Background: an optimization exercise with open tools, aiming at small area. Do not read the settings as production practice. At most, simulation tests tie the RTL to the original design; equivalence was not proved. The series may have gaps, and a smaller design here may also do less where the tests do not look. Only the layout flow was run in runs 4 to 8; the RTL was not checked for function there. Power is estimated from default activity; no workload was simulated.

==> design/flow/design.v <==
`timescale 1ns / 1ps
module digits(
    input clk,
    input reset,
	input [2:0] state,
    input [5:0] seconds, minutes,
    input [4:0] hours,
    output reg [3:0] ones,
    output reg [3:0] tens,
    output reg [3:0] hundreds,
    output reg [3:0] thousands
    );
    always @(posedge clk or posedge reset)
    begin
        if (reset) begin
            ones <= 0;
            tens <= 0;
            hundreds <= 0;
            thousands <= 0;
        end 
        else begin
			if(state==0 || state==1 || state==4) begin
				ones <= minutes % 10;
				tens <= minutes / 10;
				hundreds <= hours % 10;
				thousands <= hours / 10;
			end
			else if(state==2 || state==3) begin
				ones <= seconds % 10;
				tens <= seconds / 10;
				hundreds <= minutes % 10;
				thousands <= minutes / 10;
			end
        end
    end
endmodule
`timescale 1ns / 1ps
module seven_seg(
    input clk_100MHz,
    input por,
    input reset,
    input [2:0] state,
    input start_stop,
    input inc,
    input tm_state,
	input sw_state,
	input alarm_state,
	input [31:0] scount,
    input [1:0] edit_place,
    input [3:0] ones,
    input [3:0] tens,
    input [3:0] hundreds,
    input [3:0] thousands,
    output reg [0:6] seg,       
    output reg [3:0] digit     
    );
    parameter ZERO  = 7'b000_0001;  
    parameter ONE   = 7'b100_1111;  
    parameter TWO   = 7'b001_0010;  
    parameter THREE = 7'b000_0110;  
    parameter FOUR  = 7'b100_1100;  
    parameter FIVE  = 7'b010_0100; 
    parameter SIX   = 7'b010_0000;  
    parameter SEVEN = 7'b000_1111;
    parameter EIGHT = 7'b000_0000;  
    parameter NINE  = 7'b000_0100;  
    reg [1:0] digit_select;      
    reg [16:0] digit_timer;      
     reg sclk;
     integer count;
     always @(posedge clk_100MHz) begin
          if(por) begin
              count<=0;
              sclk<=0;
          end
          else if(count==24) begin 
              count<=0;
              sclk<=~sclk;
          end 
          else count<=count+1;
     end
    always @(posedge clk_100MHz or posedge reset) begin
        if(reset) begin
            digit_select <= 0;
            digit_timer <= 0; 
        end
        else if(por) begin
            digit_select <= 0;
            digit_timer <= 0;
        end
        else                                         
            if(digit_timer == 3 ) begin 
                digit_timer <= 0;                    
                digit_select <=  digit_select + 1;
            end
            else
                digit_timer <=  digit_timer + 1;
    end
    always @(digit_select) begin
        case(digit_select) 
            2'b00 : digit = 4'b1110;  
            2'b01 : digit = 4'b1101;  
            2'b10 : digit = 4'b1011;  
            2'b11 : digit = 4'b0111;  
        endcase
    end
    always @* begin
        seg = 7'b111_1111;
        case(digit_select)
            2'b00 : begin 
						if(state==0 && alarm_state==1 && start_stop && scount>1) begin  
                            if(sclk==1'b0) begin
                                seg=7'b111_1111;
                            end
                            else begin
                                case(ones)
                                    4'b0000 : seg = ZERO;
                                    4'b0001 : seg = ONE;
                                    4'b0010 : seg = TWO;
                                    4'b0011 : seg = THREE;
                                    4'b0100 : seg = FOUR;
                                    4'b0101 : seg = FIVE;
                                    4'b0110 : seg = SIX;
                                    4'b0111 : seg = SEVEN;
                                    4'b1000 : seg = EIGHT;
                                    4'b1001 : seg = NINE;
                                endcase
                            end
                        end
						else if(state==0 && inc && scount>14) begin  
                            if(sclk==1'b0) begin
                                seg=7'b111_1111;
                            end
                            else begin
                                case(ones)
                                    4'b0000 : seg = ZERO;
                                    4'b0001 : seg = ONE;
                                    4'b0010 : seg = TWO;
                                    4'b0011 : seg = THREE;
                                    4'b0100 : seg = FOUR;
                                    4'b0101 : seg = FIVE;
                                    4'b0110 : seg = SIX;
                                    4'b0111 : seg = SEVEN;
                                    4'b1000 : seg = EIGHT;
                                    4'b1001 : seg = NINE;
                                endcase
                            end
                        end
                        else if(state==1  && edit_place==0) begin
                            if(sclk==1'b0) begin
                                seg=7'b111_1111;
                            end
                            else begin
                                case(ones)
                                    4'b0000 : seg = ZERO;
                                    4'b0001 : seg = ONE;
                                    4'b0010 : seg = TWO;
                                    4'b0011 : seg = THREE;
                                    4'b0100 : seg = FOUR;
                                    4'b0101 : seg = FIVE;
                                    4'b0110 : seg = SIX;
                                    4'b0111 : seg = SEVEN;
                                    4'b1000 : seg = EIGHT;
                                    4'b1001 : seg = NINE;
                                endcase
                            end
                        end
                        else if(state==1  && edit_place==2) begin
                            if(sclk==1'b0) begin
                                seg=7'b111_1111;
                            end
                            else begin
                                case(ones)
                                    4'b0000 : seg = ZERO;
                                    4'b0001 : seg = ONE;
                                    4'b0010 : seg = TWO;
                                    4'b0011 : seg = THREE;
                                    4'b0100 : seg = FOUR;
                                    4'b0101 : seg = FIVE;
                                    4'b0110 : seg = SIX;
                                    4'b0111 : seg = SEVEN;
                                    4'b1000 : seg = EIGHT;
                                    4'b1001 : seg = NINE;
                                endcase
                            end
                        end
                        else if(state==2 && tm_state==0 &&  edit_place==0) begin
                            if(sclk==1'b0) begin
                                seg=7'b111_1111;
                            end
                            else begin
                                case(ones)
                                    4'b0000 : seg = ZERO;
                                    4'b0001 : seg = ONE;
                                    4'b0010 : seg = TWO;
                                    4'b0011 : seg = THREE;
                                    4'b0100 : seg = FOUR;
                                    4'b0101 : seg = FIVE;
                                    4'b0110 : seg = SIX;
                                    4'b0111 : seg = SEVEN;
                                    4'b1000 : seg = EIGHT;
                                    4'b1001 : seg = NINE;
                                endcase
                            end
                        end
						else if(state==3 && sw_state==0) begin
                            if(sclk==1'b0) begin
                                seg=7'b111_1111;
                            end
                            else begin
                                case(ones)
                                    4'b0000 : seg = ZERO;
                                    4'b0001 : seg = ONE;
                                    4'b0010 : seg = TWO;
                                    4'b0011 : seg = THREE;
                                    4'b0100 : seg = FOUR;
                                    4'b0101 : seg = FIVE;
                                    4'b0110 : seg = SIX;
                                    4'b0111 : seg = SEVEN;
                                    4'b1000 : seg = EIGHT;
                                    4'b1001 : seg = NINE;
                                endcase
                            end
                        end
						else if(state==4 && alarm_state==0 &&  edit_place==0) begin
                            if(sclk==1'b0) begin
                                seg=7'b111_1111;
                            end
                            else begin
                                case(ones)
                                    4'b0000 : seg = ZERO;
                                    4'b0001 : seg = ONE;
                                    4'b0010 : seg = TWO;
                                    4'b0011 : seg = THREE;
                                    4'b0100 : seg = FOUR;
                                    4'b0101 : seg = FIVE;
                                    4'b0110 : seg = SIX;
                                    4'b0111 : seg = SEVEN;
                                    4'b1000 : seg = EIGHT;
                                    4'b1001 : seg = NINE;
                                endcase
                            end
                        end
                        else begin
                            case(ones)
                                4'b0000 : seg = ZERO;
                                4'b0001 : seg = ONE;
                                4'b0010 : seg = TWO;
                                4'b0011 : seg = THREE;
                                4'b0100 : seg = FOUR;
                                4'b0101 : seg = FIVE;
                                4'b0110 : seg = SIX;
                                4'b0111 : seg = SEVEN;
                                4'b1000 : seg = EIGHT;
                                4'b1001 : seg = NINE;
                            endcase
                        end
            end               
            2'b01 : begin      
						if(state==0 && alarm_state==1 && start_stop && scount>1) begin
                            if(sclk==1'b0) begin
                                seg=7'b111_1111;
                            end
                            else begin
                                case(tens)
                                    4'b0000 : seg = ZERO;
                                    4'b0001 : seg = ONE;
                                    4'b0010 : seg = TWO;
                                    4'b0011 : seg = THREE;
                                    4'b0100 : seg = FOUR;
                                    4'b0101 : seg = FIVE;
                                    4'b0110 : seg = SIX;
                                    4'b0111 : seg = SEVEN;
                                    4'b1000 : seg = EIGHT;
                                    4'b1001 : seg = NINE;
                                endcase
                            end
                        end
						else if(state==0 && inc && scount>14) begin  
                            if(sclk==1'b0) begin
                                seg=7'b111_1111;
                            end
                            else begin
                                case(tens)
                                    4'b0000 : seg = ZERO;
                                    4'b0001 : seg = ONE;
                                    4'b0010 : seg = TWO;
                                    4'b0011 : seg = THREE;
                                    4'b0100 : seg = FOUR;
                                    4'b0101 : seg = FIVE;
                                    4'b0110 : seg = SIX;
                                    4'b0111 : seg = SEVEN;
                                    4'b1000 : seg = EIGHT;
                                    4'b1001 : seg = NINE;
                                endcase
                            end
                        end
                        else if(state==1 && edit_place==0) begin
                            if(sclk==1'b0) begin
                                seg=7'b111_1111;
                            end
                            else begin
                                case(tens)
                                    4'b0000 : seg = ZERO;
                                    4'b0001 : seg = ONE;
                                    4'b0010 : seg = TWO;
                                    4'b0011 : seg = THREE;
                                    4'b0100 : seg = FOUR;
                                    4'b0101 : seg = FIVE;
                                    4'b0110 : seg = SIX;
                                    4'b0111 : seg = SEVEN;
                                    4'b1000 : seg = EIGHT;
                                    4'b1001 : seg = NINE;
                                endcase
                            end
                        end
                        else if(state==1  && edit_place==2) begin
                            if(sclk==1'b0) begin
                                seg=7'b111_1111;
                            end
                            else begin
                                case(tens)
                                    4'b0000 : seg = ZERO;
                                    4'b0001 : seg = ONE;
                                    4'b0010 : seg = TWO;
                                    4'b0011 : seg = THREE;
                                    4'b0100 : seg = FOUR;
                                    4'b0101 : seg = FIVE;
                                    4'b0110 : seg = SIX;
                                    4'b0111 : seg = SEVEN;
                                    4'b1000 : seg = EIGHT;
                                    4'b1001 : seg = NINE;
                                endcase
                            end
                        end
                        else if(state==2 && tm_state==0 && edit_place==0) begin
                            if(sclk==1'b0) begin
                                seg=7'b111_1111;
                            end
                            else begin
                                case(tens)
                                    4'b0000 : seg = ZERO;
                                    4'b0001 : seg = ONE;
                                    4'b0010 : seg = TWO;
                                    4'b0011 : seg = THREE;
                                    4'b0100 : seg = FOUR;
                                    4'b0101 : seg = FIVE;
                                    4'b0110 : seg = SIX;
                                    4'b0111 : seg = SEVEN;
                                    4'b1000 : seg = EIGHT;
                                    4'b1001 : seg = NINE;
                                endcase
                            end
                        end
						else if(state==3 && sw_state==0) begin
                            if(sclk==1'b0) begin
                                seg=7'b111_1111;
                            end
                            else begin
                                case(tens)
                                    4'b0000 : seg = ZERO;
                                    4'b0001 : seg = ONE;
                                    4'b0010 : seg = TWO;
                                    4'b0011 : seg = THREE;
                                    4'b0100 : seg = FOUR;
                                    4'b0101 : seg = FIVE;
                                    4'b0110 : seg = SIX;
                                    4'b0111 : seg = SEVEN;
                                    4'b1000 : seg = EIGHT;
                                    4'b1001 : seg = NINE;
                                endcase
                            end
                        end
						else if(state==4 && alarm_state==0 &&  edit_place==0) begin
                            if(sclk==1'b0) begin
                                seg=7'b111_1111;
                            end
                            else begin
                                case(tens)
                                    4'b0000 : seg = ZERO;
                                    4'b0001 : seg = ONE;
                                    4'b0010 : seg = TWO;
                                    4'b0011 : seg = THREE;
                                    4'b0100 : seg = FOUR;
                                    4'b0101 : seg = FIVE;
                                    4'b0110 : seg = SIX;
                                    4'b0111 : seg = SEVEN;
                                    4'b1000 : seg = EIGHT;
                                    4'b1001 : seg = NINE;
                                endcase
                            end
                        end
                        else begin
                            case(tens)
                                4'b0000 : seg = ZERO;
                                4'b0001 : seg = ONE;
                                4'b0010 : seg = TWO;
                                4'b0011 : seg = THREE;
                                4'b0100 : seg = FOUR;
                                4'b0101 : seg = FIVE;
                                4'b0110 : seg = SIX;
                                4'b0111 : seg = SEVEN;
                                4'b1000 : seg = EIGHT;
                                4'b1001 : seg = NINE;
                            endcase
                        end
                    end
            2'b10 : begin   
						if(state==0 && alarm_state==1 && start_stop && scount>1) begin  
                            if(sclk==1'b0) begin
                                seg=7'b111_1111;
                            end
                            else begin
                                case(hundreds)
                                    4'b0000 : seg = ZERO;
                                    4'b0001 : seg = ONE;
                                    4'b0010 : seg = TWO;
                                    4'b0011 : seg = THREE;
                                    4'b0100 : seg = FOUR;
                                    4'b0101 : seg = FIVE;
                                    4'b0110 : seg = SIX;
                                    4'b0111 : seg = SEVEN;
                                    4'b1000 : seg = EIGHT;
                                    4'b1001 : seg = NINE;
                                endcase
                            end
                        end
						else if(state==0 && inc && scount>14) begin  
                            if(sclk==1'b0) begin
                                seg=7'b111_1111;
                            end
                            else begin
                                case(hundreds)
                                    4'b0000 : seg = ZERO;
                                    4'b0001 : seg = ONE;
                                    4'b0010 : seg = TWO;
                                    4'b0011 : seg = THREE;
                                    4'b0100 : seg = FOUR;
                                    4'b0101 : seg = FIVE;
                                    4'b0110 : seg = SIX;
                                    4'b0111 : seg = SEVEN;
                                    4'b1000 : seg = EIGHT;
                                    4'b1001 : seg = NINE;
                                endcase
                            end
                        end
                        else if(state==1  && edit_place==1) begin
                            if(sclk==1'b0) begin
                                seg=7'b111_1111;
                            end
                            else begin
                                case(hundreds)
                                    4'b0000 : seg = ZERO;
                                    4'b0001 : seg = ONE;
                                    4'b0010 : seg = TWO;
                                    4'b0011 : seg = THREE;
                                    4'b0100 : seg = FOUR;
                                    4'b0101 : seg = FIVE;
                                    4'b0110 : seg = SIX;
                                    4'b0111 : seg = SEVEN;
                                    4'b1000 : seg = EIGHT;
                                    4'b1001 : seg = NINE;
                                endcase
                            end
                        end
                        else if(state==1  && edit_place==3) begin
                            if(sclk==1'b0) begin
                                seg=7'b111_1111;
                            end
                            else begin
                                case(hundreds)
                                    4'b0000 : seg = ZERO;
                                    4'b0001 : seg = ONE;
                                    4'b0010 : seg = TWO;
                                    4'b0011 : seg = THREE;
                                    4'b0100 : seg = FOUR;
                                    4'b0101 : seg = FIVE;
                                    4'b0110 : seg = SIX;
                                    4'b0111 : seg = SEVEN;
                                    4'b1000 : seg = EIGHT;
                                    4'b1001 : seg = NINE;
                                endcase
                            end
                        end
                        else if(state==2 && tm_state==0 && edit_place==1) begin
                            if(sclk==1'b0) begin
                                seg=7'b111_1111;
                            end
                            else begin
                                case(hundreds)
                                    4'b0000 : seg = ZERO;
                                    4'b0001 : seg = ONE;
                                    4'b0010 : seg = TWO;
                                    4'b0011 : seg = THREE;
                                    4'b0100 : seg = FOUR;
                                    4'b0101 : seg = FIVE;
                                    4'b0110 : seg = SIX;
                                    4'b0111 : seg = SEVEN;
                                    4'b1000 : seg = EIGHT;
                                    4'b1001 : seg = NINE;
                                endcase
                            end
                        end
						else if(state==3 && sw_state==0) begin
                            if(sclk==1'b0) begin
                                seg=7'b111_1111;
                            end
                            else begin
                                case(hundreds)
                                    4'b0000 : seg = ZERO;
                                    4'b0001 : seg = ONE;
                                    4'b0010 : seg = TWO;
                                    4'b0011 : seg = THREE;
                                    4'b0100 : seg = FOUR;
                                    4'b0101 : seg = FIVE;
                                    4'b0110 : seg = SIX;
                                    4'b0111 : seg = SEVEN;
                                    4'b1000 : seg = EIGHT;
                                    4'b1001 : seg = NINE;
                                endcase
                            end
                        end
						else if(state==4 && alarm_state==0 && edit_place==1) begin
                            if(sclk==1'b0) begin
                                seg=7'b111_1111;
                            end
                            else begin
                                case(hundreds)
                                    4'b0000 : seg = ZERO;
                                    4'b0001 : seg = ONE;
                                    4'b0010 : seg = TWO;
                                    4'b0011 : seg = THREE;
                                    4'b0100 : seg = FOUR;
                                    4'b0101 : seg = FIVE;
                                    4'b0110 : seg = SIX;
                                    4'b0111 : seg = SEVEN;
                                    4'b1000 : seg = EIGHT;
                                    4'b1001 : seg = NINE;
                                endcase
                            end
                        end
                        else begin
                            case(hundreds)
                                4'b0000 : seg = ZERO;
                                4'b0001 : seg = ONE;
                                4'b0010 : seg = TWO;
                                4'b0011 : seg = THREE;
                                4'b0100 : seg = FOUR;
                                4'b0101 : seg = FIVE;
                                4'b0110 : seg = SIX;
                                4'b0111 : seg = SEVEN;
                                4'b1000 : seg = EIGHT;
                                4'b1001 : seg = NINE;
                            endcase
                        end
                    end
            2'b11 : begin     
						if(state==0 && alarm_state==1 && start_stop && scount>1) begin  
                            if(sclk==1'b0) begin
                                seg=7'b111_1111;
                            end
                            else begin
                                case(thousands)
                                    4'b0000 : seg = ZERO;
                                    4'b0001 : seg = ONE;
                                    4'b0010 : seg = TWO;
                                    4'b0011 : seg = THREE;
                                    4'b0100 : seg = FOUR;
                                    4'b0101 : seg = FIVE;
                                    4'b0110 : seg = SIX;
                                    4'b0111 : seg = SEVEN;
                                    4'b1000 : seg = EIGHT;
                                    4'b1001 : seg = NINE;
                                endcase
                            end
                        end
						else if(state==0 && inc && scount>14) begin  
                            if(sclk==1'b0) begin
                                seg=7'b111_1111;
                            end
                            else begin
                                case(thousands)
                                    4'b0000 : seg = ZERO;
                                    4'b0001 : seg = ONE;
                                    4'b0010 : seg = TWO;
                                    4'b0011 : seg = THREE;
                                    4'b0100 : seg = FOUR;
                                    4'b0101 : seg = FIVE;
                                    4'b0110 : seg = SIX;
                                    4'b0111 : seg = SEVEN;
                                    4'b1000 : seg = EIGHT;
                                    4'b1001 : seg = NINE;
                                endcase
                            end
                        end
                        else if(state==1  && edit_place==1) begin
                            if(sclk==1'b0) begin
                                seg=7'b111_1111;
                            end
                            else begin
                                case(thousands)
                                    4'b0000 : seg = ZERO;
                                    4'b0001 : seg = ONE;
                                    4'b0010 : seg = TWO;
                                    4'b0011 : seg = THREE;
                                    4'b0100 : seg = FOUR;
                                    4'b0101 : seg = FIVE;
                                    4'b0110 : seg = SIX;
                                    4'b0111 : seg = SEVEN;
                                    4'b1000 : seg = EIGHT;
                                    4'b1001 : seg = NINE;
                                endcase
                            end
                        end
                        else if(state==1  && edit_place==3) begin
                            if(sclk==1'b0) begin
                                seg=7'b111_1111;
                            end
                            else begin
                                case(thousands)
                                    4'b0000 : seg = ZERO;
                                    4'b0001 : seg = ONE;
                                    4'b0010 : seg = TWO;
                                    4'b0011 : seg = THREE;
                                    4'b0100 : seg = FOUR;
                                    4'b0101 : seg = FIVE;
                                    4'b0110 : seg = SIX;
                                    4'b0111 : seg = SEVEN;
                                    4'b1000 : seg = EIGHT;
                                    4'b1001 : seg = NINE;
                                endcase
                            end
                        end
                        else if(state==2 && tm_state==0 && edit_place==1) begin
                            if(sclk==1'b0) begin
                                seg=7'b111_1111;
                            end
                            else begin
                                case(thousands)
                                    4'b0000 : seg = ZERO;
                                    4'b0001 : seg = ONE;
                                    4'b0010 : seg = TWO;
                                    4'b0011 : seg = THREE;
                                    4'b0100 : seg = FOUR;
                                    4'b0101 : seg = FIVE;
                                    4'b0110 : seg = SIX;
                                    4'b0111 : seg = SEVEN;
                                    4'b1000 : seg = EIGHT;
                                    4'b1001 : seg = NINE;
                                endcase
                            end
                        end
						else if(state==3 && sw_state==0) begin
                            if(sclk==1'b0) begin
                                seg=7'b111_1111;
                            end
                            else begin
                                case(thousands)
                                    4'b0000 : seg = ZERO;
                                    4'b0001 : seg = ONE;
                                    4'b0010 : seg = TWO;
                                    4'b0011 : seg = THREE;
                                    4'b0100 : seg = FOUR;
                                    4'b0101 : seg = FIVE;
                                    4'b0110 : seg = SIX;
                                    4'b0111 : seg = SEVEN;
                                    4'b1000 : seg = EIGHT;
                                    4'b1001 : seg = NINE;
                                endcase
                            end
                        end
						else if(state==4 && alarm_state==0 && edit_place==1) begin
                            if(sclk==1'b0) begin
                                seg=7'b111_1111;
                            end
                            else begin
                                case(thousands)
                                    4'b0000 : seg = ZERO;
                                    4'b0001 : seg = ONE;
                                    4'b0010 : seg = TWO;
                                    4'b0011 : seg = THREE;
                                    4'b0100 : seg = FOUR;
                                    4'b0101 : seg = FIVE;
                                    4'b0110 : seg = SIX;
                                    4'b0111 : seg = SEVEN;
                                    4'b1000 : seg = EIGHT;
                                    4'b1001 : seg = NINE;
                                endcase
                            end
                        end
                        else begin
                            case(thousands)
                                4'b0000 : seg = ZERO;
                                4'b0001 : seg = ONE;
                                4'b0010 : seg = TWO;
                                4'b0011 : seg = THREE;
                                4'b0100 : seg = FOUR;
                                4'b0101 : seg = FIVE;
                                4'b0110 : seg = SIX;
                                4'b0111 : seg = SEVEN;
                                4'b1000 : seg = EIGHT;
                                4'b1001 : seg = NINE;
                            endcase
                        end
                    end
        endcase
    end
endmodule
module top(input clk, por, reset, start_stop, mode, edit_shift, inc, output reg buzzer, output [0:6] seg,output [3:0] digit,output reg [4:0] mode_value);
reg [1:0] edit_place;
reg [5:0] seconds,minutes;
reg [4:0] hours;
reg [5:0] seconds_temp,minutes_temp;
reg [4:0] hours_temp;
reg [5:0] al_minutes;
reg [4:0] al_hours;
reg [4:0] day_temp;
reg [3:0] month_temp;
wire [3:0] ones,tens,hundreds,thousands;
parameter clock = 0;
parameter edit =1;
parameter timer =2; 
parameter stop_watch=3;
parameter alarm=4;
parameter tm_stop=0;
parameter tm_start=1;
parameter sw_stop=0;
parameter sw_start=1;
parameter alarm_off=0;
parameter alarm_on=1;
reg tm_state, tm_nstate;
reg sw_state, sw_nstate;
reg alarm_state, alarm_nstate;
reg [2:0] state, nstate;   
reg trigger;
reg sclk;
integer count;
reg[31:0] scount;
reg[31:0] a_count;
digits digits_1(clk,reset,state,seconds,minutes,hours,ones,tens,hundreds,thousands);
seven_seg seven_seg_1(clk,por,reset,state,start_stop,inc,tm_state,sw_state,alarm_state,scount,edit_place,ones,tens,hundreds,thousands,seg,digit);
 always @(posedge clk) begin
     if(por) begin
         count<=0;
         sclk<=0;
     end
     else if(count==49) begin 
         count<=0;
         sclk<=~sclk;
     end 
     else count<=count+1;
 end
 always @(posedge clk) begin
  if(por) begin
	seconds_temp<=0;
	minutes_temp<=0;
	hours_temp<=0;
	buzzer<=0;
	a_count<=0;
  end
  else begin
	if(state==edit) begin
		if(edit_place==0 || edit_place==1) begin
			if (reset==1 && scount==16) begin
				hours_temp<=hours;
				minutes_temp<=minutes;
				seconds_temp<=seconds;
			end
			else if (inc==1 && scount==16) begin
				hours_temp<=hours;
				minutes_temp<=minutes;
			end
		end
	end
	if(sclk==1'b1 && count==0) begin  
		seconds_temp<=seconds_temp + 1; 
		if(seconds_temp==59) begin 
			seconds_temp<=0;  
			minutes_temp<=minutes_temp + 1;
			if(minutes_temp==59) begin 
				minutes_temp<=0; 
				hours_temp<=hours_temp + 1; 
			   if(hours_temp==23) begin  
					hours_temp<=0; 
				end 
			end
		end     
	end
	if(hours_temp==al_hours && minutes_temp==al_minutes && alarm_state==alarm_on) begin
		if(seconds_temp==0)
			buzzer<=1;
		else if(start_stop && buzzer==1) begin
			if(a_count<15)
				a_count<=a_count + 1;
			else if(start_stop && a_count==15) begin
				buzzer<=0;
				a_count<=a_count + 1;
			end
			else
				a_count<=a_count + 1;		
		end
		else
			a_count<=0;
	end
	else begin
		a_count<=0;
		buzzer<=0;
	end
  end
 end
always @(posedge clk) begin
    if(por)
        mode_value<=5'b10000;
    else if(state==clock)
        mode_value<=5'b10000;
    else if(state==edit)
        mode_value<=5'b01000;
    else if(state==timer)
        mode_value<=5'b00100;
    else if(state==stop_watch)
        mode_value<=5'b00010;
	else if(state==alarm)
        mode_value<=5'b00001;
end
always@(posedge clk) begin
  if(por) begin
	day_temp<=1;
	month_temp<=1;
  end
  else begin
	if(state==edit) begin
		if(edit_place==2 || edit_place==3) begin
			if (reset==1 && scount==16) begin
				day_temp<=hours;
				month_temp<=minutes;
			end
			else if (inc==1 && scount==16) begin
				day_temp<=hours;
				month_temp<=minutes;
			end
		end
	end
	if(seconds_temp==59 && minutes_temp==59 && hours_temp==23 && sclk==1 && count==49) begin
		day_temp<=day_temp + 1;
		if(month_temp==2 && day_temp==28) begin
			day_temp<=1;
			month_temp<=month_temp + 1;
		end
		else if(day_temp== (30+(month_temp & 1)^(month_temp>7))) begin 
			day_temp<=1;
			month_temp<=month_temp + 1;
			if(month_temp==12) 
				month_temp<=1;
		end
	end
  end
end
always @(posedge(clk)) begin
  if(por) begin
	edit_place<=0;
	seconds<=0;
	minutes<=0;
	hours<=0;
	al_minutes<=0;
	al_hours<=0;
	tm_state<=tm_stop;
	tm_nstate<=tm_stop;
	sw_state<=sw_stop;
	sw_nstate<=sw_stop;
	alarm_state<=alarm_off;
	alarm_nstate<=alarm_off;
	state<=clock;
	nstate<=clock;
	trigger<=0;
	scount<=0;
  end
  else
	case(state)
	clock: begin
		if(mode) begin
            if(scount<15)  
                scount<=scount+1;
            else begin
                if(mode && scount==15) begin  
					nstate<=edit;
					trigger<=1; 
                    scount<=scount+1;
                end
                else begin
					nstate<=nstate;
                    scount<=scount+1;
                end
            end
        end
		else if(alarm_state==alarm_on && start_stop) begin
			if(scount<15)
					scount<=scount + 1;
				else begin
					hours<=al_hours;
					minutes<=al_minutes;
				end
		end
		else if(inc) begin 
			if(scount<15)
				scount<=scount + 1;
			else begin
				hours<=day_temp;
				minutes<=month_temp;
			end
		end
		else begin
		    scount<=0;
			state<=nstate;
			hours<=hours_temp;
			minutes<=minutes_temp;
			seconds<=seconds_temp;
			alarm_state<=alarm_nstate;
		end
	end
	edit: begin
		if(trigger) begin
			edit_place<=0;
			trigger<=0;
		end
		if(reset) begin 
			if(scount<15)  
				scount<=scount+1;
			else begin
				if(reset && scount==15) begin  
					if(edit_place==0 || edit_place==1) begin
						seconds<=0;
						minutes<=0;
						hours<=0;
					end
					else begin
						hours<=1;
						minutes<=1;
					end
					scount<=scount+1;
				end
				else begin
					scount<=scount+1;
				end
			end
		end
		else if(mode) begin
			if(scount<15)  
				scount<=scount+1;
			else begin
				if(mode && scount==15) begin  
					nstate<=timer;
					scount<=scount+1;
				end
				else begin
					nstate<=nstate;
					scount<=scount+1;
					trigger<=1;
				end
			end
		end
		else if(edit_shift) begin
			if(scount<15)  
				scount<=scount+1;
			else begin
				if(edit_shift && scount==15) begin  
					scount<=scount+1;
					if(edit_place<3)
						edit_place<=edit_place + 1;
					else
						edit_place<=0;
				end
				else begin
					scount<=scount+1;
					edit_place<=edit_place;
				end
			end
		end
		else if(inc) begin
			if(scount<15)  
				scount<=scount+1;
			else begin
				if(inc && scount==15) begin  
					if(edit_place==0) begin  
						if(minutes<59)
							minutes<=minutes+1;
						else
							minutes<=0;
					end
					else if(edit_place==1) begin  
						if(hours<23)
							hours<=hours+1;
						else
							hours<=0;
					end 
					else if(edit_place==2) begin  
						if(minutes<12)
							minutes<=minutes + 1;
						else
							minutes<=1;
					end
					else if(edit_place==3) begin  
						if(minutes==2) begin
							if(hours<28)
								hours<=hours + 1;
							else
								hours<=1;
						end
						else begin
							if(hours < (30+(month_temp & 1)^(month_temp>7)))
								hours<=hours + 1;
							else
								hours<=1;
						end
					end
					scount<=scount+1;
				end
				else begin
					scount<=scount+1;
				end
			end
		end
		else begin
			if(edit_place==0 || edit_place==1) begin
				if(minutes!=minutes_temp || hours!=hours_temp) begin
					minutes<=minutes_temp;
					hours<=hours_temp;
				end
			end
			else begin
				if(minutes!=month_temp || hours!=day_temp) begin
					minutes<=month_temp;
					hours<=day_temp;
				end
			end
			scount<=0;
			if (nstate==timer)
				trigger<=1;
			state<=nstate;
		end
	  end
	timer: begin
		if(trigger) begin
			edit_place<=0;
			minutes<=0;
			seconds<=0;
			trigger<=0;
		end
		case(tm_state)
			tm_stop: begin
				if(reset == 1'b1) begin 
					if(scount<15)  
						scount<=scount+1;
					else begin
						if(reset && scount==15) begin  
							seconds<=0;
							minutes<=0;
							scount<=scount+1;
						end
						else begin
							seconds<=seconds;
							minutes<=minutes;
							scount<=scount+1;
						end
					end
				end
				else if(mode) begin
					if(scount<15)  
						scount<=scount+1;
					else begin
						if(mode && scount==15) begin   
							nstate<=stop_watch;
							trigger<=1;
							scount<=scount+1;
						end
						else begin
							nstate<=nstate;
							scount<=scount+1;
						end
					end
				end
				else if(inc) begin
					if(scount<15)  
						scount<=scount+1;
					else begin
						if(inc && scount==15) begin  
							if(edit_place==1) begin
								if(minutes<60)
									minutes<=minutes+1;
								else
									minutes<=0;
							end 
							else begin
								if(seconds<59)
									seconds<=seconds+1;
								else
									seconds<=0;
							end
							scount<=scount+1;
						end
						else begin
							scount<=scount+1;
							minutes<=minutes;
							seconds<=seconds;
						end
					end
				end
				else if(edit_shift) begin
					if(scount<15)  
						scount<=scount+1;
					else begin
						if(edit_shift && scount==15) begin  
							scount<=scount+1;
							if(edit_place<1)
								edit_place<=edit_place + 1;
							else
								edit_place<=0;
						end
						else begin
							edit_place<=edit_place;
							scount<=scount+1;
						end
					end
				end
				else if(start_stop) begin
					if(scount<15)  
						scount<=scount+1;
					else begin
						if(start_stop && scount==15) begin  
							tm_nstate<=tm_start;
							scount<=scount+1;
						end
						else begin
							tm_nstate<=tm_nstate;
							scount<=scount+1;
						end
					end
				end
				else begin
					scount<=0;
					if (nstate==stop_watch)
						trigger<=1;
					state<=nstate;
					tm_state<=tm_nstate;
				end
			end
			tm_start: begin
				if(start_stop) begin
					if(scount<15)  
						scount<=scount+1;
					else begin
						if(start_stop && scount==15) begin  
							tm_nstate<=tm_stop;
							scount<=scount+1;
						end
						else begin
							tm_nstate<=tm_nstate;
							scount<=scount+1;
						end
					end
				end
				else begin
					scount<=0;
					tm_state<=tm_nstate;
					if(sclk==1'b1 && count==0 && tm_nstate==tm_start) begin  
						if(minutes>0) begin
							if(seconds>0) 
								seconds<=seconds-1;
							else begin
								minutes<=minutes-1;
								seconds<=6'd59;
							end
						end
						else begin
							if(seconds==0) begin
							    tm_nstate<=tm_stop;
								seconds<=seconds;
								minutes<=minutes;
							end
							else
								seconds<=seconds-1;
						end		
					end
				end
			end
			default: begin
				tm_state<=tm_stop;
				seconds<=seconds;
				minutes<=minutes;
			end
		endcase
		end
		stop_watch: begin
			if(trigger) begin
				edit_place<=0;
				minutes<=0;
				seconds<=0;
				trigger<=0;
			end
			case(sw_state)
			sw_stop: begin
				if(reset == 1'b1) begin 
					if(scount<15)  
						scount<=scount+1;
					else begin
						if(reset && scount==15) begin  
							seconds<=0;
							minutes<=0;
							scount<=scount+1;
						end
						else begin
							seconds<=seconds;
							minutes<=minutes;
							scount<=scount+1;
						end
					end
				end
				else if(mode) begin
					if(scount<15)  
						scount<=scount+1;
					else begin
						if(mode && scount==15) begin   
							nstate<=alarm;
							scount<=scount+1;
						end
						else begin
							nstate<=nstate;
							scount<=scount+1;
							trigger<=1;
						end
					end
				end
				else if(start_stop) begin
					if(scount<15)  
						scount<=scount+1;
					else begin
						if(start_stop && scount==15) begin  
							sw_nstate<=sw_start;
							scount<=scount+1;
						end
						else begin
							sw_nstate<=sw_nstate;
							scount<=scount+1;
						end
					end
				end
				else begin
					scount<=0;
					if (nstate==alarm)
						trigger<=1;
					state<=nstate;
					sw_state<=sw_nstate;
				end
			end
			sw_start: begin
				if(start_stop) begin
					if(scount<15)  
						scount<=scount+1;
					else begin
						if(start_stop && scount==15) begin  
							sw_nstate<=sw_stop;
							scount<=scount+1;
						end
						else begin
							sw_nstate<=sw_nstate;
							scount<=scount+1;
						end
					end
				end
				else begin
					scount<=0;
					sw_state<=sw_nstate;
					if(sclk==1'b1 && count==0 && sw_nstate==sw_start) begin  
						if(minutes<59) begin
							if(seconds<59) 
								seconds<=seconds+1;
							else begin
								minutes<=minutes+1;
								seconds<=6'd00;
							end
						end
						else begin
							if(seconds==6'd59) begin
							    sw_nstate<=sw_stop;
								seconds<=seconds;
								minutes<=minutes;
							end
							else
								seconds<=seconds+1;
						end		
					end
				end
			end
			default: begin
				sw_state<=sw_stop;
				seconds<=seconds;
				minutes<=minutes;
			end
			endcase
		end
		alarm: begin
			if(trigger) begin
				edit_place<=0;
				minutes<=al_minutes;
				hours  <=al_hours;
				trigger<=0;
			end
			case(alarm_state)
				alarm_off: begin
					if(mode) begin
						if(scount<15)  
							scount<=scount+1;
						else begin
							if(mode && scount==15) begin   
								nstate<=clock;
								scount<=scount+1;
							end
							else begin
								nstate<=nstate;
								scount<=scount+1;
							end
						end
					end
					else if(start_stop) begin
						if(scount<15)  
							scount<=scount+1;
						else begin
							if(start_stop && scount==15) begin  
								alarm_nstate<=alarm_on;
								scount<=scount+1;
							end
							else begin
								alarm_nstate<=alarm_nstate;
								scount<=scount+1;
							end
						end
					end
					else if(inc) begin
						if(scount<15)  
							scount<=scount+1;
						else begin
							if(inc && scount==15) begin  
								if(edit_place==1) begin
									if(hours<23)
										hours<=hours+1;
									else
										hours<=0;
								end 
								else if(edit_place==0) begin
									if(minutes<59)
										minutes<=minutes+1;
									else
										minutes<=0;
								end
								scount<=scount+1;
							end
							else begin
								scount<=scount+1;
							end
						end
					end
					else if(edit_shift) begin
						if(scount<15)  
							scount<=scount+1;
						else begin
							if(edit_shift && scount==15) begin  
								scount<=scount+1;
								if(edit_place<1)
									edit_place<=edit_place + 1;
								else
									edit_place<=0;
							end
							else begin
								edit_place<=edit_place;
								scount<=scount+1;
							end
						end
					end
					else begin
						scount<=0;
						al_minutes<=minutes;
						al_hours<=hours;
						state<=nstate;
						alarm_state<=alarm_nstate;
					end
				end
				alarm_on: begin
					if(mode) begin
						if(scount<15)  
							scount<=scount+1;
						else begin
							if(mode && scount==15) begin   
								nstate<=clock;
								scount<=scount+1;
							end
							else begin
								nstate<=nstate;
								scount<=scount+1;
							end
						end
					end
					else if(start_stop) begin
						if(scount<15)  
							scount<=scount+1;
						else begin
							if(start_stop && scount==15) begin  
								alarm_nstate<=alarm_off;
								scount<=scount+1;
							end
							else begin
								alarm_nstate<=alarm_nstate;
								scount<=scount+1;
							end
						end
					end
					else begin
						scount<=0;
						state<=nstate;
						alarm_state<=alarm_nstate;
					end
				end
			endcase
		end
		default: begin
			state<=clock;
			seconds<=seconds;
			minutes<=minutes;
			hours<=hours;
		end
	endcase
end
endmodule
==> design/flow/run.sh <==
#!/bin/bash
# synth_recipe.tcl (not shown) runs the flow's synth.tcl, then flattens the netlist and writes it again
# the make line also repeats each setting of config.mk as NAME=value (left out here)
make -C /OpenROAD-flow-scripts/flow DESIGN_CONFIG=/design/flow/config.mk WORK_HOME=/design/flow/orfs CLKGATE_MAP_FILE= SYNTH_SCRIPT=/design/flow/synth_recipe.tcl finish
==> design/flow/config.mk <==
export PLATFORM = sky130hd
export DESIGN_NAME = top
export DESIGN_NICKNAME = top
export VERILOG_FILES = /design/flow/design.v
export SDC_FILE = /design/flow/constraint.sdc
export NUM_CORES = 4
export LEC_CHECK = 0
export CAP_MARGIN = 20
export CORE_MARGIN = 2
export CORE_UTILIZATION = 40
export SLEW_MARGIN = 20
==> design/flow/constraint.sdc <==
create_clock -name core_clock -period 10.0 [get_ports {clk}]
set_input_delay 2.0000 -clock core_clock [delete_from_list [all_inputs] [get_ports {clk}]]
set_output_delay 2.0000 -clock core_clock [all_outputs]
set_load 0.01 [all_outputs]
==> run_1/routing.png <==
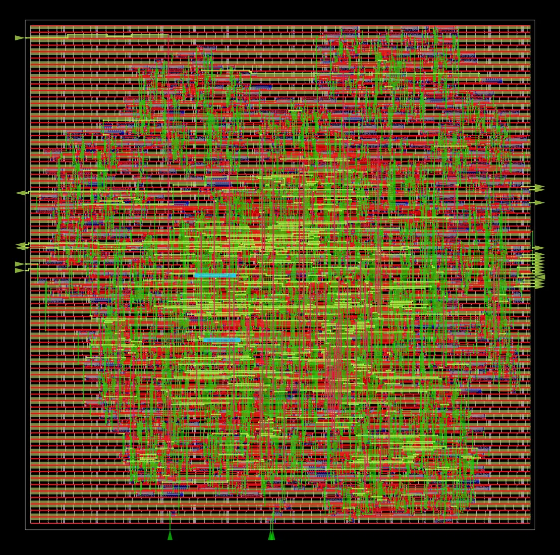
met3 routed wirelength: 4.828 mm
WL per Instance: 19.83 um

==> run_1/logic_types.png <==
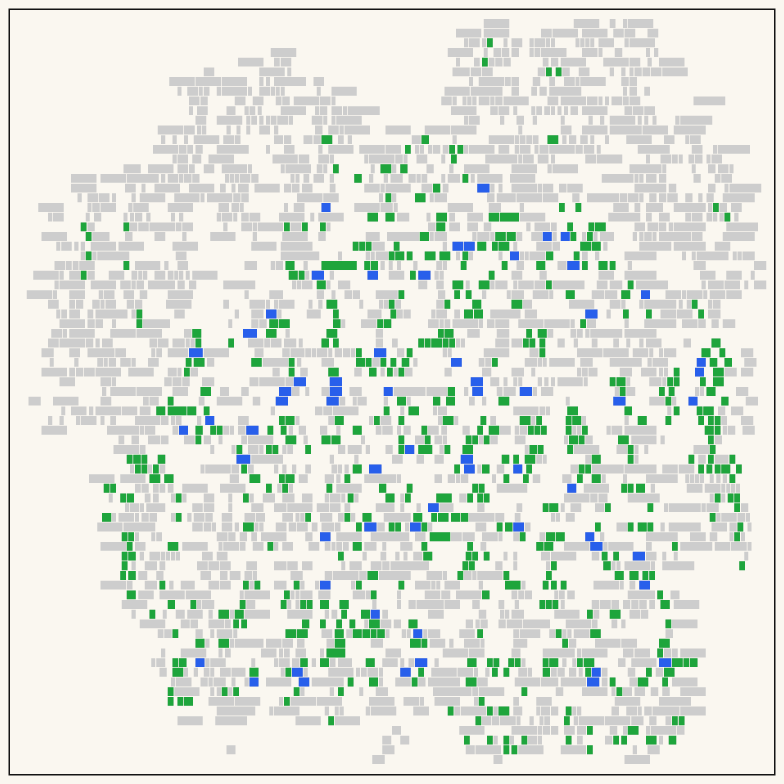
color	family	cells
green	aoi and oai cells	506
blue	non-inverting ao/oa cells	63

==> run_1/clock_tree.png <==
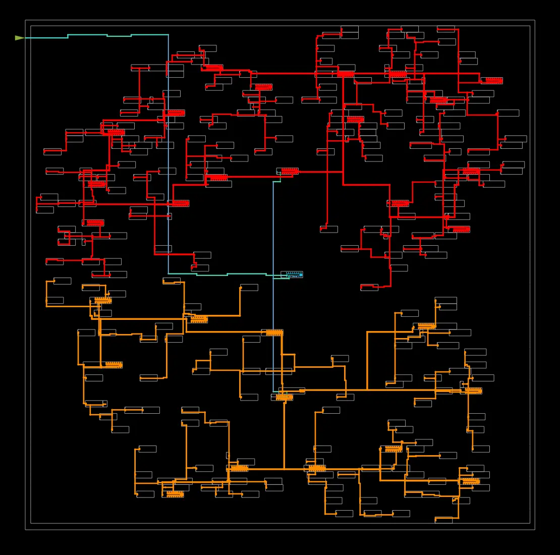
total CTS buffers: 30
Clock Sinks: 238
H-tree levels: 1

==> run_1/detail.png <==
Region (82, 82) to (132, 132) um. Cells in gray, sequential cells in the stronger gray; small squares are vias.
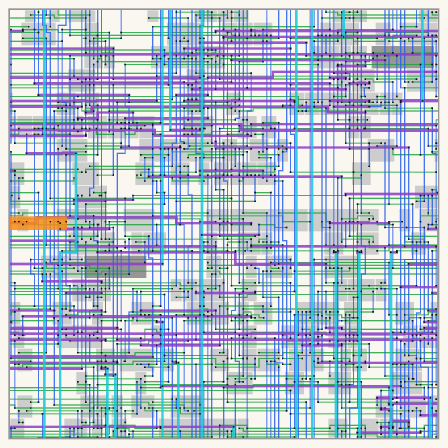
color	layer
green	metal 1
orange	metal 5
purple	metal 3
cyan	metal 4
blue	metal 2
most frequent	nand2_1 (20), nor2_1 (19)
sequential cells in the window	2
cells with their middle in the window	177
netlist names of flops here include	minutes (1), sw_nstate (1)

==> results.tsv, run 1 <==
metric	value	unit
io_pins	24	
clock_latency	0.60	ns
mostFrequentLayoutCell	nor2_1	
rsz0062_at_grt	false	
routabilityCongestion	0.9930	
grt_pass1_vias	16540	
synth-simple-area-share	0.2940	
drive_above_1_share	0.06801	
fmax	0.1337	GHz
synth_xor_area_frac	0.07880	
crit_path_start	start_stop	
yosys_warnings	3	
viasPerCell	6.062	
synth_common_cells	309 x nor2_1, 205 x dfxtp_1, 190 x nand2_1, 160 x a21oi_1, 151 x o21ai_0	
p_per_area	126.6	mW/mm2
grt_pass1_wl	91.00	mm
syn_inst	2326	
cpLargestDelayFamily	buffers and inverters	
cts.repair.resized	0	
cts_tree	yes	
worst_path_max_delay_cell	a31oi_1	
leakagePower	6.978	nW
fin_crit_sh	0.7478	
hold_path_end	seven_seg_1.count[0]	
tns	0	ns
run_status	timing/DRC/antenna clean	
critPathBufInv	3	
hp-class	register to register	
seq_area_frac_synth	0.2779	
[run 1: final cells by class]
type	count	area (um2)
clock buffers	44	853.3
clock inverters	12	188.9
fillers	4405	24690
inverters	83	311.5
multi-input cells	1849	11860
flip-flops and latches	238	4930
well taps	592	740.7
repair buffers	53	450.4
[run 1: metal layers]
metal | GRT usage | part of all wire | up-vias
met4 | 0.09144 | 0.037 | 4
li1 | - | - | 8245
met1 | 0.3226 | 0.44 | 8315
met3 | 0.05106 | 0.085 | 139
met2 | 0.3797 | 0.44 | 700
met5 | 0 | 0.00051 | -
[run 1: stage by stage]
step           instance area (um2)  hold WS (ns)  instances  utilization
2_1_floorplan                17740        0.4297       2326            -
3_3_place_gp                 18270        0.4411       2813       0.4150
3_5_place_dp                 18280        0.4477       2814       0.4151
4_1_cts                      19320        0.4613       2870       0.4387
5_1_grt                      19330        0.4918       2871       0.4391
6_report                     19330        0.4587       2871       0.4391
--- run 2 (changed files replaced; the others as in run 1) ---
==> design/flow/design.v <==
`timescale 1ns / 1ps
module digits(
    input  [5:0] value,
    input        sel_tens,
    output [3:0] bcd
    );
    wire [3:0] tens = value / 10;
    wire [3:0] ones = value % 10;
    assign bcd = sel_tens ? tens : ones;
endmodule
`timescale 1ns / 1ps
module seven_seg(
    input clk,
    input por,
    input reset,
    input st23,                
    input [5:0] seconds,
    input [5:0] minutes,
    input [4:0] hours,
    input blink_lo,            
    input blink_hi,            
    input blink_phase,         
    output reg [0:6] seg,
    output reg [3:0] digit
    );
    reg [3:0] scan;            
    reg [3:0] cur;             
    wire [3:0] scan_nxt = por ? 4'd0 : scan + 4'd1;
    wire [1:0] sel_nxt  = scan_nxt[3:2];
    always @(posedge clk or posedge reset)
        if (reset) scan <= 0;
        else       scan <= scan_nxt;
    wire [5:0] val = sel_nxt[1] ? (st23 ? minutes : {1'b0, hours})
                                : (st23 ? seconds : minutes);
    wire [3:0] bcd;
    digits digits_1(.value(val), .sel_tens(sel_nxt[0]), .bcd(bcd));
    always @(posedge clk or posedge reset)
        if (reset) cur <= 0;
        else       cur <= bcd;
    always @* begin
        case (scan[3:2])
            2'b00: digit = 4'b1110;
            2'b01: digit = 4'b1101;
            2'b10: digit = 4'b1011;
            2'b11: digit = 4'b0111;
        endcase
    end
    wire dark = ~blink_phase & (scan[3] ? blink_hi : blink_lo);
    always @* begin
        seg = 7'b111_1111;
        if (!dark)
            case (cur)
                4'd0: seg = 7'b000_0001;
                4'd1: seg = 7'b100_1111;
                4'd2: seg = 7'b001_0010;
                4'd3: seg = 7'b000_0110;
                4'd4: seg = 7'b100_1100;
                4'd5: seg = 7'b010_0100;
                4'd6: seg = 7'b010_0000;
                4'd7: seg = 7'b000_1111;
                4'd8: seg = 7'b000_0000;
                4'd9: seg = 7'b000_0100;
                default: seg = 7'b111_1111;
            endcase
    end
endmodule
`timescale 1ns / 1ps
module top(input clk, por, reset, start_stop, mode, edit_shift, inc,
           output reg buzzer, output [0:6] seg, output [3:0] digit, output [4:0] mode_value);
reg [1:0] edit_place;
reg [5:0] seconds, minutes;
reg [4:0] hours;
reg [5:0] seconds_temp, minutes_temp;
reg [4:0] hours_temp;
reg [5:0] al_minutes;
reg [4:0] al_hours;
reg [4:0] day_temp;
reg [3:0] month_temp;
reg tm_state, tm_nstate;
reg sw_state, sw_nstate;
reg alarm_state, alarm_nstate;
reg [2:0] state;     
reg adv;             
reg moved;           
reg trigger;
reg [4:0] scount;    
reg [4:0] a_count;   
wire st0 = ~state[2] & ~state[1] & ~state[0];
wire st1 = ~state[1] & state[0];
wire st2 = state[1] & ~state[0];
wire st3 = state[1] & state[0];
wire st4 = state[2];
wire [2:0] state_nxt = state[2] ? 3'd0 : state + 3'd1;
assign mode_value = moved ? {st1, st2, st3, st4, st0} : {st0, st1, st2, st3, st4};
reg [4:0] c25;
reg half, sclk;
wire c25_end = c25[4] & c25[3];    
always @(posedge clk) begin
    if (por) begin
        c25 <= 0; half <= 0; sclk <= 0;
    end else if (c25_end) begin
        c25 <= 0;
        half <= ~half;
        if (half) sclk <= ~sclk;
    end else
        c25 <= c25 + 5'd1;
end
wire tick    = sclk & ~half & (c25 == 5'd0);    
wire tick_49 = sclk & half & c25_end;           
wire lt15 = scount < 5'd15;
wire s15  = scount == 5'd15;
wire s16  = scount == 5'd16;
wire gt15 = ~lt15 & ~s15;
wire ge15 = ~lt15;
wire [4:0] sc_inc = scount + {4'd0, ~&scount};
wire R = reset, M = mode, E = edit_shift, I = inc, S = start_stop;
wire al = alarm_state, tm = tm_state, sw = sw_state;
wire trig = trigger;
wire [1:0] ep = edit_place;
wire ep0 = ep == 2'd0, ep1 = ep == 2'd1;
wire c_AS  = st0 & ~M & al & S;
wire c_I   = st0 & ~M & ~(al & S) & I;
wire c_rel = st0 & ~M & ~(al & S) & ~I;
wire e_R   = st1 & R;
wire e_M   = st1 & ~R & M;
wire e_E   = st1 & ~R & ~M & E;
wire e_I   = st1 & ~R & ~M & ~E & I;
wire e_rel = st1 & ~R & ~M & ~E & ~I;
wire t0    = st2 & ~tm;
wire t_R   = t0 & R;
wire t_M   = t0 & ~R & M;
wire t_I   = t0 & ~R & ~M & I;
wire t_E   = t0 & ~R & ~M & ~I & E;
wire t_S   = t0 & ~R & ~M & ~I & ~E & S;
wire t_rel = t0 & ~R & ~M & ~I & ~E & ~S;
wire t_S1  = st2 & tm & S;
wire t_run = st2 & tm & ~S & tick & tm_nstate;
wire w0    = st3 & ~sw;
wire w_R   = w0 & R;
wire w_M   = w0 & ~R & M;
wire w_S   = w0 & ~R & ~M & S;
wire w_rel = w0 & ~R & ~M & ~S;
wire w_S1  = st3 & sw & S;
wire w_run = st3 & sw & ~S & tick & sw_nstate;
wire a_M   = st4 & M;
wire a_S   = st4 & ~M & S;
wire a_I   = st4 & ~M & ~S & ~al & I;
wire a_E   = st4 & ~M & ~S & ~al & ~I & E;
wire a_rel = st4 & ~M & ~S & ~(~al & (I | E));
wire any_M = st0 & M | e_M | t_M | w_M | a_M;
wire step  = c_rel | e_rel | t_rel | w_rel | a_rel;         
wire idle  = step | st2 & tm & ~S | st3 & sw & ~S;          
wire sec_z   = seconds == 6'd0;
wire sec_59  = seconds == 6'd59;
wire sec_lt59 = seconds < 6'd59;
wire min_z   = minutes == 6'd0;
wire min_lt59 = minutes < 6'd59;
wire [5:0] sec_up = sec_lt59 ? seconds + 6'd1 : 6'd0;
wire [5:0] sec_dn = sec_z ? 6'd59 : seconds - 6'd1;
wire c1 = st1 & ep[1];         
wire min_lt = c1 ? (minutes < 6'd12) : st2 ? (minutes < 6'd60) : min_lt59;
wire [5:0] min_up = min_lt ? minutes + 6'd1 : {5'd0, c1};
wire [5:0] min_dn = minutes - 6'd1;
wire [4:0] mlen = {4'b1111, month_temp[0] ^ month_temp[3]};    
wire hr_lt = c1 ? ((minutes == 6'd2) ? (hours < 5'd28) : (hours < mlen)) : (hours < 5'd23);
wire [4:0] hr_up = hr_lt ? hours + 5'd1 : {4'd0, c1};
wire t_keep = t_R & gt15 | t_I & gt15 | t_run & min_z & sec_z;
wire w_keep = w_R & gt15 | w_run & ~min_lt59 & sec_59;
wire m_up  = e_I & s15 & ~ep[0] | t_I & s15 & ep1 | w_run & min_lt59 & ~sec_lt59 | a_I & s15 & ep0;
wire m_dn  = t_run & ~min_z & sec_z;
wire m_c   = e_R & s15 | t_R & s15 | w_R & s15 |
             trig & (st2 & ~t_keep & ~m_up & ~m_dn | st3 & ~w_keep & ~m_up);
wire m_al  = c_AS & ge15 | trig & st4 & ~m_up;
wire m_mo  = c_I & ge15 | e_rel & ep[1];
wire m_mt  = c_rel | e_rel & ~ep[1];
wire m_keep = ~(m_up | m_dn | m_c | m_al | m_mo | m_mt);
wire [5:0] minutes_nxt = {6{m_keep}} & minutes | {6{m_up}} & min_up | {6{m_dn}} & min_dn |
                         {6{m_c}} & {5'd0, c1} | {6{m_al}} & al_minutes |
                         {6{m_mo}} & {2'd0, month_temp} | {6{m_mt}} & minutes_temp;
wire s_up = t_I & s15 & ~ep1 | w_run & ~(~min_lt59 & sec_59);
wire s_dn = t_run & ~(min_z & sec_z);
wire s_z  = e_R & s15 & ~ep[1] | t_R & s15 | w_R & s15 |
            trig & (st2 & ~t_keep & ~s_up & ~s_dn | st3 & ~w_keep & ~s_up);
wire s_t  = c_rel;
wire s_keep = ~(s_up | s_dn | s_z | s_t);
wire [5:0] seconds_nxt = {6{s_keep}} & seconds | {6{s_up}} & sec_up | {6{s_dn}} & sec_dn |
                         {6{s_t}} & seconds_temp;
wire h_up = e_I & s15 & ep[0] | a_I & s15 & ep1;
wire h_c  = e_R & s15;
wire h_al = c_AS & ge15 | trig & st4 & ~h_up;
wire h_dy = c_I & ge15 | e_rel & ep[1];
wire h_ht = c_rel | e_rel & ~ep[1];
wire h_keep = ~(h_up | h_c | h_al | h_dy | h_ht);
wire [4:0] hours_nxt = {5{h_keep}} & hours | {5{h_up}} & hr_up | {5{h_c}} & {4'd0, c1} |
                       {5{h_al}} & al_hours | {5{h_dy}} & day_temp | {5{h_ht}} & hours_temp;
wire blink_any = (st0 & al & S & scount > 5'd1) | (st0 & I & scount > 5'd14) | (st3 & ~sw);
seven_seg seven_seg_1(
    .clk(clk), .por(por), .reset(reset), .st23(state[1]),
    .seconds(seconds), .minutes(minutes), .hours(hours),
    .blink_lo(blink_any | (st1 & ~ep[0]) | (st2 & ~tm & ep0) | (st4 & ~al & ep0)),
    .blink_hi(blink_any | (st1 & ep[0]) | (st2 & ~tm & ep1) | (st4 & ~al & ep1)),
    .blink_phase(half), .seg(seg), .digit(digit));
wire commit_t = st1 & ~ep[1] & s16;
wire sec_t59 = seconds_temp == 6'd59;
wire min_t59 = minutes_temp == 6'd59;
wire hr_t23  = hours_temp == 5'd23;
always @(posedge clk) begin
  if (por) begin
    seconds_temp <= 0;
    minutes_temp <= 0;
    hours_temp <= 0;
    buzzer <= 0;
    a_count <= 0;
  end else begin
    if (tick)
      seconds_temp <= sec_t59 ? 6'd0 : seconds_temp + 6'd1;
    else if (commit_t & R)
      seconds_temp <= seconds;
    if (tick & sec_t59)
      minutes_temp <= min_t59 ? 6'd0 : minutes_temp + 6'd1;
    else if (commit_t & (R | I))
      minutes_temp <= minutes;
    if (tick & sec_t59 & min_t59)
      hours_temp <= hr_t23 ? 5'd0 : hours_temp + 5'd1;
    else if (commit_t & (R | I))
      hours_temp <= hours;
    if (hours_temp == al_hours && minutes_temp == al_minutes && al) begin
      if (seconds_temp == 0)
        buzzer <= 1;
      else if (S && buzzer) begin
        if (a_count == 15)
          buzzer <= 0;
        a_count <= a_count + {4'd0, ~a_count[4]};
      end else
        a_count <= 0;
    end else begin
      a_count <= 0;
      buzzer <= 0;
    end
  end
end
wire day_end = sec_t59 & min_t59 & hr_t23 & tick_49;
wire commit_d = st1 & ep[1] & s16 & (R | I);
wire roll = (month_temp == 4'd2 & day_temp == 5'd28) | (day_temp == mlen);
always @(posedge clk) begin
  if (por) begin
    day_temp <= 1;
    month_temp <= 1;
  end else begin
    if (day_end)
      day_temp <= roll ? 5'd1 : day_temp + 5'd1;
    else if (commit_d)
      day_temp <= hours;
    if (day_end & roll)
      month_temp <= (month_temp == 4'd12) ? 4'd1 : month_temp + 4'd1;
    else if (commit_d)
      month_temp <= minutes[3:0];
  end
end
always @(posedge clk) begin
  if (por) begin
    edit_place <= 0;
    seconds <= 0;
    minutes <= 0;
    hours <= 0;
    al_minutes <= 0;
    al_hours <= 0;
    tm_state <= 0;
    tm_nstate <= 0;
    sw_state <= 0;
    sw_nstate <= 0;
    alarm_state <= 0;
    alarm_nstate <= 0;
    state <= 0;
    adv <= 0;
    moved <= 0;
    trigger <= 0;
    scount <= 0;
  end else begin
    seconds <= seconds_nxt;
    minutes <= minutes_nxt;
    hours <= hours_nxt;
    scount <= idle ? 5'd0 : ((c_AS | c_I) & ge15) ? scount : sc_inc;
    moved <= step & adv;
    if (step & adv) begin
      state <= state_nxt;
      adv <= 0;
    end else if (any_M & s15)
      adv <= 1;
    trigger <= st0 & (trig | M & s15) | e_M & gt15 | e_rel & adv |
               t_M & s15 | t_rel & adv | w_M & gt15 | w_rel & adv;
    if (e_E & s15)
      edit_place <= ep + 2'd1;
    else if ((t_E | a_E) & s15)
      edit_place <= {1'b0, ep0};
    else if (trig & ~st0)
      edit_place <= 0;
    if (t_S & s15) tm_nstate <= 1;
    else if (t_S1 & s15 | t_run & min_z & sec_z) tm_nstate <= 0;
    if (t_rel | st2 & tm & ~S) tm_state <= tm_nstate;
    if (w_S & s15) sw_nstate <= 1;
    else if (w_S1 & s15 | w_run & ~min_lt59 & sec_59) sw_nstate <= 0;
    if (w_rel | st3 & sw & ~S) sw_state <= sw_nstate;
    if (a_S & s15) alarm_nstate <= ~al;
    if (c_rel | a_rel) alarm_state <= alarm_nstate;
    if (a_rel & ~al) begin
      al_minutes <= minutes;
      al_hours <= hours;
    end
  end
end
endmodule
==> run_2/routing.png <==
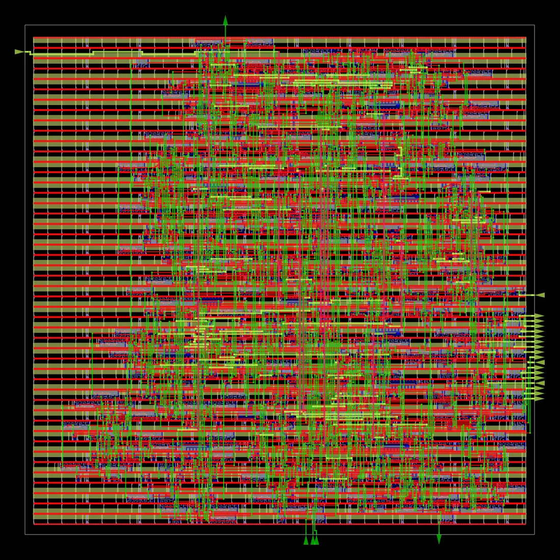
Metal-1 WL: 9.021 mm
Overall Global Routing Usage: 0.2149
met3 routed wirelength: 894 um

==> run_2/layer_met4.png <==
Scale bar: 50 um. Supply wires on this layer in gray.
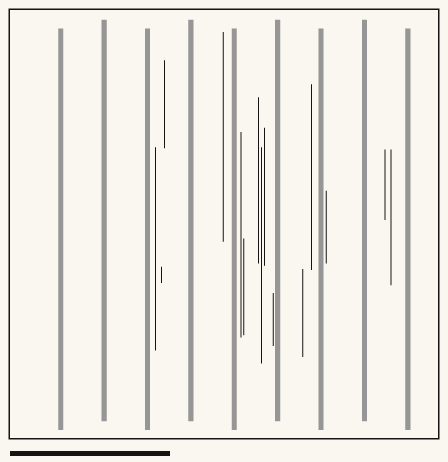
main direction	vertical
wire length on this layer	604 um
share of all routed wire	3.2%
longest straight run	67.3 um

==> results.tsv, run 2 <==
metric	value	unit	change
tns	0	ns	unchanged
sh_seq_area	0.2596		+0.004651
multiInputGateArea	0.004447	mm2	-63%
finalCoreUtilization	0.4479		+0.008830
seq_area_frac_synth	0.2849		+0.006932
design.seq.count	94		-61%
fin_crit_sh	0.6435		-0.1043
run_status	timing/DRC/antenna clean		
num-clock-buffers	9		-80%
p_per_area	110.5	mW/mm2	-13%
dp_cells	1094		-61%
use_met1	0.2963		-0.02630
cpLargestDelayFamily	simple AND/OR/NAND/NOR gates		
met2_length	8.392	mm	-66%
leakagePower	2.724	nW	-61%
worst_path_max_delay_cell	buf_4		
synth-simple-area-share	0.2832		-0.01082
h-tree-depth	3		+2
io_pins	24		unchanged
fin_area	0.007402	mm2	-62%
clkCellAreaFrac	0.04462		-0.009284
fmax	0.1554	GHz	+16%
buffers	31		-42%
fillCellCount	1630		-63%
viasPerCell	5.926		-2.2%
hp-class	register to register		
top_layer	met4		
placed_area	0.007068	mm2	-61%
mostFrequentLayoutCell	nand2_1		
drive_above_1_share	0.05730		-0.01071
syn_inst	900		-61%
synth_xor_area_frac	0.05193		-0.02687
dominant_cells	multi-input gates		
nonClkBufAreaFrac	0.03854		+0.01524
regArea	0.001922	mm2	-61%
grtUsageMet3	0.02494		-0.02612
nWellTaps	220		-63%
cts_tree	yes		
synth_common_cells	99 x nand2_1, 95 x nor2_1, 86 x dfxtp_1, 67 x a21oi_1, 49 x clkbuf_1		
antenna_left	0		
use_met2	0.3365		-0.04319
fin_cells	1110		-61%
grt_pass1_vias	5942		-64%
routabilityCongestion	0.8889		-10%
grt-busiest-layer	met2		
nNonClkInverters	38		-54%
numCtsBuffers	9		-70%
hold_slack	0.4503	ns	-0.008491 ns
==> run_2/detail.png <==
Region (42, 42) to (92, 92) um. Cells in gray, sequential cells in the stronger gray; small squares are vias.
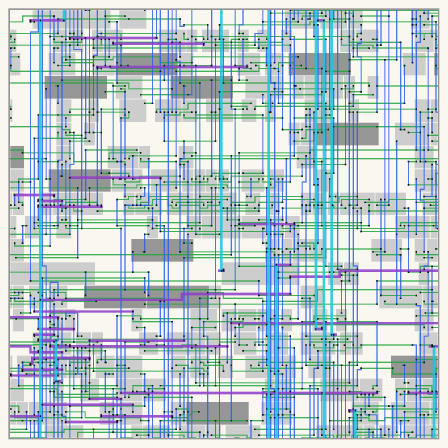
color	layer
purple	metal 3
cyan	metal 4
green	metal 1
blue	metal 2
cells with their middle in the window	192
most frequent	nand2_1 (23), nor2_1 (23), nand3_1 (14)
sequential cells in the window	11
netlist names of flops here include	minutes (5), seconds (3), al_minutes (2)

-- run 2: changes by cell type after synthesis, sizes merged, moves of 53 or more --
| cell | change |
|---|---|
| nor2 | -213 |
| xnor2 | -64 |
| dfxtp | -119 |
| nand2 | -91 |
| clkbuf | -60 |
| nand3 | -54 |
| o21ai | -108 |
| a21oi | -93 |
| xor2 | -53 |
-- run 2: path summary, 6_finish.rpt --
| path | endpoint | start | depth (start not counted) | slack [ns] |
|---|---|---|---|---|
| setup reg to reg | seven_seg_1.cur[1] | seven_seg_1.scan[2] | 14 | 5.45 |
| hold / removal | seven_seg_1.scan[0] | seven_seg_1.scan[0] | 1 | 0.45 |
| hold reg to reg | seven_seg_1.scan[0] | seven_seg_1.scan[0] | 1 | 0.45 |
| min in group asynchronous | seven_seg_1.scan[0] | reset | 2 | 2.28 |
| max in group asynchronous | seven_seg_1.scan[1] | reset | 2 | 7.46 |
| setup / recovery | seven_seg_1.cur[1] | por | 16 | 3.56 |
-- run 2: where the power goes --
part,total [mW],switching [mW],internal [mW]
sequential,0.383,0.00506,0.378
clock,0.392,0.169,0.223
combinational,0.0432,0.0260,0.0172
total,0.818,0.200,0.618
==> run 3: changes to the inputs <==
--- a/design/flow/design.v
+++ b/design/flow/design.v
@@ -293,7 +293,7 @@
       edit_place <= ep + 2'd1;
     else if ((t_E | a_E) & s15)
       edit_place <= {1'b0, ep0};
-    else if (trig & ~st0)
+    else if (trig & ~st0 & ~((e_E | t_E | a_E) & gt15))
       edit_place <= 0;
     if (t_S & s15) tm_nstate <= 1;
     else if (t_S1 & s15 | t_run & min_z & sec_z) tm_nstate <= 0;
==> run_3/placement_by_type.png <==
Scale bar: 50 um.
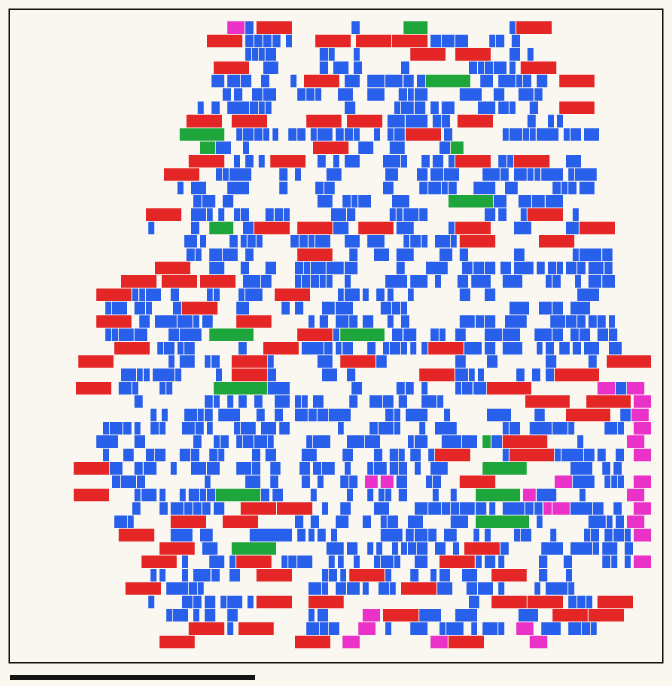
color	class	cells
green	clock drivers and dummy loads	16
blue	combinational and other logic	741
red	sequential cells	94
magenta	remaining buffers and delay cells	26

==> run_3/detail.png <==
Region (41, 41) to (91, 91) um. Cells in gray, sequential cells in the stronger gray; small squares are vias.
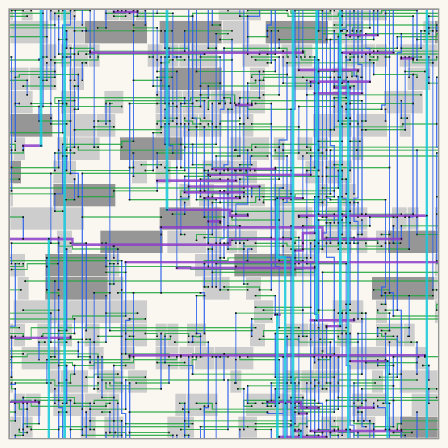
color	layer
blue	metal 2
green	metal 1
purple	metal 3
cyan	metal 4
most frequent	nand2_1 (21), nor2_1 (19), a21oi_1 (17)
sequential cells in the window	15
netlist names of flops here include	al_minutes (4), minutes (4), seconds (3)
cells with their middle in the window	178

==> results.tsv, run 3 <==
metric	value	unit	change
run_status	timing/DRC/antenna clean		
dr_wl_met3	690	um	-23%
h-tree-depth	3		unchanged
hold_slack	0.4461	ns	-0.004127 ns
cpLargestDelayFamily	buffers and inverters		
p_sw	0.1783	mW	-11%
track_usage	0.2055		-0.009428
tns	0	ns	unchanged
design.seq.count	94		unchanged
grt-busiest-layer	met2		
numCtsBuffers	9		unchanged
viasPerCell	5.737		-3.2%
switching_share	0.2218		-0.02274
worst_path_max_delay_cell	clkdlybuf4s50_1		
mostFrequentLayoutCell	nor2_1		
fillCellCount	1662		+2.0%
r2r_setup_slack	5.96	ns	+0.51 ns
regArea	0.001922	mm2	unchanged
power_frac_seq	0.475		+0.007
synth_common_cells	103 x nor2_1, 89 x nand2_1, 86 x dfxtp_1, 75 x a21oi_1		
drt-met1-wl	8.711	mm	-3.4%
multiInputGateArea	0.004340	mm2	-2.4%
io_pins	24		unchanged
routabilityCongestion	0.8554		-3.8%
leakagePower	2.718	nW	-0.20%
nNonClkInverters	43		+13%
sh_seq_area	0.2640		+0.004328
num-clock-buffers	11		+2
clkCellAreaFrac	0.04588		+0.001259
fin_cells	1097		-1.2%
cts_tree	yes		
hp-class	register to register		
nWellTaps	220		unchanged
fin_area	0.007281	mm2	-1.6%
crit_path_start	start_stop		
buffers	26		-16%
use_met2	0.3189		-0.01753
grt_pass1_vias	5862		-1.3%
dp_cells	1081		-1.2%
intPower	0.6257	mW	+1.2%
fin_crit_sh	0.6507		+0.007178
syn_inst	889		-1.2%
fmax	0.1537	GHz	-1.1%
clkPwrFrac	0.476		-0.003
p_per_area	110.4	mW/mm2	about the same
r2r-start	seven_seg_1.scan[2]		
seq_area_frac_synth	0.2896		+0.004781
grtUsageMet3	0.02184		-0.003104
nonClkBufAreaFrac	0.03403		-0.004513
top_layer	met4		
antenna_left	0		unchanged
==> run_3/layer_met4.png <==
Scale bar: 50 um. Supply wires on this layer in gray.
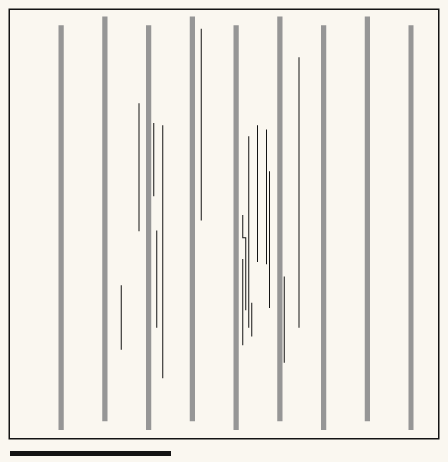
main direction	vertical
share of all routed wire	3.4%
routed wire length: 17.75 mm
via count: 6293

[run 3: changes by cell type after synthesis, sizes merged, moves of 6 or more]
cell | before | now
nand2b | 18 | 10
nor2 | 97 | 103
a21oi | 67 | 75
nor2b | 10 | 17
nor4 | 21 | 11
nand2 | 99 | 89
a222oi | 5 | 11
[run 3: worst paths after layout]
| path | cells after the start | endpoint |
|---|---|---|
| setup / recovery | 8 | seg[3] |
| hold / removal | 1 | seven_seg_1.scan[0] |
| setup reg to reg | 14 | seven_seg_1.cur[2] |
| hold reg to reg | 1 | seven_seg_1.scan[0] |
| max in group asynchronous | 2 | seven_seg_1.cur[2] |
| min in group asynchronous | 2 | seven_seg_1.scan[0] |
[run 3: power by group through the flow]
stage	combinational, mW	sequential [mW]	clock, mW
after floorplan	0.0258	0.389	0
after global placement	0.0389	0.391	0
after detailed placement	0.0388	0.391	0
after CTS	0.0390	0.382	0.392
after global routing	0.0436	0.383	0.407
final	0.0391	0.382	0.383
[run 3: cells by family after synthesis]
group / Yosys count / share of synthesized area
buf+inv: 97 / 0.05714
fa+ha+maj: 34 / 0.06393
flops: 94 / 0.2896
mux: 20 / 0.03168
compound gates: 230 / 0.2223
simple gates: 375 / 0.2838
xor+xnor: 39 / 0.05148
==> run 4: changes to the inputs <==
--- a/design/flow/design.v
+++ b/design/flow/design.v
@@ -46,23 +46,15 @@
         endcase
     end
     wire dark = ~blink_phase & (scan[3] ? blink_hi : blink_lo);
-    always @* begin
-        seg = 7'b111_1111;
-        if (!dark)
-            case (cur)
-                4'd0: seg = 7'b000_0001;
-                4'd1: seg = 7'b100_1111;
-                4'd2: seg = 7'b001_0010;
-                4'd3: seg = 7'b000_0110;
-                4'd4: seg = 7'b100_1100;
-                4'd5: seg = 7'b010_0100;
-                4'd6: seg = 7'b010_0000;
-                4'd7: seg = 7'b000_1111;
-                4'd8: seg = 7'b000_0000;
-                4'd9: seg = 7'b000_0100;
-                default: seg = 7'b111_1111;
-            endcase
-    end
+    wire A = cur[3], B = cur[2], C = cur[1], D = cur[0];
+    wire sa = A | C | B & D | ~B & ~D;
+    wire sb = ~B | ~C & ~D | C & D;
+    wire sc = B | ~C | D;
+    wire sd = A | ~B & ~D | ~B & C | C & ~D | B & ~C & D;
+    wire se = ~B & ~D | C & ~D;
+    wire sf = A | ~C & ~D | B & ~C | B & ~D;
+    wire sg = A | ~B & C | B & ~C | C & ~D;
+    always @* seg = ~({sa, sb, sc, sd, se, sf, sg} & {7{~dark}});
 endmodule
 `timescale 1ns / 1ps
 module top(input clk, por, reset, start_stop, mode, edit_shift, inc,
==> design/flow/flow/run.sh (new file) <==
#!/bin/bash
# Own layout flow: the standard flow (standard.sh) with
#  - an area-oriented ABC script for the combinational logic in synthesis
#    (same Yosys synthesis otherwise: -nofsm -noshare, flatten, renames; registers untouched),
#  - the smallest buffer cell for the port buffers,
#  - a clock tree without dummy loads, from smaller clock buffers,
#  - power recovery (downsizing of non-critical cells) after global routing.
# Every tool's output goes to the ORFS logs under orfs/logs/, make's output to flow.log.
set -euo pipefail
W=$(pwd)
CTS="-sink_clustering_enable -repair_clock_nets -dont_use_dummy_load ${CTS_EXTRA:-}"
{
  printf 'proc abc {args} { set i [lsearch $args -script]; if {$i >= 0} { lset args [expr {$i+1}] %s }; yosys abc {*}$args }\n' "$W/flow/abc_area.script"
  cat synth_recipe.tcl
} > my_synth.tcl
sed -e "s|SYNTH_SCRIPT=[^ ]*|SYNTH_SCRIPT=$W/my_synth.tcl|" \
    -e "s|\"\${@:-finish}\"|RECOVER_POWER=100 \"BUFFER_PORTS_ARGS=-buffer_cell sky130_fd_sc_hd__buf_1\" \"CTS_ARGS=$CTS\" \"\${@:-finish}\"|" \
    standard.sh > my_standard.sh
bash my_standard.sh > flow.log 2>&1
==> design/flow/flow/abc_area.script (new file) <==
strash
balance
rewrite
refactor
balance
rewrite
rewrite -z
balance
refactor -z
rewrite -z
balance
dch -f
amap
topo
==> design/flow/standard.sh (new file) <==
#!/bin/bash
# synth_recipe.tcl (not shown) runs the flow's synth.tcl, then flattens the netlist and writes it again
# the make line also repeats each setting of config.mk as NAME=value (left out here)
make -C /OpenROAD-flow-scripts/flow DESIGN_CONFIG=/design/flow/config.mk WORK_HOME=/design/flow/orfs CLKGATE_MAP_FILE= SYNTH_SCRIPT=/design/flow/synth_recipe.tcl "${@:-finish}"
removed: design/flow/run.sh
==> run_4/clock_tree.png <==
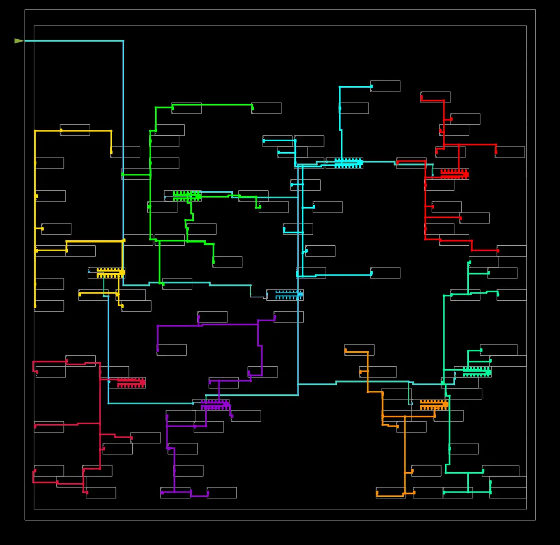
flip-flop and latch count: 94
Clk Tree Root Cell: clkbuf_16
H-tree levels: 3

==> run_4/logic_types.png <==
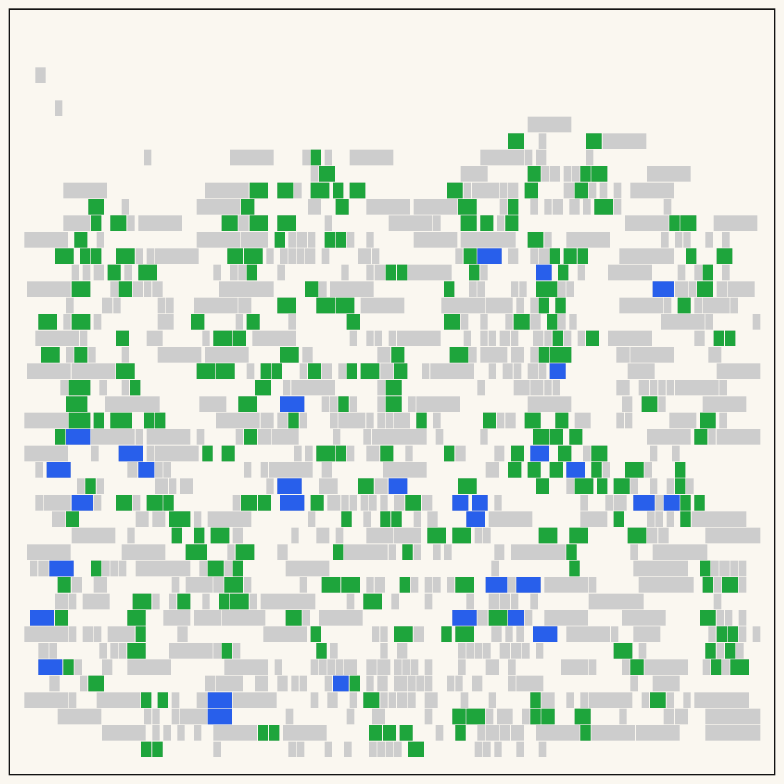
color	family	cells
blue	non-inverting ao/oa cells	31
green	aoi and oai cells	239
final std cells w/o fill: 1046
multi-input combinational area share: 0.5443
most common cell after layout, fill and taps aside: clkinv_1

==> results.tsv, run 4 <==
metric	value	unit	change
syn_inst	824		-7.3%
drv_cap	1		
run_status	finished with violations		
fin_area	0.006563	mm2	-9.9%
synth_top_family_by_area	compound AO/OA/AOI/OAI gates		
antenna_left	0		unchanged
grt-ovfl-total	0		
viasPerCell	5.970		+4.1%
fin_crit_sh	0.6517		+0.0009830
dr_wl_met3	1.139	mm	+65%
drt-met1-wl	8.738	mm	+0.31%
grt-busiest-layer	met2		
track_usage	0.2347		+0.02919
via_count	6245		-0.76%
slew_violations	49		
numCtsBuffers	9		unchanged
tns	0	ns	unchanged
synth-simple-area-share	0.2211		-0.06272
io_pins	24		unchanged
so.violations	max-capacitance violations, max-slew violations		
grtUsageMet3	0.05061		+0.02877
routabilityCongestion	0.9280		+8.5%
worst_path_max_delay_cell	clkbuf_1		
cpLargestDelayFamily	compound AO/OA/AOI/OAI gates		
yosys_warnings	2		
fillCellCount	1513		-9.0%
cts_tree	yes		
synth_compound_area_frac	0.3165		+0.09417
synth_common_cells	133 x clkinv_1, 131 x nor2_1, 86 x dfxtp_1, 56 x nand2_1, 52 x o21ai_0		
leakagePower	2.136	nW	-21%
seq_area_frac_synth	0.3207		+0.03102
place_hpwl	14.25	mm	
routed_wl	18.51	mm	+4.3%
dp_cells	1037		-4.1%
use_met2	0.3702		+0.05130
top_layer	met4		
hold_slack	0.4520	ns	+0.005855 ns
grt_pass1_vias	5707		-2.6%
fmax	0.1534	GHz	-0.15%
muxShareOfSynthArea	0		-0.03168
==> run_4/detail.png <==
Region (38, 38) to (88, 88) um. Cells in gray, sequential cells in the stronger gray; small squares are vias.
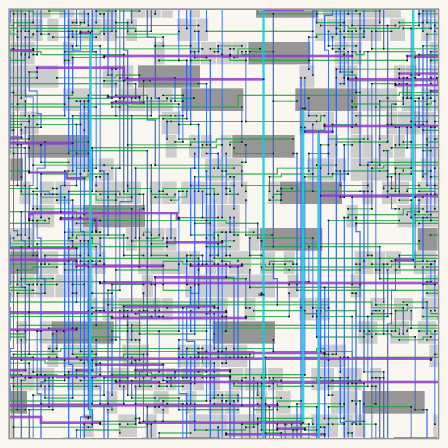
color	layer
purple	metal 3
blue	metal 2
cyan	metal 4
green	metal 1
netlist names of flops here include	minutes (5), al_minutes (3)
sequential cells in the window	12
cells with their middle in the window	195
most frequent	nor2_1 (35), clkinv_1 (30)

-- run 4: cell count changes after synthesis, moves of 23 or more --
cell      change
a21oi_1      -38
nor2_1       +28
o22ai_1      +32
inv_1        -42
nor3_1       +28
nand2_1      -33
xor2_1       -23
clkbuf_1     -46
clkinv_1    +133
-- run 4: cell type report --
type | instances | area, um2 | area share
flip-flops and latches | 94 | 1922 | 0.2929
inverters | 133 | 499.2 | 0.07607
clock buffers | 9 | 225.2 | 0.03432
repair buffers | 29 | 113.9 | 0.01735
well taps | 184 | 230.2 | 0.03508
multi-input cells | 597 | 3572 | 0.5443
-- run 4: final timing paths --
kind	to	start	slack [ns]	depth (start not counted)
worst min register to register	scount[3]	scount[3]	0.45	2
worst max-delay path	seven_seg_1.cur[1]	por	3.48	20
max in group asynchronous	seven_seg_1.scan[3]	reset	7.99	2
worst max register to register	seven_seg_1.cur[1]	seven_seg_1.scan[2]	5.84	17
min in group asynchronous	seven_seg_1.cur[1]	reset	1.73	2
worst min-delay path	scount[3]	scount[3]	0.45	2
-- run 4: report_power, final --
| group | switching, mW | internal (mW) |
|---|---|---|
| combinational | 0.0256 | 0.0101 |
| sequential | 0.00465 | 0.379 |
| clock | 0.135 | 0.159 |
==> run 5: changes to the inputs <==
==> design/flow/flow/run.sh (replaced) <==
#!/bin/bash
# Own layout flow: the standard flow (standard.sh) with
#  - an area-oriented ABC script for the combinational logic in synthesis
#    (same Yosys synthesis otherwise: -nofsm -noshare, flatten, renames; registers untouched),
#  - the smallest buffer cell for the port buffers,
#  - a clock tree without dummy loads, from smaller clock buffers,
# Every tool's output goes to the ORFS logs under orfs/logs/, make's output to flow.log.
set -euo pipefail
W=$(pwd)
CTS="-sink_clustering_enable -repair_clock_nets -dont_use_dummy_load $(cat flow/cts_args)"
{
  printf 'proc abc {args} { set i [lsearch $args -script]; if {$i >= 0} { lset args [expr {$i+1}] %s }; yosys abc {*}$args }\n' "$W/flow/abc_area.script"
  cat synth_recipe.tcl
} > my_synth.tcl
sed -e "s|SYNTH_SCRIPT=[^ ]*|SYNTH_SCRIPT=$W/my_synth.tcl|" \
    -e "s|\"\${@:-finish}\"|\"BUFFER_PORTS_ARGS=-buffer_cell sky130_fd_sc_hd__buf_1\" \"CTS_ARGS=$CTS\" \"\${@:-finish}\"|" \
    standard.sh > my_standard.sh
bash my_standard.sh > flow.log 2>&1
==> design/flow/flow/cts_args (new file) <==
-buf_list sky130_fd_sc_hd__clkbuf_8 -sink_clustering_size 30 -sink_clustering_max_diameter 100
==> run_5/routing.png <==
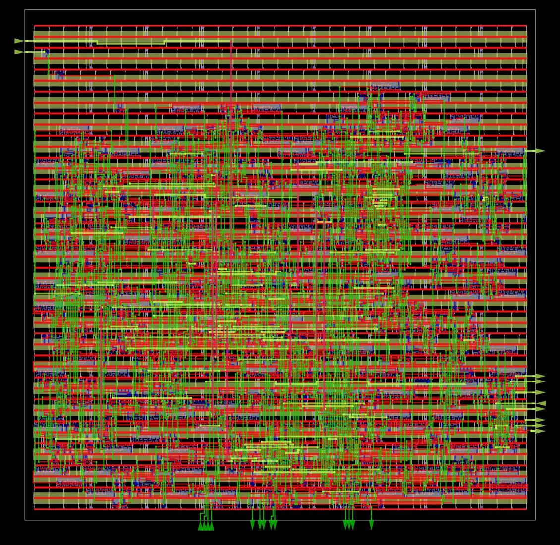
met2 WL: 8.284 mm
WL per Instance: 17.71 um
routed wire length: 18.52 mm
Max Used Layer: met4
met3 routed wirelength: 1.252 mm

==> run_5/detail.png <==
Region (38, 38) to (88, 88) um. Cells in gray, sequential cells in the stronger gray; small squares are vias.
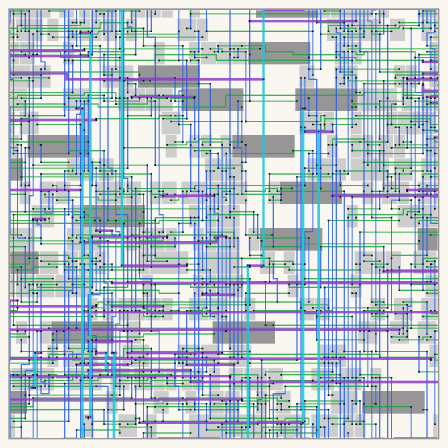
color	layer
blue	metal 2
green	metal 1
purple	metal 3
cyan	metal 4
most frequent	nor2_1 (35), clkinv_1 (29)
sequential cells in the window	12
cells with their middle in the window	194
netlist names of flops here include	minutes (5), al_minutes (3)

==> results.tsv, run 5 <==
metric	value	unit	change
path_depth	20		unchanged
min_delay_path_depth	2		unchanged
routabilityCongestion	0.9280		unchanged
run_status	timing/DRC/antenna clean		
area_growth	8.246	%	
io_pins	24		unchanged
track_usage	0.2344		-0.0002875
avgSynthCellArea	7.273	um2	
numCtsBuffers	9		unchanged
pg_clk	0.205	mW	-30%
syn_inst	824		unchanged
combPwrFrac	0.059		+0.009
grt_pass1_wl	30.16	mm	
grt-busiest-layer	met2		
hold_start	scount[3]		
tns	0	ns	unchanged
yosys_warnings	2		unchanged
seq_area_frac_synth	0.3207		unchanged
grt-ovfl-total	0		unchanged
power_leader	sequential cells		
cts_tree	yes		
p_seq	0.383	mW	about the same
leakagePower	2.111	nW	-1.2%
grt_pass1_vias	5697		-0.18%
cts_root_buf	clkbuf_8		
grtUsageMet3	0.05314		+0.002531
fmax	0.1736	GHz	+13%
use_met2	0.3652		-0.005033
clkPwrFrac	0.328		-0.084
hold_path_end	scount[3]		
p_sw	0.1543	mW	-6.4%
power_frac_seq	0.613		+0.075
slew_violations	0		-100%
start_util	0.4108		
cp_data_required_time	10.27	ns	
mostFrequentLayoutCell	clkinv_1		
drv_cap	0		-1
worst_r2r_path_depth	17		unchanged
worst_path_max_delay_cell	o32ai_1		
dp_cells	1037		unchanged
dpl_worst_slack	3.944	ns	
reg2reg_to	seven_seg_1.cur[1]		
finalCoreUtilization	0.4447		
place_hpwl	14.25	mm	unchanged
r2r_setup_slack	5.82	ns	-0.02 ns
r2r-start	seven_seg_1.scan[2]		
h-tree-depth	3		unchanged
critPathBufInv	7		
grt_max_degree	49		
cpLargestDelayFamily	compound AO/OA/AOI/OAI gates		
drt-met1-wl	8.600	mm	-1.6%
synth_common_cells	133 x clkinv_1, 131 x nor2_1, 86 x dfxtp_1, 56 x nand2_1, 52 x o21ai_0		
via_count	6241		-0.064%
switching_share	0.2472		+0.01571
==> run_5/logic_types.png <==
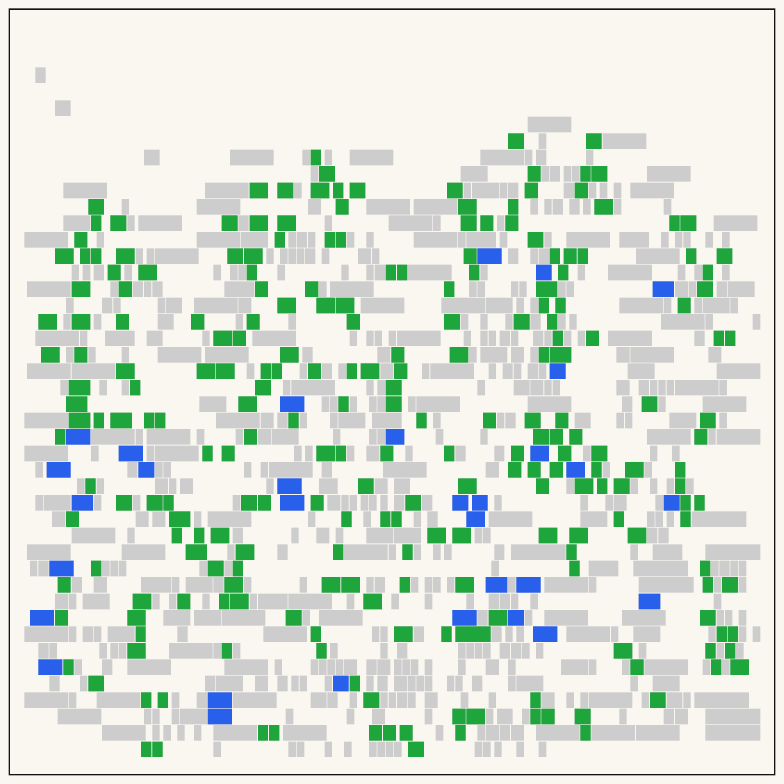
color	family	cells
green	aoi and oai cells	239
blue	non-inverting ao/oa cells	31

==> run 5: metrics by stage <==
stage                     hold slack, ns  cell area [um2]
after floorplan                   0.4212             5993
after global placement            0.4399             6356
after detailed placement          0.4419             6356
after CTS                         0.4640             6480
after global routing              0.4883             6487
final                             0.4542             6487
==> run 5: layout make-up <==
cell class	instances	area (um2)
Multi-Input combinational cell	597	3580
Fill cell	1521	8102
Clock buffer	9	123.9
Timing Repair Buffer	29	132.6
Tap cell	184	230.2
Sequential cell	94	1922
Inverter	133	499.2
==> run 5: how the worst max path moves through the flow <==
stage | startpoint | end | slack (ns)
6_report | por | seven_seg_1.cur[1] | 4.24
5_1_grt | por | seven_seg_1.cur[1] | 3.74
4_1_cts | start_stop | seg[6] | 4.05
3_5_place_dp | por | seven_seg_1.cur[1] | 3.94
3_3_place_gp | por | seven_seg_1.cur[1] | 4.06
2_1_floorplan | start_stop | seg[0] | 4.86
==> run 5: cells by family (layout without fill, tap and decap cells) <==
family                   count (synthesis)  after routing  synth area share
flip-flops                              94             94            0.3207
adder cells (fa/ha/maj)                 28             28           0.05846
AND/OR/NAND/NOR                        299            299            0.2211
AO/OA/AOI/OAI                          270            270            0.3165
buffers and inverters                  133            171           0.08330
==> run 6: changes to the inputs <==
==> design/flow/flow/cts_args (replaced) <==
-buf_list sky130_fd_sc_hd__clkbuf_4 -root_buf sky130_fd_sc_hd__clkbuf_8 -sink_clustering_size 20 -sink_clustering_max_diameter 100
==> run_6/clock_tree.png <==
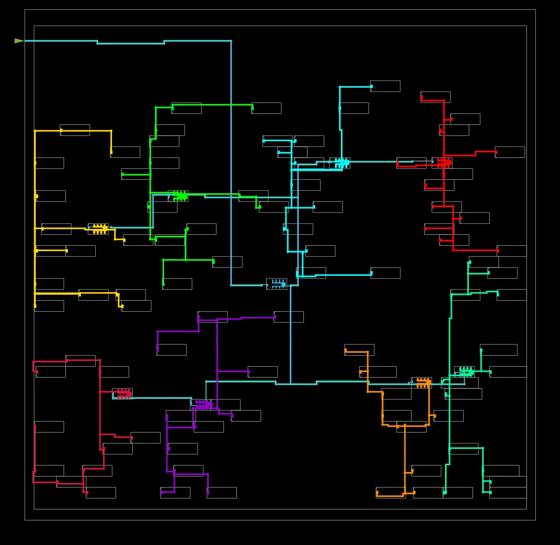
Clk Tree Root Cell: clkbuf_8
Clock Sinks: 94
total CTS buffers: 9

==> run_6/layer_met4.png <==
Scale bar: 50 um. Supply wires on this layer in gray.
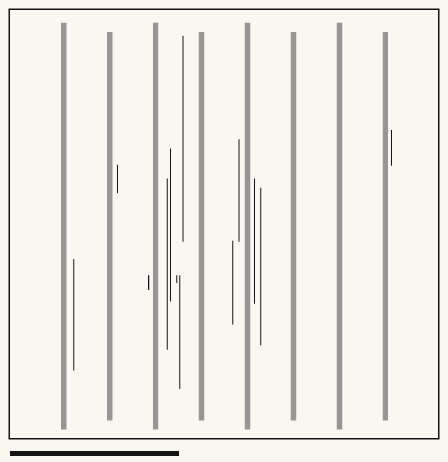
share of all routed wire	2.1%
wire length on this layer	384 um
main direction	vertical
via count: 6241

==> results.tsv, run 6 <==
metric	value	unit	change
yosys_warnings	2		unchanged
p_seq	0.383	mW	about the same
min_delay_path_depth	2		unchanged
placed_area	0.006356	mm2	unchanged
power_frac_seq	0.613		about the same
critPathBufInv	7		unchanged
met2_length	8.284	mm	unchanged
path_depth	20		unchanged
dr_wl_met3	1.252	mm	unchanged
slew_violations	0		unchanged
start_util	0.4108		unchanged
dp_cells	1037		unchanged
syn_inst	824		unchanged
cp_data_required_time	10.27	ns	about the same
cts_tree	yes		
place_hpwl	14.25	mm	unchanged
worst_path_max_delay_cell	o32ai_1		
run_status	timing/DRC/antenna clean		
tns	0	ns	unchanged
hold_slack	0.4542	ns	unchanged
use_met2	0.3652		unchanged
track_usage	0.2344		unchanged
combPwrFrac	0.059		about the same
grtUsageMet3	0.05314		unchanged
wl_per_cell	17.71	um	unchanged
grt_pass1_wl	30.16	mm	unchanged
finalCoreUtilization	0.4447		unchanged
routabilityCongestion	0.9280		unchanged
clkPwrFrac	0.328		about the same
switching_share	0.2472		unchanged
avgSynthCellArea	7.273	um2	unchanged
mostFrequentLayoutCell	clkinv_1		
fmax	0.1736	GHz	unchanged
p_sw	0.1543	mW	unchanged
seq_area_frac_synth	0.3207		unchanged
area_growth	8.246	%	unchanged
h-tree-depth	3		unchanged
fin_area	0.006487	mm2	unchanged
top_layer	met4		
synth_common_cells	133 x clkinv_1, 131 x nor2_1, 86 x dfxtp_1, 56 x nand2_1, 52 x o21ai_0		
drv_cap	0		unchanged
power_leader	sequential cells		
io_pins	24		unchanged
pg_clk	0.205	mW	about the same
==> run_6/placement_by_type.png <==
Scale bar: 50 um.
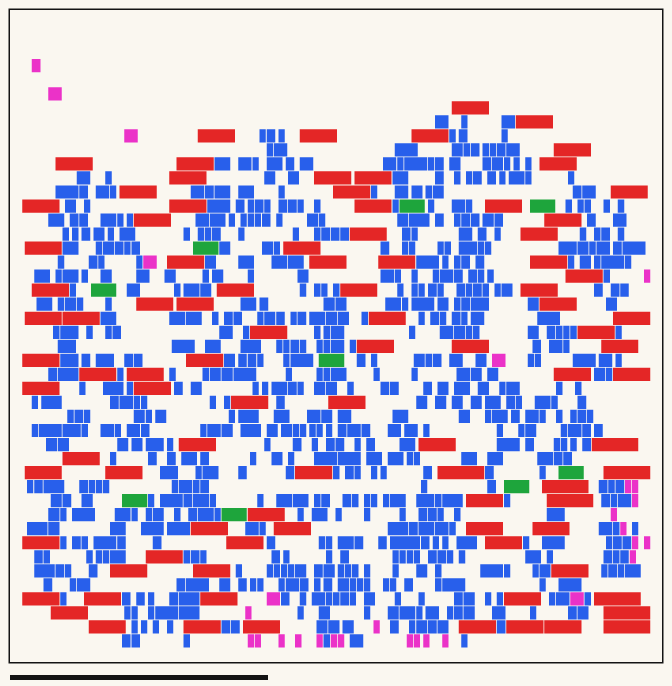
color	class	cells
magenta	remaining buffers and delay cells	29
blue	combinational and other logic	730
red	sequential cells	94
green	clock drivers	9

-- run 6: cell counts in the layout (fill, tap and decap cells not counted) --
No cell type changed its count.
-- run 6: path summary, 6_finish.rpt --
path                            slack (ns)             endpoint           startpoint
worst max-delay path                  4.24   seven_seg_1.cur[1]                  por
worst min-delay path                  0.45            scount[3]            scount[3]
worst max register to register        5.82   seven_seg_1.cur[1]  seven_seg_1.scan[2]
worst min register to register        0.45            scount[3]            scount[3]
max in group asynchronous             8.00  seven_seg_1.scan[3]                reset
min in group asynchronous             1.70   seven_seg_1.cur[1]                reset
-- run 6: cells by family after synthesis --
family                     after synthesis  synth area share
and+or+nand+nor                        299            0.2211
adders and majority gates               28           0.05846
buffers and inverters                  133           0.08330
DFF                                     94            0.3207
AOI/OAI and AO/OA                      270            0.3165
-- run 6: area by class of cell --
class                      instances  area, um2
fill                            1521       8102
multi-input combinational        597       3580
sequential                        94       1922
inverter                         133      499.2
tap                              184      230.2
timing repair buffer              29      132.6
clock buffer                       9      123.9
==> run 7: changes to the inputs <==
==> design/flow/flow/abc_area.script (replaced) <==
strash
dch -f
amap
strash
&get -n
&deepsyn -T 20
&put
dch -f
amap
topo
==> design/flow/flow/cts_args (replaced) <==
-buf_list sky130_fd_sc_hd__clkbuf_16 -sink_clustering_size 50 -sink_clustering_max_diameter 500
==> run_7/placement_by_type.png <==
Scale bar: 20 um.
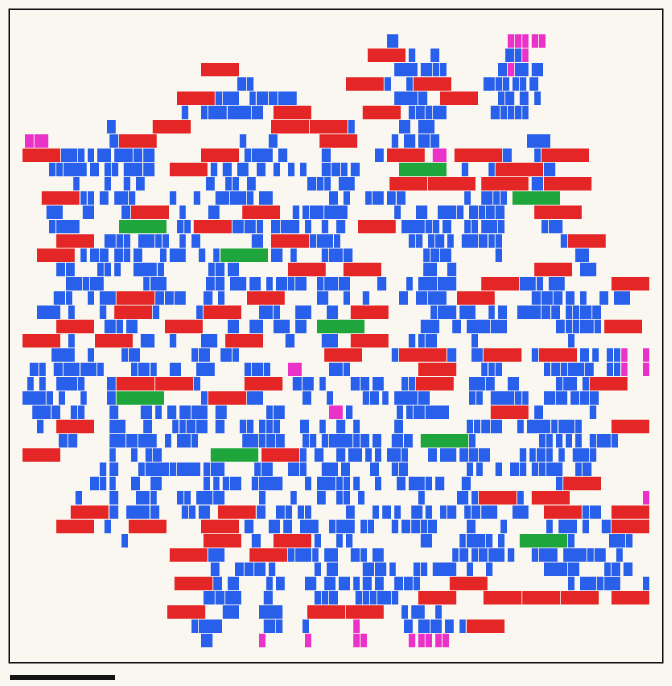
color	class	cells
blue	combinational and other logic	716
green	clock drivers	9
red	sequential cells	94
magenta	remaining buffers and delay cells	27

==> run_7/layer_met4.png <==
Scale bar: 20 um. Supply wires on this layer in gray.
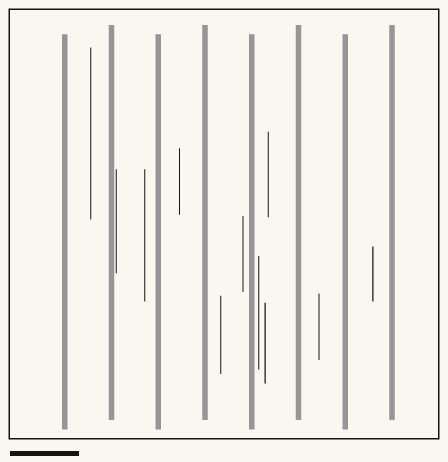
share of all routed wire	1.6%
nets with wire on the layer	8

==> results.tsv, run 7 <==
metric	value	unit	change
yosys_warnings	2		unchanged
tns	0	ns	unchanged
endpoint	seven_seg_1.cur[2]		
nNonClkInverters	139		+4.5%
nWellTaps	180		-2.2%
p_sw	0.1990	mW	+29%
fin_area	0.006356	mm2	-2.0%
r2r-start	minutes[0]		
place_hpwl	13.94	mm	-2.2%
r2r_setup_slack	5.48	ns	-0.34 ns
cts_tree	yes		
cts_root_buf	clkbuf_16		
crit_path_start	por		
numCtsBuffers	9		unchanged
fillCellCount	1456		-4.3%
wl_per_cell	17.63	um	-0.41%
synth_common_cells	139 x clkinv_1, 124 x nor2_1, 86 x dfxtp_1, 70 x nand2_1, 52 x o21ai_0		
dp_cells	1017		-1.9%
regArea	0.001922	mm2	unchanged
run_status	timing/DRC/antenna clean		
cts_num_sinks	94		unchanged
slew_violations	0		unchanged
multiInputGateArea	0.003344	mm2	-6.6%
clkPwrFrac	0.386		+0.058
h-tree-depth	3		unchanged
cp_data_required_time	10.24	ns	-0.03 ns
hold_slack	0.4567	ns	+0.002569 ns
hold_path_end	c25[0]		
num-clock-buffers	9		unchanged
==> run_7/routing.png <==
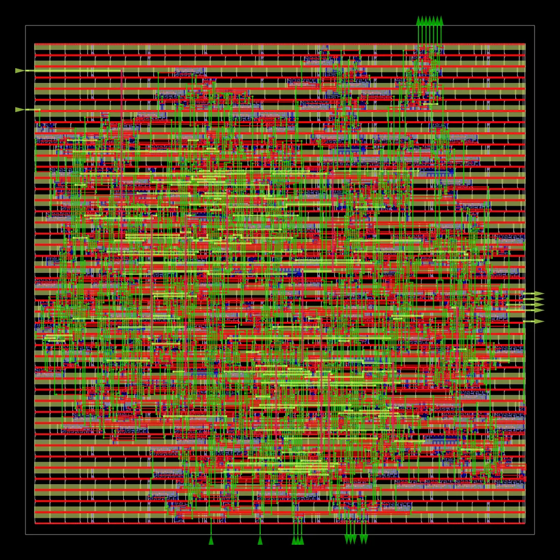
routed wire length: 18.09 mm
met2 WL: 8.244 mm

-- run 7: cell types whose count changed after synthesis, moves of 5 or more --
cell / before / now
o221ai_1: 6 / 16
a211oi_1: 22 / 5
o221a_1: 14 / 2
nor2_1: 131 / 124
a221oi_1: 25 / 7
nand4_1: 5 / 10
a22oi_1: 13 / 6
nand2_1: 56 / 70
clkinv_1: 133 / 139
or2_0: 11 / 5
-- run 7: power by group through the flow --
stage / Sequential (mW) / Combinational (mW) / Clock, mW
CTS: 0.391 / 0.0791 / 0.304
finish: 0.391 / 0.0797 / 0.296
floorplan: 0.397 / 0.0537 / 0
detailed placement: 0.399 / 0.0789 / 0
global placement: 0.400 / 0.0786 / 0
global route: 0.392 / 0.0902 / 0.315
-- run 7: cell families (layout without fill, tap and decap cells) --
family,Yosys count,after routing,share of synthesized area
buffers and inverters,139,175,0.09022
AOI/OAI and AO/OA,238,238,0.2782
DFF,94,94,0.3323
adders and majority gates,28,28,0.06058
and+or+nand+nor,311,311,0.2386
==> run 8: changes to the inputs <==
==> design/flow/flow/cts_args (replaced) <==
-buf_list sky130_fd_sc_hd__clkbuf_8 -sink_clustering_size 100 -sink_clustering_max_diameter 500
==> run_8/detail.png <==
Region (37, 37) to (87, 87) um. Cells in gray, sequential cells in the stronger gray; small squares are vias.
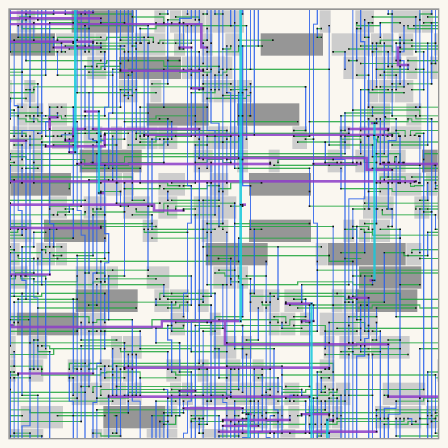
color	layer
purple	metal 3
blue	metal 2
green	metal 1
cyan	metal 4
netlist names of flops here include	al_hours (5), hours (3), al_minutes (2)
cells with their middle in the window	179
sequential cells in the window	18
most frequent	clkinv_1 (32), nor2_1 (21)

==> run_8/layer_met4.png <==
Scale bar: 20 um. Supply wires on this layer in gray.
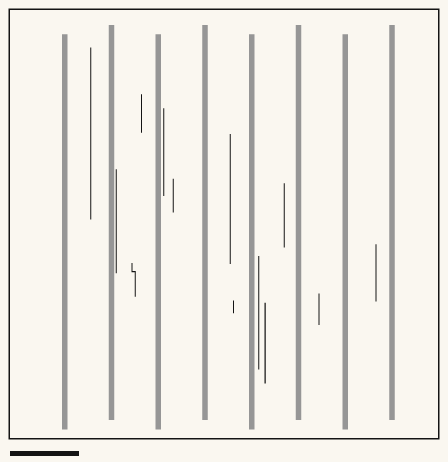
longest straight run	49.6 um
nets with wire on the layer	9
wire length on this layer	276 um
routed wire length: 18.00 mm
via count: 6066

==> results.tsv, run 8 <==
metric	value	unit	change
synth_xor_area_frac	0		unchanged
tns	0	ns	unchanged
cts-hold-fix-buffers	0		
cts_tree	yes		
clkPwrFrac	0.307		-0.079
synth_compound_area_frac	0.2782		unchanged
ys_top_cells_by_area	dfxtp_1 30%, clkinv_1 9.0%, nor2_1 8.0%		
final_cell_mix	139 x clkinv_1, 124 x nor2_1, 86 x dfxtp_1, 70 x nand2_1, 52 x o21ai_0		
synth-simple-area-share	0.2386		unchanged
r2r-start	minutes[0]		
nNonClkInverters	139		unchanged
peakVddDrop	0.05710	mV	
nWellTaps	180		unchanged
muxShareOfSynthArea	0		unchanged
dieArea	0.01544	mm2	
numCtsBuffers	9		unchanged
synth_common_cells	139 x clkinv_1, 124 x nor2_1, 86 x dfxtp_1, 70 x nand2_1, 52 x o21ai_0		
fillCellCount	1465		+0.62%
endpoint	seven_seg_1.cur[2]		
leakagePower	2.111	nW	
worst_r2r_path_depth	17		
r2r_setup_slack	5.47	ns	about the same
setup_slack	3.452	ns	
h-tree-depth	3		unchanged
dp_cells	1017		unchanged
num-clock-buffers	9		unchanged
p_seq	0.391	mW	about the same
synth.top_cell.area_share	0.2977		
dpl_worst_slack	3.169	ns	
synth_top_family_by_area	compound AO/OA/AOI/OAI gates		
regArea	0.001922	mm2	unchanged
skew	0.01945	ns	
place_hpwl	13.94	mm	unchanged
p_sw	0.1901	mW	-4.5%
wl_per_cell	17.54	um	-0.51%
hold_path_end	c25[0]		
pg_clk	0.209	mW	-29%
synth-adder-area-share	0.06058		unchanged
fin_area	0.006255	mm2	-1.6%
power_leader	sequential cells		
multi_input_gates	577		
routabilityCongestion	0.9859		
multiInputGateArea	0.003344	mm2	unchanged
drv_cap	0		
run_status	timing/DRC/antenna clean		
fin_cells	1026		
comb_cell_power	0.0797	mW	about the same
tightest_slew	0.7980	ns	
grt_pass1_vias	5482		
rsz0062_at_grt	false		
hold_slack	0.4615	ns	+0.004746 ns
cp_data_required_time	10.28	ns	+0.04 ns
yosys_warnings	2		unchanged
slew_violations	0		unchanged
cts_root_buf	clkbuf_8		
antenna_left	0		
ys_ff_latch	94		
cts_num_sinks	94		unchanged
clockBufferDepth	2		
crit_path_start	por		
==> run_8/clock_tree.png <==
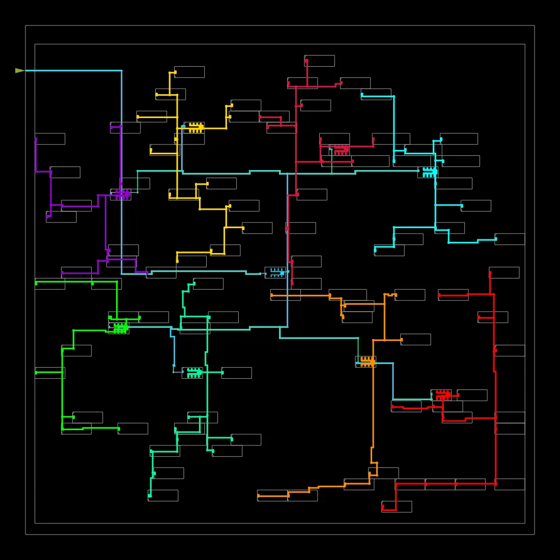

==> run 8: cell count changes in the layout (fill, tap and decap cells not counted) <==
| cell | delta |
|---|---|
| clkbuf_16 | -9 |
| clkbuf_8 | +9 |
==> run 8: metal layers <==
| metal | vias to the layer above | track usage | routed length [um] |
|---|---|---|---|
| met3 | 29 | 0.04604 | 1210 |
| met4 | 0 | 0.06543 | 275 |
| met2 | 203 | 0.3652 | 8207 |
| met5 | - | 0 | 0 |
| met1 | 2811 | 0.3205 | 8306 |
| li1 | 3023 | - | - |
==> run 8: critical path, stage by stage <==
cell and delay [ns]:
clkbuf_2 0.07, buf_4 0.38, clkinv_1 0.70, o21ai_0 0.27, a31oi_1 0.10, nor2_1 0.35
nor2_1 0.18, a222oi_1 0.41, clkinv_1 0.19, nand3_1 0.13, o21ai_0 0.17, nor3_1 0.27
clkinv_1 0.11, a31oi_1 0.24, clkinv_1 0.11, o21ai_0 0.23, clkinv_1 0.12, o221ai_1 0.10
nand3_1 0.10, nand2_1 0.14, nand2_1 0.08, clkinv_1 0.06, o22ai_1 0.06, a32o_1 0.22
==> run 9: changes to the inputs <==
--- a/design/flow/design.v
+++ b/design/flow/design.v
@@ -147,15 +147,20 @@
 wire sec_lt59 = seconds < 6'd59;
 wire min_z   = minutes == 6'd0;
 wire min_lt59 = minutes < 6'd59;
-wire [5:0] sec_up = sec_lt59 ? seconds + 6'd1 : 6'd0;
-wire [5:0] sec_dn = sec_z ? 6'd59 : seconds - 6'd1;
+wire use_hr  = st1 & ep[0] | st4 & ep1;
+wire use_min = st1 & ~ep[0] | st2 & (tm ? sec_z : ep1) | st3 & ~sec_lt59 | st4 & ep0;
+wire dn = st2 & tm;
+wire [5:0] opnd = use_min ? minutes : use_hr ? {1'b0, hours} : seconds;
+wire [5:0] pm1 = opnd + {{5{dn}}, 1'b1};
+wire [5:0] sec_up = sec_lt59 ? pm1 : 6'd0;
+wire [5:0] sec_dn = sec_z ? 6'd59 : pm1;
 wire c1 = st1 & ep[1];         
 wire min_lt = c1 ? (minutes < 6'd12) : st2 ? (minutes < 6'd60) : min_lt59;
-wire [5:0] min_up = min_lt ? minutes + 6'd1 : {5'd0, c1};
-wire [5:0] min_dn = minutes - 6'd1;
+wire [5:0] min_up = min_lt ? pm1 : {5'd0, c1};
+wire [5:0] min_dn = pm1;
 wire [4:0] mlen = {4'b1111, month_temp[0] ^ month_temp[3]};    
 wire hr_lt = c1 ? ((minutes == 6'd2) ? (hours < 5'd28) : (hours < mlen)) : (hours < 5'd23);
-wire [4:0] hr_up = hr_lt ? hours + 5'd1 : {4'd0, c1};
+wire [4:0] hr_up = hr_lt ? pm1[4:0] : {4'd0, c1};
 wire t_keep = t_R & gt15 | t_I & gt15 | t_run & min_z & sec_z;
 wire w_keep = w_R & gt15 | w_run & ~min_lt59 & sec_59;
 wire m_up  = e_I & s15 & ~ep[0] | t_I & s15 & ep1 | w_run & min_lt59 & ~sec_lt59 | a_I & s15 & ep0;
==> run_9/placement_by_type.png <==
Scale bar: 20 um.
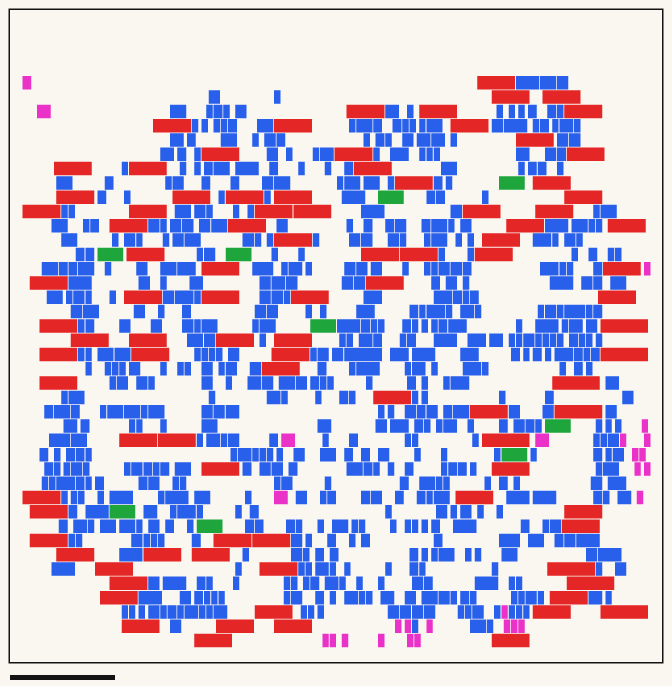
color	class	cells
blue	combinational and other logic	689
red	sequential cells	94
green	clock drivers	9
magenta	remaining buffers and delay cells	27

==> run_9/routing.png <==
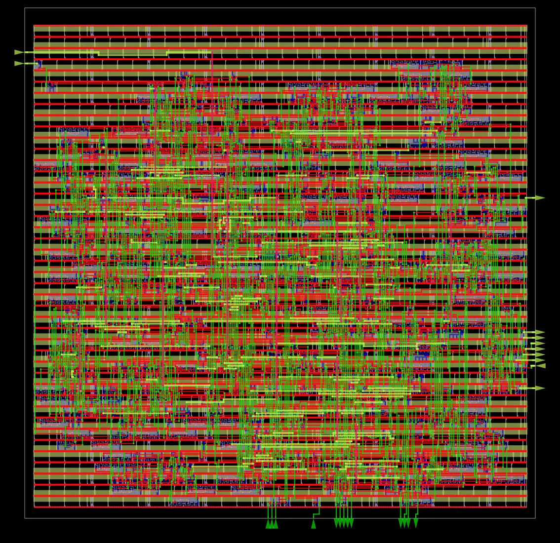
WL per Instance: 19.16 um
via count: 6142
Overall Global Routing Usage: 0.2594
Metal-1 WL: 8.591 mm
routed wire length: 19.14 mm

==> results.tsv, run 9 <==
metric	value	unit	change
multi_input_gates	560		-2.9%
peakVddDrop	0.07518	mV	+32%
multiInputGateArea	0.003354	mm2	+0.30%
worst_r2r_path_depth	20		+3
cts_num_sinks	94		unchanged
synth-main-ff-cell	dfxtp_1		
critPathBufInv	4		-4
cts-hold-fix-buffers	0		unchanged
ys_ff_latch	94		unchanged
drv_cap	0		unchanged
avgSynthCellArea	7.357	um2	
tns	0	ns	unchanged
use_met1	0.3431		+0.02259
cpPeakStageDelay	0.66	ns	-0.04 ns
rsz0062_at_grt	false		
final_cell_mix	130 x nor2_1, 129 x clkinv_1, 86 x dfxtp_1, 52 x nand2_1, 44 x o22ai_1		
nWellTaps	180		unchanged
design.seq.count	94		
mostFrequentLayoutCell	nor2_1		
numCtsBuffers	9		unchanged
place_hpwl	14.74	mm	+5.8%
cts_tree	yes		
use_met2	0.4224		+0.05723
antenna_left	0		unchanged
grt_pass1_vias	5729		+4.5%
path_depth	12		-50%
num-clock-buffers	9		unchanged
synthArstFlopShare	0.08511		
skew	0.02005	ns	+0.0006046 ns
h-tree-depth	3		unchanged
tightest_slew	0.9242	ns	+0.1262 ns
run_status	timing/DRC/antenna clean		
grt-busiest-layer	met2		
die_y	124.0	um	
synth.top_cell.area_share	0.2989		+0.001164
regArea	0.001922	mm2	unchanged
grt-ovfl-total	0		
fillCellCount	1414		-3.5%
slew_violations	0		unchanged
nNonClkInverters	129		-7.2%
clockBufferDepth	2		unchanged
leakagePower	2.035	nW	-3.6%
syn_inst	783		
grtUsageMet3	0.05769		+0.01165
cpLargestDelayFamily	compound AO/OA/AOI/OAI gates		
routabilityCongestion	0.9378		-4.9%
start_util	0.4118		
synth_common_cells	130 x nor2_1, 129 x clkinv_1, 86 x dfxtp_1, 52 x nand2_1, 44 x o22ai_1		
dieArea	0.01538	mm2	-0.38%
finalPower	0.6655	mW	
crit_chain	buf_1 -> clkinv_1 -> nor2_1 -> clkinv_1 -> nand2_1 -> o21ai_0 -> o21ai_0 -> a2111oi_0 -> nor2_1 -> a31o_1 -> or2_0 -> buf_1		
syn_area	0.005761	mm2	
r2r_setup_slack	4.95	ns	-0.52 ns
top_layer	met4		
yosys_warnings	2		unchanged
ys_top_cells_by_area	dfxtp_1 30%, nor2_1 8.5%, clkinv_1 8.4%		
cts_root_buf	clkbuf_8		
met2_length	8.776	mm	+6.9%
==> run_9/layer_met4.png <==
Scale bar: 20 um. Supply wires on this layer in gray.
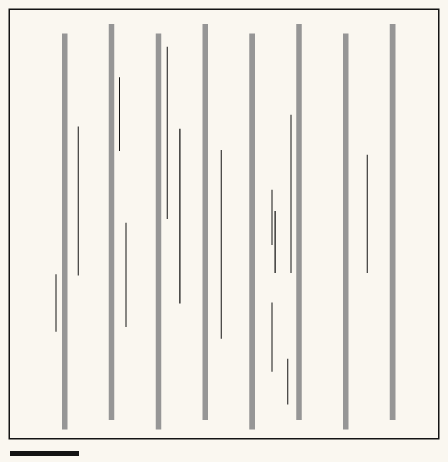
wire length on this layer	410 um
longest straight run	54.4 um

==> run 9: path summary, 6_finish.rpt <==
path / from / endpoint
hold / removal: seven_seg_1.scan[0] / seven_seg_1.scan[0]
setup reg to reg: state[0] / hours[4]
setup / recovery: start_stop / seg[3]
max in group asynchronous: reset / seven_seg_1.scan[3]
hold reg to reg: seven_seg_1.scan[0] / seven_seg_1.scan[0]
min in group asynchronous: reset / seven_seg_1.scan[2]
==> run 9: power by group <==
| group | internal (mW) | switching (mW) |
|---|---|---|
| logic | 0.0238 | 0.0486 |
| clock network | 0.0809 | 0.123 |
| registers | 0.381 | 0.00743 |
==> run 9: cells by family after synthesis <==
kind of cell    share of synthesized area
simple gates                       0.2333
compound gates                     0.2891
buf+inv                           0.08406
flops                              0.3336
fa+ha+maj                         0.05995
==> run 9: metrics by stage <==
step	cells	hold slack, ns	utilization	area [um2]	setup WS (ns)
6_report	999	0.4456	0.4452	6227	3.725
5_1_grt	999	0.4757	0.4452	6227	3.502
4_1_cts	999	0.4516	0.4452	6227	3.752
3_5_place_dp	990	0.4336	0.4363	6103	3.771
3_3_place_gp	990	0.4377	0.4363	6103	3.903
2_1_floorplan	783	0.4150	-	5761	4.537
==> run 10: changes to the inputs <==
==> design/flow/flow/run.sh (replaced) <==
#!/bin/bash
# Own layout flow: the standard flow (standard.sh) with
#  - an area-oriented ABC script for the combinational logic in synthesis, and adders left
#    to ABC instead of ORFS's adder cell mapping (same Yosys synthesis otherwise: -nofsm
#    -noshare, flatten, renames; registers untouched),
#  - the smallest buffer cell for the port buffers,
#  - a clock tree without dummy loads, from smaller clock buffers,
# Every tool's output goes to the ORFS logs under orfs/logs/, make's output to flow.log.
set -euo pipefail
W=$(pwd)
CTS="-sink_clustering_enable -repair_clock_nets -dont_use_dummy_load $(cat flow/cts_args)"
{
  printf 'proc abc {args} { set i [lsearch $args -script]; if {$i >= 0} { lset args [expr {$i+1}] %s }; yosys abc {*}$args }\n' "$W/flow/abc_area.script"
  cat synth_recipe.tcl
} > my_synth.tcl
sed -e "s|SYNTH_SCRIPT=[^ ]*|SYNTH_SCRIPT=$W/my_synth.tcl|" \
    -e "s|\"\${@:-finish}\"|ADDER_MAP_FILE= \"BUFFER_PORTS_ARGS=-buffer_cell sky130_fd_sc_hd__buf_1\" \"CTS_ARGS=$CTS\" \"\${@:-finish}\"|" \
    standard.sh > my_standard.sh
bash my_standard.sh > flow.log 2>&1
==> design/flow/flow/abc_area.script (replaced) <==
strash
balance -l
resub -K 6 -l
rewrite -l
resub -K 6 -N 2 -l
refactor -l
resub -K 8 -l
balance -l
resub -K 8 -N 2 -l
rewrite -l
resub -K 10 -l
rewrite -z -l
resub -K 10 -N 2 -l
balance -l
resub -K 12 -l
refactor -z -l
resub -K 12 -N 2 -l
rewrite -z -l
balance -l
dch -f
amap
strash
&get -n
&deepsyn -T 30
&put
dch -f
amap -F 2 -A 8
topo
==> run_10/placement_by_type.png <==
Scale bar: 20 um.
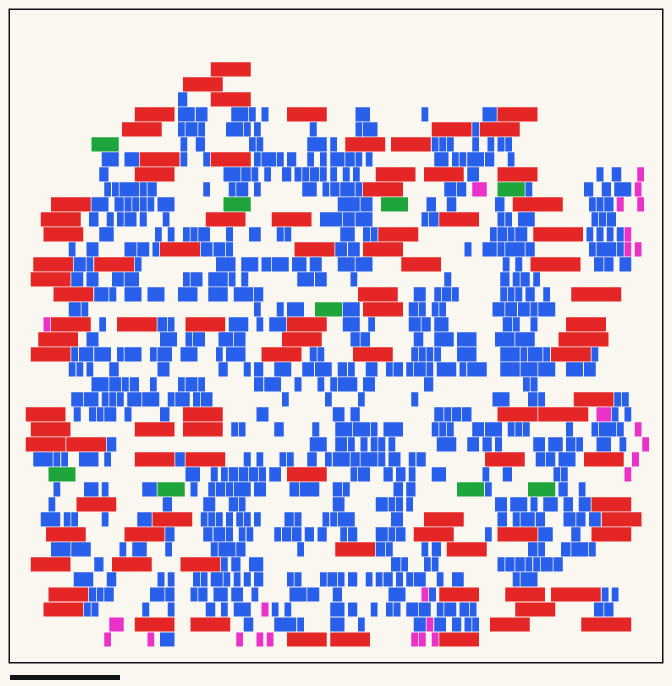
color	class	cells
magenta	remaining buffers and delay cells	26
red	sequential cells	94
blue	combinational and other logic	620
green	clock drivers	9
row count: 41
Final Cell Area: 0.005664 mm2
sequential cell area share: 0.3393
core area: 0.01267 mm2
final core utilization: 0.4470

==> run_10/layer_met4.png <==
Scale bar: 20 um. Supply wires on this layer in gray.
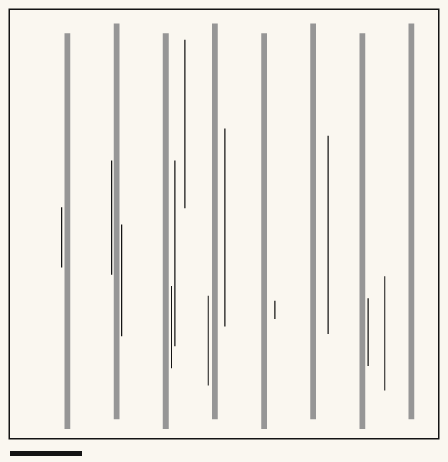
share of all routed wire	2.3%
nets with wire on the layer	12
wire length on this layer	386 um
via count: 5685
routed wire length: 16.92 mm

==> results.tsv, run 10 <==
metric	value	unit	change
numCtsBuffers	9		unchanged
p_seq	0.382	mW	-2%
clkPwrFrac	0.326		+0.019
hold_path_end	c25[0]		
synth-main-ff-cell	dfxtp_1		
yosys_warnings	2		unchanged
p_sw	0.1531	mW	-15%
grtUsageMet3	0.05647		-0.001225
cts-hold-fix-buffers	0		unchanged
clockBufferDepth	2		unchanged
comb_cell_power	0.0377	mW	-48%
track_usage	0.2448		-0.01458
synth-adder-area-share	0		-0.05995
cts_tree	yes		
h-tree-depth	3		unchanged
grt-busiest-layer	met2		
wl_per_cell	18.37	um	-4.1%
fillCellCount	1339		-5.3%
cts_root_buf	clkbuf_8		
run_status	timing/DRC/antenna clean		
use_met1	0.3316		-0.01145
r2r-start	state[1]		
synth-simple-area-share	0.2233		-0.009960
place_hpwl	13.19	mm	-11%
synth.top_cell.area_share	0.3301		+0.03118
crit_path_start	start_stop		
placed_area	0.005540	mm2	-9.2%
drv_cap	0		unchanged
hold_slack	0.4269	ns	-0.01868 ns
grt_pass1_vias	5367		-6.3%
==> run_10/detail.png <==
Region (34, 34) to (84, 84) um. Cells in gray, sequential cells in the stronger gray; small squares are vias.
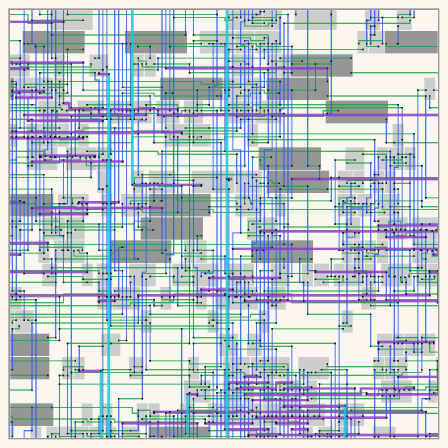
color	layer
blue	metal 2
purple	metal 3
cyan	metal 4
green	metal 1
netlist names of flops here include	minutes (6), hours (5), al_minutes (3)
most frequent	nor2_1 (33), clkinv_1 (22), dfxtp_1 (18)
cells with their middle in the window	182
sequential cells in the window	18

-- run 10: cell count changes after synthesis, moves of 9 or more --
cell / previous run / this run
nand4_1: 13 / 3
a221oi_1: 16 / 5
a21oi_1: 26 / 36
nand2_1: 52 / 64
ha_1: 26 / 0
a31oi_1: 18 / 6
nor2_1: 130 / 113
or2_0: 19 / 10
-- run 10: logic make-up (layout without fill, tap and decap cells) --
| logic type | Yosys count | after routing |
|---|---|---|
| and+or+nand+nor | 265 | 265 |
| buffers and inverters | 121 | 156 |
| DFF | 94 | 94 |
| AOI/OAI and AO/OA | 234 | 234 |
-- run 10: layout make-up --
class	count	share of cell area
repair buffers	26	0.01922
well taps	172	0.03799
clock buffers	9	0.02187
inverters	121	0.08019
flip-flops and latches	94	0.3393
multi-input cells	499	0.5014
-- run 10: layer usage --
layer / routed length [um] / vias up
met5: 0 / -
met4: 385 / 0
met3: 1436 / 26
met2: 7479 / 252
met1: 7621 / 2675
li1: - / 2732
==> run 11: changes to the inputs <==
--- a/design/flow/design.v
+++ b/design/flow/design.v
@@ -104,7 +104,7 @@
 wire s16  = scount == 5'd16;
 wire gt15 = ~lt15 & ~s15;
 wire ge15 = ~lt15;
-wire [4:0] sc_inc = scount + {4'd0, ~&scount};
+wire [4:0] sc_inc = scount + {4'd0, ~(scount[4] & scount[3])};    
 wire R = reset, M = mode, E = edit_shift, I = inc, S = start_stop;
 wire al = alarm_state, tm = tm_state, sw = sw_state;
 wire trig = trigger;
==> design/flow/flow/cts_args (replaced) <==
-buf_list sky130_fd_sc_hd__clkbuf_16 -sink_clustering_size 100 -sink_clustering_max_diameter 500 -sink_buffer_max_cap_derate 1.0
==> run_11/placement_by_type.png <==
Scale bar: 20 um.
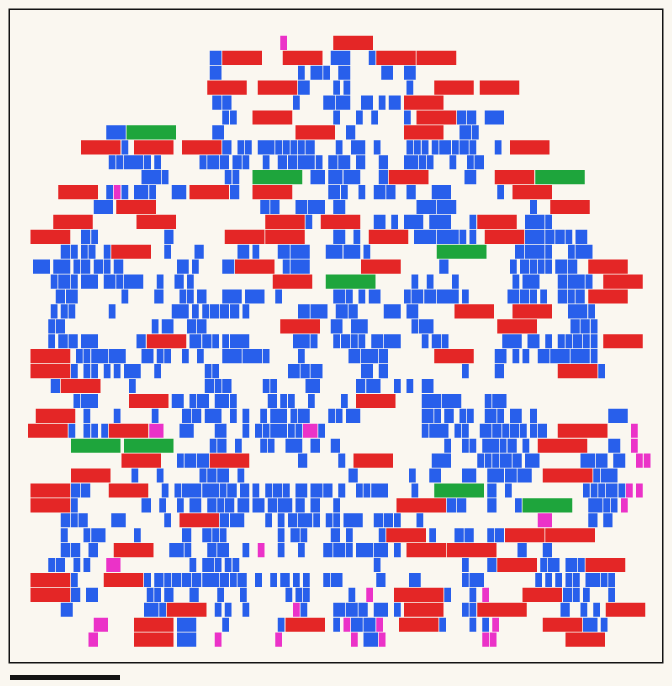
color	class	cells
blue	combinational and other logic	647
magenta	remaining buffers and delay cells	28
green	clock drivers	9
red	sequential cells	94
final core utilization: 0.4575
core area: 0.01277 mm2
Final Cell Area: 0.005844 mm2

==> run_11/routing.png <==
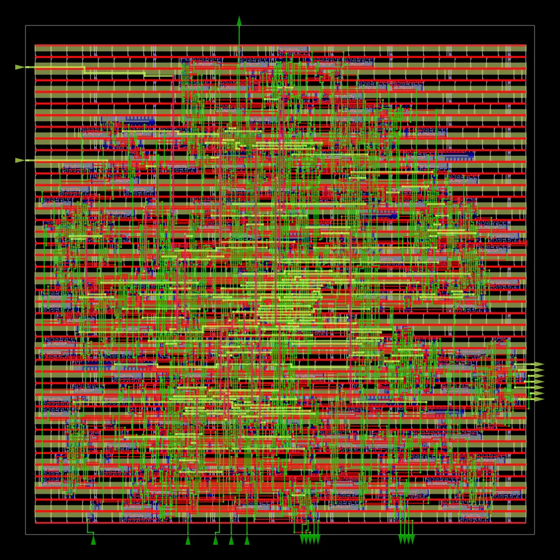
routed wire length: 17.81 mm
Metal-1 WL: 7.897 mm

==> results.tsv, run 11 <==
metric	value	unit	change
cts-hold-fix-buffers	0		unchanged
die_x	118.9	um	
cts_tree	yes		
synth-adder-area-share	0		unchanged
grt_max_degree	50		
top_layer	met4		
cts_root_buf	clkbuf_16		
drv_cap	0		unchanged
numCtsBuffers	9		unchanged
grt-busiest-layer	met2		
clkPwrFrac	0.416		+0.090
clockBufferDepth	2		unchanged
h-tree-depth	3		unchanged
synth-simple-area-share	0.2411		+0.01774
p_sw	0.1530	mW	about the same
synth-main-ff-cell	dfxtp_1		
num-clock-buffers	9		unchanged
p_seq	0.380	mW	about the same
nWellTaps	172		unchanged
routabilityCongestion	0.9677		
grt_pass1_wl	28.26	mm	
wl_per_cell	18.75	um	+2.0%
comb_cell_power	0.0266	mW	-29%
grt_pass1_vias	5277		-1.7%
nonClkBufAreaFrac	0.02141		+0.002191
dominant_cells	multi-input gates		
synth.top_cell.area_share	0.3261		-0.003912
design.seq.count	94		unchanged
viasPerCell	6.180		
cpPeakStageDelay	0.72	ns	
track_usage	0.2523		+0.007503
tightest_slew	1.012	ns	
nNonClkInverters	129		+6.6%
setup_viol	0		
placed_area	0.005619	mm2	+1.4%
grtUsageMet3	0.05125		-0.005222
sh_seq_area	0.3288		-0.01046
dr_wl_met3	1.555	mm	+8.3%
syn_inst	741		
multi_input_area_share	0.4915		-0.009891
met2_length	7.902	mm	+5.7%
place_hpwl	13.87	mm	+5.1%
use_met1	0.3534		+0.02173
num_rows	41		unchanged
run_status	timing/DRC/antenna clean		
yosys_warnings	2		unchanged
==> run_11/detail.png <==
Region (34, 34) to (84, 84) um. Cells in gray, sequential cells in the stronger gray; small squares are vias.
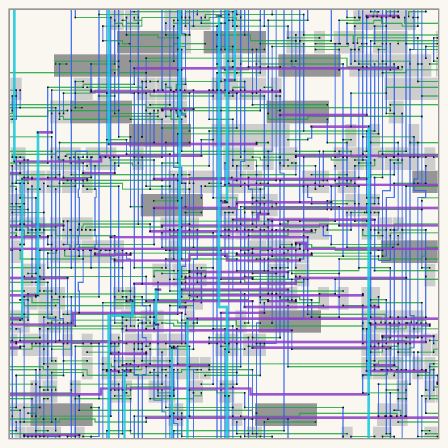
color	layer
cyan	metal 4
blue	metal 2
green	metal 1
purple	metal 3
cells with their middle in the window	179
sequential cells in the window	13
netlist names of flops here include	minutes (6), al_minutes (3)
most frequent	clkinv_1 (30), nor2_1 (30), o22ai_1 (17)

## run 11: cell count changes after synthesis, moves of 5 or more
| cell | before | now |
|---|---|---|
| o221ai_1 | 24 | 6 |
| a2111oi_0 | 2 | 8 |
| or3_1 | 4 | 9 |
| clkinv_1 | 121 | 129 |
| nor2_1 | 113 | 133 |
| o21ai_0 | 35 | 46 |
| o22ai_1 | 37 | 43 |
| nand4_1 | 3 | 8 |
| nand2_1 | 64 | 56 |
| a222oi_1 | 19 | 24 |
| nor3_1 | 31 | 39 |
| o21a_1 | 12 | 7 |
## run 11: stage by stage
stage               utilization  hold WS [ns]
global placement         0.4399        0.4129
floorplan                     -        0.3990
detailed placement       0.4399        0.4171
CTS                      0.4575        0.4276
global route             0.4575        0.4465
finish                   0.4575        0.4205
## run 11: worst paths after layout
check / startpoint / endpoint / slack (ns)
setup / recovery: por / seven_seg_1.cur[1] / 4.04
setup reg to reg: state[1] / seconds[3] / 5.28
hold reg to reg: c25[0] / c25[0] / 0.42
min in group asynchronous: reset / seven_seg_1.scan[2] / 1.73
hold / removal: c25[0] / c25[0] / 0.42
max in group asynchronous: reset / seven_seg_1.scan[1] / 7.98
==> run 12: changes to the inputs <==
==> design/flow/flow/cts_args (replaced) <==
-buf_list sky130_fd_sc_hd__clkbuf_8 -sink_clustering_size 40 -sink_clustering_max_diameter 500 -sink_buffer_max_cap_derate 1.0
==> run_12/placement_by_type.png <==
Scale bar: 20 um.
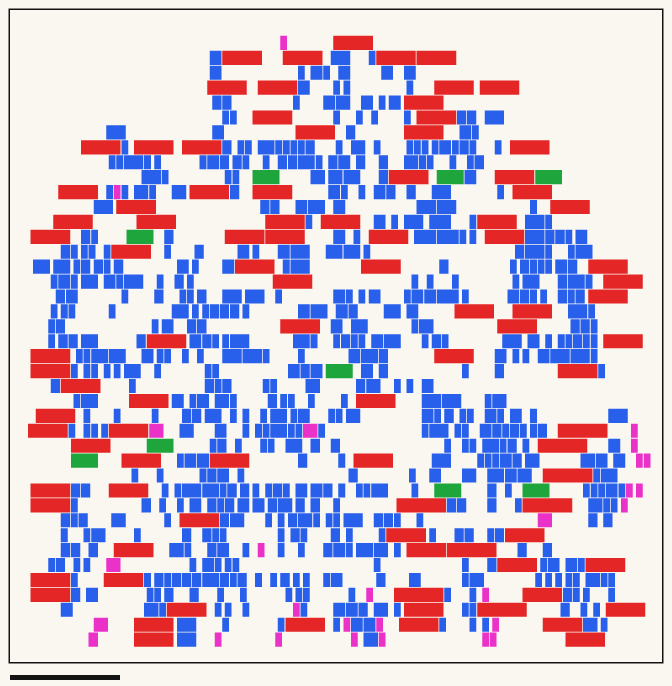
color	class	cells
red	sequential cells	94
magenta	remaining buffers and delay cells	28
blue	combinational and other logic	647
green	clock drivers	9
final core utilization: 0.4496
Final Cell Area: 0.005743 mm2

==> run_12/routing.png <==
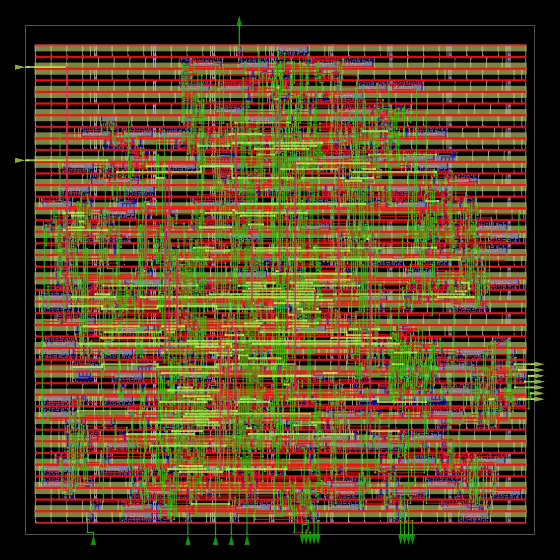
met3 routed wirelength: 1.476 mm
met2 WL: 7.813 mm
WL per Instance: 18.75 um

==> results.tsv, run 12 <==
metric	value	unit	change
run_status	timing/DRC/antenna clean		
dp_cells	941		
nNonClkInverters	129		unchanged
grt_pass1_wl	28.16	mm	-0.34%
synth.top_cell.area_share	0.3261		unchanged
drt-met1-wl	8.002	mm	+1.3%
nWellTaps	172		unchanged
numCtsBuffers	9		unchanged
p_sw	0.1433	mW	-6.4%
placed_area	0.005619	mm2	unchanged
hold_start	c25[0]		
viasPerCell	6.205		+0.41%
grt_max_degree	50		unchanged
coreArea	0.01277	mm2	unchanged
routabilityCongestion	0.9677		unchanged
track_usage	0.2518		-0.0005332
dominant_cells	multi-input gates		
synth-main-ff-cell	dfxtp_1		
comb_cell_power	0.0266	mW	about the same
setup_viol	0		unchanged
tightest_slew	1.038	ns	+0.02598 ns
place_hpwl	13.87	mm	unchanged
syn-num-nets	748		
r2r_setup_slack	5.24	ns	-0.04 ns
design.seq.count	94		unchanged
routed_wl	17.81	mm	about the same
sh_seq_area	0.3346		+0.005803
hold_path_end	c25[0]		
hold_slack	0.4234	ns	+0.002922 ns
multi_input_area_share	0.5002		+0.008675
r2r-start	state[1]		
top_layer	met4		
nonClkBufAreaFrac	0.02179		+0.0003778
num_rows	41		unchanged
dieArea	0.01413	mm2	
drv_cap	0		unchanged
use_met1	0.3503		-0.003079
cpPeakStageDelay	0.75	ns	+0.03 ns
cp_data_required_time	10.28	ns	
p_seq	0.379	mW	about the same
syn_inst	741		unchanged
reg2reg_to	seconds[3]		
grt-busiest-layer	met2		
grtUsageMet3	0.06226		+0.01102
clkPwrFrac	0.332		-0.084
cts-hold-fix-buffers	0		unchanged
==> run_12/logic_types.png <==
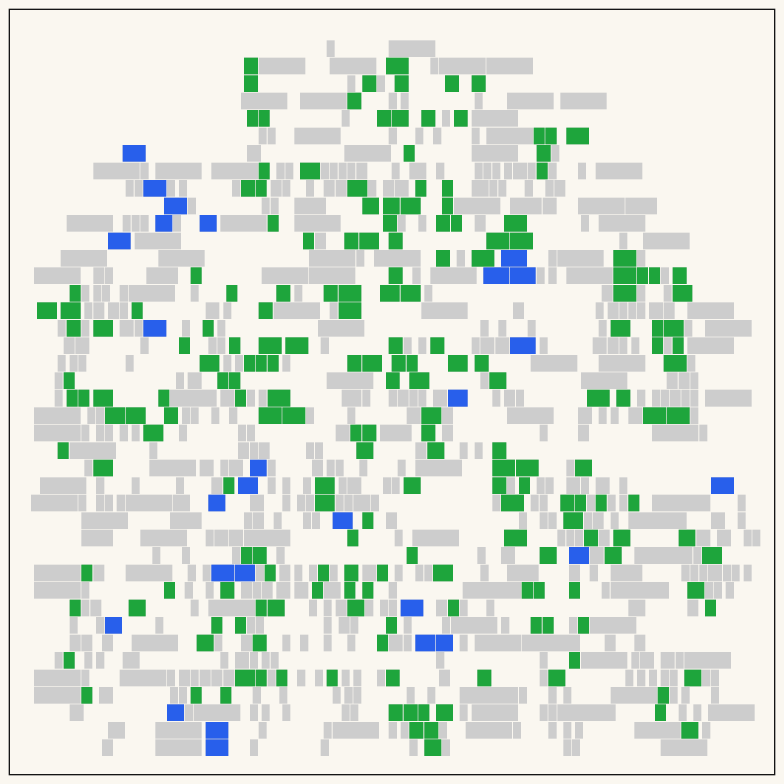
color	family	cells
green	aoi and oai cells	202
blue	non-inverting ao/oa cells	27

## run 12: cell counts after synthesis
Identical to the previous run, type by type.
## run 12: worst max path at each step
stage                     cells after the start        from                  to  slack (ns)
after detailed placement                     16         por  seven_seg_1.cur[1]        3.80
after floorplan                               8  start_stop              seg[3]        4.72
after CTS                                    10  start_stop              seg[3]        4.11
final                                        16         por  seven_seg_1.cur[1]        4.03
after global routing                         16         por  seven_seg_1.cur[1]        3.69
after global placement                       16         por  seven_seg_1.cur[1]        4.09
## run 12: worst register-to-register path, stage by stage, from the launching register on
cell	delay, ns
dfxtp_1	0.54
clkinv_1	0.31
nor2_1	0.29
clkinv_1	0.25
nor2_1	0.22
clkinv_1	0.15
o221ai_1	0.23
nor2_1	0.10
nand2_1	0.10
clkinv_1	0.14
a222oi_1	0.49
clkinv_1	0.30
nand2_1	0.11
o21ai_0	0.15
o21ai_0	0.65
nor2_1	0.12
a2111oi_0	0.42
nor2_1	0.07
## run 12: kinds of logic (layout without fill, tap and decap cells)
group                  after synthesis  in the layout  share of synthesized area
flip-flops                          94             94                     0.3641
buffers and inverters              129            166                    0.09173
AO/OA/AOI/OAI                      229            229                     0.3032
AND/OR/NAND/NOR                    289            289                     0.2411
==> run 13: changes to the inputs <==
--- a/design/flow/design.v
+++ b/design/flow/design.v
@@ -147,20 +147,15 @@
 wire sec_lt59 = seconds < 6'd59;
 wire min_z   = minutes == 6'd0;
 wire min_lt59 = minutes < 6'd59;
-wire use_hr  = st1 & ep[0] | st4 & ep1;
-wire use_min = st1 & ~ep[0] | st2 & (tm ? sec_z : ep1) | st3 & ~sec_lt59 | st4 & ep0;
-wire dn = st2 & tm;
-wire [5:0] opnd = use_min ? minutes : use_hr ? {1'b0, hours} : seconds;
-wire [5:0] pm1 = opnd + {{5{dn}}, 1'b1};
-wire [5:0] sec_up = sec_lt59 ? pm1 : 6'd0;
-wire [5:0] sec_dn = sec_z ? 6'd59 : pm1;
+wire [5:0] sec_up = sec_lt59 ? seconds + 6'd1 : 6'd0;
+wire [5:0] sec_dn = sec_z ? 6'd59 : seconds - 6'd1;
 wire c1 = st1 & ep[1];         
 wire min_lt = c1 ? (minutes < 6'd12) : st2 ? (minutes < 6'd60) : min_lt59;
-wire [5:0] min_up = min_lt ? pm1 : {5'd0, c1};
-wire [5:0] min_dn = pm1;
+wire [5:0] min_up = min_lt ? minutes + 6'd1 : {5'd0, c1};
+wire [5:0] min_dn = minutes - 6'd1;
 wire [4:0] mlen = {4'b1111, month_temp[0] ^ month_temp[3]};    
 wire hr_lt = c1 ? ((minutes == 6'd2) ? (hours < 5'd28) : (hours < mlen)) : (hours < 5'd23);
-wire [4:0] hr_up = hr_lt ? pm1[4:0] : {4'd0, c1};
+wire [4:0] hr_up = hr_lt ? hours + 5'd1 : {4'd0, c1};
 wire t_keep = t_R & gt15 | t_I & gt15 | t_run & min_z & sec_z;
 wire w_keep = w_R & gt15 | w_run & ~min_lt59 & sec_59;
 wire m_up  = e_I & s15 & ~ep[0] | t_I & s15 & ep1 | w_run & min_lt59 & ~sec_lt59 | a_I & s15 & ep0;
==> design/flow/flow/cts_args (replaced) <==
-buf_list sky130_fd_sc_hd__clkbuf_8 -sink_clustering_size 100 -sink_clustering_max_diameter 500
--- a/design/flow/config.mk
+++ b/design/flow/config.mk
@@ -7,5 +7,5 @@
 export LEC_CHECK = 0
 export CAP_MARGIN = 20
 export CORE_MARGIN = 2
-export CORE_UTILIZATION = 40
+export CORE_UTILIZATION = 65
 export SLEW_MARGIN = 20
==> run_13/logic_types.png <==
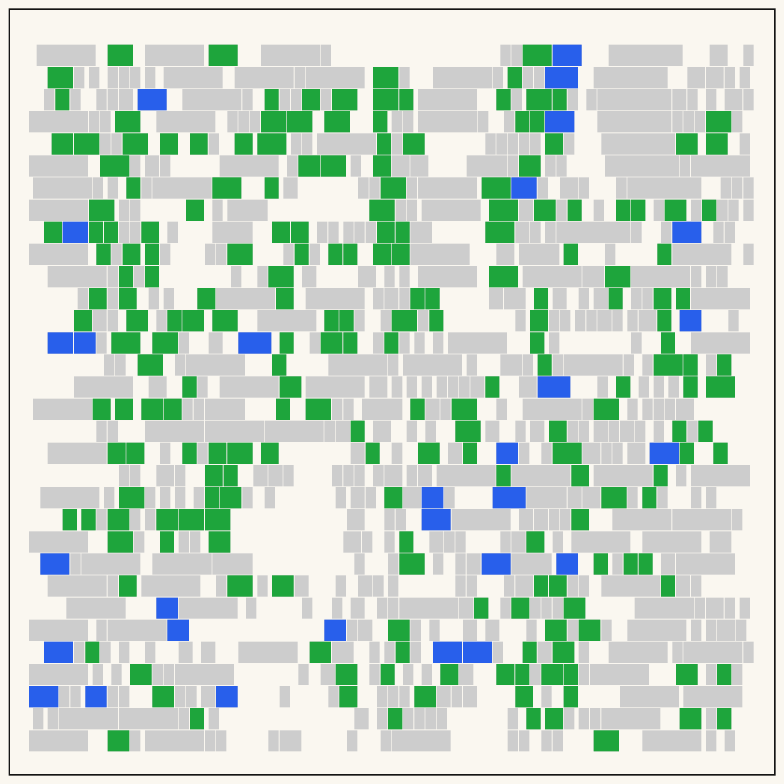
color	family	cells	where
green	aoi and oai cells	214	spread over the die
blue	non-inverting ao/oa cells	29	spread over the die
final std cells w/o fill: 877
multi-input combinational area share: 0.5041

==> run_13/layer_met4.png <==
Scale bar: 20 um. Supply wires on this layer in gray.
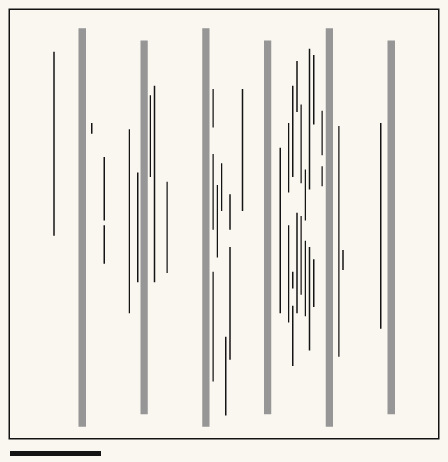
share of all routed wire	4.6%
nets with wire on the layer	35
main direction	vertical
longest straight run	50.3 um
wire length on this layer	751 um

==> results.tsv, run 13 <==
metric	value	unit	change
run_status	timing/DRC/antenna clean		
tightest_slew	0.7609	ns	-0.2768 ns
dpl_worst_slack	4.128	ns	
synth-simple-area-share	0.2192		-0.02189
intPower	0.4649	mW	
min_period	5.944	ns	
syn_inst	741		unchanged
synth-adder-area-share	0		unchanged
synth_xor_area_frac	0		unchanged
coreArea	0.007767	mm2	-39%
antenna_cells	0		
fillCellCount	645		
synth_edf_count	0		
drt_first_pass_iters	9		
setup_viol	0		unchanged
wl_per_cell	18.77	um	+0.12%
grt_pass1_wl	26.93	mm	-4.4%
p_sw	0.1438	mW	+0.38%
finalCoreUtilization	0.7231		+0.2735
synth.top_cell.area_share	0.3271		+0.0009303
cts.repair.resized	0		
syn_area	0.005264	mm2	
slew_violations	0		
comb_cell_power	0.0286	mW	+7.5%
antenna_left	0		
hold_slack	0.4245	ns	+0.001143 ns
hp-class	register to register		
p_per_area	108.4	mW/mm2	
synth-main-ff-cell	dfxtp_1		
fin_area	0.005617	mm2	-2.2%
cpPeakStageDelay	0.58	ns	-0.17 ns
synth_compound_area_frac	0.3188		+0.01560
placed_area	0.005493	mm2	-2.2%
crit_top_cell	buf_1		
dp_cells	868		-7.8%
muxShareOfSynthArea	0		unchanged
clkPwrFrac	0.330		-0.002
num_rows	32		-22%
cp_data_required_time	8.00	ns	-2.28 ns
place_hpwl	12.43	mm	-10%
viasPerCell	6.975		+12%
synthArstFlopShare	0.08511		
cp_max_fo	7		
synth_top_area_cell	dfxtp_1		
cts-hold-fix-buffers	0		unchanged
grt_max_degree	34		-32%
syn-num-nets	748		unchanged
dieArea	0.008834	mm2	-37%
drc	0		
numCtsBuffers	9		unchanged
drv_cap	0		unchanged
synth_top_family_by_area	compound AO/OA/AOI/OAI gates		
p_seq	0.379	mW	about the same
routabilityCongestion	1.062		+9.7%
==> run_13/routing.png <==
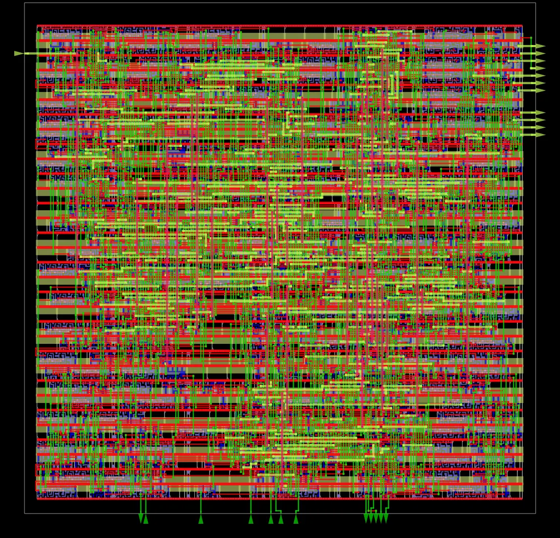
met2 WL: 7.291 mm
routed wire length: 16.46 mm
met3 routed wirelength: 1.825 mm
Overall Global Routing Usage: 0.3865
via count: 6117

[run 13: cell types whose count changed in the layout (fill, tap and decap cells not counted), sizes merged, moves of 5 or more]
cell and change:
o221ai +15, a222oi -11, nor2 -11, nand2 +8, clkinv +7, a2111oi -6, a211oi +6, a22oi +5
o22ai -5
[run 13: worst paths after layout]
kind,start,end,slack (ns),cells after the start
setup / recovery,start_stop,seg[3],4.06,8
hold / removal,c25[0],c25[0],0.42,1
setup reg to reg,state[1],seconds[3],5.96,15
hold reg to reg,c25[0],c25[0],0.42,1
max in group asynchronous,reset,seven_seg_1.scan[3],8.10,2
min in group asynchronous,reset,seven_seg_1.scan[2],1.65,2
[run 13: final cells by class]
type / instances / area [um2] / area share
clock buffer: 9 / 123.9 / 0.02205
inverter: 136 / 510.5 / 0.09089
multi-input combinational: 511 / 2831 / 0.5041
sequential: 94 / 1922 / 0.3422
tap: 102 / 127.6 / 0.02272
timing repair buffer: 25 / 101.3 / 0.01804
[run 13: routing by layer]
metal | routed length [um] | global-route usage | vias up
met1 | 6594 | 0.5244 | 2776
met3 | 1825 | 0.05377 | 85
met5 | 0 | 0 | -
li1 | - | - | 2779
met2 | 7291 | 0.6060 | 477
met4 | 750 | 0.1872 | 0
==> run 14: changes to the inputs <==
--- a/design/flow/config.mk
+++ b/design/flow/config.mk
@@ -7,5 +7,5 @@
 export LEC_CHECK = 0
 export CAP_MARGIN = 20
 export CORE_MARGIN = 2
-export CORE_UTILIZATION = 65
+export CORE_UTILIZATION = 40
 export SLEW_MARGIN = 20
==> run_14/logic_types.png <==
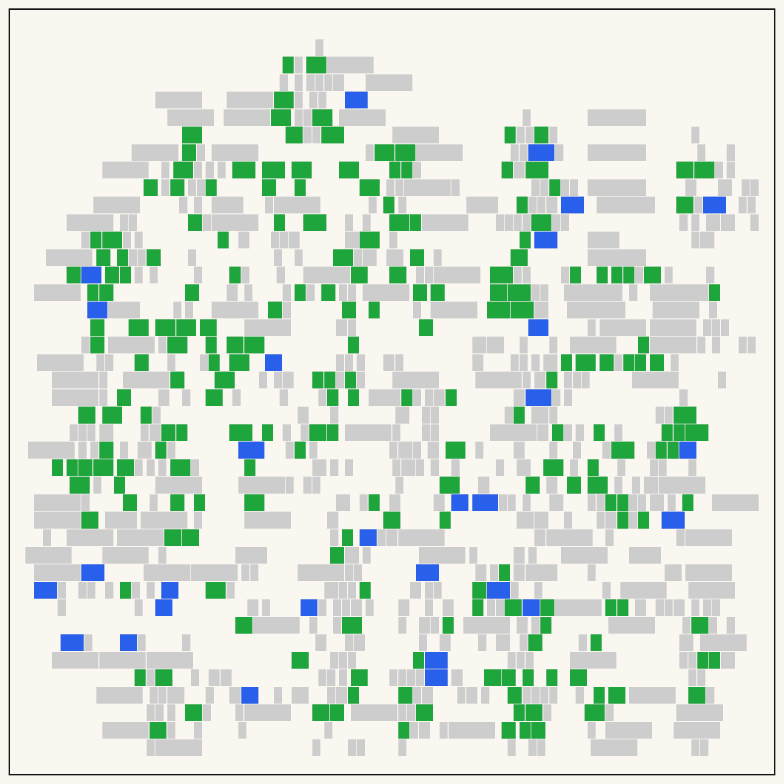
color	family	cells
green	aoi and oai cells	214
blue	non-inverting ao/oa cells	29

==> run_14/clock_tree.png <==
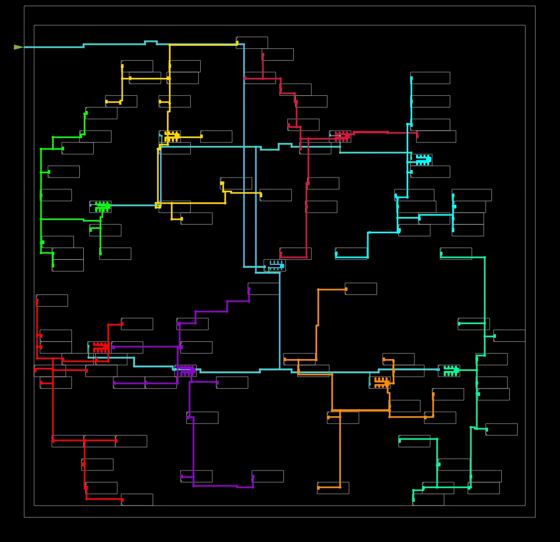

==> results.tsv, run 14 <==
metric	value	unit	change
routabilityCongestion	0.9451		-11%
grt_pass1_wl	27.90	mm	+3.6%
tightest_slew	0.7875	ns	+0.02663 ns
drv_cap	0		unchanged
dr_wl_met3	1.399	mm	-23%
drt_first_pass_iters	6		-3
wl_per_cell	18.48	um	-1.6%
drt-met1-wl	8.007	mm	+21%
dieArea	0.01409	mm2	+60%
use_met1	0.3489		-0.1754
coreArea	0.01272	mm2	+64%
dp_cells	938		+8.1%
syn_area	0.005264	mm2	unchanged
num_rows	41		+28%
synth_xor_area_frac	0		unchanged
cts.repair.resized	0		unchanged
fin_area	0.005704	mm2	+1.6%
hold_slack	0.4213	ns	-0.003239 ns
syn-num-nets	748		unchanged
grtUsageMet3	0.05743		+0.003660
muxShareOfSynthArea	0		unchanged
p_seq	0.379	mW	about the same
syn_inst	741		unchanged
setup_viol	0		unchanged
run_status	timing/DRC/antenna clean		
synth_edf_count	0		unchanged
grt-busiest-layer	met2		
slew_violations	0		unchanged
synth-adder-area-share	0		unchanged
crit_top_cell	buf_1		
cp_max_fo	7		unchanged
grt_max_degree	34		unchanged
routed_wl	17.50	mm	+6.3%
cpPeakStageDelay	0.60	ns	+0.02 ns
dpl_worst_slack	4.003	ns	-0.1257 ns
use_met2	0.3822		-0.2238
antenna_cells	0		unchanged
met2_length	7.771	mm	+6.6%
place_hpwl	13.34	mm	+7.3%
numCtsBuffers	9		unchanged
min_period	5.956	ns	+0.01196 ns
==> run_14/detail.png <==
Region (34, 34) to (84, 84) um. Cells in gray, sequential cells in the stronger gray; small squares are vias.
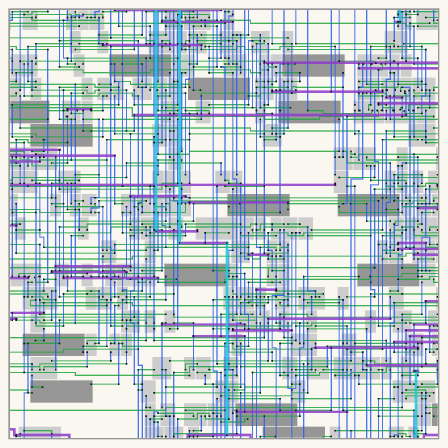
color	layer
purple	metal 3
green	metal 1
blue	metal 2
cyan	metal 4
netlist names of flops here include	minutes (6), hours_temp (2), seconds_temp (2)
cells with their middle in the window	185
sequential cells in the window	14
most frequent	nor2_1 (30), clkinv_1 (26), nand2_1 (19)

-- run 14: cell counts after synthesis --
Identical to the previous run, type by type.
-- run 14: layout make-up --
type | instances | area, um2 | area share
Multi-Input combinational cell | 511 | 2831 | 0.4964
Timing Repair Buffer | 25 | 101.3 | 0.01777
Tap cell | 172 | 215.2 | 0.03773
Clock buffer | 9 | 123.9 | 0.02172
Sequential cell | 94 | 1922 | 0.3369
Inverter | 136 | 510.5 | 0.08949
-- run 14: worst paths after layout --
check | startpoint | to | slack [ns] | cells after the start
setup / recovery | start_stop | seg[3] | 4.04 | 8
hold / removal | c25[0] | c25[0] | 0.42 | 1
setup reg to reg | state[1] | seconds[3] | 6.00 | 15
hold reg to reg | c25[0] | c25[0] | 0.42 | 1
max in group asynchronous | reset | seven_seg_1.cur[0] | 8.11 | 2
min in group asynchronous | reset | seven_seg_1.scan[2] | 1.62 | 2
-- run 14: worst register-to-register path: cells and delay by family (launching register included) --
family / cells / cell delay [ns]
buf+inv: 3 / 0.67
compound gates: 3 / 1.01
simple gates: 9 / 1.64
flops: 1 / 0.56
==> run 15: changes to the inputs <==
--- a/design/flow/design.v
+++ b/design/flow/design.v
@@ -147,15 +147,20 @@
 wire sec_lt59 = seconds < 6'd59;
 wire min_z   = minutes == 6'd0;
 wire min_lt59 = minutes < 6'd59;
-wire [5:0] sec_up = sec_lt59 ? seconds + 6'd1 : 6'd0;
-wire [5:0] sec_dn = sec_z ? 6'd59 : seconds - 6'd1;
+wire use_hr  = st1 & ep[0] | st4 & ep1;
+wire use_min = st1 & ~ep[0] | st2 & (tm ? sec_z : ep1) | st3 & ~sec_lt59 | st4 & ep0;
+wire dn = st2 & tm;
+wire [5:0] opnd = use_min ? minutes : use_hr ? {1'b0, hours} : seconds;
+wire [5:0] pm1 = opnd + {{5{dn}}, 1'b1};
+wire [5:0] sec_up = sec_lt59 ? pm1 : 6'd0;
+wire [5:0] sec_dn = sec_z ? 6'd59 : pm1;
 wire c1 = st1 & ep[1];         
 wire min_lt = c1 ? (minutes < 6'd12) : st2 ? (minutes < 6'd60) : min_lt59;
-wire [5:0] min_up = min_lt ? minutes + 6'd1 : {5'd0, c1};
-wire [5:0] min_dn = minutes - 6'd1;
+wire [5:0] min_up = min_lt ? pm1 : {5'd0, c1};
+wire [5:0] min_dn = pm1;
 wire [4:0] mlen = {4'b1111, month_temp[0] ^ month_temp[3]};    
 wire hr_lt = c1 ? ((minutes == 6'd2) ? (hours < 5'd28) : (hours < mlen)) : (hours < 5'd23);
-wire [4:0] hr_up = hr_lt ? hours + 5'd1 : {4'd0, c1};
+wire [4:0] hr_up = hr_lt ? pm1[4:0] : {4'd0, c1};
 wire t_keep = t_R & gt15 | t_I & gt15 | t_run & min_z & sec_z;
 wire w_keep = w_R & gt15 | w_run & ~min_lt59 & sec_59;
 wire m_up  = e_I & s15 & ~ep[0] | t_I & s15 & ep1 | w_run & min_lt59 & ~sec_lt59 | a_I & s15 & ep0;
==> design/flow/flow/run.sh (replaced) <==
#!/bin/bash
# Own layout flow: the standard flow (standard.sh) with
#  - an area-oriented ABC mapping of the combinational logic in synthesis: flow/abc_area.script
#    is run with several random seeds for its &deepsyn step and the smallest mapping is kept
#    (flow/abc_best.tcl); adders are left to ABC instead of ORFS's adder cell mapping. The Yosys
#    synthesis is otherwise the standard flow's (-nofsm -noshare, flatten, renames); registers are untouched,
#  - the smallest buffer cell for the port buffers,
#  - a clock tree without dummy loads, from smaller clock buffers (flow/cts_args).
# Every tool's output goes to the ORFS logs under orfs/logs/, make's output to flow.log.
set -euo pipefail
W=$(pwd)
CTS="-sink_clustering_enable -repair_clock_nets -dont_use_dummy_load $(cat flow/cts_args)"
mkdir -p abc
scripts=""
for s in 0 1 2 3 4 5; do
  sed "s/SEED/$s/" flow/abc_area.script > abc/abc_s$s.script
  scripts="$scripts $W/abc/abc_s$s.script"
done
{
  echo "set ::ABC_SCRIPTS [list$scripts]"
  cat flow/abc_best.tcl
  cat synth_recipe.tcl
} > my_synth.tcl
sed -e "s|SYNTH_SCRIPT=[^ ]*|SYNTH_SCRIPT=$W/my_synth.tcl|" \
    -e "s|\"\${@:-finish}\"|ADDER_MAP_FILE= \"BUFFER_PORTS_ARGS=-buffer_cell sky130_fd_sc_hd__buf_1\" \"CTS_ARGS=$CTS\" \"\${@:-finish}\"|" \
    standard.sh > my_standard.sh
bash my_standard.sh > flow.log 2>&1
--- a/design/flow/flow/abc_area.script
+++ b/design/flow/flow/abc_area.script
@@ -21,7 +21,7 @@
 amap
 strash
 &get -n
-&deepsyn -T 30
+&deepsyn -T 30 -S SEED
 &put
 dch -f
 amap -F 2 -A 8
==> design/flow/flow/abc_best.tcl (new file) <==
# Replaces the abc command of ORFS's synthesis: runs each ABC script in ABC_SCRIPTS on the same
# logic and keeps the mapping with the smallest cell area. Registers are not touched.
proc abc {args} {
  set i [lsearch $args -script]
  set best 1e18
  yosys design -save abc_pre
  foreach s $::ABC_SCRIPTS {
    yosys design -load abc_pre
    lset args [expr {$i + 1}] $s
    yosys abc {*}$args
    set st [tee -q -s result.string stat {*}$::lib_args]
    regexp {Chip area for module '\\top': ([0-9.]+)} $st -> a
    puts "abc script $s: area $a"
    if {$a < $best} {
      set best $a
      yosys design -save abc_best
    }
  }
  yosys design -load abc_best
  puts "abc: kept area $best"
}
==> run_15/routing.png <==
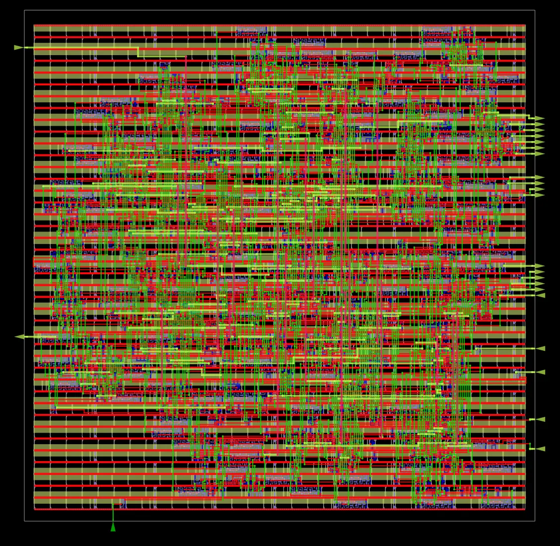
met2 WL: 7.823 mm
routed wire length: 17.23 mm

==> run_15/detail.png <==
Region (34, 34) to (84, 84) um. Cells in gray, sequential cells in the stronger gray; small squares are vias.
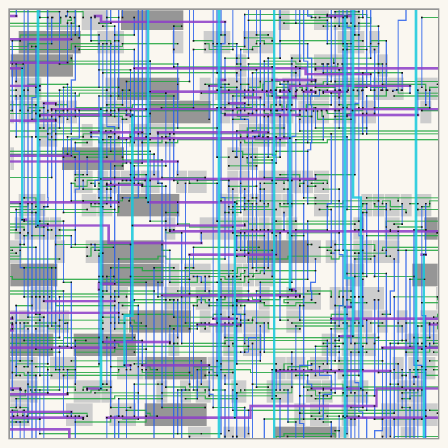
color	layer
green	metal 1
cyan	metal 4
purple	metal 3
blue	metal 2
cells with their middle in the window	188
netlist names of flops here include	minutes (6), hours (4), minutes_temp (4)
most frequent	clkinv_1 (29), nor2_1 (23)
sequential cells in the window	17

==> results.tsv, run 15 <==
metric	value	unit	change
r2r_setup_slack	5.69	ns	-0.31 ns
place_hpwl	13.38	mm	+0.31%
setup_viol	0		unchanged
min_delay_path_depth	1		unchanged
regArea	0.001922	mm2	unchanged
slew_violations	0		unchanged
nNonClkInverters	122		-10%
num_rows	41		unchanged
syn-num-nets	716		-4.3%
numCtsBuffers	9		unchanged
coreArea	0.01262	mm2	-0.81%
min_period	5.588	ns	-0.3678 ns
multi_input_area_share	0.4966		about the same
dieArea	0.01387	mm2	-1.6%
clkCellAreaFrac	0.02200		+0.0002798
wl_per_cell	18.79	um	+1.7%
dpl_worst_slack	4.443	ns	+0.4405 ns
grt_pass1_wl	27.72	mm	-0.64%
run_status	timing/DRC/antenna clean		
sh_seq_area	0.3413		+0.004342
grt_max_degree	34		unchanged
drv_cap	0		unchanged
nWellTaps	172		unchanged
multi_input_gates	493		-3.5%
p_seq	0.380	mW	about the same
==> run_15/layer_met4.png <==
Scale bar: 20 um. Supply wires on this layer in gray.
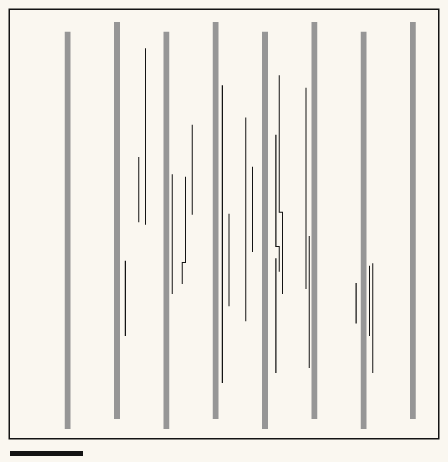
wire length on this layer	641 um
share of all routed wire	3.7%
longest straight run	81.6 um
main direction	vertical
nets with wire on the layer	16

[run 15: layer usage]
layer	part of all wire	vias to the layer above	global-route usage
met4	0.037	0	0.1130
met5	0	-	0
met1	0.43	2657	0.3198
met2	0.45	247	0.4044
li1	-	2734	-
met3	0.082	40	0.05959
[run 15: worst max-delay path: cells and delay by family]
| family | cells | cell delay [ns] |
|---|---|---|
| compound gates | 3 | 0.58 |
| simple gates | 2 | 0.31 |
| buf+inv | 3 | 0.71 |
[run 15: logic make-up (layout without fill, tap and decap cells)]
kind of cell | Yosys count | after routing | share of synthesized area
simple gates | 258 | 258 | 0.2190
compound gates | 235 | 235 | 0.3212
buf+inv | 122 | 158 | 0.08847
flops | 94 | 94 | 0.3713
[run 15: stage by stage]
step	hold slack, ns	utilization	area, um2	cells	power [mW]
2_1_floorplan	0.4128	-	5176	709	0.4063
3_3_place_gp	0.4224	0.4364	5508	908	0.4191
3_5_place_dp	0.4422	0.4364	5508	908	0.4197
4_1_cts	0.4629	0.4463	5632	917	0.6219
5_1_grt	0.4805	0.4463	5632	917	0.6417
6_report	0.4572	0.4463	5632	917	0.6169
==> run 16: changes to the inputs <==
--- a/design/flow/flow/run.sh
+++ b/design/flow/flow/run.sh
@@ -12,7 +12,7 @@
 CTS="-sink_clustering_enable -repair_clock_nets -dont_use_dummy_load $(cat flow/cts_args)"
 mkdir -p abc
 scripts=""
-for s in 0 1 2 3 4 5; do
+for s in 0 1 2 3 4 5 6 7 8 9 10 11; do
   sed "s/SEED/$s/" flow/abc_area.script > abc/abc_s$s.script
   scripts="$scripts $W/abc/abc_s$s.script"
 done
==> run_16/logic_types.png <==
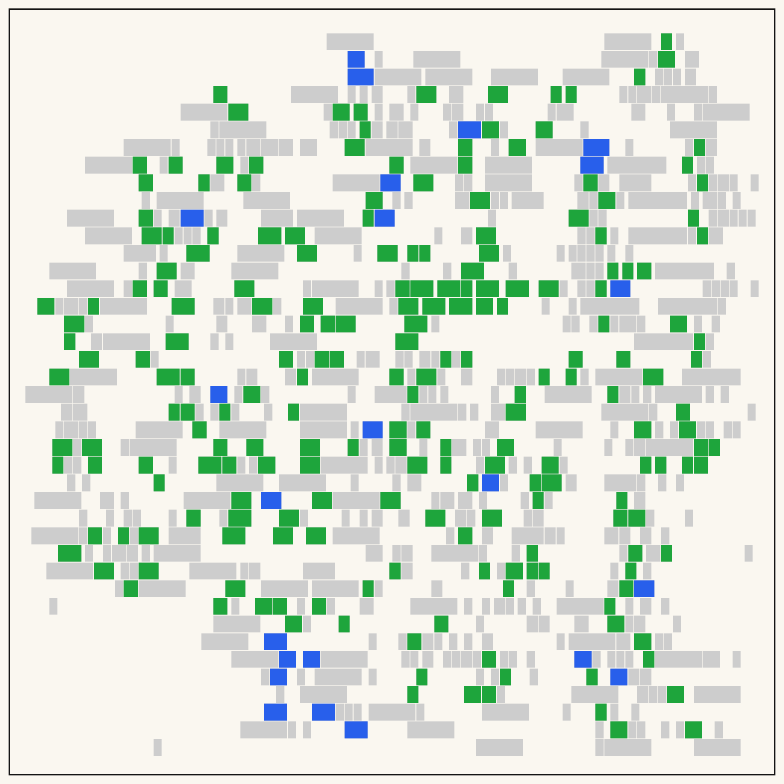
color	family	cells
blue	non-inverting ao/oa cells	23
green	aoi and oai cells	212
multi-input combinational area share: 0.4966
final std cells w/o fill: 917

==> run_16/placement_by_type.png <==
Scale bar: 20 um.
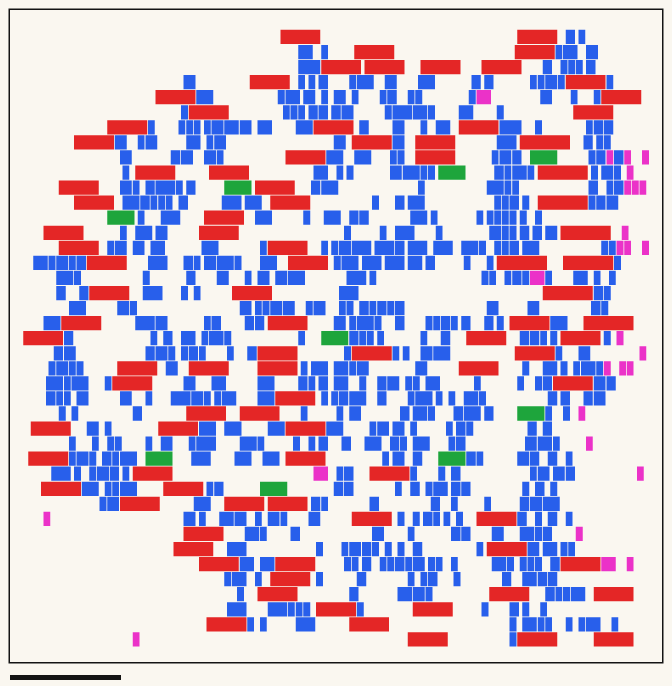
color	class	cells
green	clock drivers	9
blue	combinational and other logic	615
magenta	remaining buffers and delay cells	27
red	sequential cells	94
core area: 0.01262 mm2
Final Cell Area: 0.005632 mm2
sequential cell area share: 0.3413
final core utilization: 0.4463

==> results.tsv, run 16 <==
metric	value	unit	change
start_util	0.4102		
dieArea	0.01387	mm2	unchanged
cts_root_buf	clkbuf_8		
hold_viol_final	0		
grtUsageMet3	0.05959		unchanged
place_hpwl	13.38	mm	unchanged
grt-busiest-layer	met2		
antenna_found_initial	0		
setup_viol	0		unchanged
crit_chain	buf_1 -> nand2_1 -> nor2_1 -> o21ai_0 -> a31oi_1 -> clkinv_1 -> o21ai_0 -> buf_1		
min_period	5.588	ns	unchanged
r2r_setup_slack	5.69	ns	about the same
clkPwrFrac	0.333		
path_depth	8		unchanged
routabilityCongestion	0.9266		
synthArstFlopShare	0.08511		
reg2reg_to	minutes[5]		
drt-met1-wl	7.357	mm	unchanged
use_met1	0.3198		unchanged
use_met2	0.4044		unchanged
routed_wl	17.23	mm	unchanged
grt_max_degree	34		unchanged
critPathBufInv	3		unchanged
top_layer	met4		
cts-hold-fix-buffers	0		
drv_cap	0		unchanged
hold_slack	0.4572	ns	unchanged
numCtsBuffers	9		unchanged
run_status	timing/DRC/antenna clean		
num_rows	41		unchanged
syn-num-nets	716		unchanged
dr_wl_met3	1.412	mm	unchanged
worstPathArrival	3.59	ns	
slew_violations	0		unchanged
cpPeakStageDelay	0.33	ns	
min_delay_path_depth	1		unchanged
cts.repair.resized	0		
synth_edf_count	0		
wl_per_cell	18.79	um	unchanged
placed_area	0.005508	mm2	unchanged
met2_length	7.823	mm	unchanged
cpLargestDelayFamily	buffers and inverters		
grt_pass1_wl	27.72	mm	unchanged
==> run_16/clock_tree.png <==
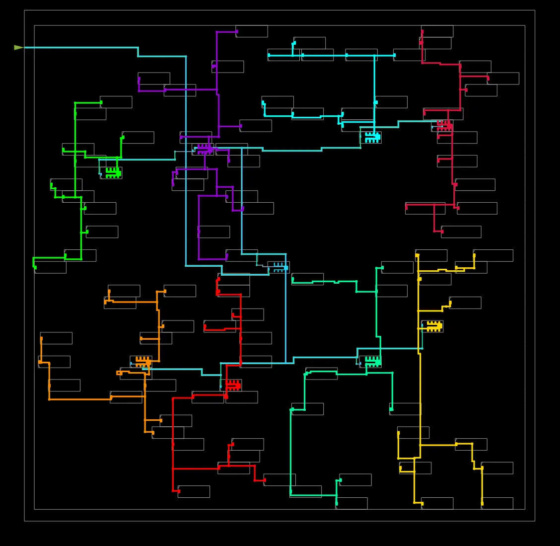

-- run 16: cell type report --
type	count	area, um2
fillers	1340	6988
multi-input cells	493	2796
flip-flops and latches	94	1922
inverters	122	457.9
well taps	172	215.2
clock buffers	9	123.9
repair buffers	27	116.4
-- run 16: logic make-up after synthesis --
kind of cell / after synthesis / share of synthesized area
flops: 94 / 0.3713
compound gates: 235 / 0.3212
simple gates: 258 / 0.2190
buf+inv: 122 / 0.08847
-- run 16: metrics by stage --
| step | worst slack [ns] | util | power [mW] | std cells |
|---|---|---|---|---|
| after floorplan | 5.255 | - | 0.4063 | 709 |
| after global placement | 4.518 | 0.4364 | 0.4191 | 908 |
| after detailed placement | 4.443 | 0.4364 | 0.4197 | 908 |
| after CTS | 4.437 | 0.4463 | 0.6219 | 917 |
| after global routing | 4.262 | 0.4463 | 0.6417 | 917 |
| final | 4.412 | 0.4463 | 0.6169 | 917 |
-- run 16: power groups by stage --
stage	Sequential [mW]	Clock, mW	Combinational (mW)
final	0.380	0.205	0.0314
after global routing	0.381	0.226	0.0349
after CTS	0.380	0.211	0.0311
after detailed placement	0.389	0	0.0310
after global placement	0.389	0	0.0304
after floorplan	0.388	0	0.0183
==> run 17: changes to the inputs <==
--- a/design/flow/flow/run.sh
+++ b/design/flow/flow/run.sh
@@ -1,7 +1,7 @@
 #!/bin/bash
 # Own layout flow: the standard flow (standard.sh) with
 #  - an area-oriented ABC mapping of the combinational logic in synthesis: flow/abc_area.script
-#    is run with several random seeds for its &deepsyn step and the smallest mapping is kept
+#    is run with several random seeds for its &deepsyn steps and the smallest mapping is kept
 #    (flow/abc_best.tcl); adders are left to ABC instead of ORFS's adder cell mapping. The Yosys
 #    synthesis is otherwise the standard flow's (-nofsm -noshare, flatten, renames); registers are untouched,
 #  - the smallest buffer cell for the port buffers,
@@ -12,8 +12,8 @@
 CTS="-sink_clustering_enable -repair_clock_nets -dont_use_dummy_load $(cat flow/cts_args)"
 mkdir -p abc
 scripts=""
-for s in 0 1 2 3 4 5 6 7 8 9 10 11; do
-  sed "s/SEED/$s/" flow/abc_area.script > abc/abc_s$s.script
+for s in 0 1 2 3 4 5 6 7; do
+  sed "s/SEED2/$((s + 50))/; s/SEED/$s/" flow/abc_area.script > abc/abc_s$s.script
   scripts="$scripts $W/abc/abc_s$s.script"
 done
 {
--- a/design/flow/flow/abc_area.script
+++ b/design/flow/flow/abc_area.script
@@ -24,5 +24,11 @@
 &deepsyn -T 30 -S SEED
 &put
 dch -f
-amap -F 2 -A 8
+amap -F 4 -A 16
+strash
+&get -n
+&deepsyn -T 30 -S SEED2
+&put
+dch -f
+amap -F 4 -A 16
 topo
==> run_17/logic_types.png <==
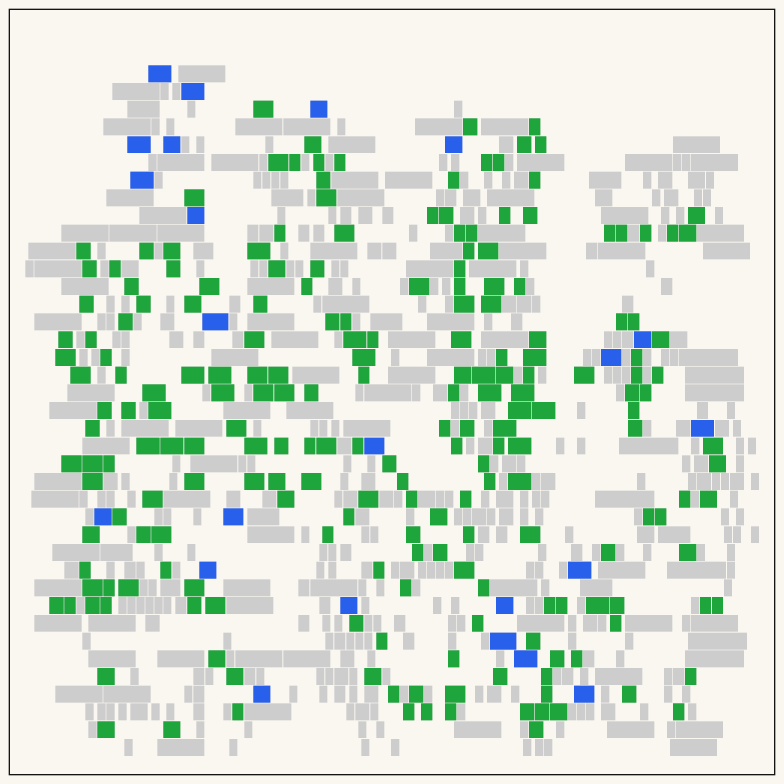
color	family	cells
green	aoi and oai cells	213
blue	non-inverting ao/oa cells	23
final std cells w/o fill: 906
multi-input combinational area share: 0.4935

==> run_17/placement_by_type.png <==
Scale bar: 20 um.
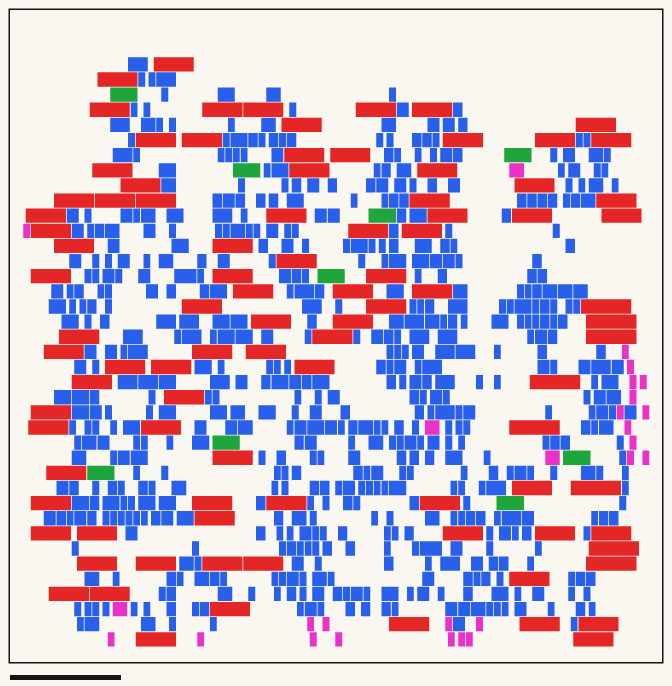
color	class	cells
blue	combinational and other logic	604
magenta	remaining buffers and delay cells	27
red	sequential cells	94
green	clock drivers	9
Final Cell Area: 0.005583 mm2
final core utilization: 0.4442

==> results.tsv, run 17 <==
metric	value	unit	change
dp_cells	897		-1.2%
syn-num-nets	705		-1.5%
slew_violations	0		unchanged
cts-hold-fix-buffers	0		unchanged
multiInputGateArea	0.002755	mm2	-1.5%
synth_edf_count	0		unchanged
grt_max_degree	28		-18%
numCtsBuffers	9		unchanged
routabilityCongestion	0.9810		+5.9%
dpl_worst_slack	4.220	ns	-0.2232 ns
setup_slack	4.229	ns	-0.1827 ns
hold_viol_final	0		unchanged
cts.repair.resized	0		unchanged
cts_root_buf	clkbuf_8		
run_status	timing/DRC/antenna clean		
setup_viol	0		unchanged
drt-met1-wl	7.443	mm	+1.2%
synth-main-ff-cell	dfxtp_1		
reg2reg_to	seconds[5]		
path_depth	9		+1
place_hpwl	13.05	mm	-2.5%
critPathBufInv	2		-1
wl_per_cell	18.78	um	about the same
regArea	0.001922	mm2	unchanged
routed_wl	17.02	mm	-1.3%
hold_slack	0.4222	ns	-0.03494 ns
min_period	5.771	ns	+0.1827 ns
antenna_found_initial	0		unchanged
synthArstFlopShare	0.08511		unchanged
placed_area	0.005459	mm2	-0.89%
coreArea	0.01257	mm2	-0.41%
met2_length	7.520	mm	-3.9%
finalPower	0.6203	mW	+0.55%
cpLargestDelayFamily	simple AND/OR/NAND/NOR gates		
cpPeakStageDelay	0.29	ns	-0.04 ns
area_growth	8.882	%	
dieArea	0.01374	mm2	-0.91%
min_delay_path_depth	1		unchanged
grt_pass1_wl	26.59	mm	-4.1%
==> run_17/layer_met4.png <==
Scale bar: 20 um. Supply wires on this layer in gray.
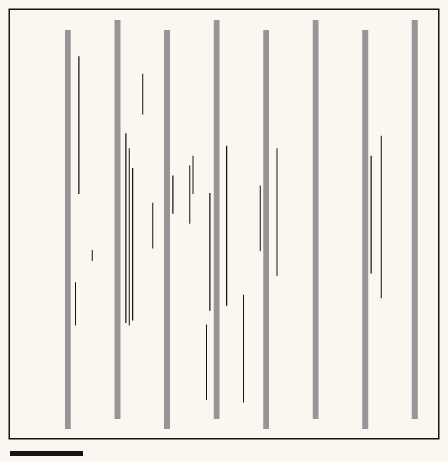
share of all routed wire	3.0%
main direction	vertical

==> run 17: cell types whose count changed after synthesis, sizes merged, moves of 4 or more <==
cell    delta
a211oi     -7
a21oi     +11
a31oi      -4
nand2     -13
nand3     -10
nor2       +8
nor3      -10
nor4       +8
o21ai      +4
o22a       -4
==> run 17: logic make-up (layout without fill, tap and decap cells) <==
group | count (synthesis) | after routing | synth area share
compound gates | 236 | 236 | 0.3197
buf+inv | 120 | 156 | 0.08785
flops | 94 | 94 | 0.3748
simple gates | 248 | 248 | 0.2177
==> run 17: power by group <==
group	leakage (nW)	internal (mW)	switching [mW]	total, mW
registers	0.802	0.378	0.00269	0.381
clock network	0.0647	0.0809	0.124	0.205
logic	0.918	0.00920	0.0260	0.0352
total	1.78	0.468	0.152	0.620
==> run 17: metal layers <==
metal,vias to the layer above,track usage
li1,2671,-
met1,2561,0.3448
met2,268,0.3981
met3,43,0.06488
met4,0,0.09176
met5,-,0
==> run 17: cell type report <==
type,count,share of cell area
Sequential cell,94,0.3442
Tap cell,172,0.03855
Clock buffer,9,0.02219
Multi-Input combinational cell,484,0.4935
Timing Repair Buffer,27,0.02084
Inverter,120,0.08068
==> run 18: changes to the inputs <==
--- a/design/flow/flow/run.sh
+++ b/design/flow/flow/run.sh
@@ -12,7 +12,7 @@
 CTS="-sink_clustering_enable -repair_clock_nets -dont_use_dummy_load $(cat flow/cts_args)"
 mkdir -p abc
 scripts=""
-for s in 0 1 2 3 4 5 6 7; do
+for s in 0 1 2 3 4 5 6 7 8 9 10 11 12 13 14 15; do
   sed "s/SEED2/$((s + 50))/; s/SEED/$s/" flow/abc_area.script > abc/abc_s$s.script
   scripts="$scripts $W/abc/abc_s$s.script"
 done
==> run_18/routing.png <==
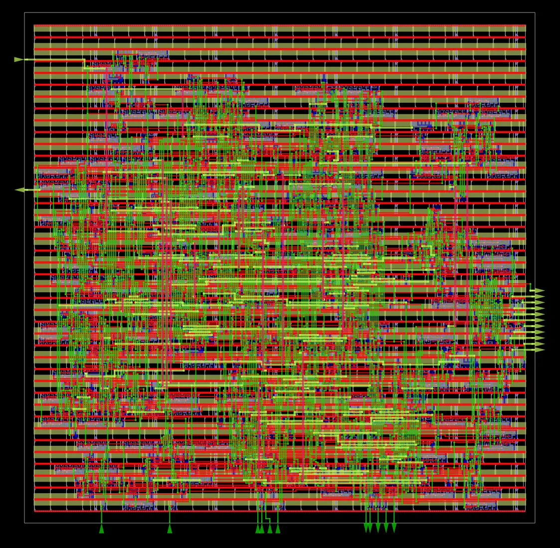
Metal-1 WL: 7.443 mm
routed wire length: 17.02 mm
via count: 5543

==> run_18/clock_tree.png <==
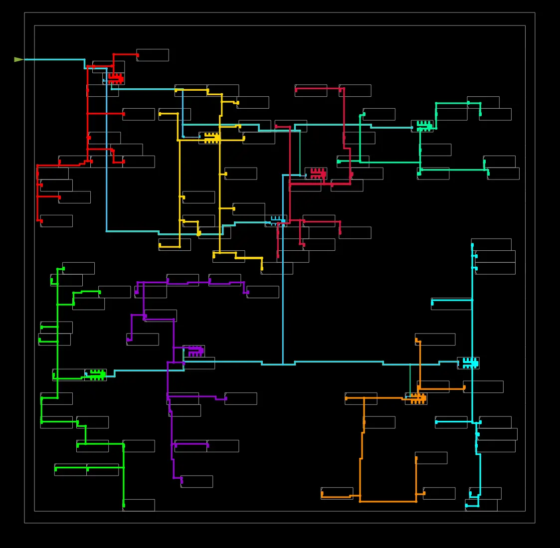

==> results.tsv, run 18 <==
metric	value	unit	change
fin_area	0.005583	mm2	unchanged
slew_violations	0		unchanged
cp_max_fo	8		
dieArea	0.01374	mm2	unchanged
reg2reg_to	seconds[5]		
placed_area	0.005459	mm2	unchanged
setup_slack	4.229	ns	unchanged
area_growth	8.882	%	unchanged
yosys_warnings	2		
cpLargestDelayFamily	simple AND/OR/NAND/NOR gates		
grt-busiest-layer	met2		
avgSynthCellArea	7.346	um2	
start_kind	input port		
grt_pass1_wl	26.59	mm	unchanged
dpl_worst_slack	4.220	ns	unchanged
dp_cells	897		unchanged
synthArstFlopShare	0.08511		unchanged
run_status	timing/DRC/antenna clean		
hold_start	c25[0]		
met2_length	7.520	mm	unchanged
finalCoreUtilization	0.4442		unchanged
synth_edf_count	0		unchanged
synth-main-ff-cell	dfxtp_1		
fin_cells	906		unchanged
setup_viol	0		unchanged
use_met2	0.3981		unchanged
hold_viol_final	0		unchanged
finalPower	0.6203	mW	unchanged
syn-num-nets	705		unchanged
coreArea	0.01257	mm2	unchanged
cpPeakStageDelay	0.29	ns	about the same
use_met1	0.3448		unchanged
cts-hold-fix-buffers	0		unchanged
antenna_found_initial	0		unchanged
hold_slack	0.4222	ns	unchanged
h-tree-depth	3		
numCtsBuffers	9		unchanged
seq_area_frac_synth	0.3748		
cts.repair.resized	0		unchanged
wl_per_cell	18.78	um	unchanged
grt_max_degree	28		unchanged
fmax	0.1733	GHz	
cts_root_buf	clkbuf_8		
drt_first_pass_iters	5		
min_delay_path_depth	1		unchanged
routabilityCongestion	0.9810		unchanged
grtUsageMet3	0.06488		unchanged
critPathBufInv	2		unchanged
min_period	5.771	ns	unchanged
==> run_18/detail.png <==
Region (34, 34) to (84, 84) um. Cells in gray, sequential cells in the stronger gray; small squares are vias.
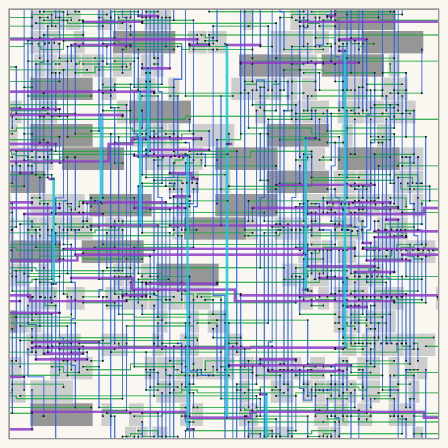
color	layer
purple	metal 3
blue	metal 2
cyan	metal 4
green	metal 1
sequential cells in the window	21
netlist names of flops here include	minutes (6), seconds (6), al_minutes (3)
cells with their middle in the window	206
most frequent	clkinv_1 (38), nor2_1 (23), dfxtp_1 (21)

-- run 18: cell counts in the layout (fill, tap and decap cells not counted) --
No cell type changed its count.
-- run 18: cell type report --
cell class	count	area [um2]
Timing Repair Buffer	27	116.4
Sequential cell	94	1922
Tap cell	172	215.2
Multi-Input combinational cell	484	2755
Inverter	120	450.4
Fill cell	1340	6985
Clock buffer	9	123.9
-- run 18: cells by family (layout without fill, tap and decap cells) --
| family | after synthesis | in the layout | synth area share |
|---|---|---|---|
| compound gates | 236 | 236 | 0.3197 |
| buf+inv | 120 | 156 | 0.08785 |
| flops | 94 | 94 | 0.3748 |
| simple gates | 248 | 248 | 0.2177 |
-- run 18: how the worst max path moves through the flow --
stage	start	to	slack [ns]	depth (start not counted)
floorplan	inc	seg[3]	4.67	7
global placement	start_stop	seg[3]	4.33	9
detailed placement	start_stop	seg[3]	4.22	9
CTS	start_stop	seg[3]	4.22	9
global route	inc	seg[3]	4.04	9
finish	start_stop	seg[3]	4.23	9
-- run 18: power breakdown --
part	internal, mW	switching, mW
combinational	0.00920	0.0260
clock	0.0809	0.124
sequential	0.378	0.00269
total	0.468	0.152

==> layout pictures side by side <==
Placed cells, one color a class.
shot_01.png
Scale bar: 50 um.
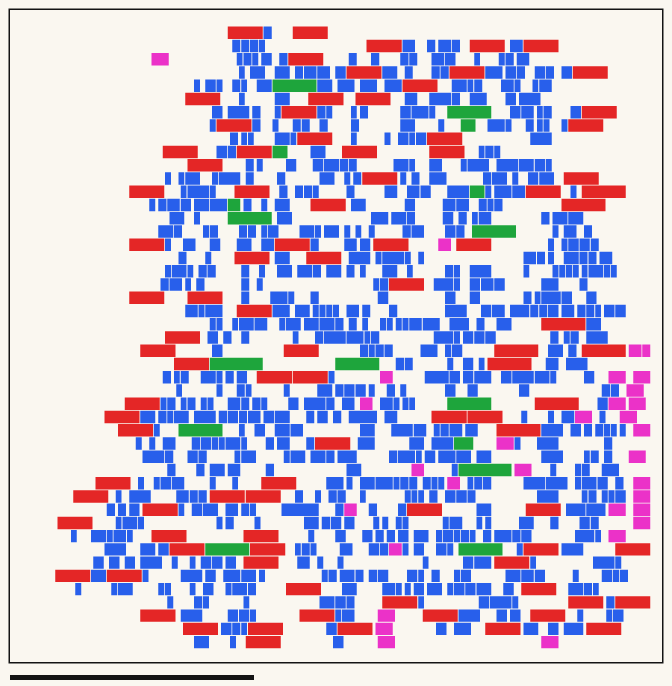
shot_02.png
Scale bar: 20 um.
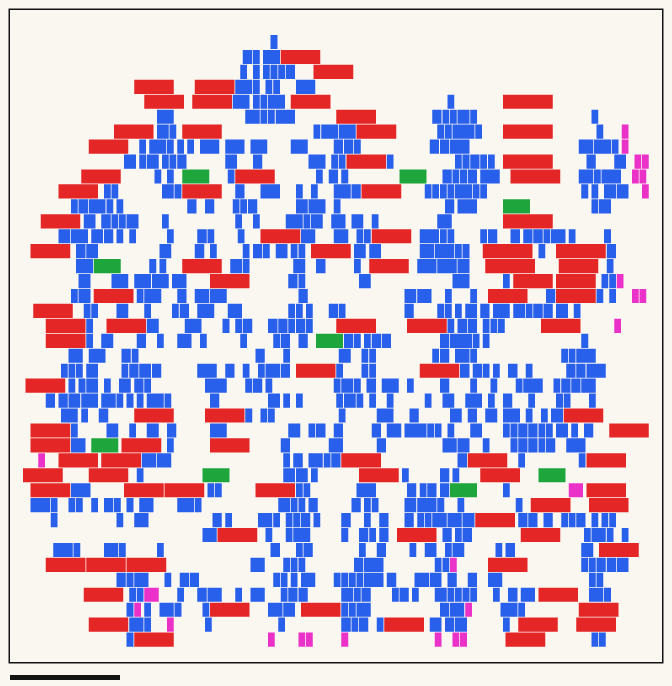
shot_03.png
Scale bar: 50 um.
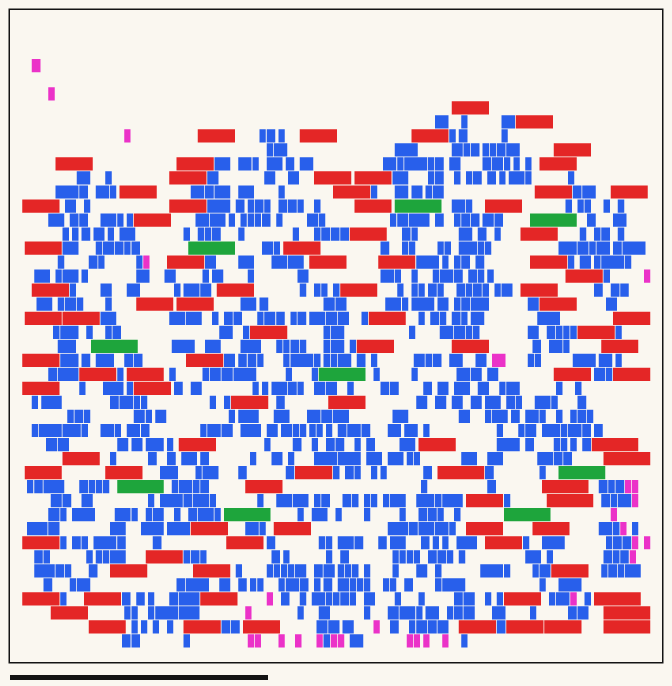
shot_04.png
Scale bar: 20 um.
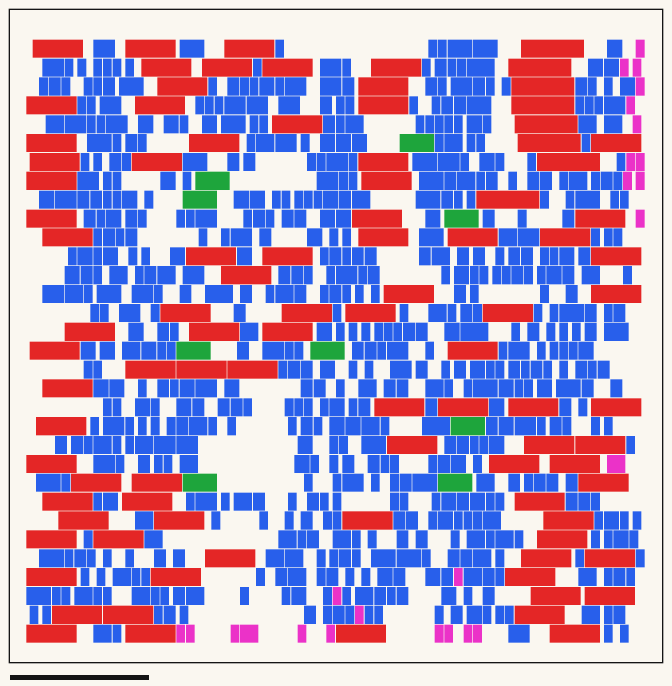
shot_05.png
Scale bar: 20 um.
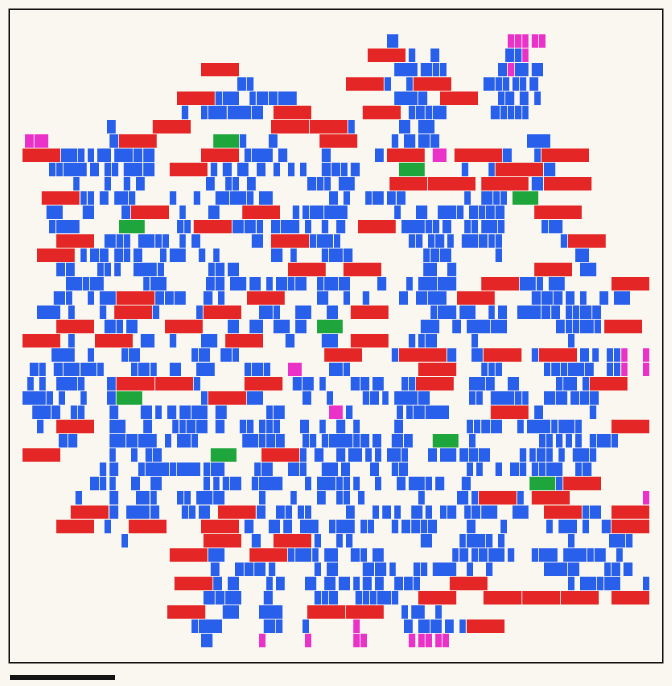
shot_06.png
Scale bar: 50 um.
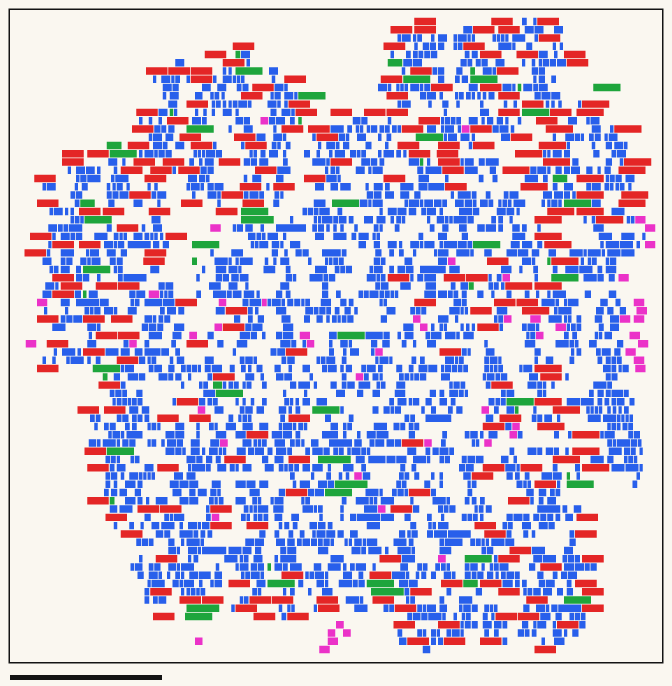
run 2 -> shot_01.png
run 1 -> shot_06.png
run 13 -> shot_04.png
run 14 -> shot_02.png
run 8 -> shot_05.png
run 4 -> shot_03.png


==> notes/layouts.md <==
Pictures saved along the way, in no particular order.

Layout detail.
(a)
Region (37, 37) to (87, 87) um. Cells in gray, sequential cells in the stronger gray; small squares are vias.
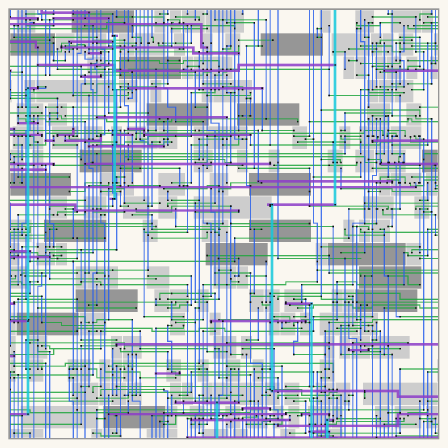
(b)
Region (37, 37) to (87, 87) um. Cells in gray, sequential cells in the stronger gray; small squares are vias.
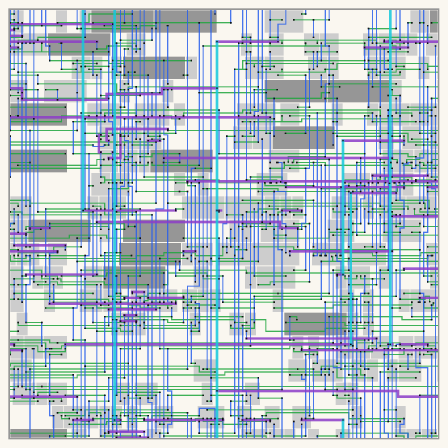
(c)
Region (34, 34) to (84, 84) um. Cells in gray, sequential cells in the stronger gray; small squares are vias.
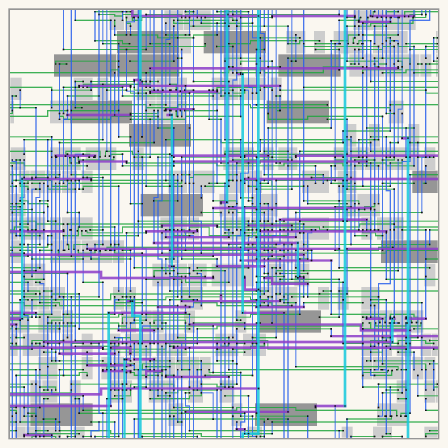
(d)
Region (22, 22) to (72, 72) um. Cells in gray, sequential cells in the stronger gray; small squares are vias.
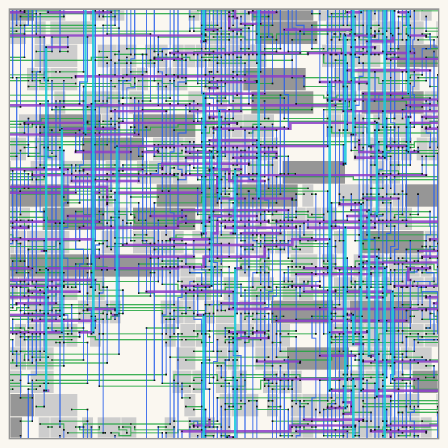
For run 13, see (d).
For run 7, see (a).
For run 12, see (c).
For run 9, see (b).

Key to (b):
color	layer
cyan	metal 4
green	metal 1
blue	metal 2
purple	metal 3
sequential cells in the window	15
netlist names of flops here include	minutes (6), al_minutes (4), seconds (3)
cells with their middle in the window	190
most frequent	clkinv_1 (32), nor2_1 (31), dfxtp_1 (15)

==> afterwards: timing with drivers on the ports <==
The results above use ideal ports. As a check the final layouts listed here were re-extracted and re-timed, cells and wires unchanged. Step 1: set_driving_cell puts a clkbuf_16 on clk and a buf_2 on each other input, an assumption about the parent block. Step 2 adds t to the input delays and takes it off the output delays; t is the mean of the earliest and latest rising clock arrival at the registers after step 1. Input paths then give back, and output paths get back, about the clock's delay inside the block. a / b / c = ideal ports / drivers / drivers and shift; a / b = the first two.
run | shift t [ns] | setup WS [ns] | worst hold slack (ns) | worst setup path at the end | cell pins on the clock port's net
run 1 | 0.643 | 2.522 / 2.456 / 2.456 | 0.459 / 0.459 / 0.459 | input to output | 1
run 2 | 0.405 | 3.565 / 3.589 / 3.183 | 0.450 / 0.450 / 0.450 | input to register | 1
run 3 | 0.393 | 3.493 / 3.469 / 3.469 | 0.446 / 0.446 / 0.446 | input to output | 1
run 4 | 0.388 | 3.483 / 3.506 / 3.118 | 0.452 / 0.452 / 0.452 | input to register | 1
run 5 | 0.407 | 4.239 / 4.256 / 3.848 | 0.454 / 0.454 / 0.454 | input to register | 1
run 6 | 0.407 | 4.239 / 4.256 / 3.848 | 0.454 / 0.454 / 0.454 | input to register | 1
run 7 | 0.391 | 3.457 / 3.476 / 3.086 | 0.457 / 0.457 / 0.457 | input to register | 1
run 8 | 0.415 | 3.452 / 3.465 / 3.050 | 0.461 / 0.461 / 0.461 | input to register | 1
run 9 | 0.403 | 3.725 / 3.706 / 3.706 | 0.446 / 0.446 / 0.446 | input to output | 1
run 10 | 0.401 | 3.774 / 3.753 / 3.753 | 0.427 / 0.427 / 0.427 | input to output | 1
run 11 | 0.381 | 4.044 / 4.044 / 3.679 | 0.420 / 0.420 / 0.420 | input to register | 1
run 12 | 0.409 | 4.032 / 4.031 / 3.638 | 0.423 / 0.423 / 0.423 | input to register | 1
run 13 | 0.385 | 4.056 / 4.034 / 4.034 | 0.425 / 0.425 / 0.425 | input to output | 1
run 14 | 0.409 | 4.044 / 4.020 / 4.020 | 0.421 / 0.421 / 0.421 | input to output | 1
run 15 | 0.406 | 4.412 / 4.389 / 4.389 | 0.457 / 0.457 / 0.457 | input to output | 1
run 16 | 0.406 | 4.412 / 4.389 / 4.389 | 0.457 / 0.457 / 0.457 | input to output | 1
run 17 | 0.407 | 4.229 / 4.207 / 4.207 | 0.422 / 0.422 / 0.422 | input to output | 1
run 18 | 0.407 | 4.229 / 4.207 / 4.207 | 0.422 / 0.422 / 0.422 | input to output | 1
The setup slack of run 8, which loses most, moves by +0.013 ns with the drivers and by -0.402 ns with both steps.
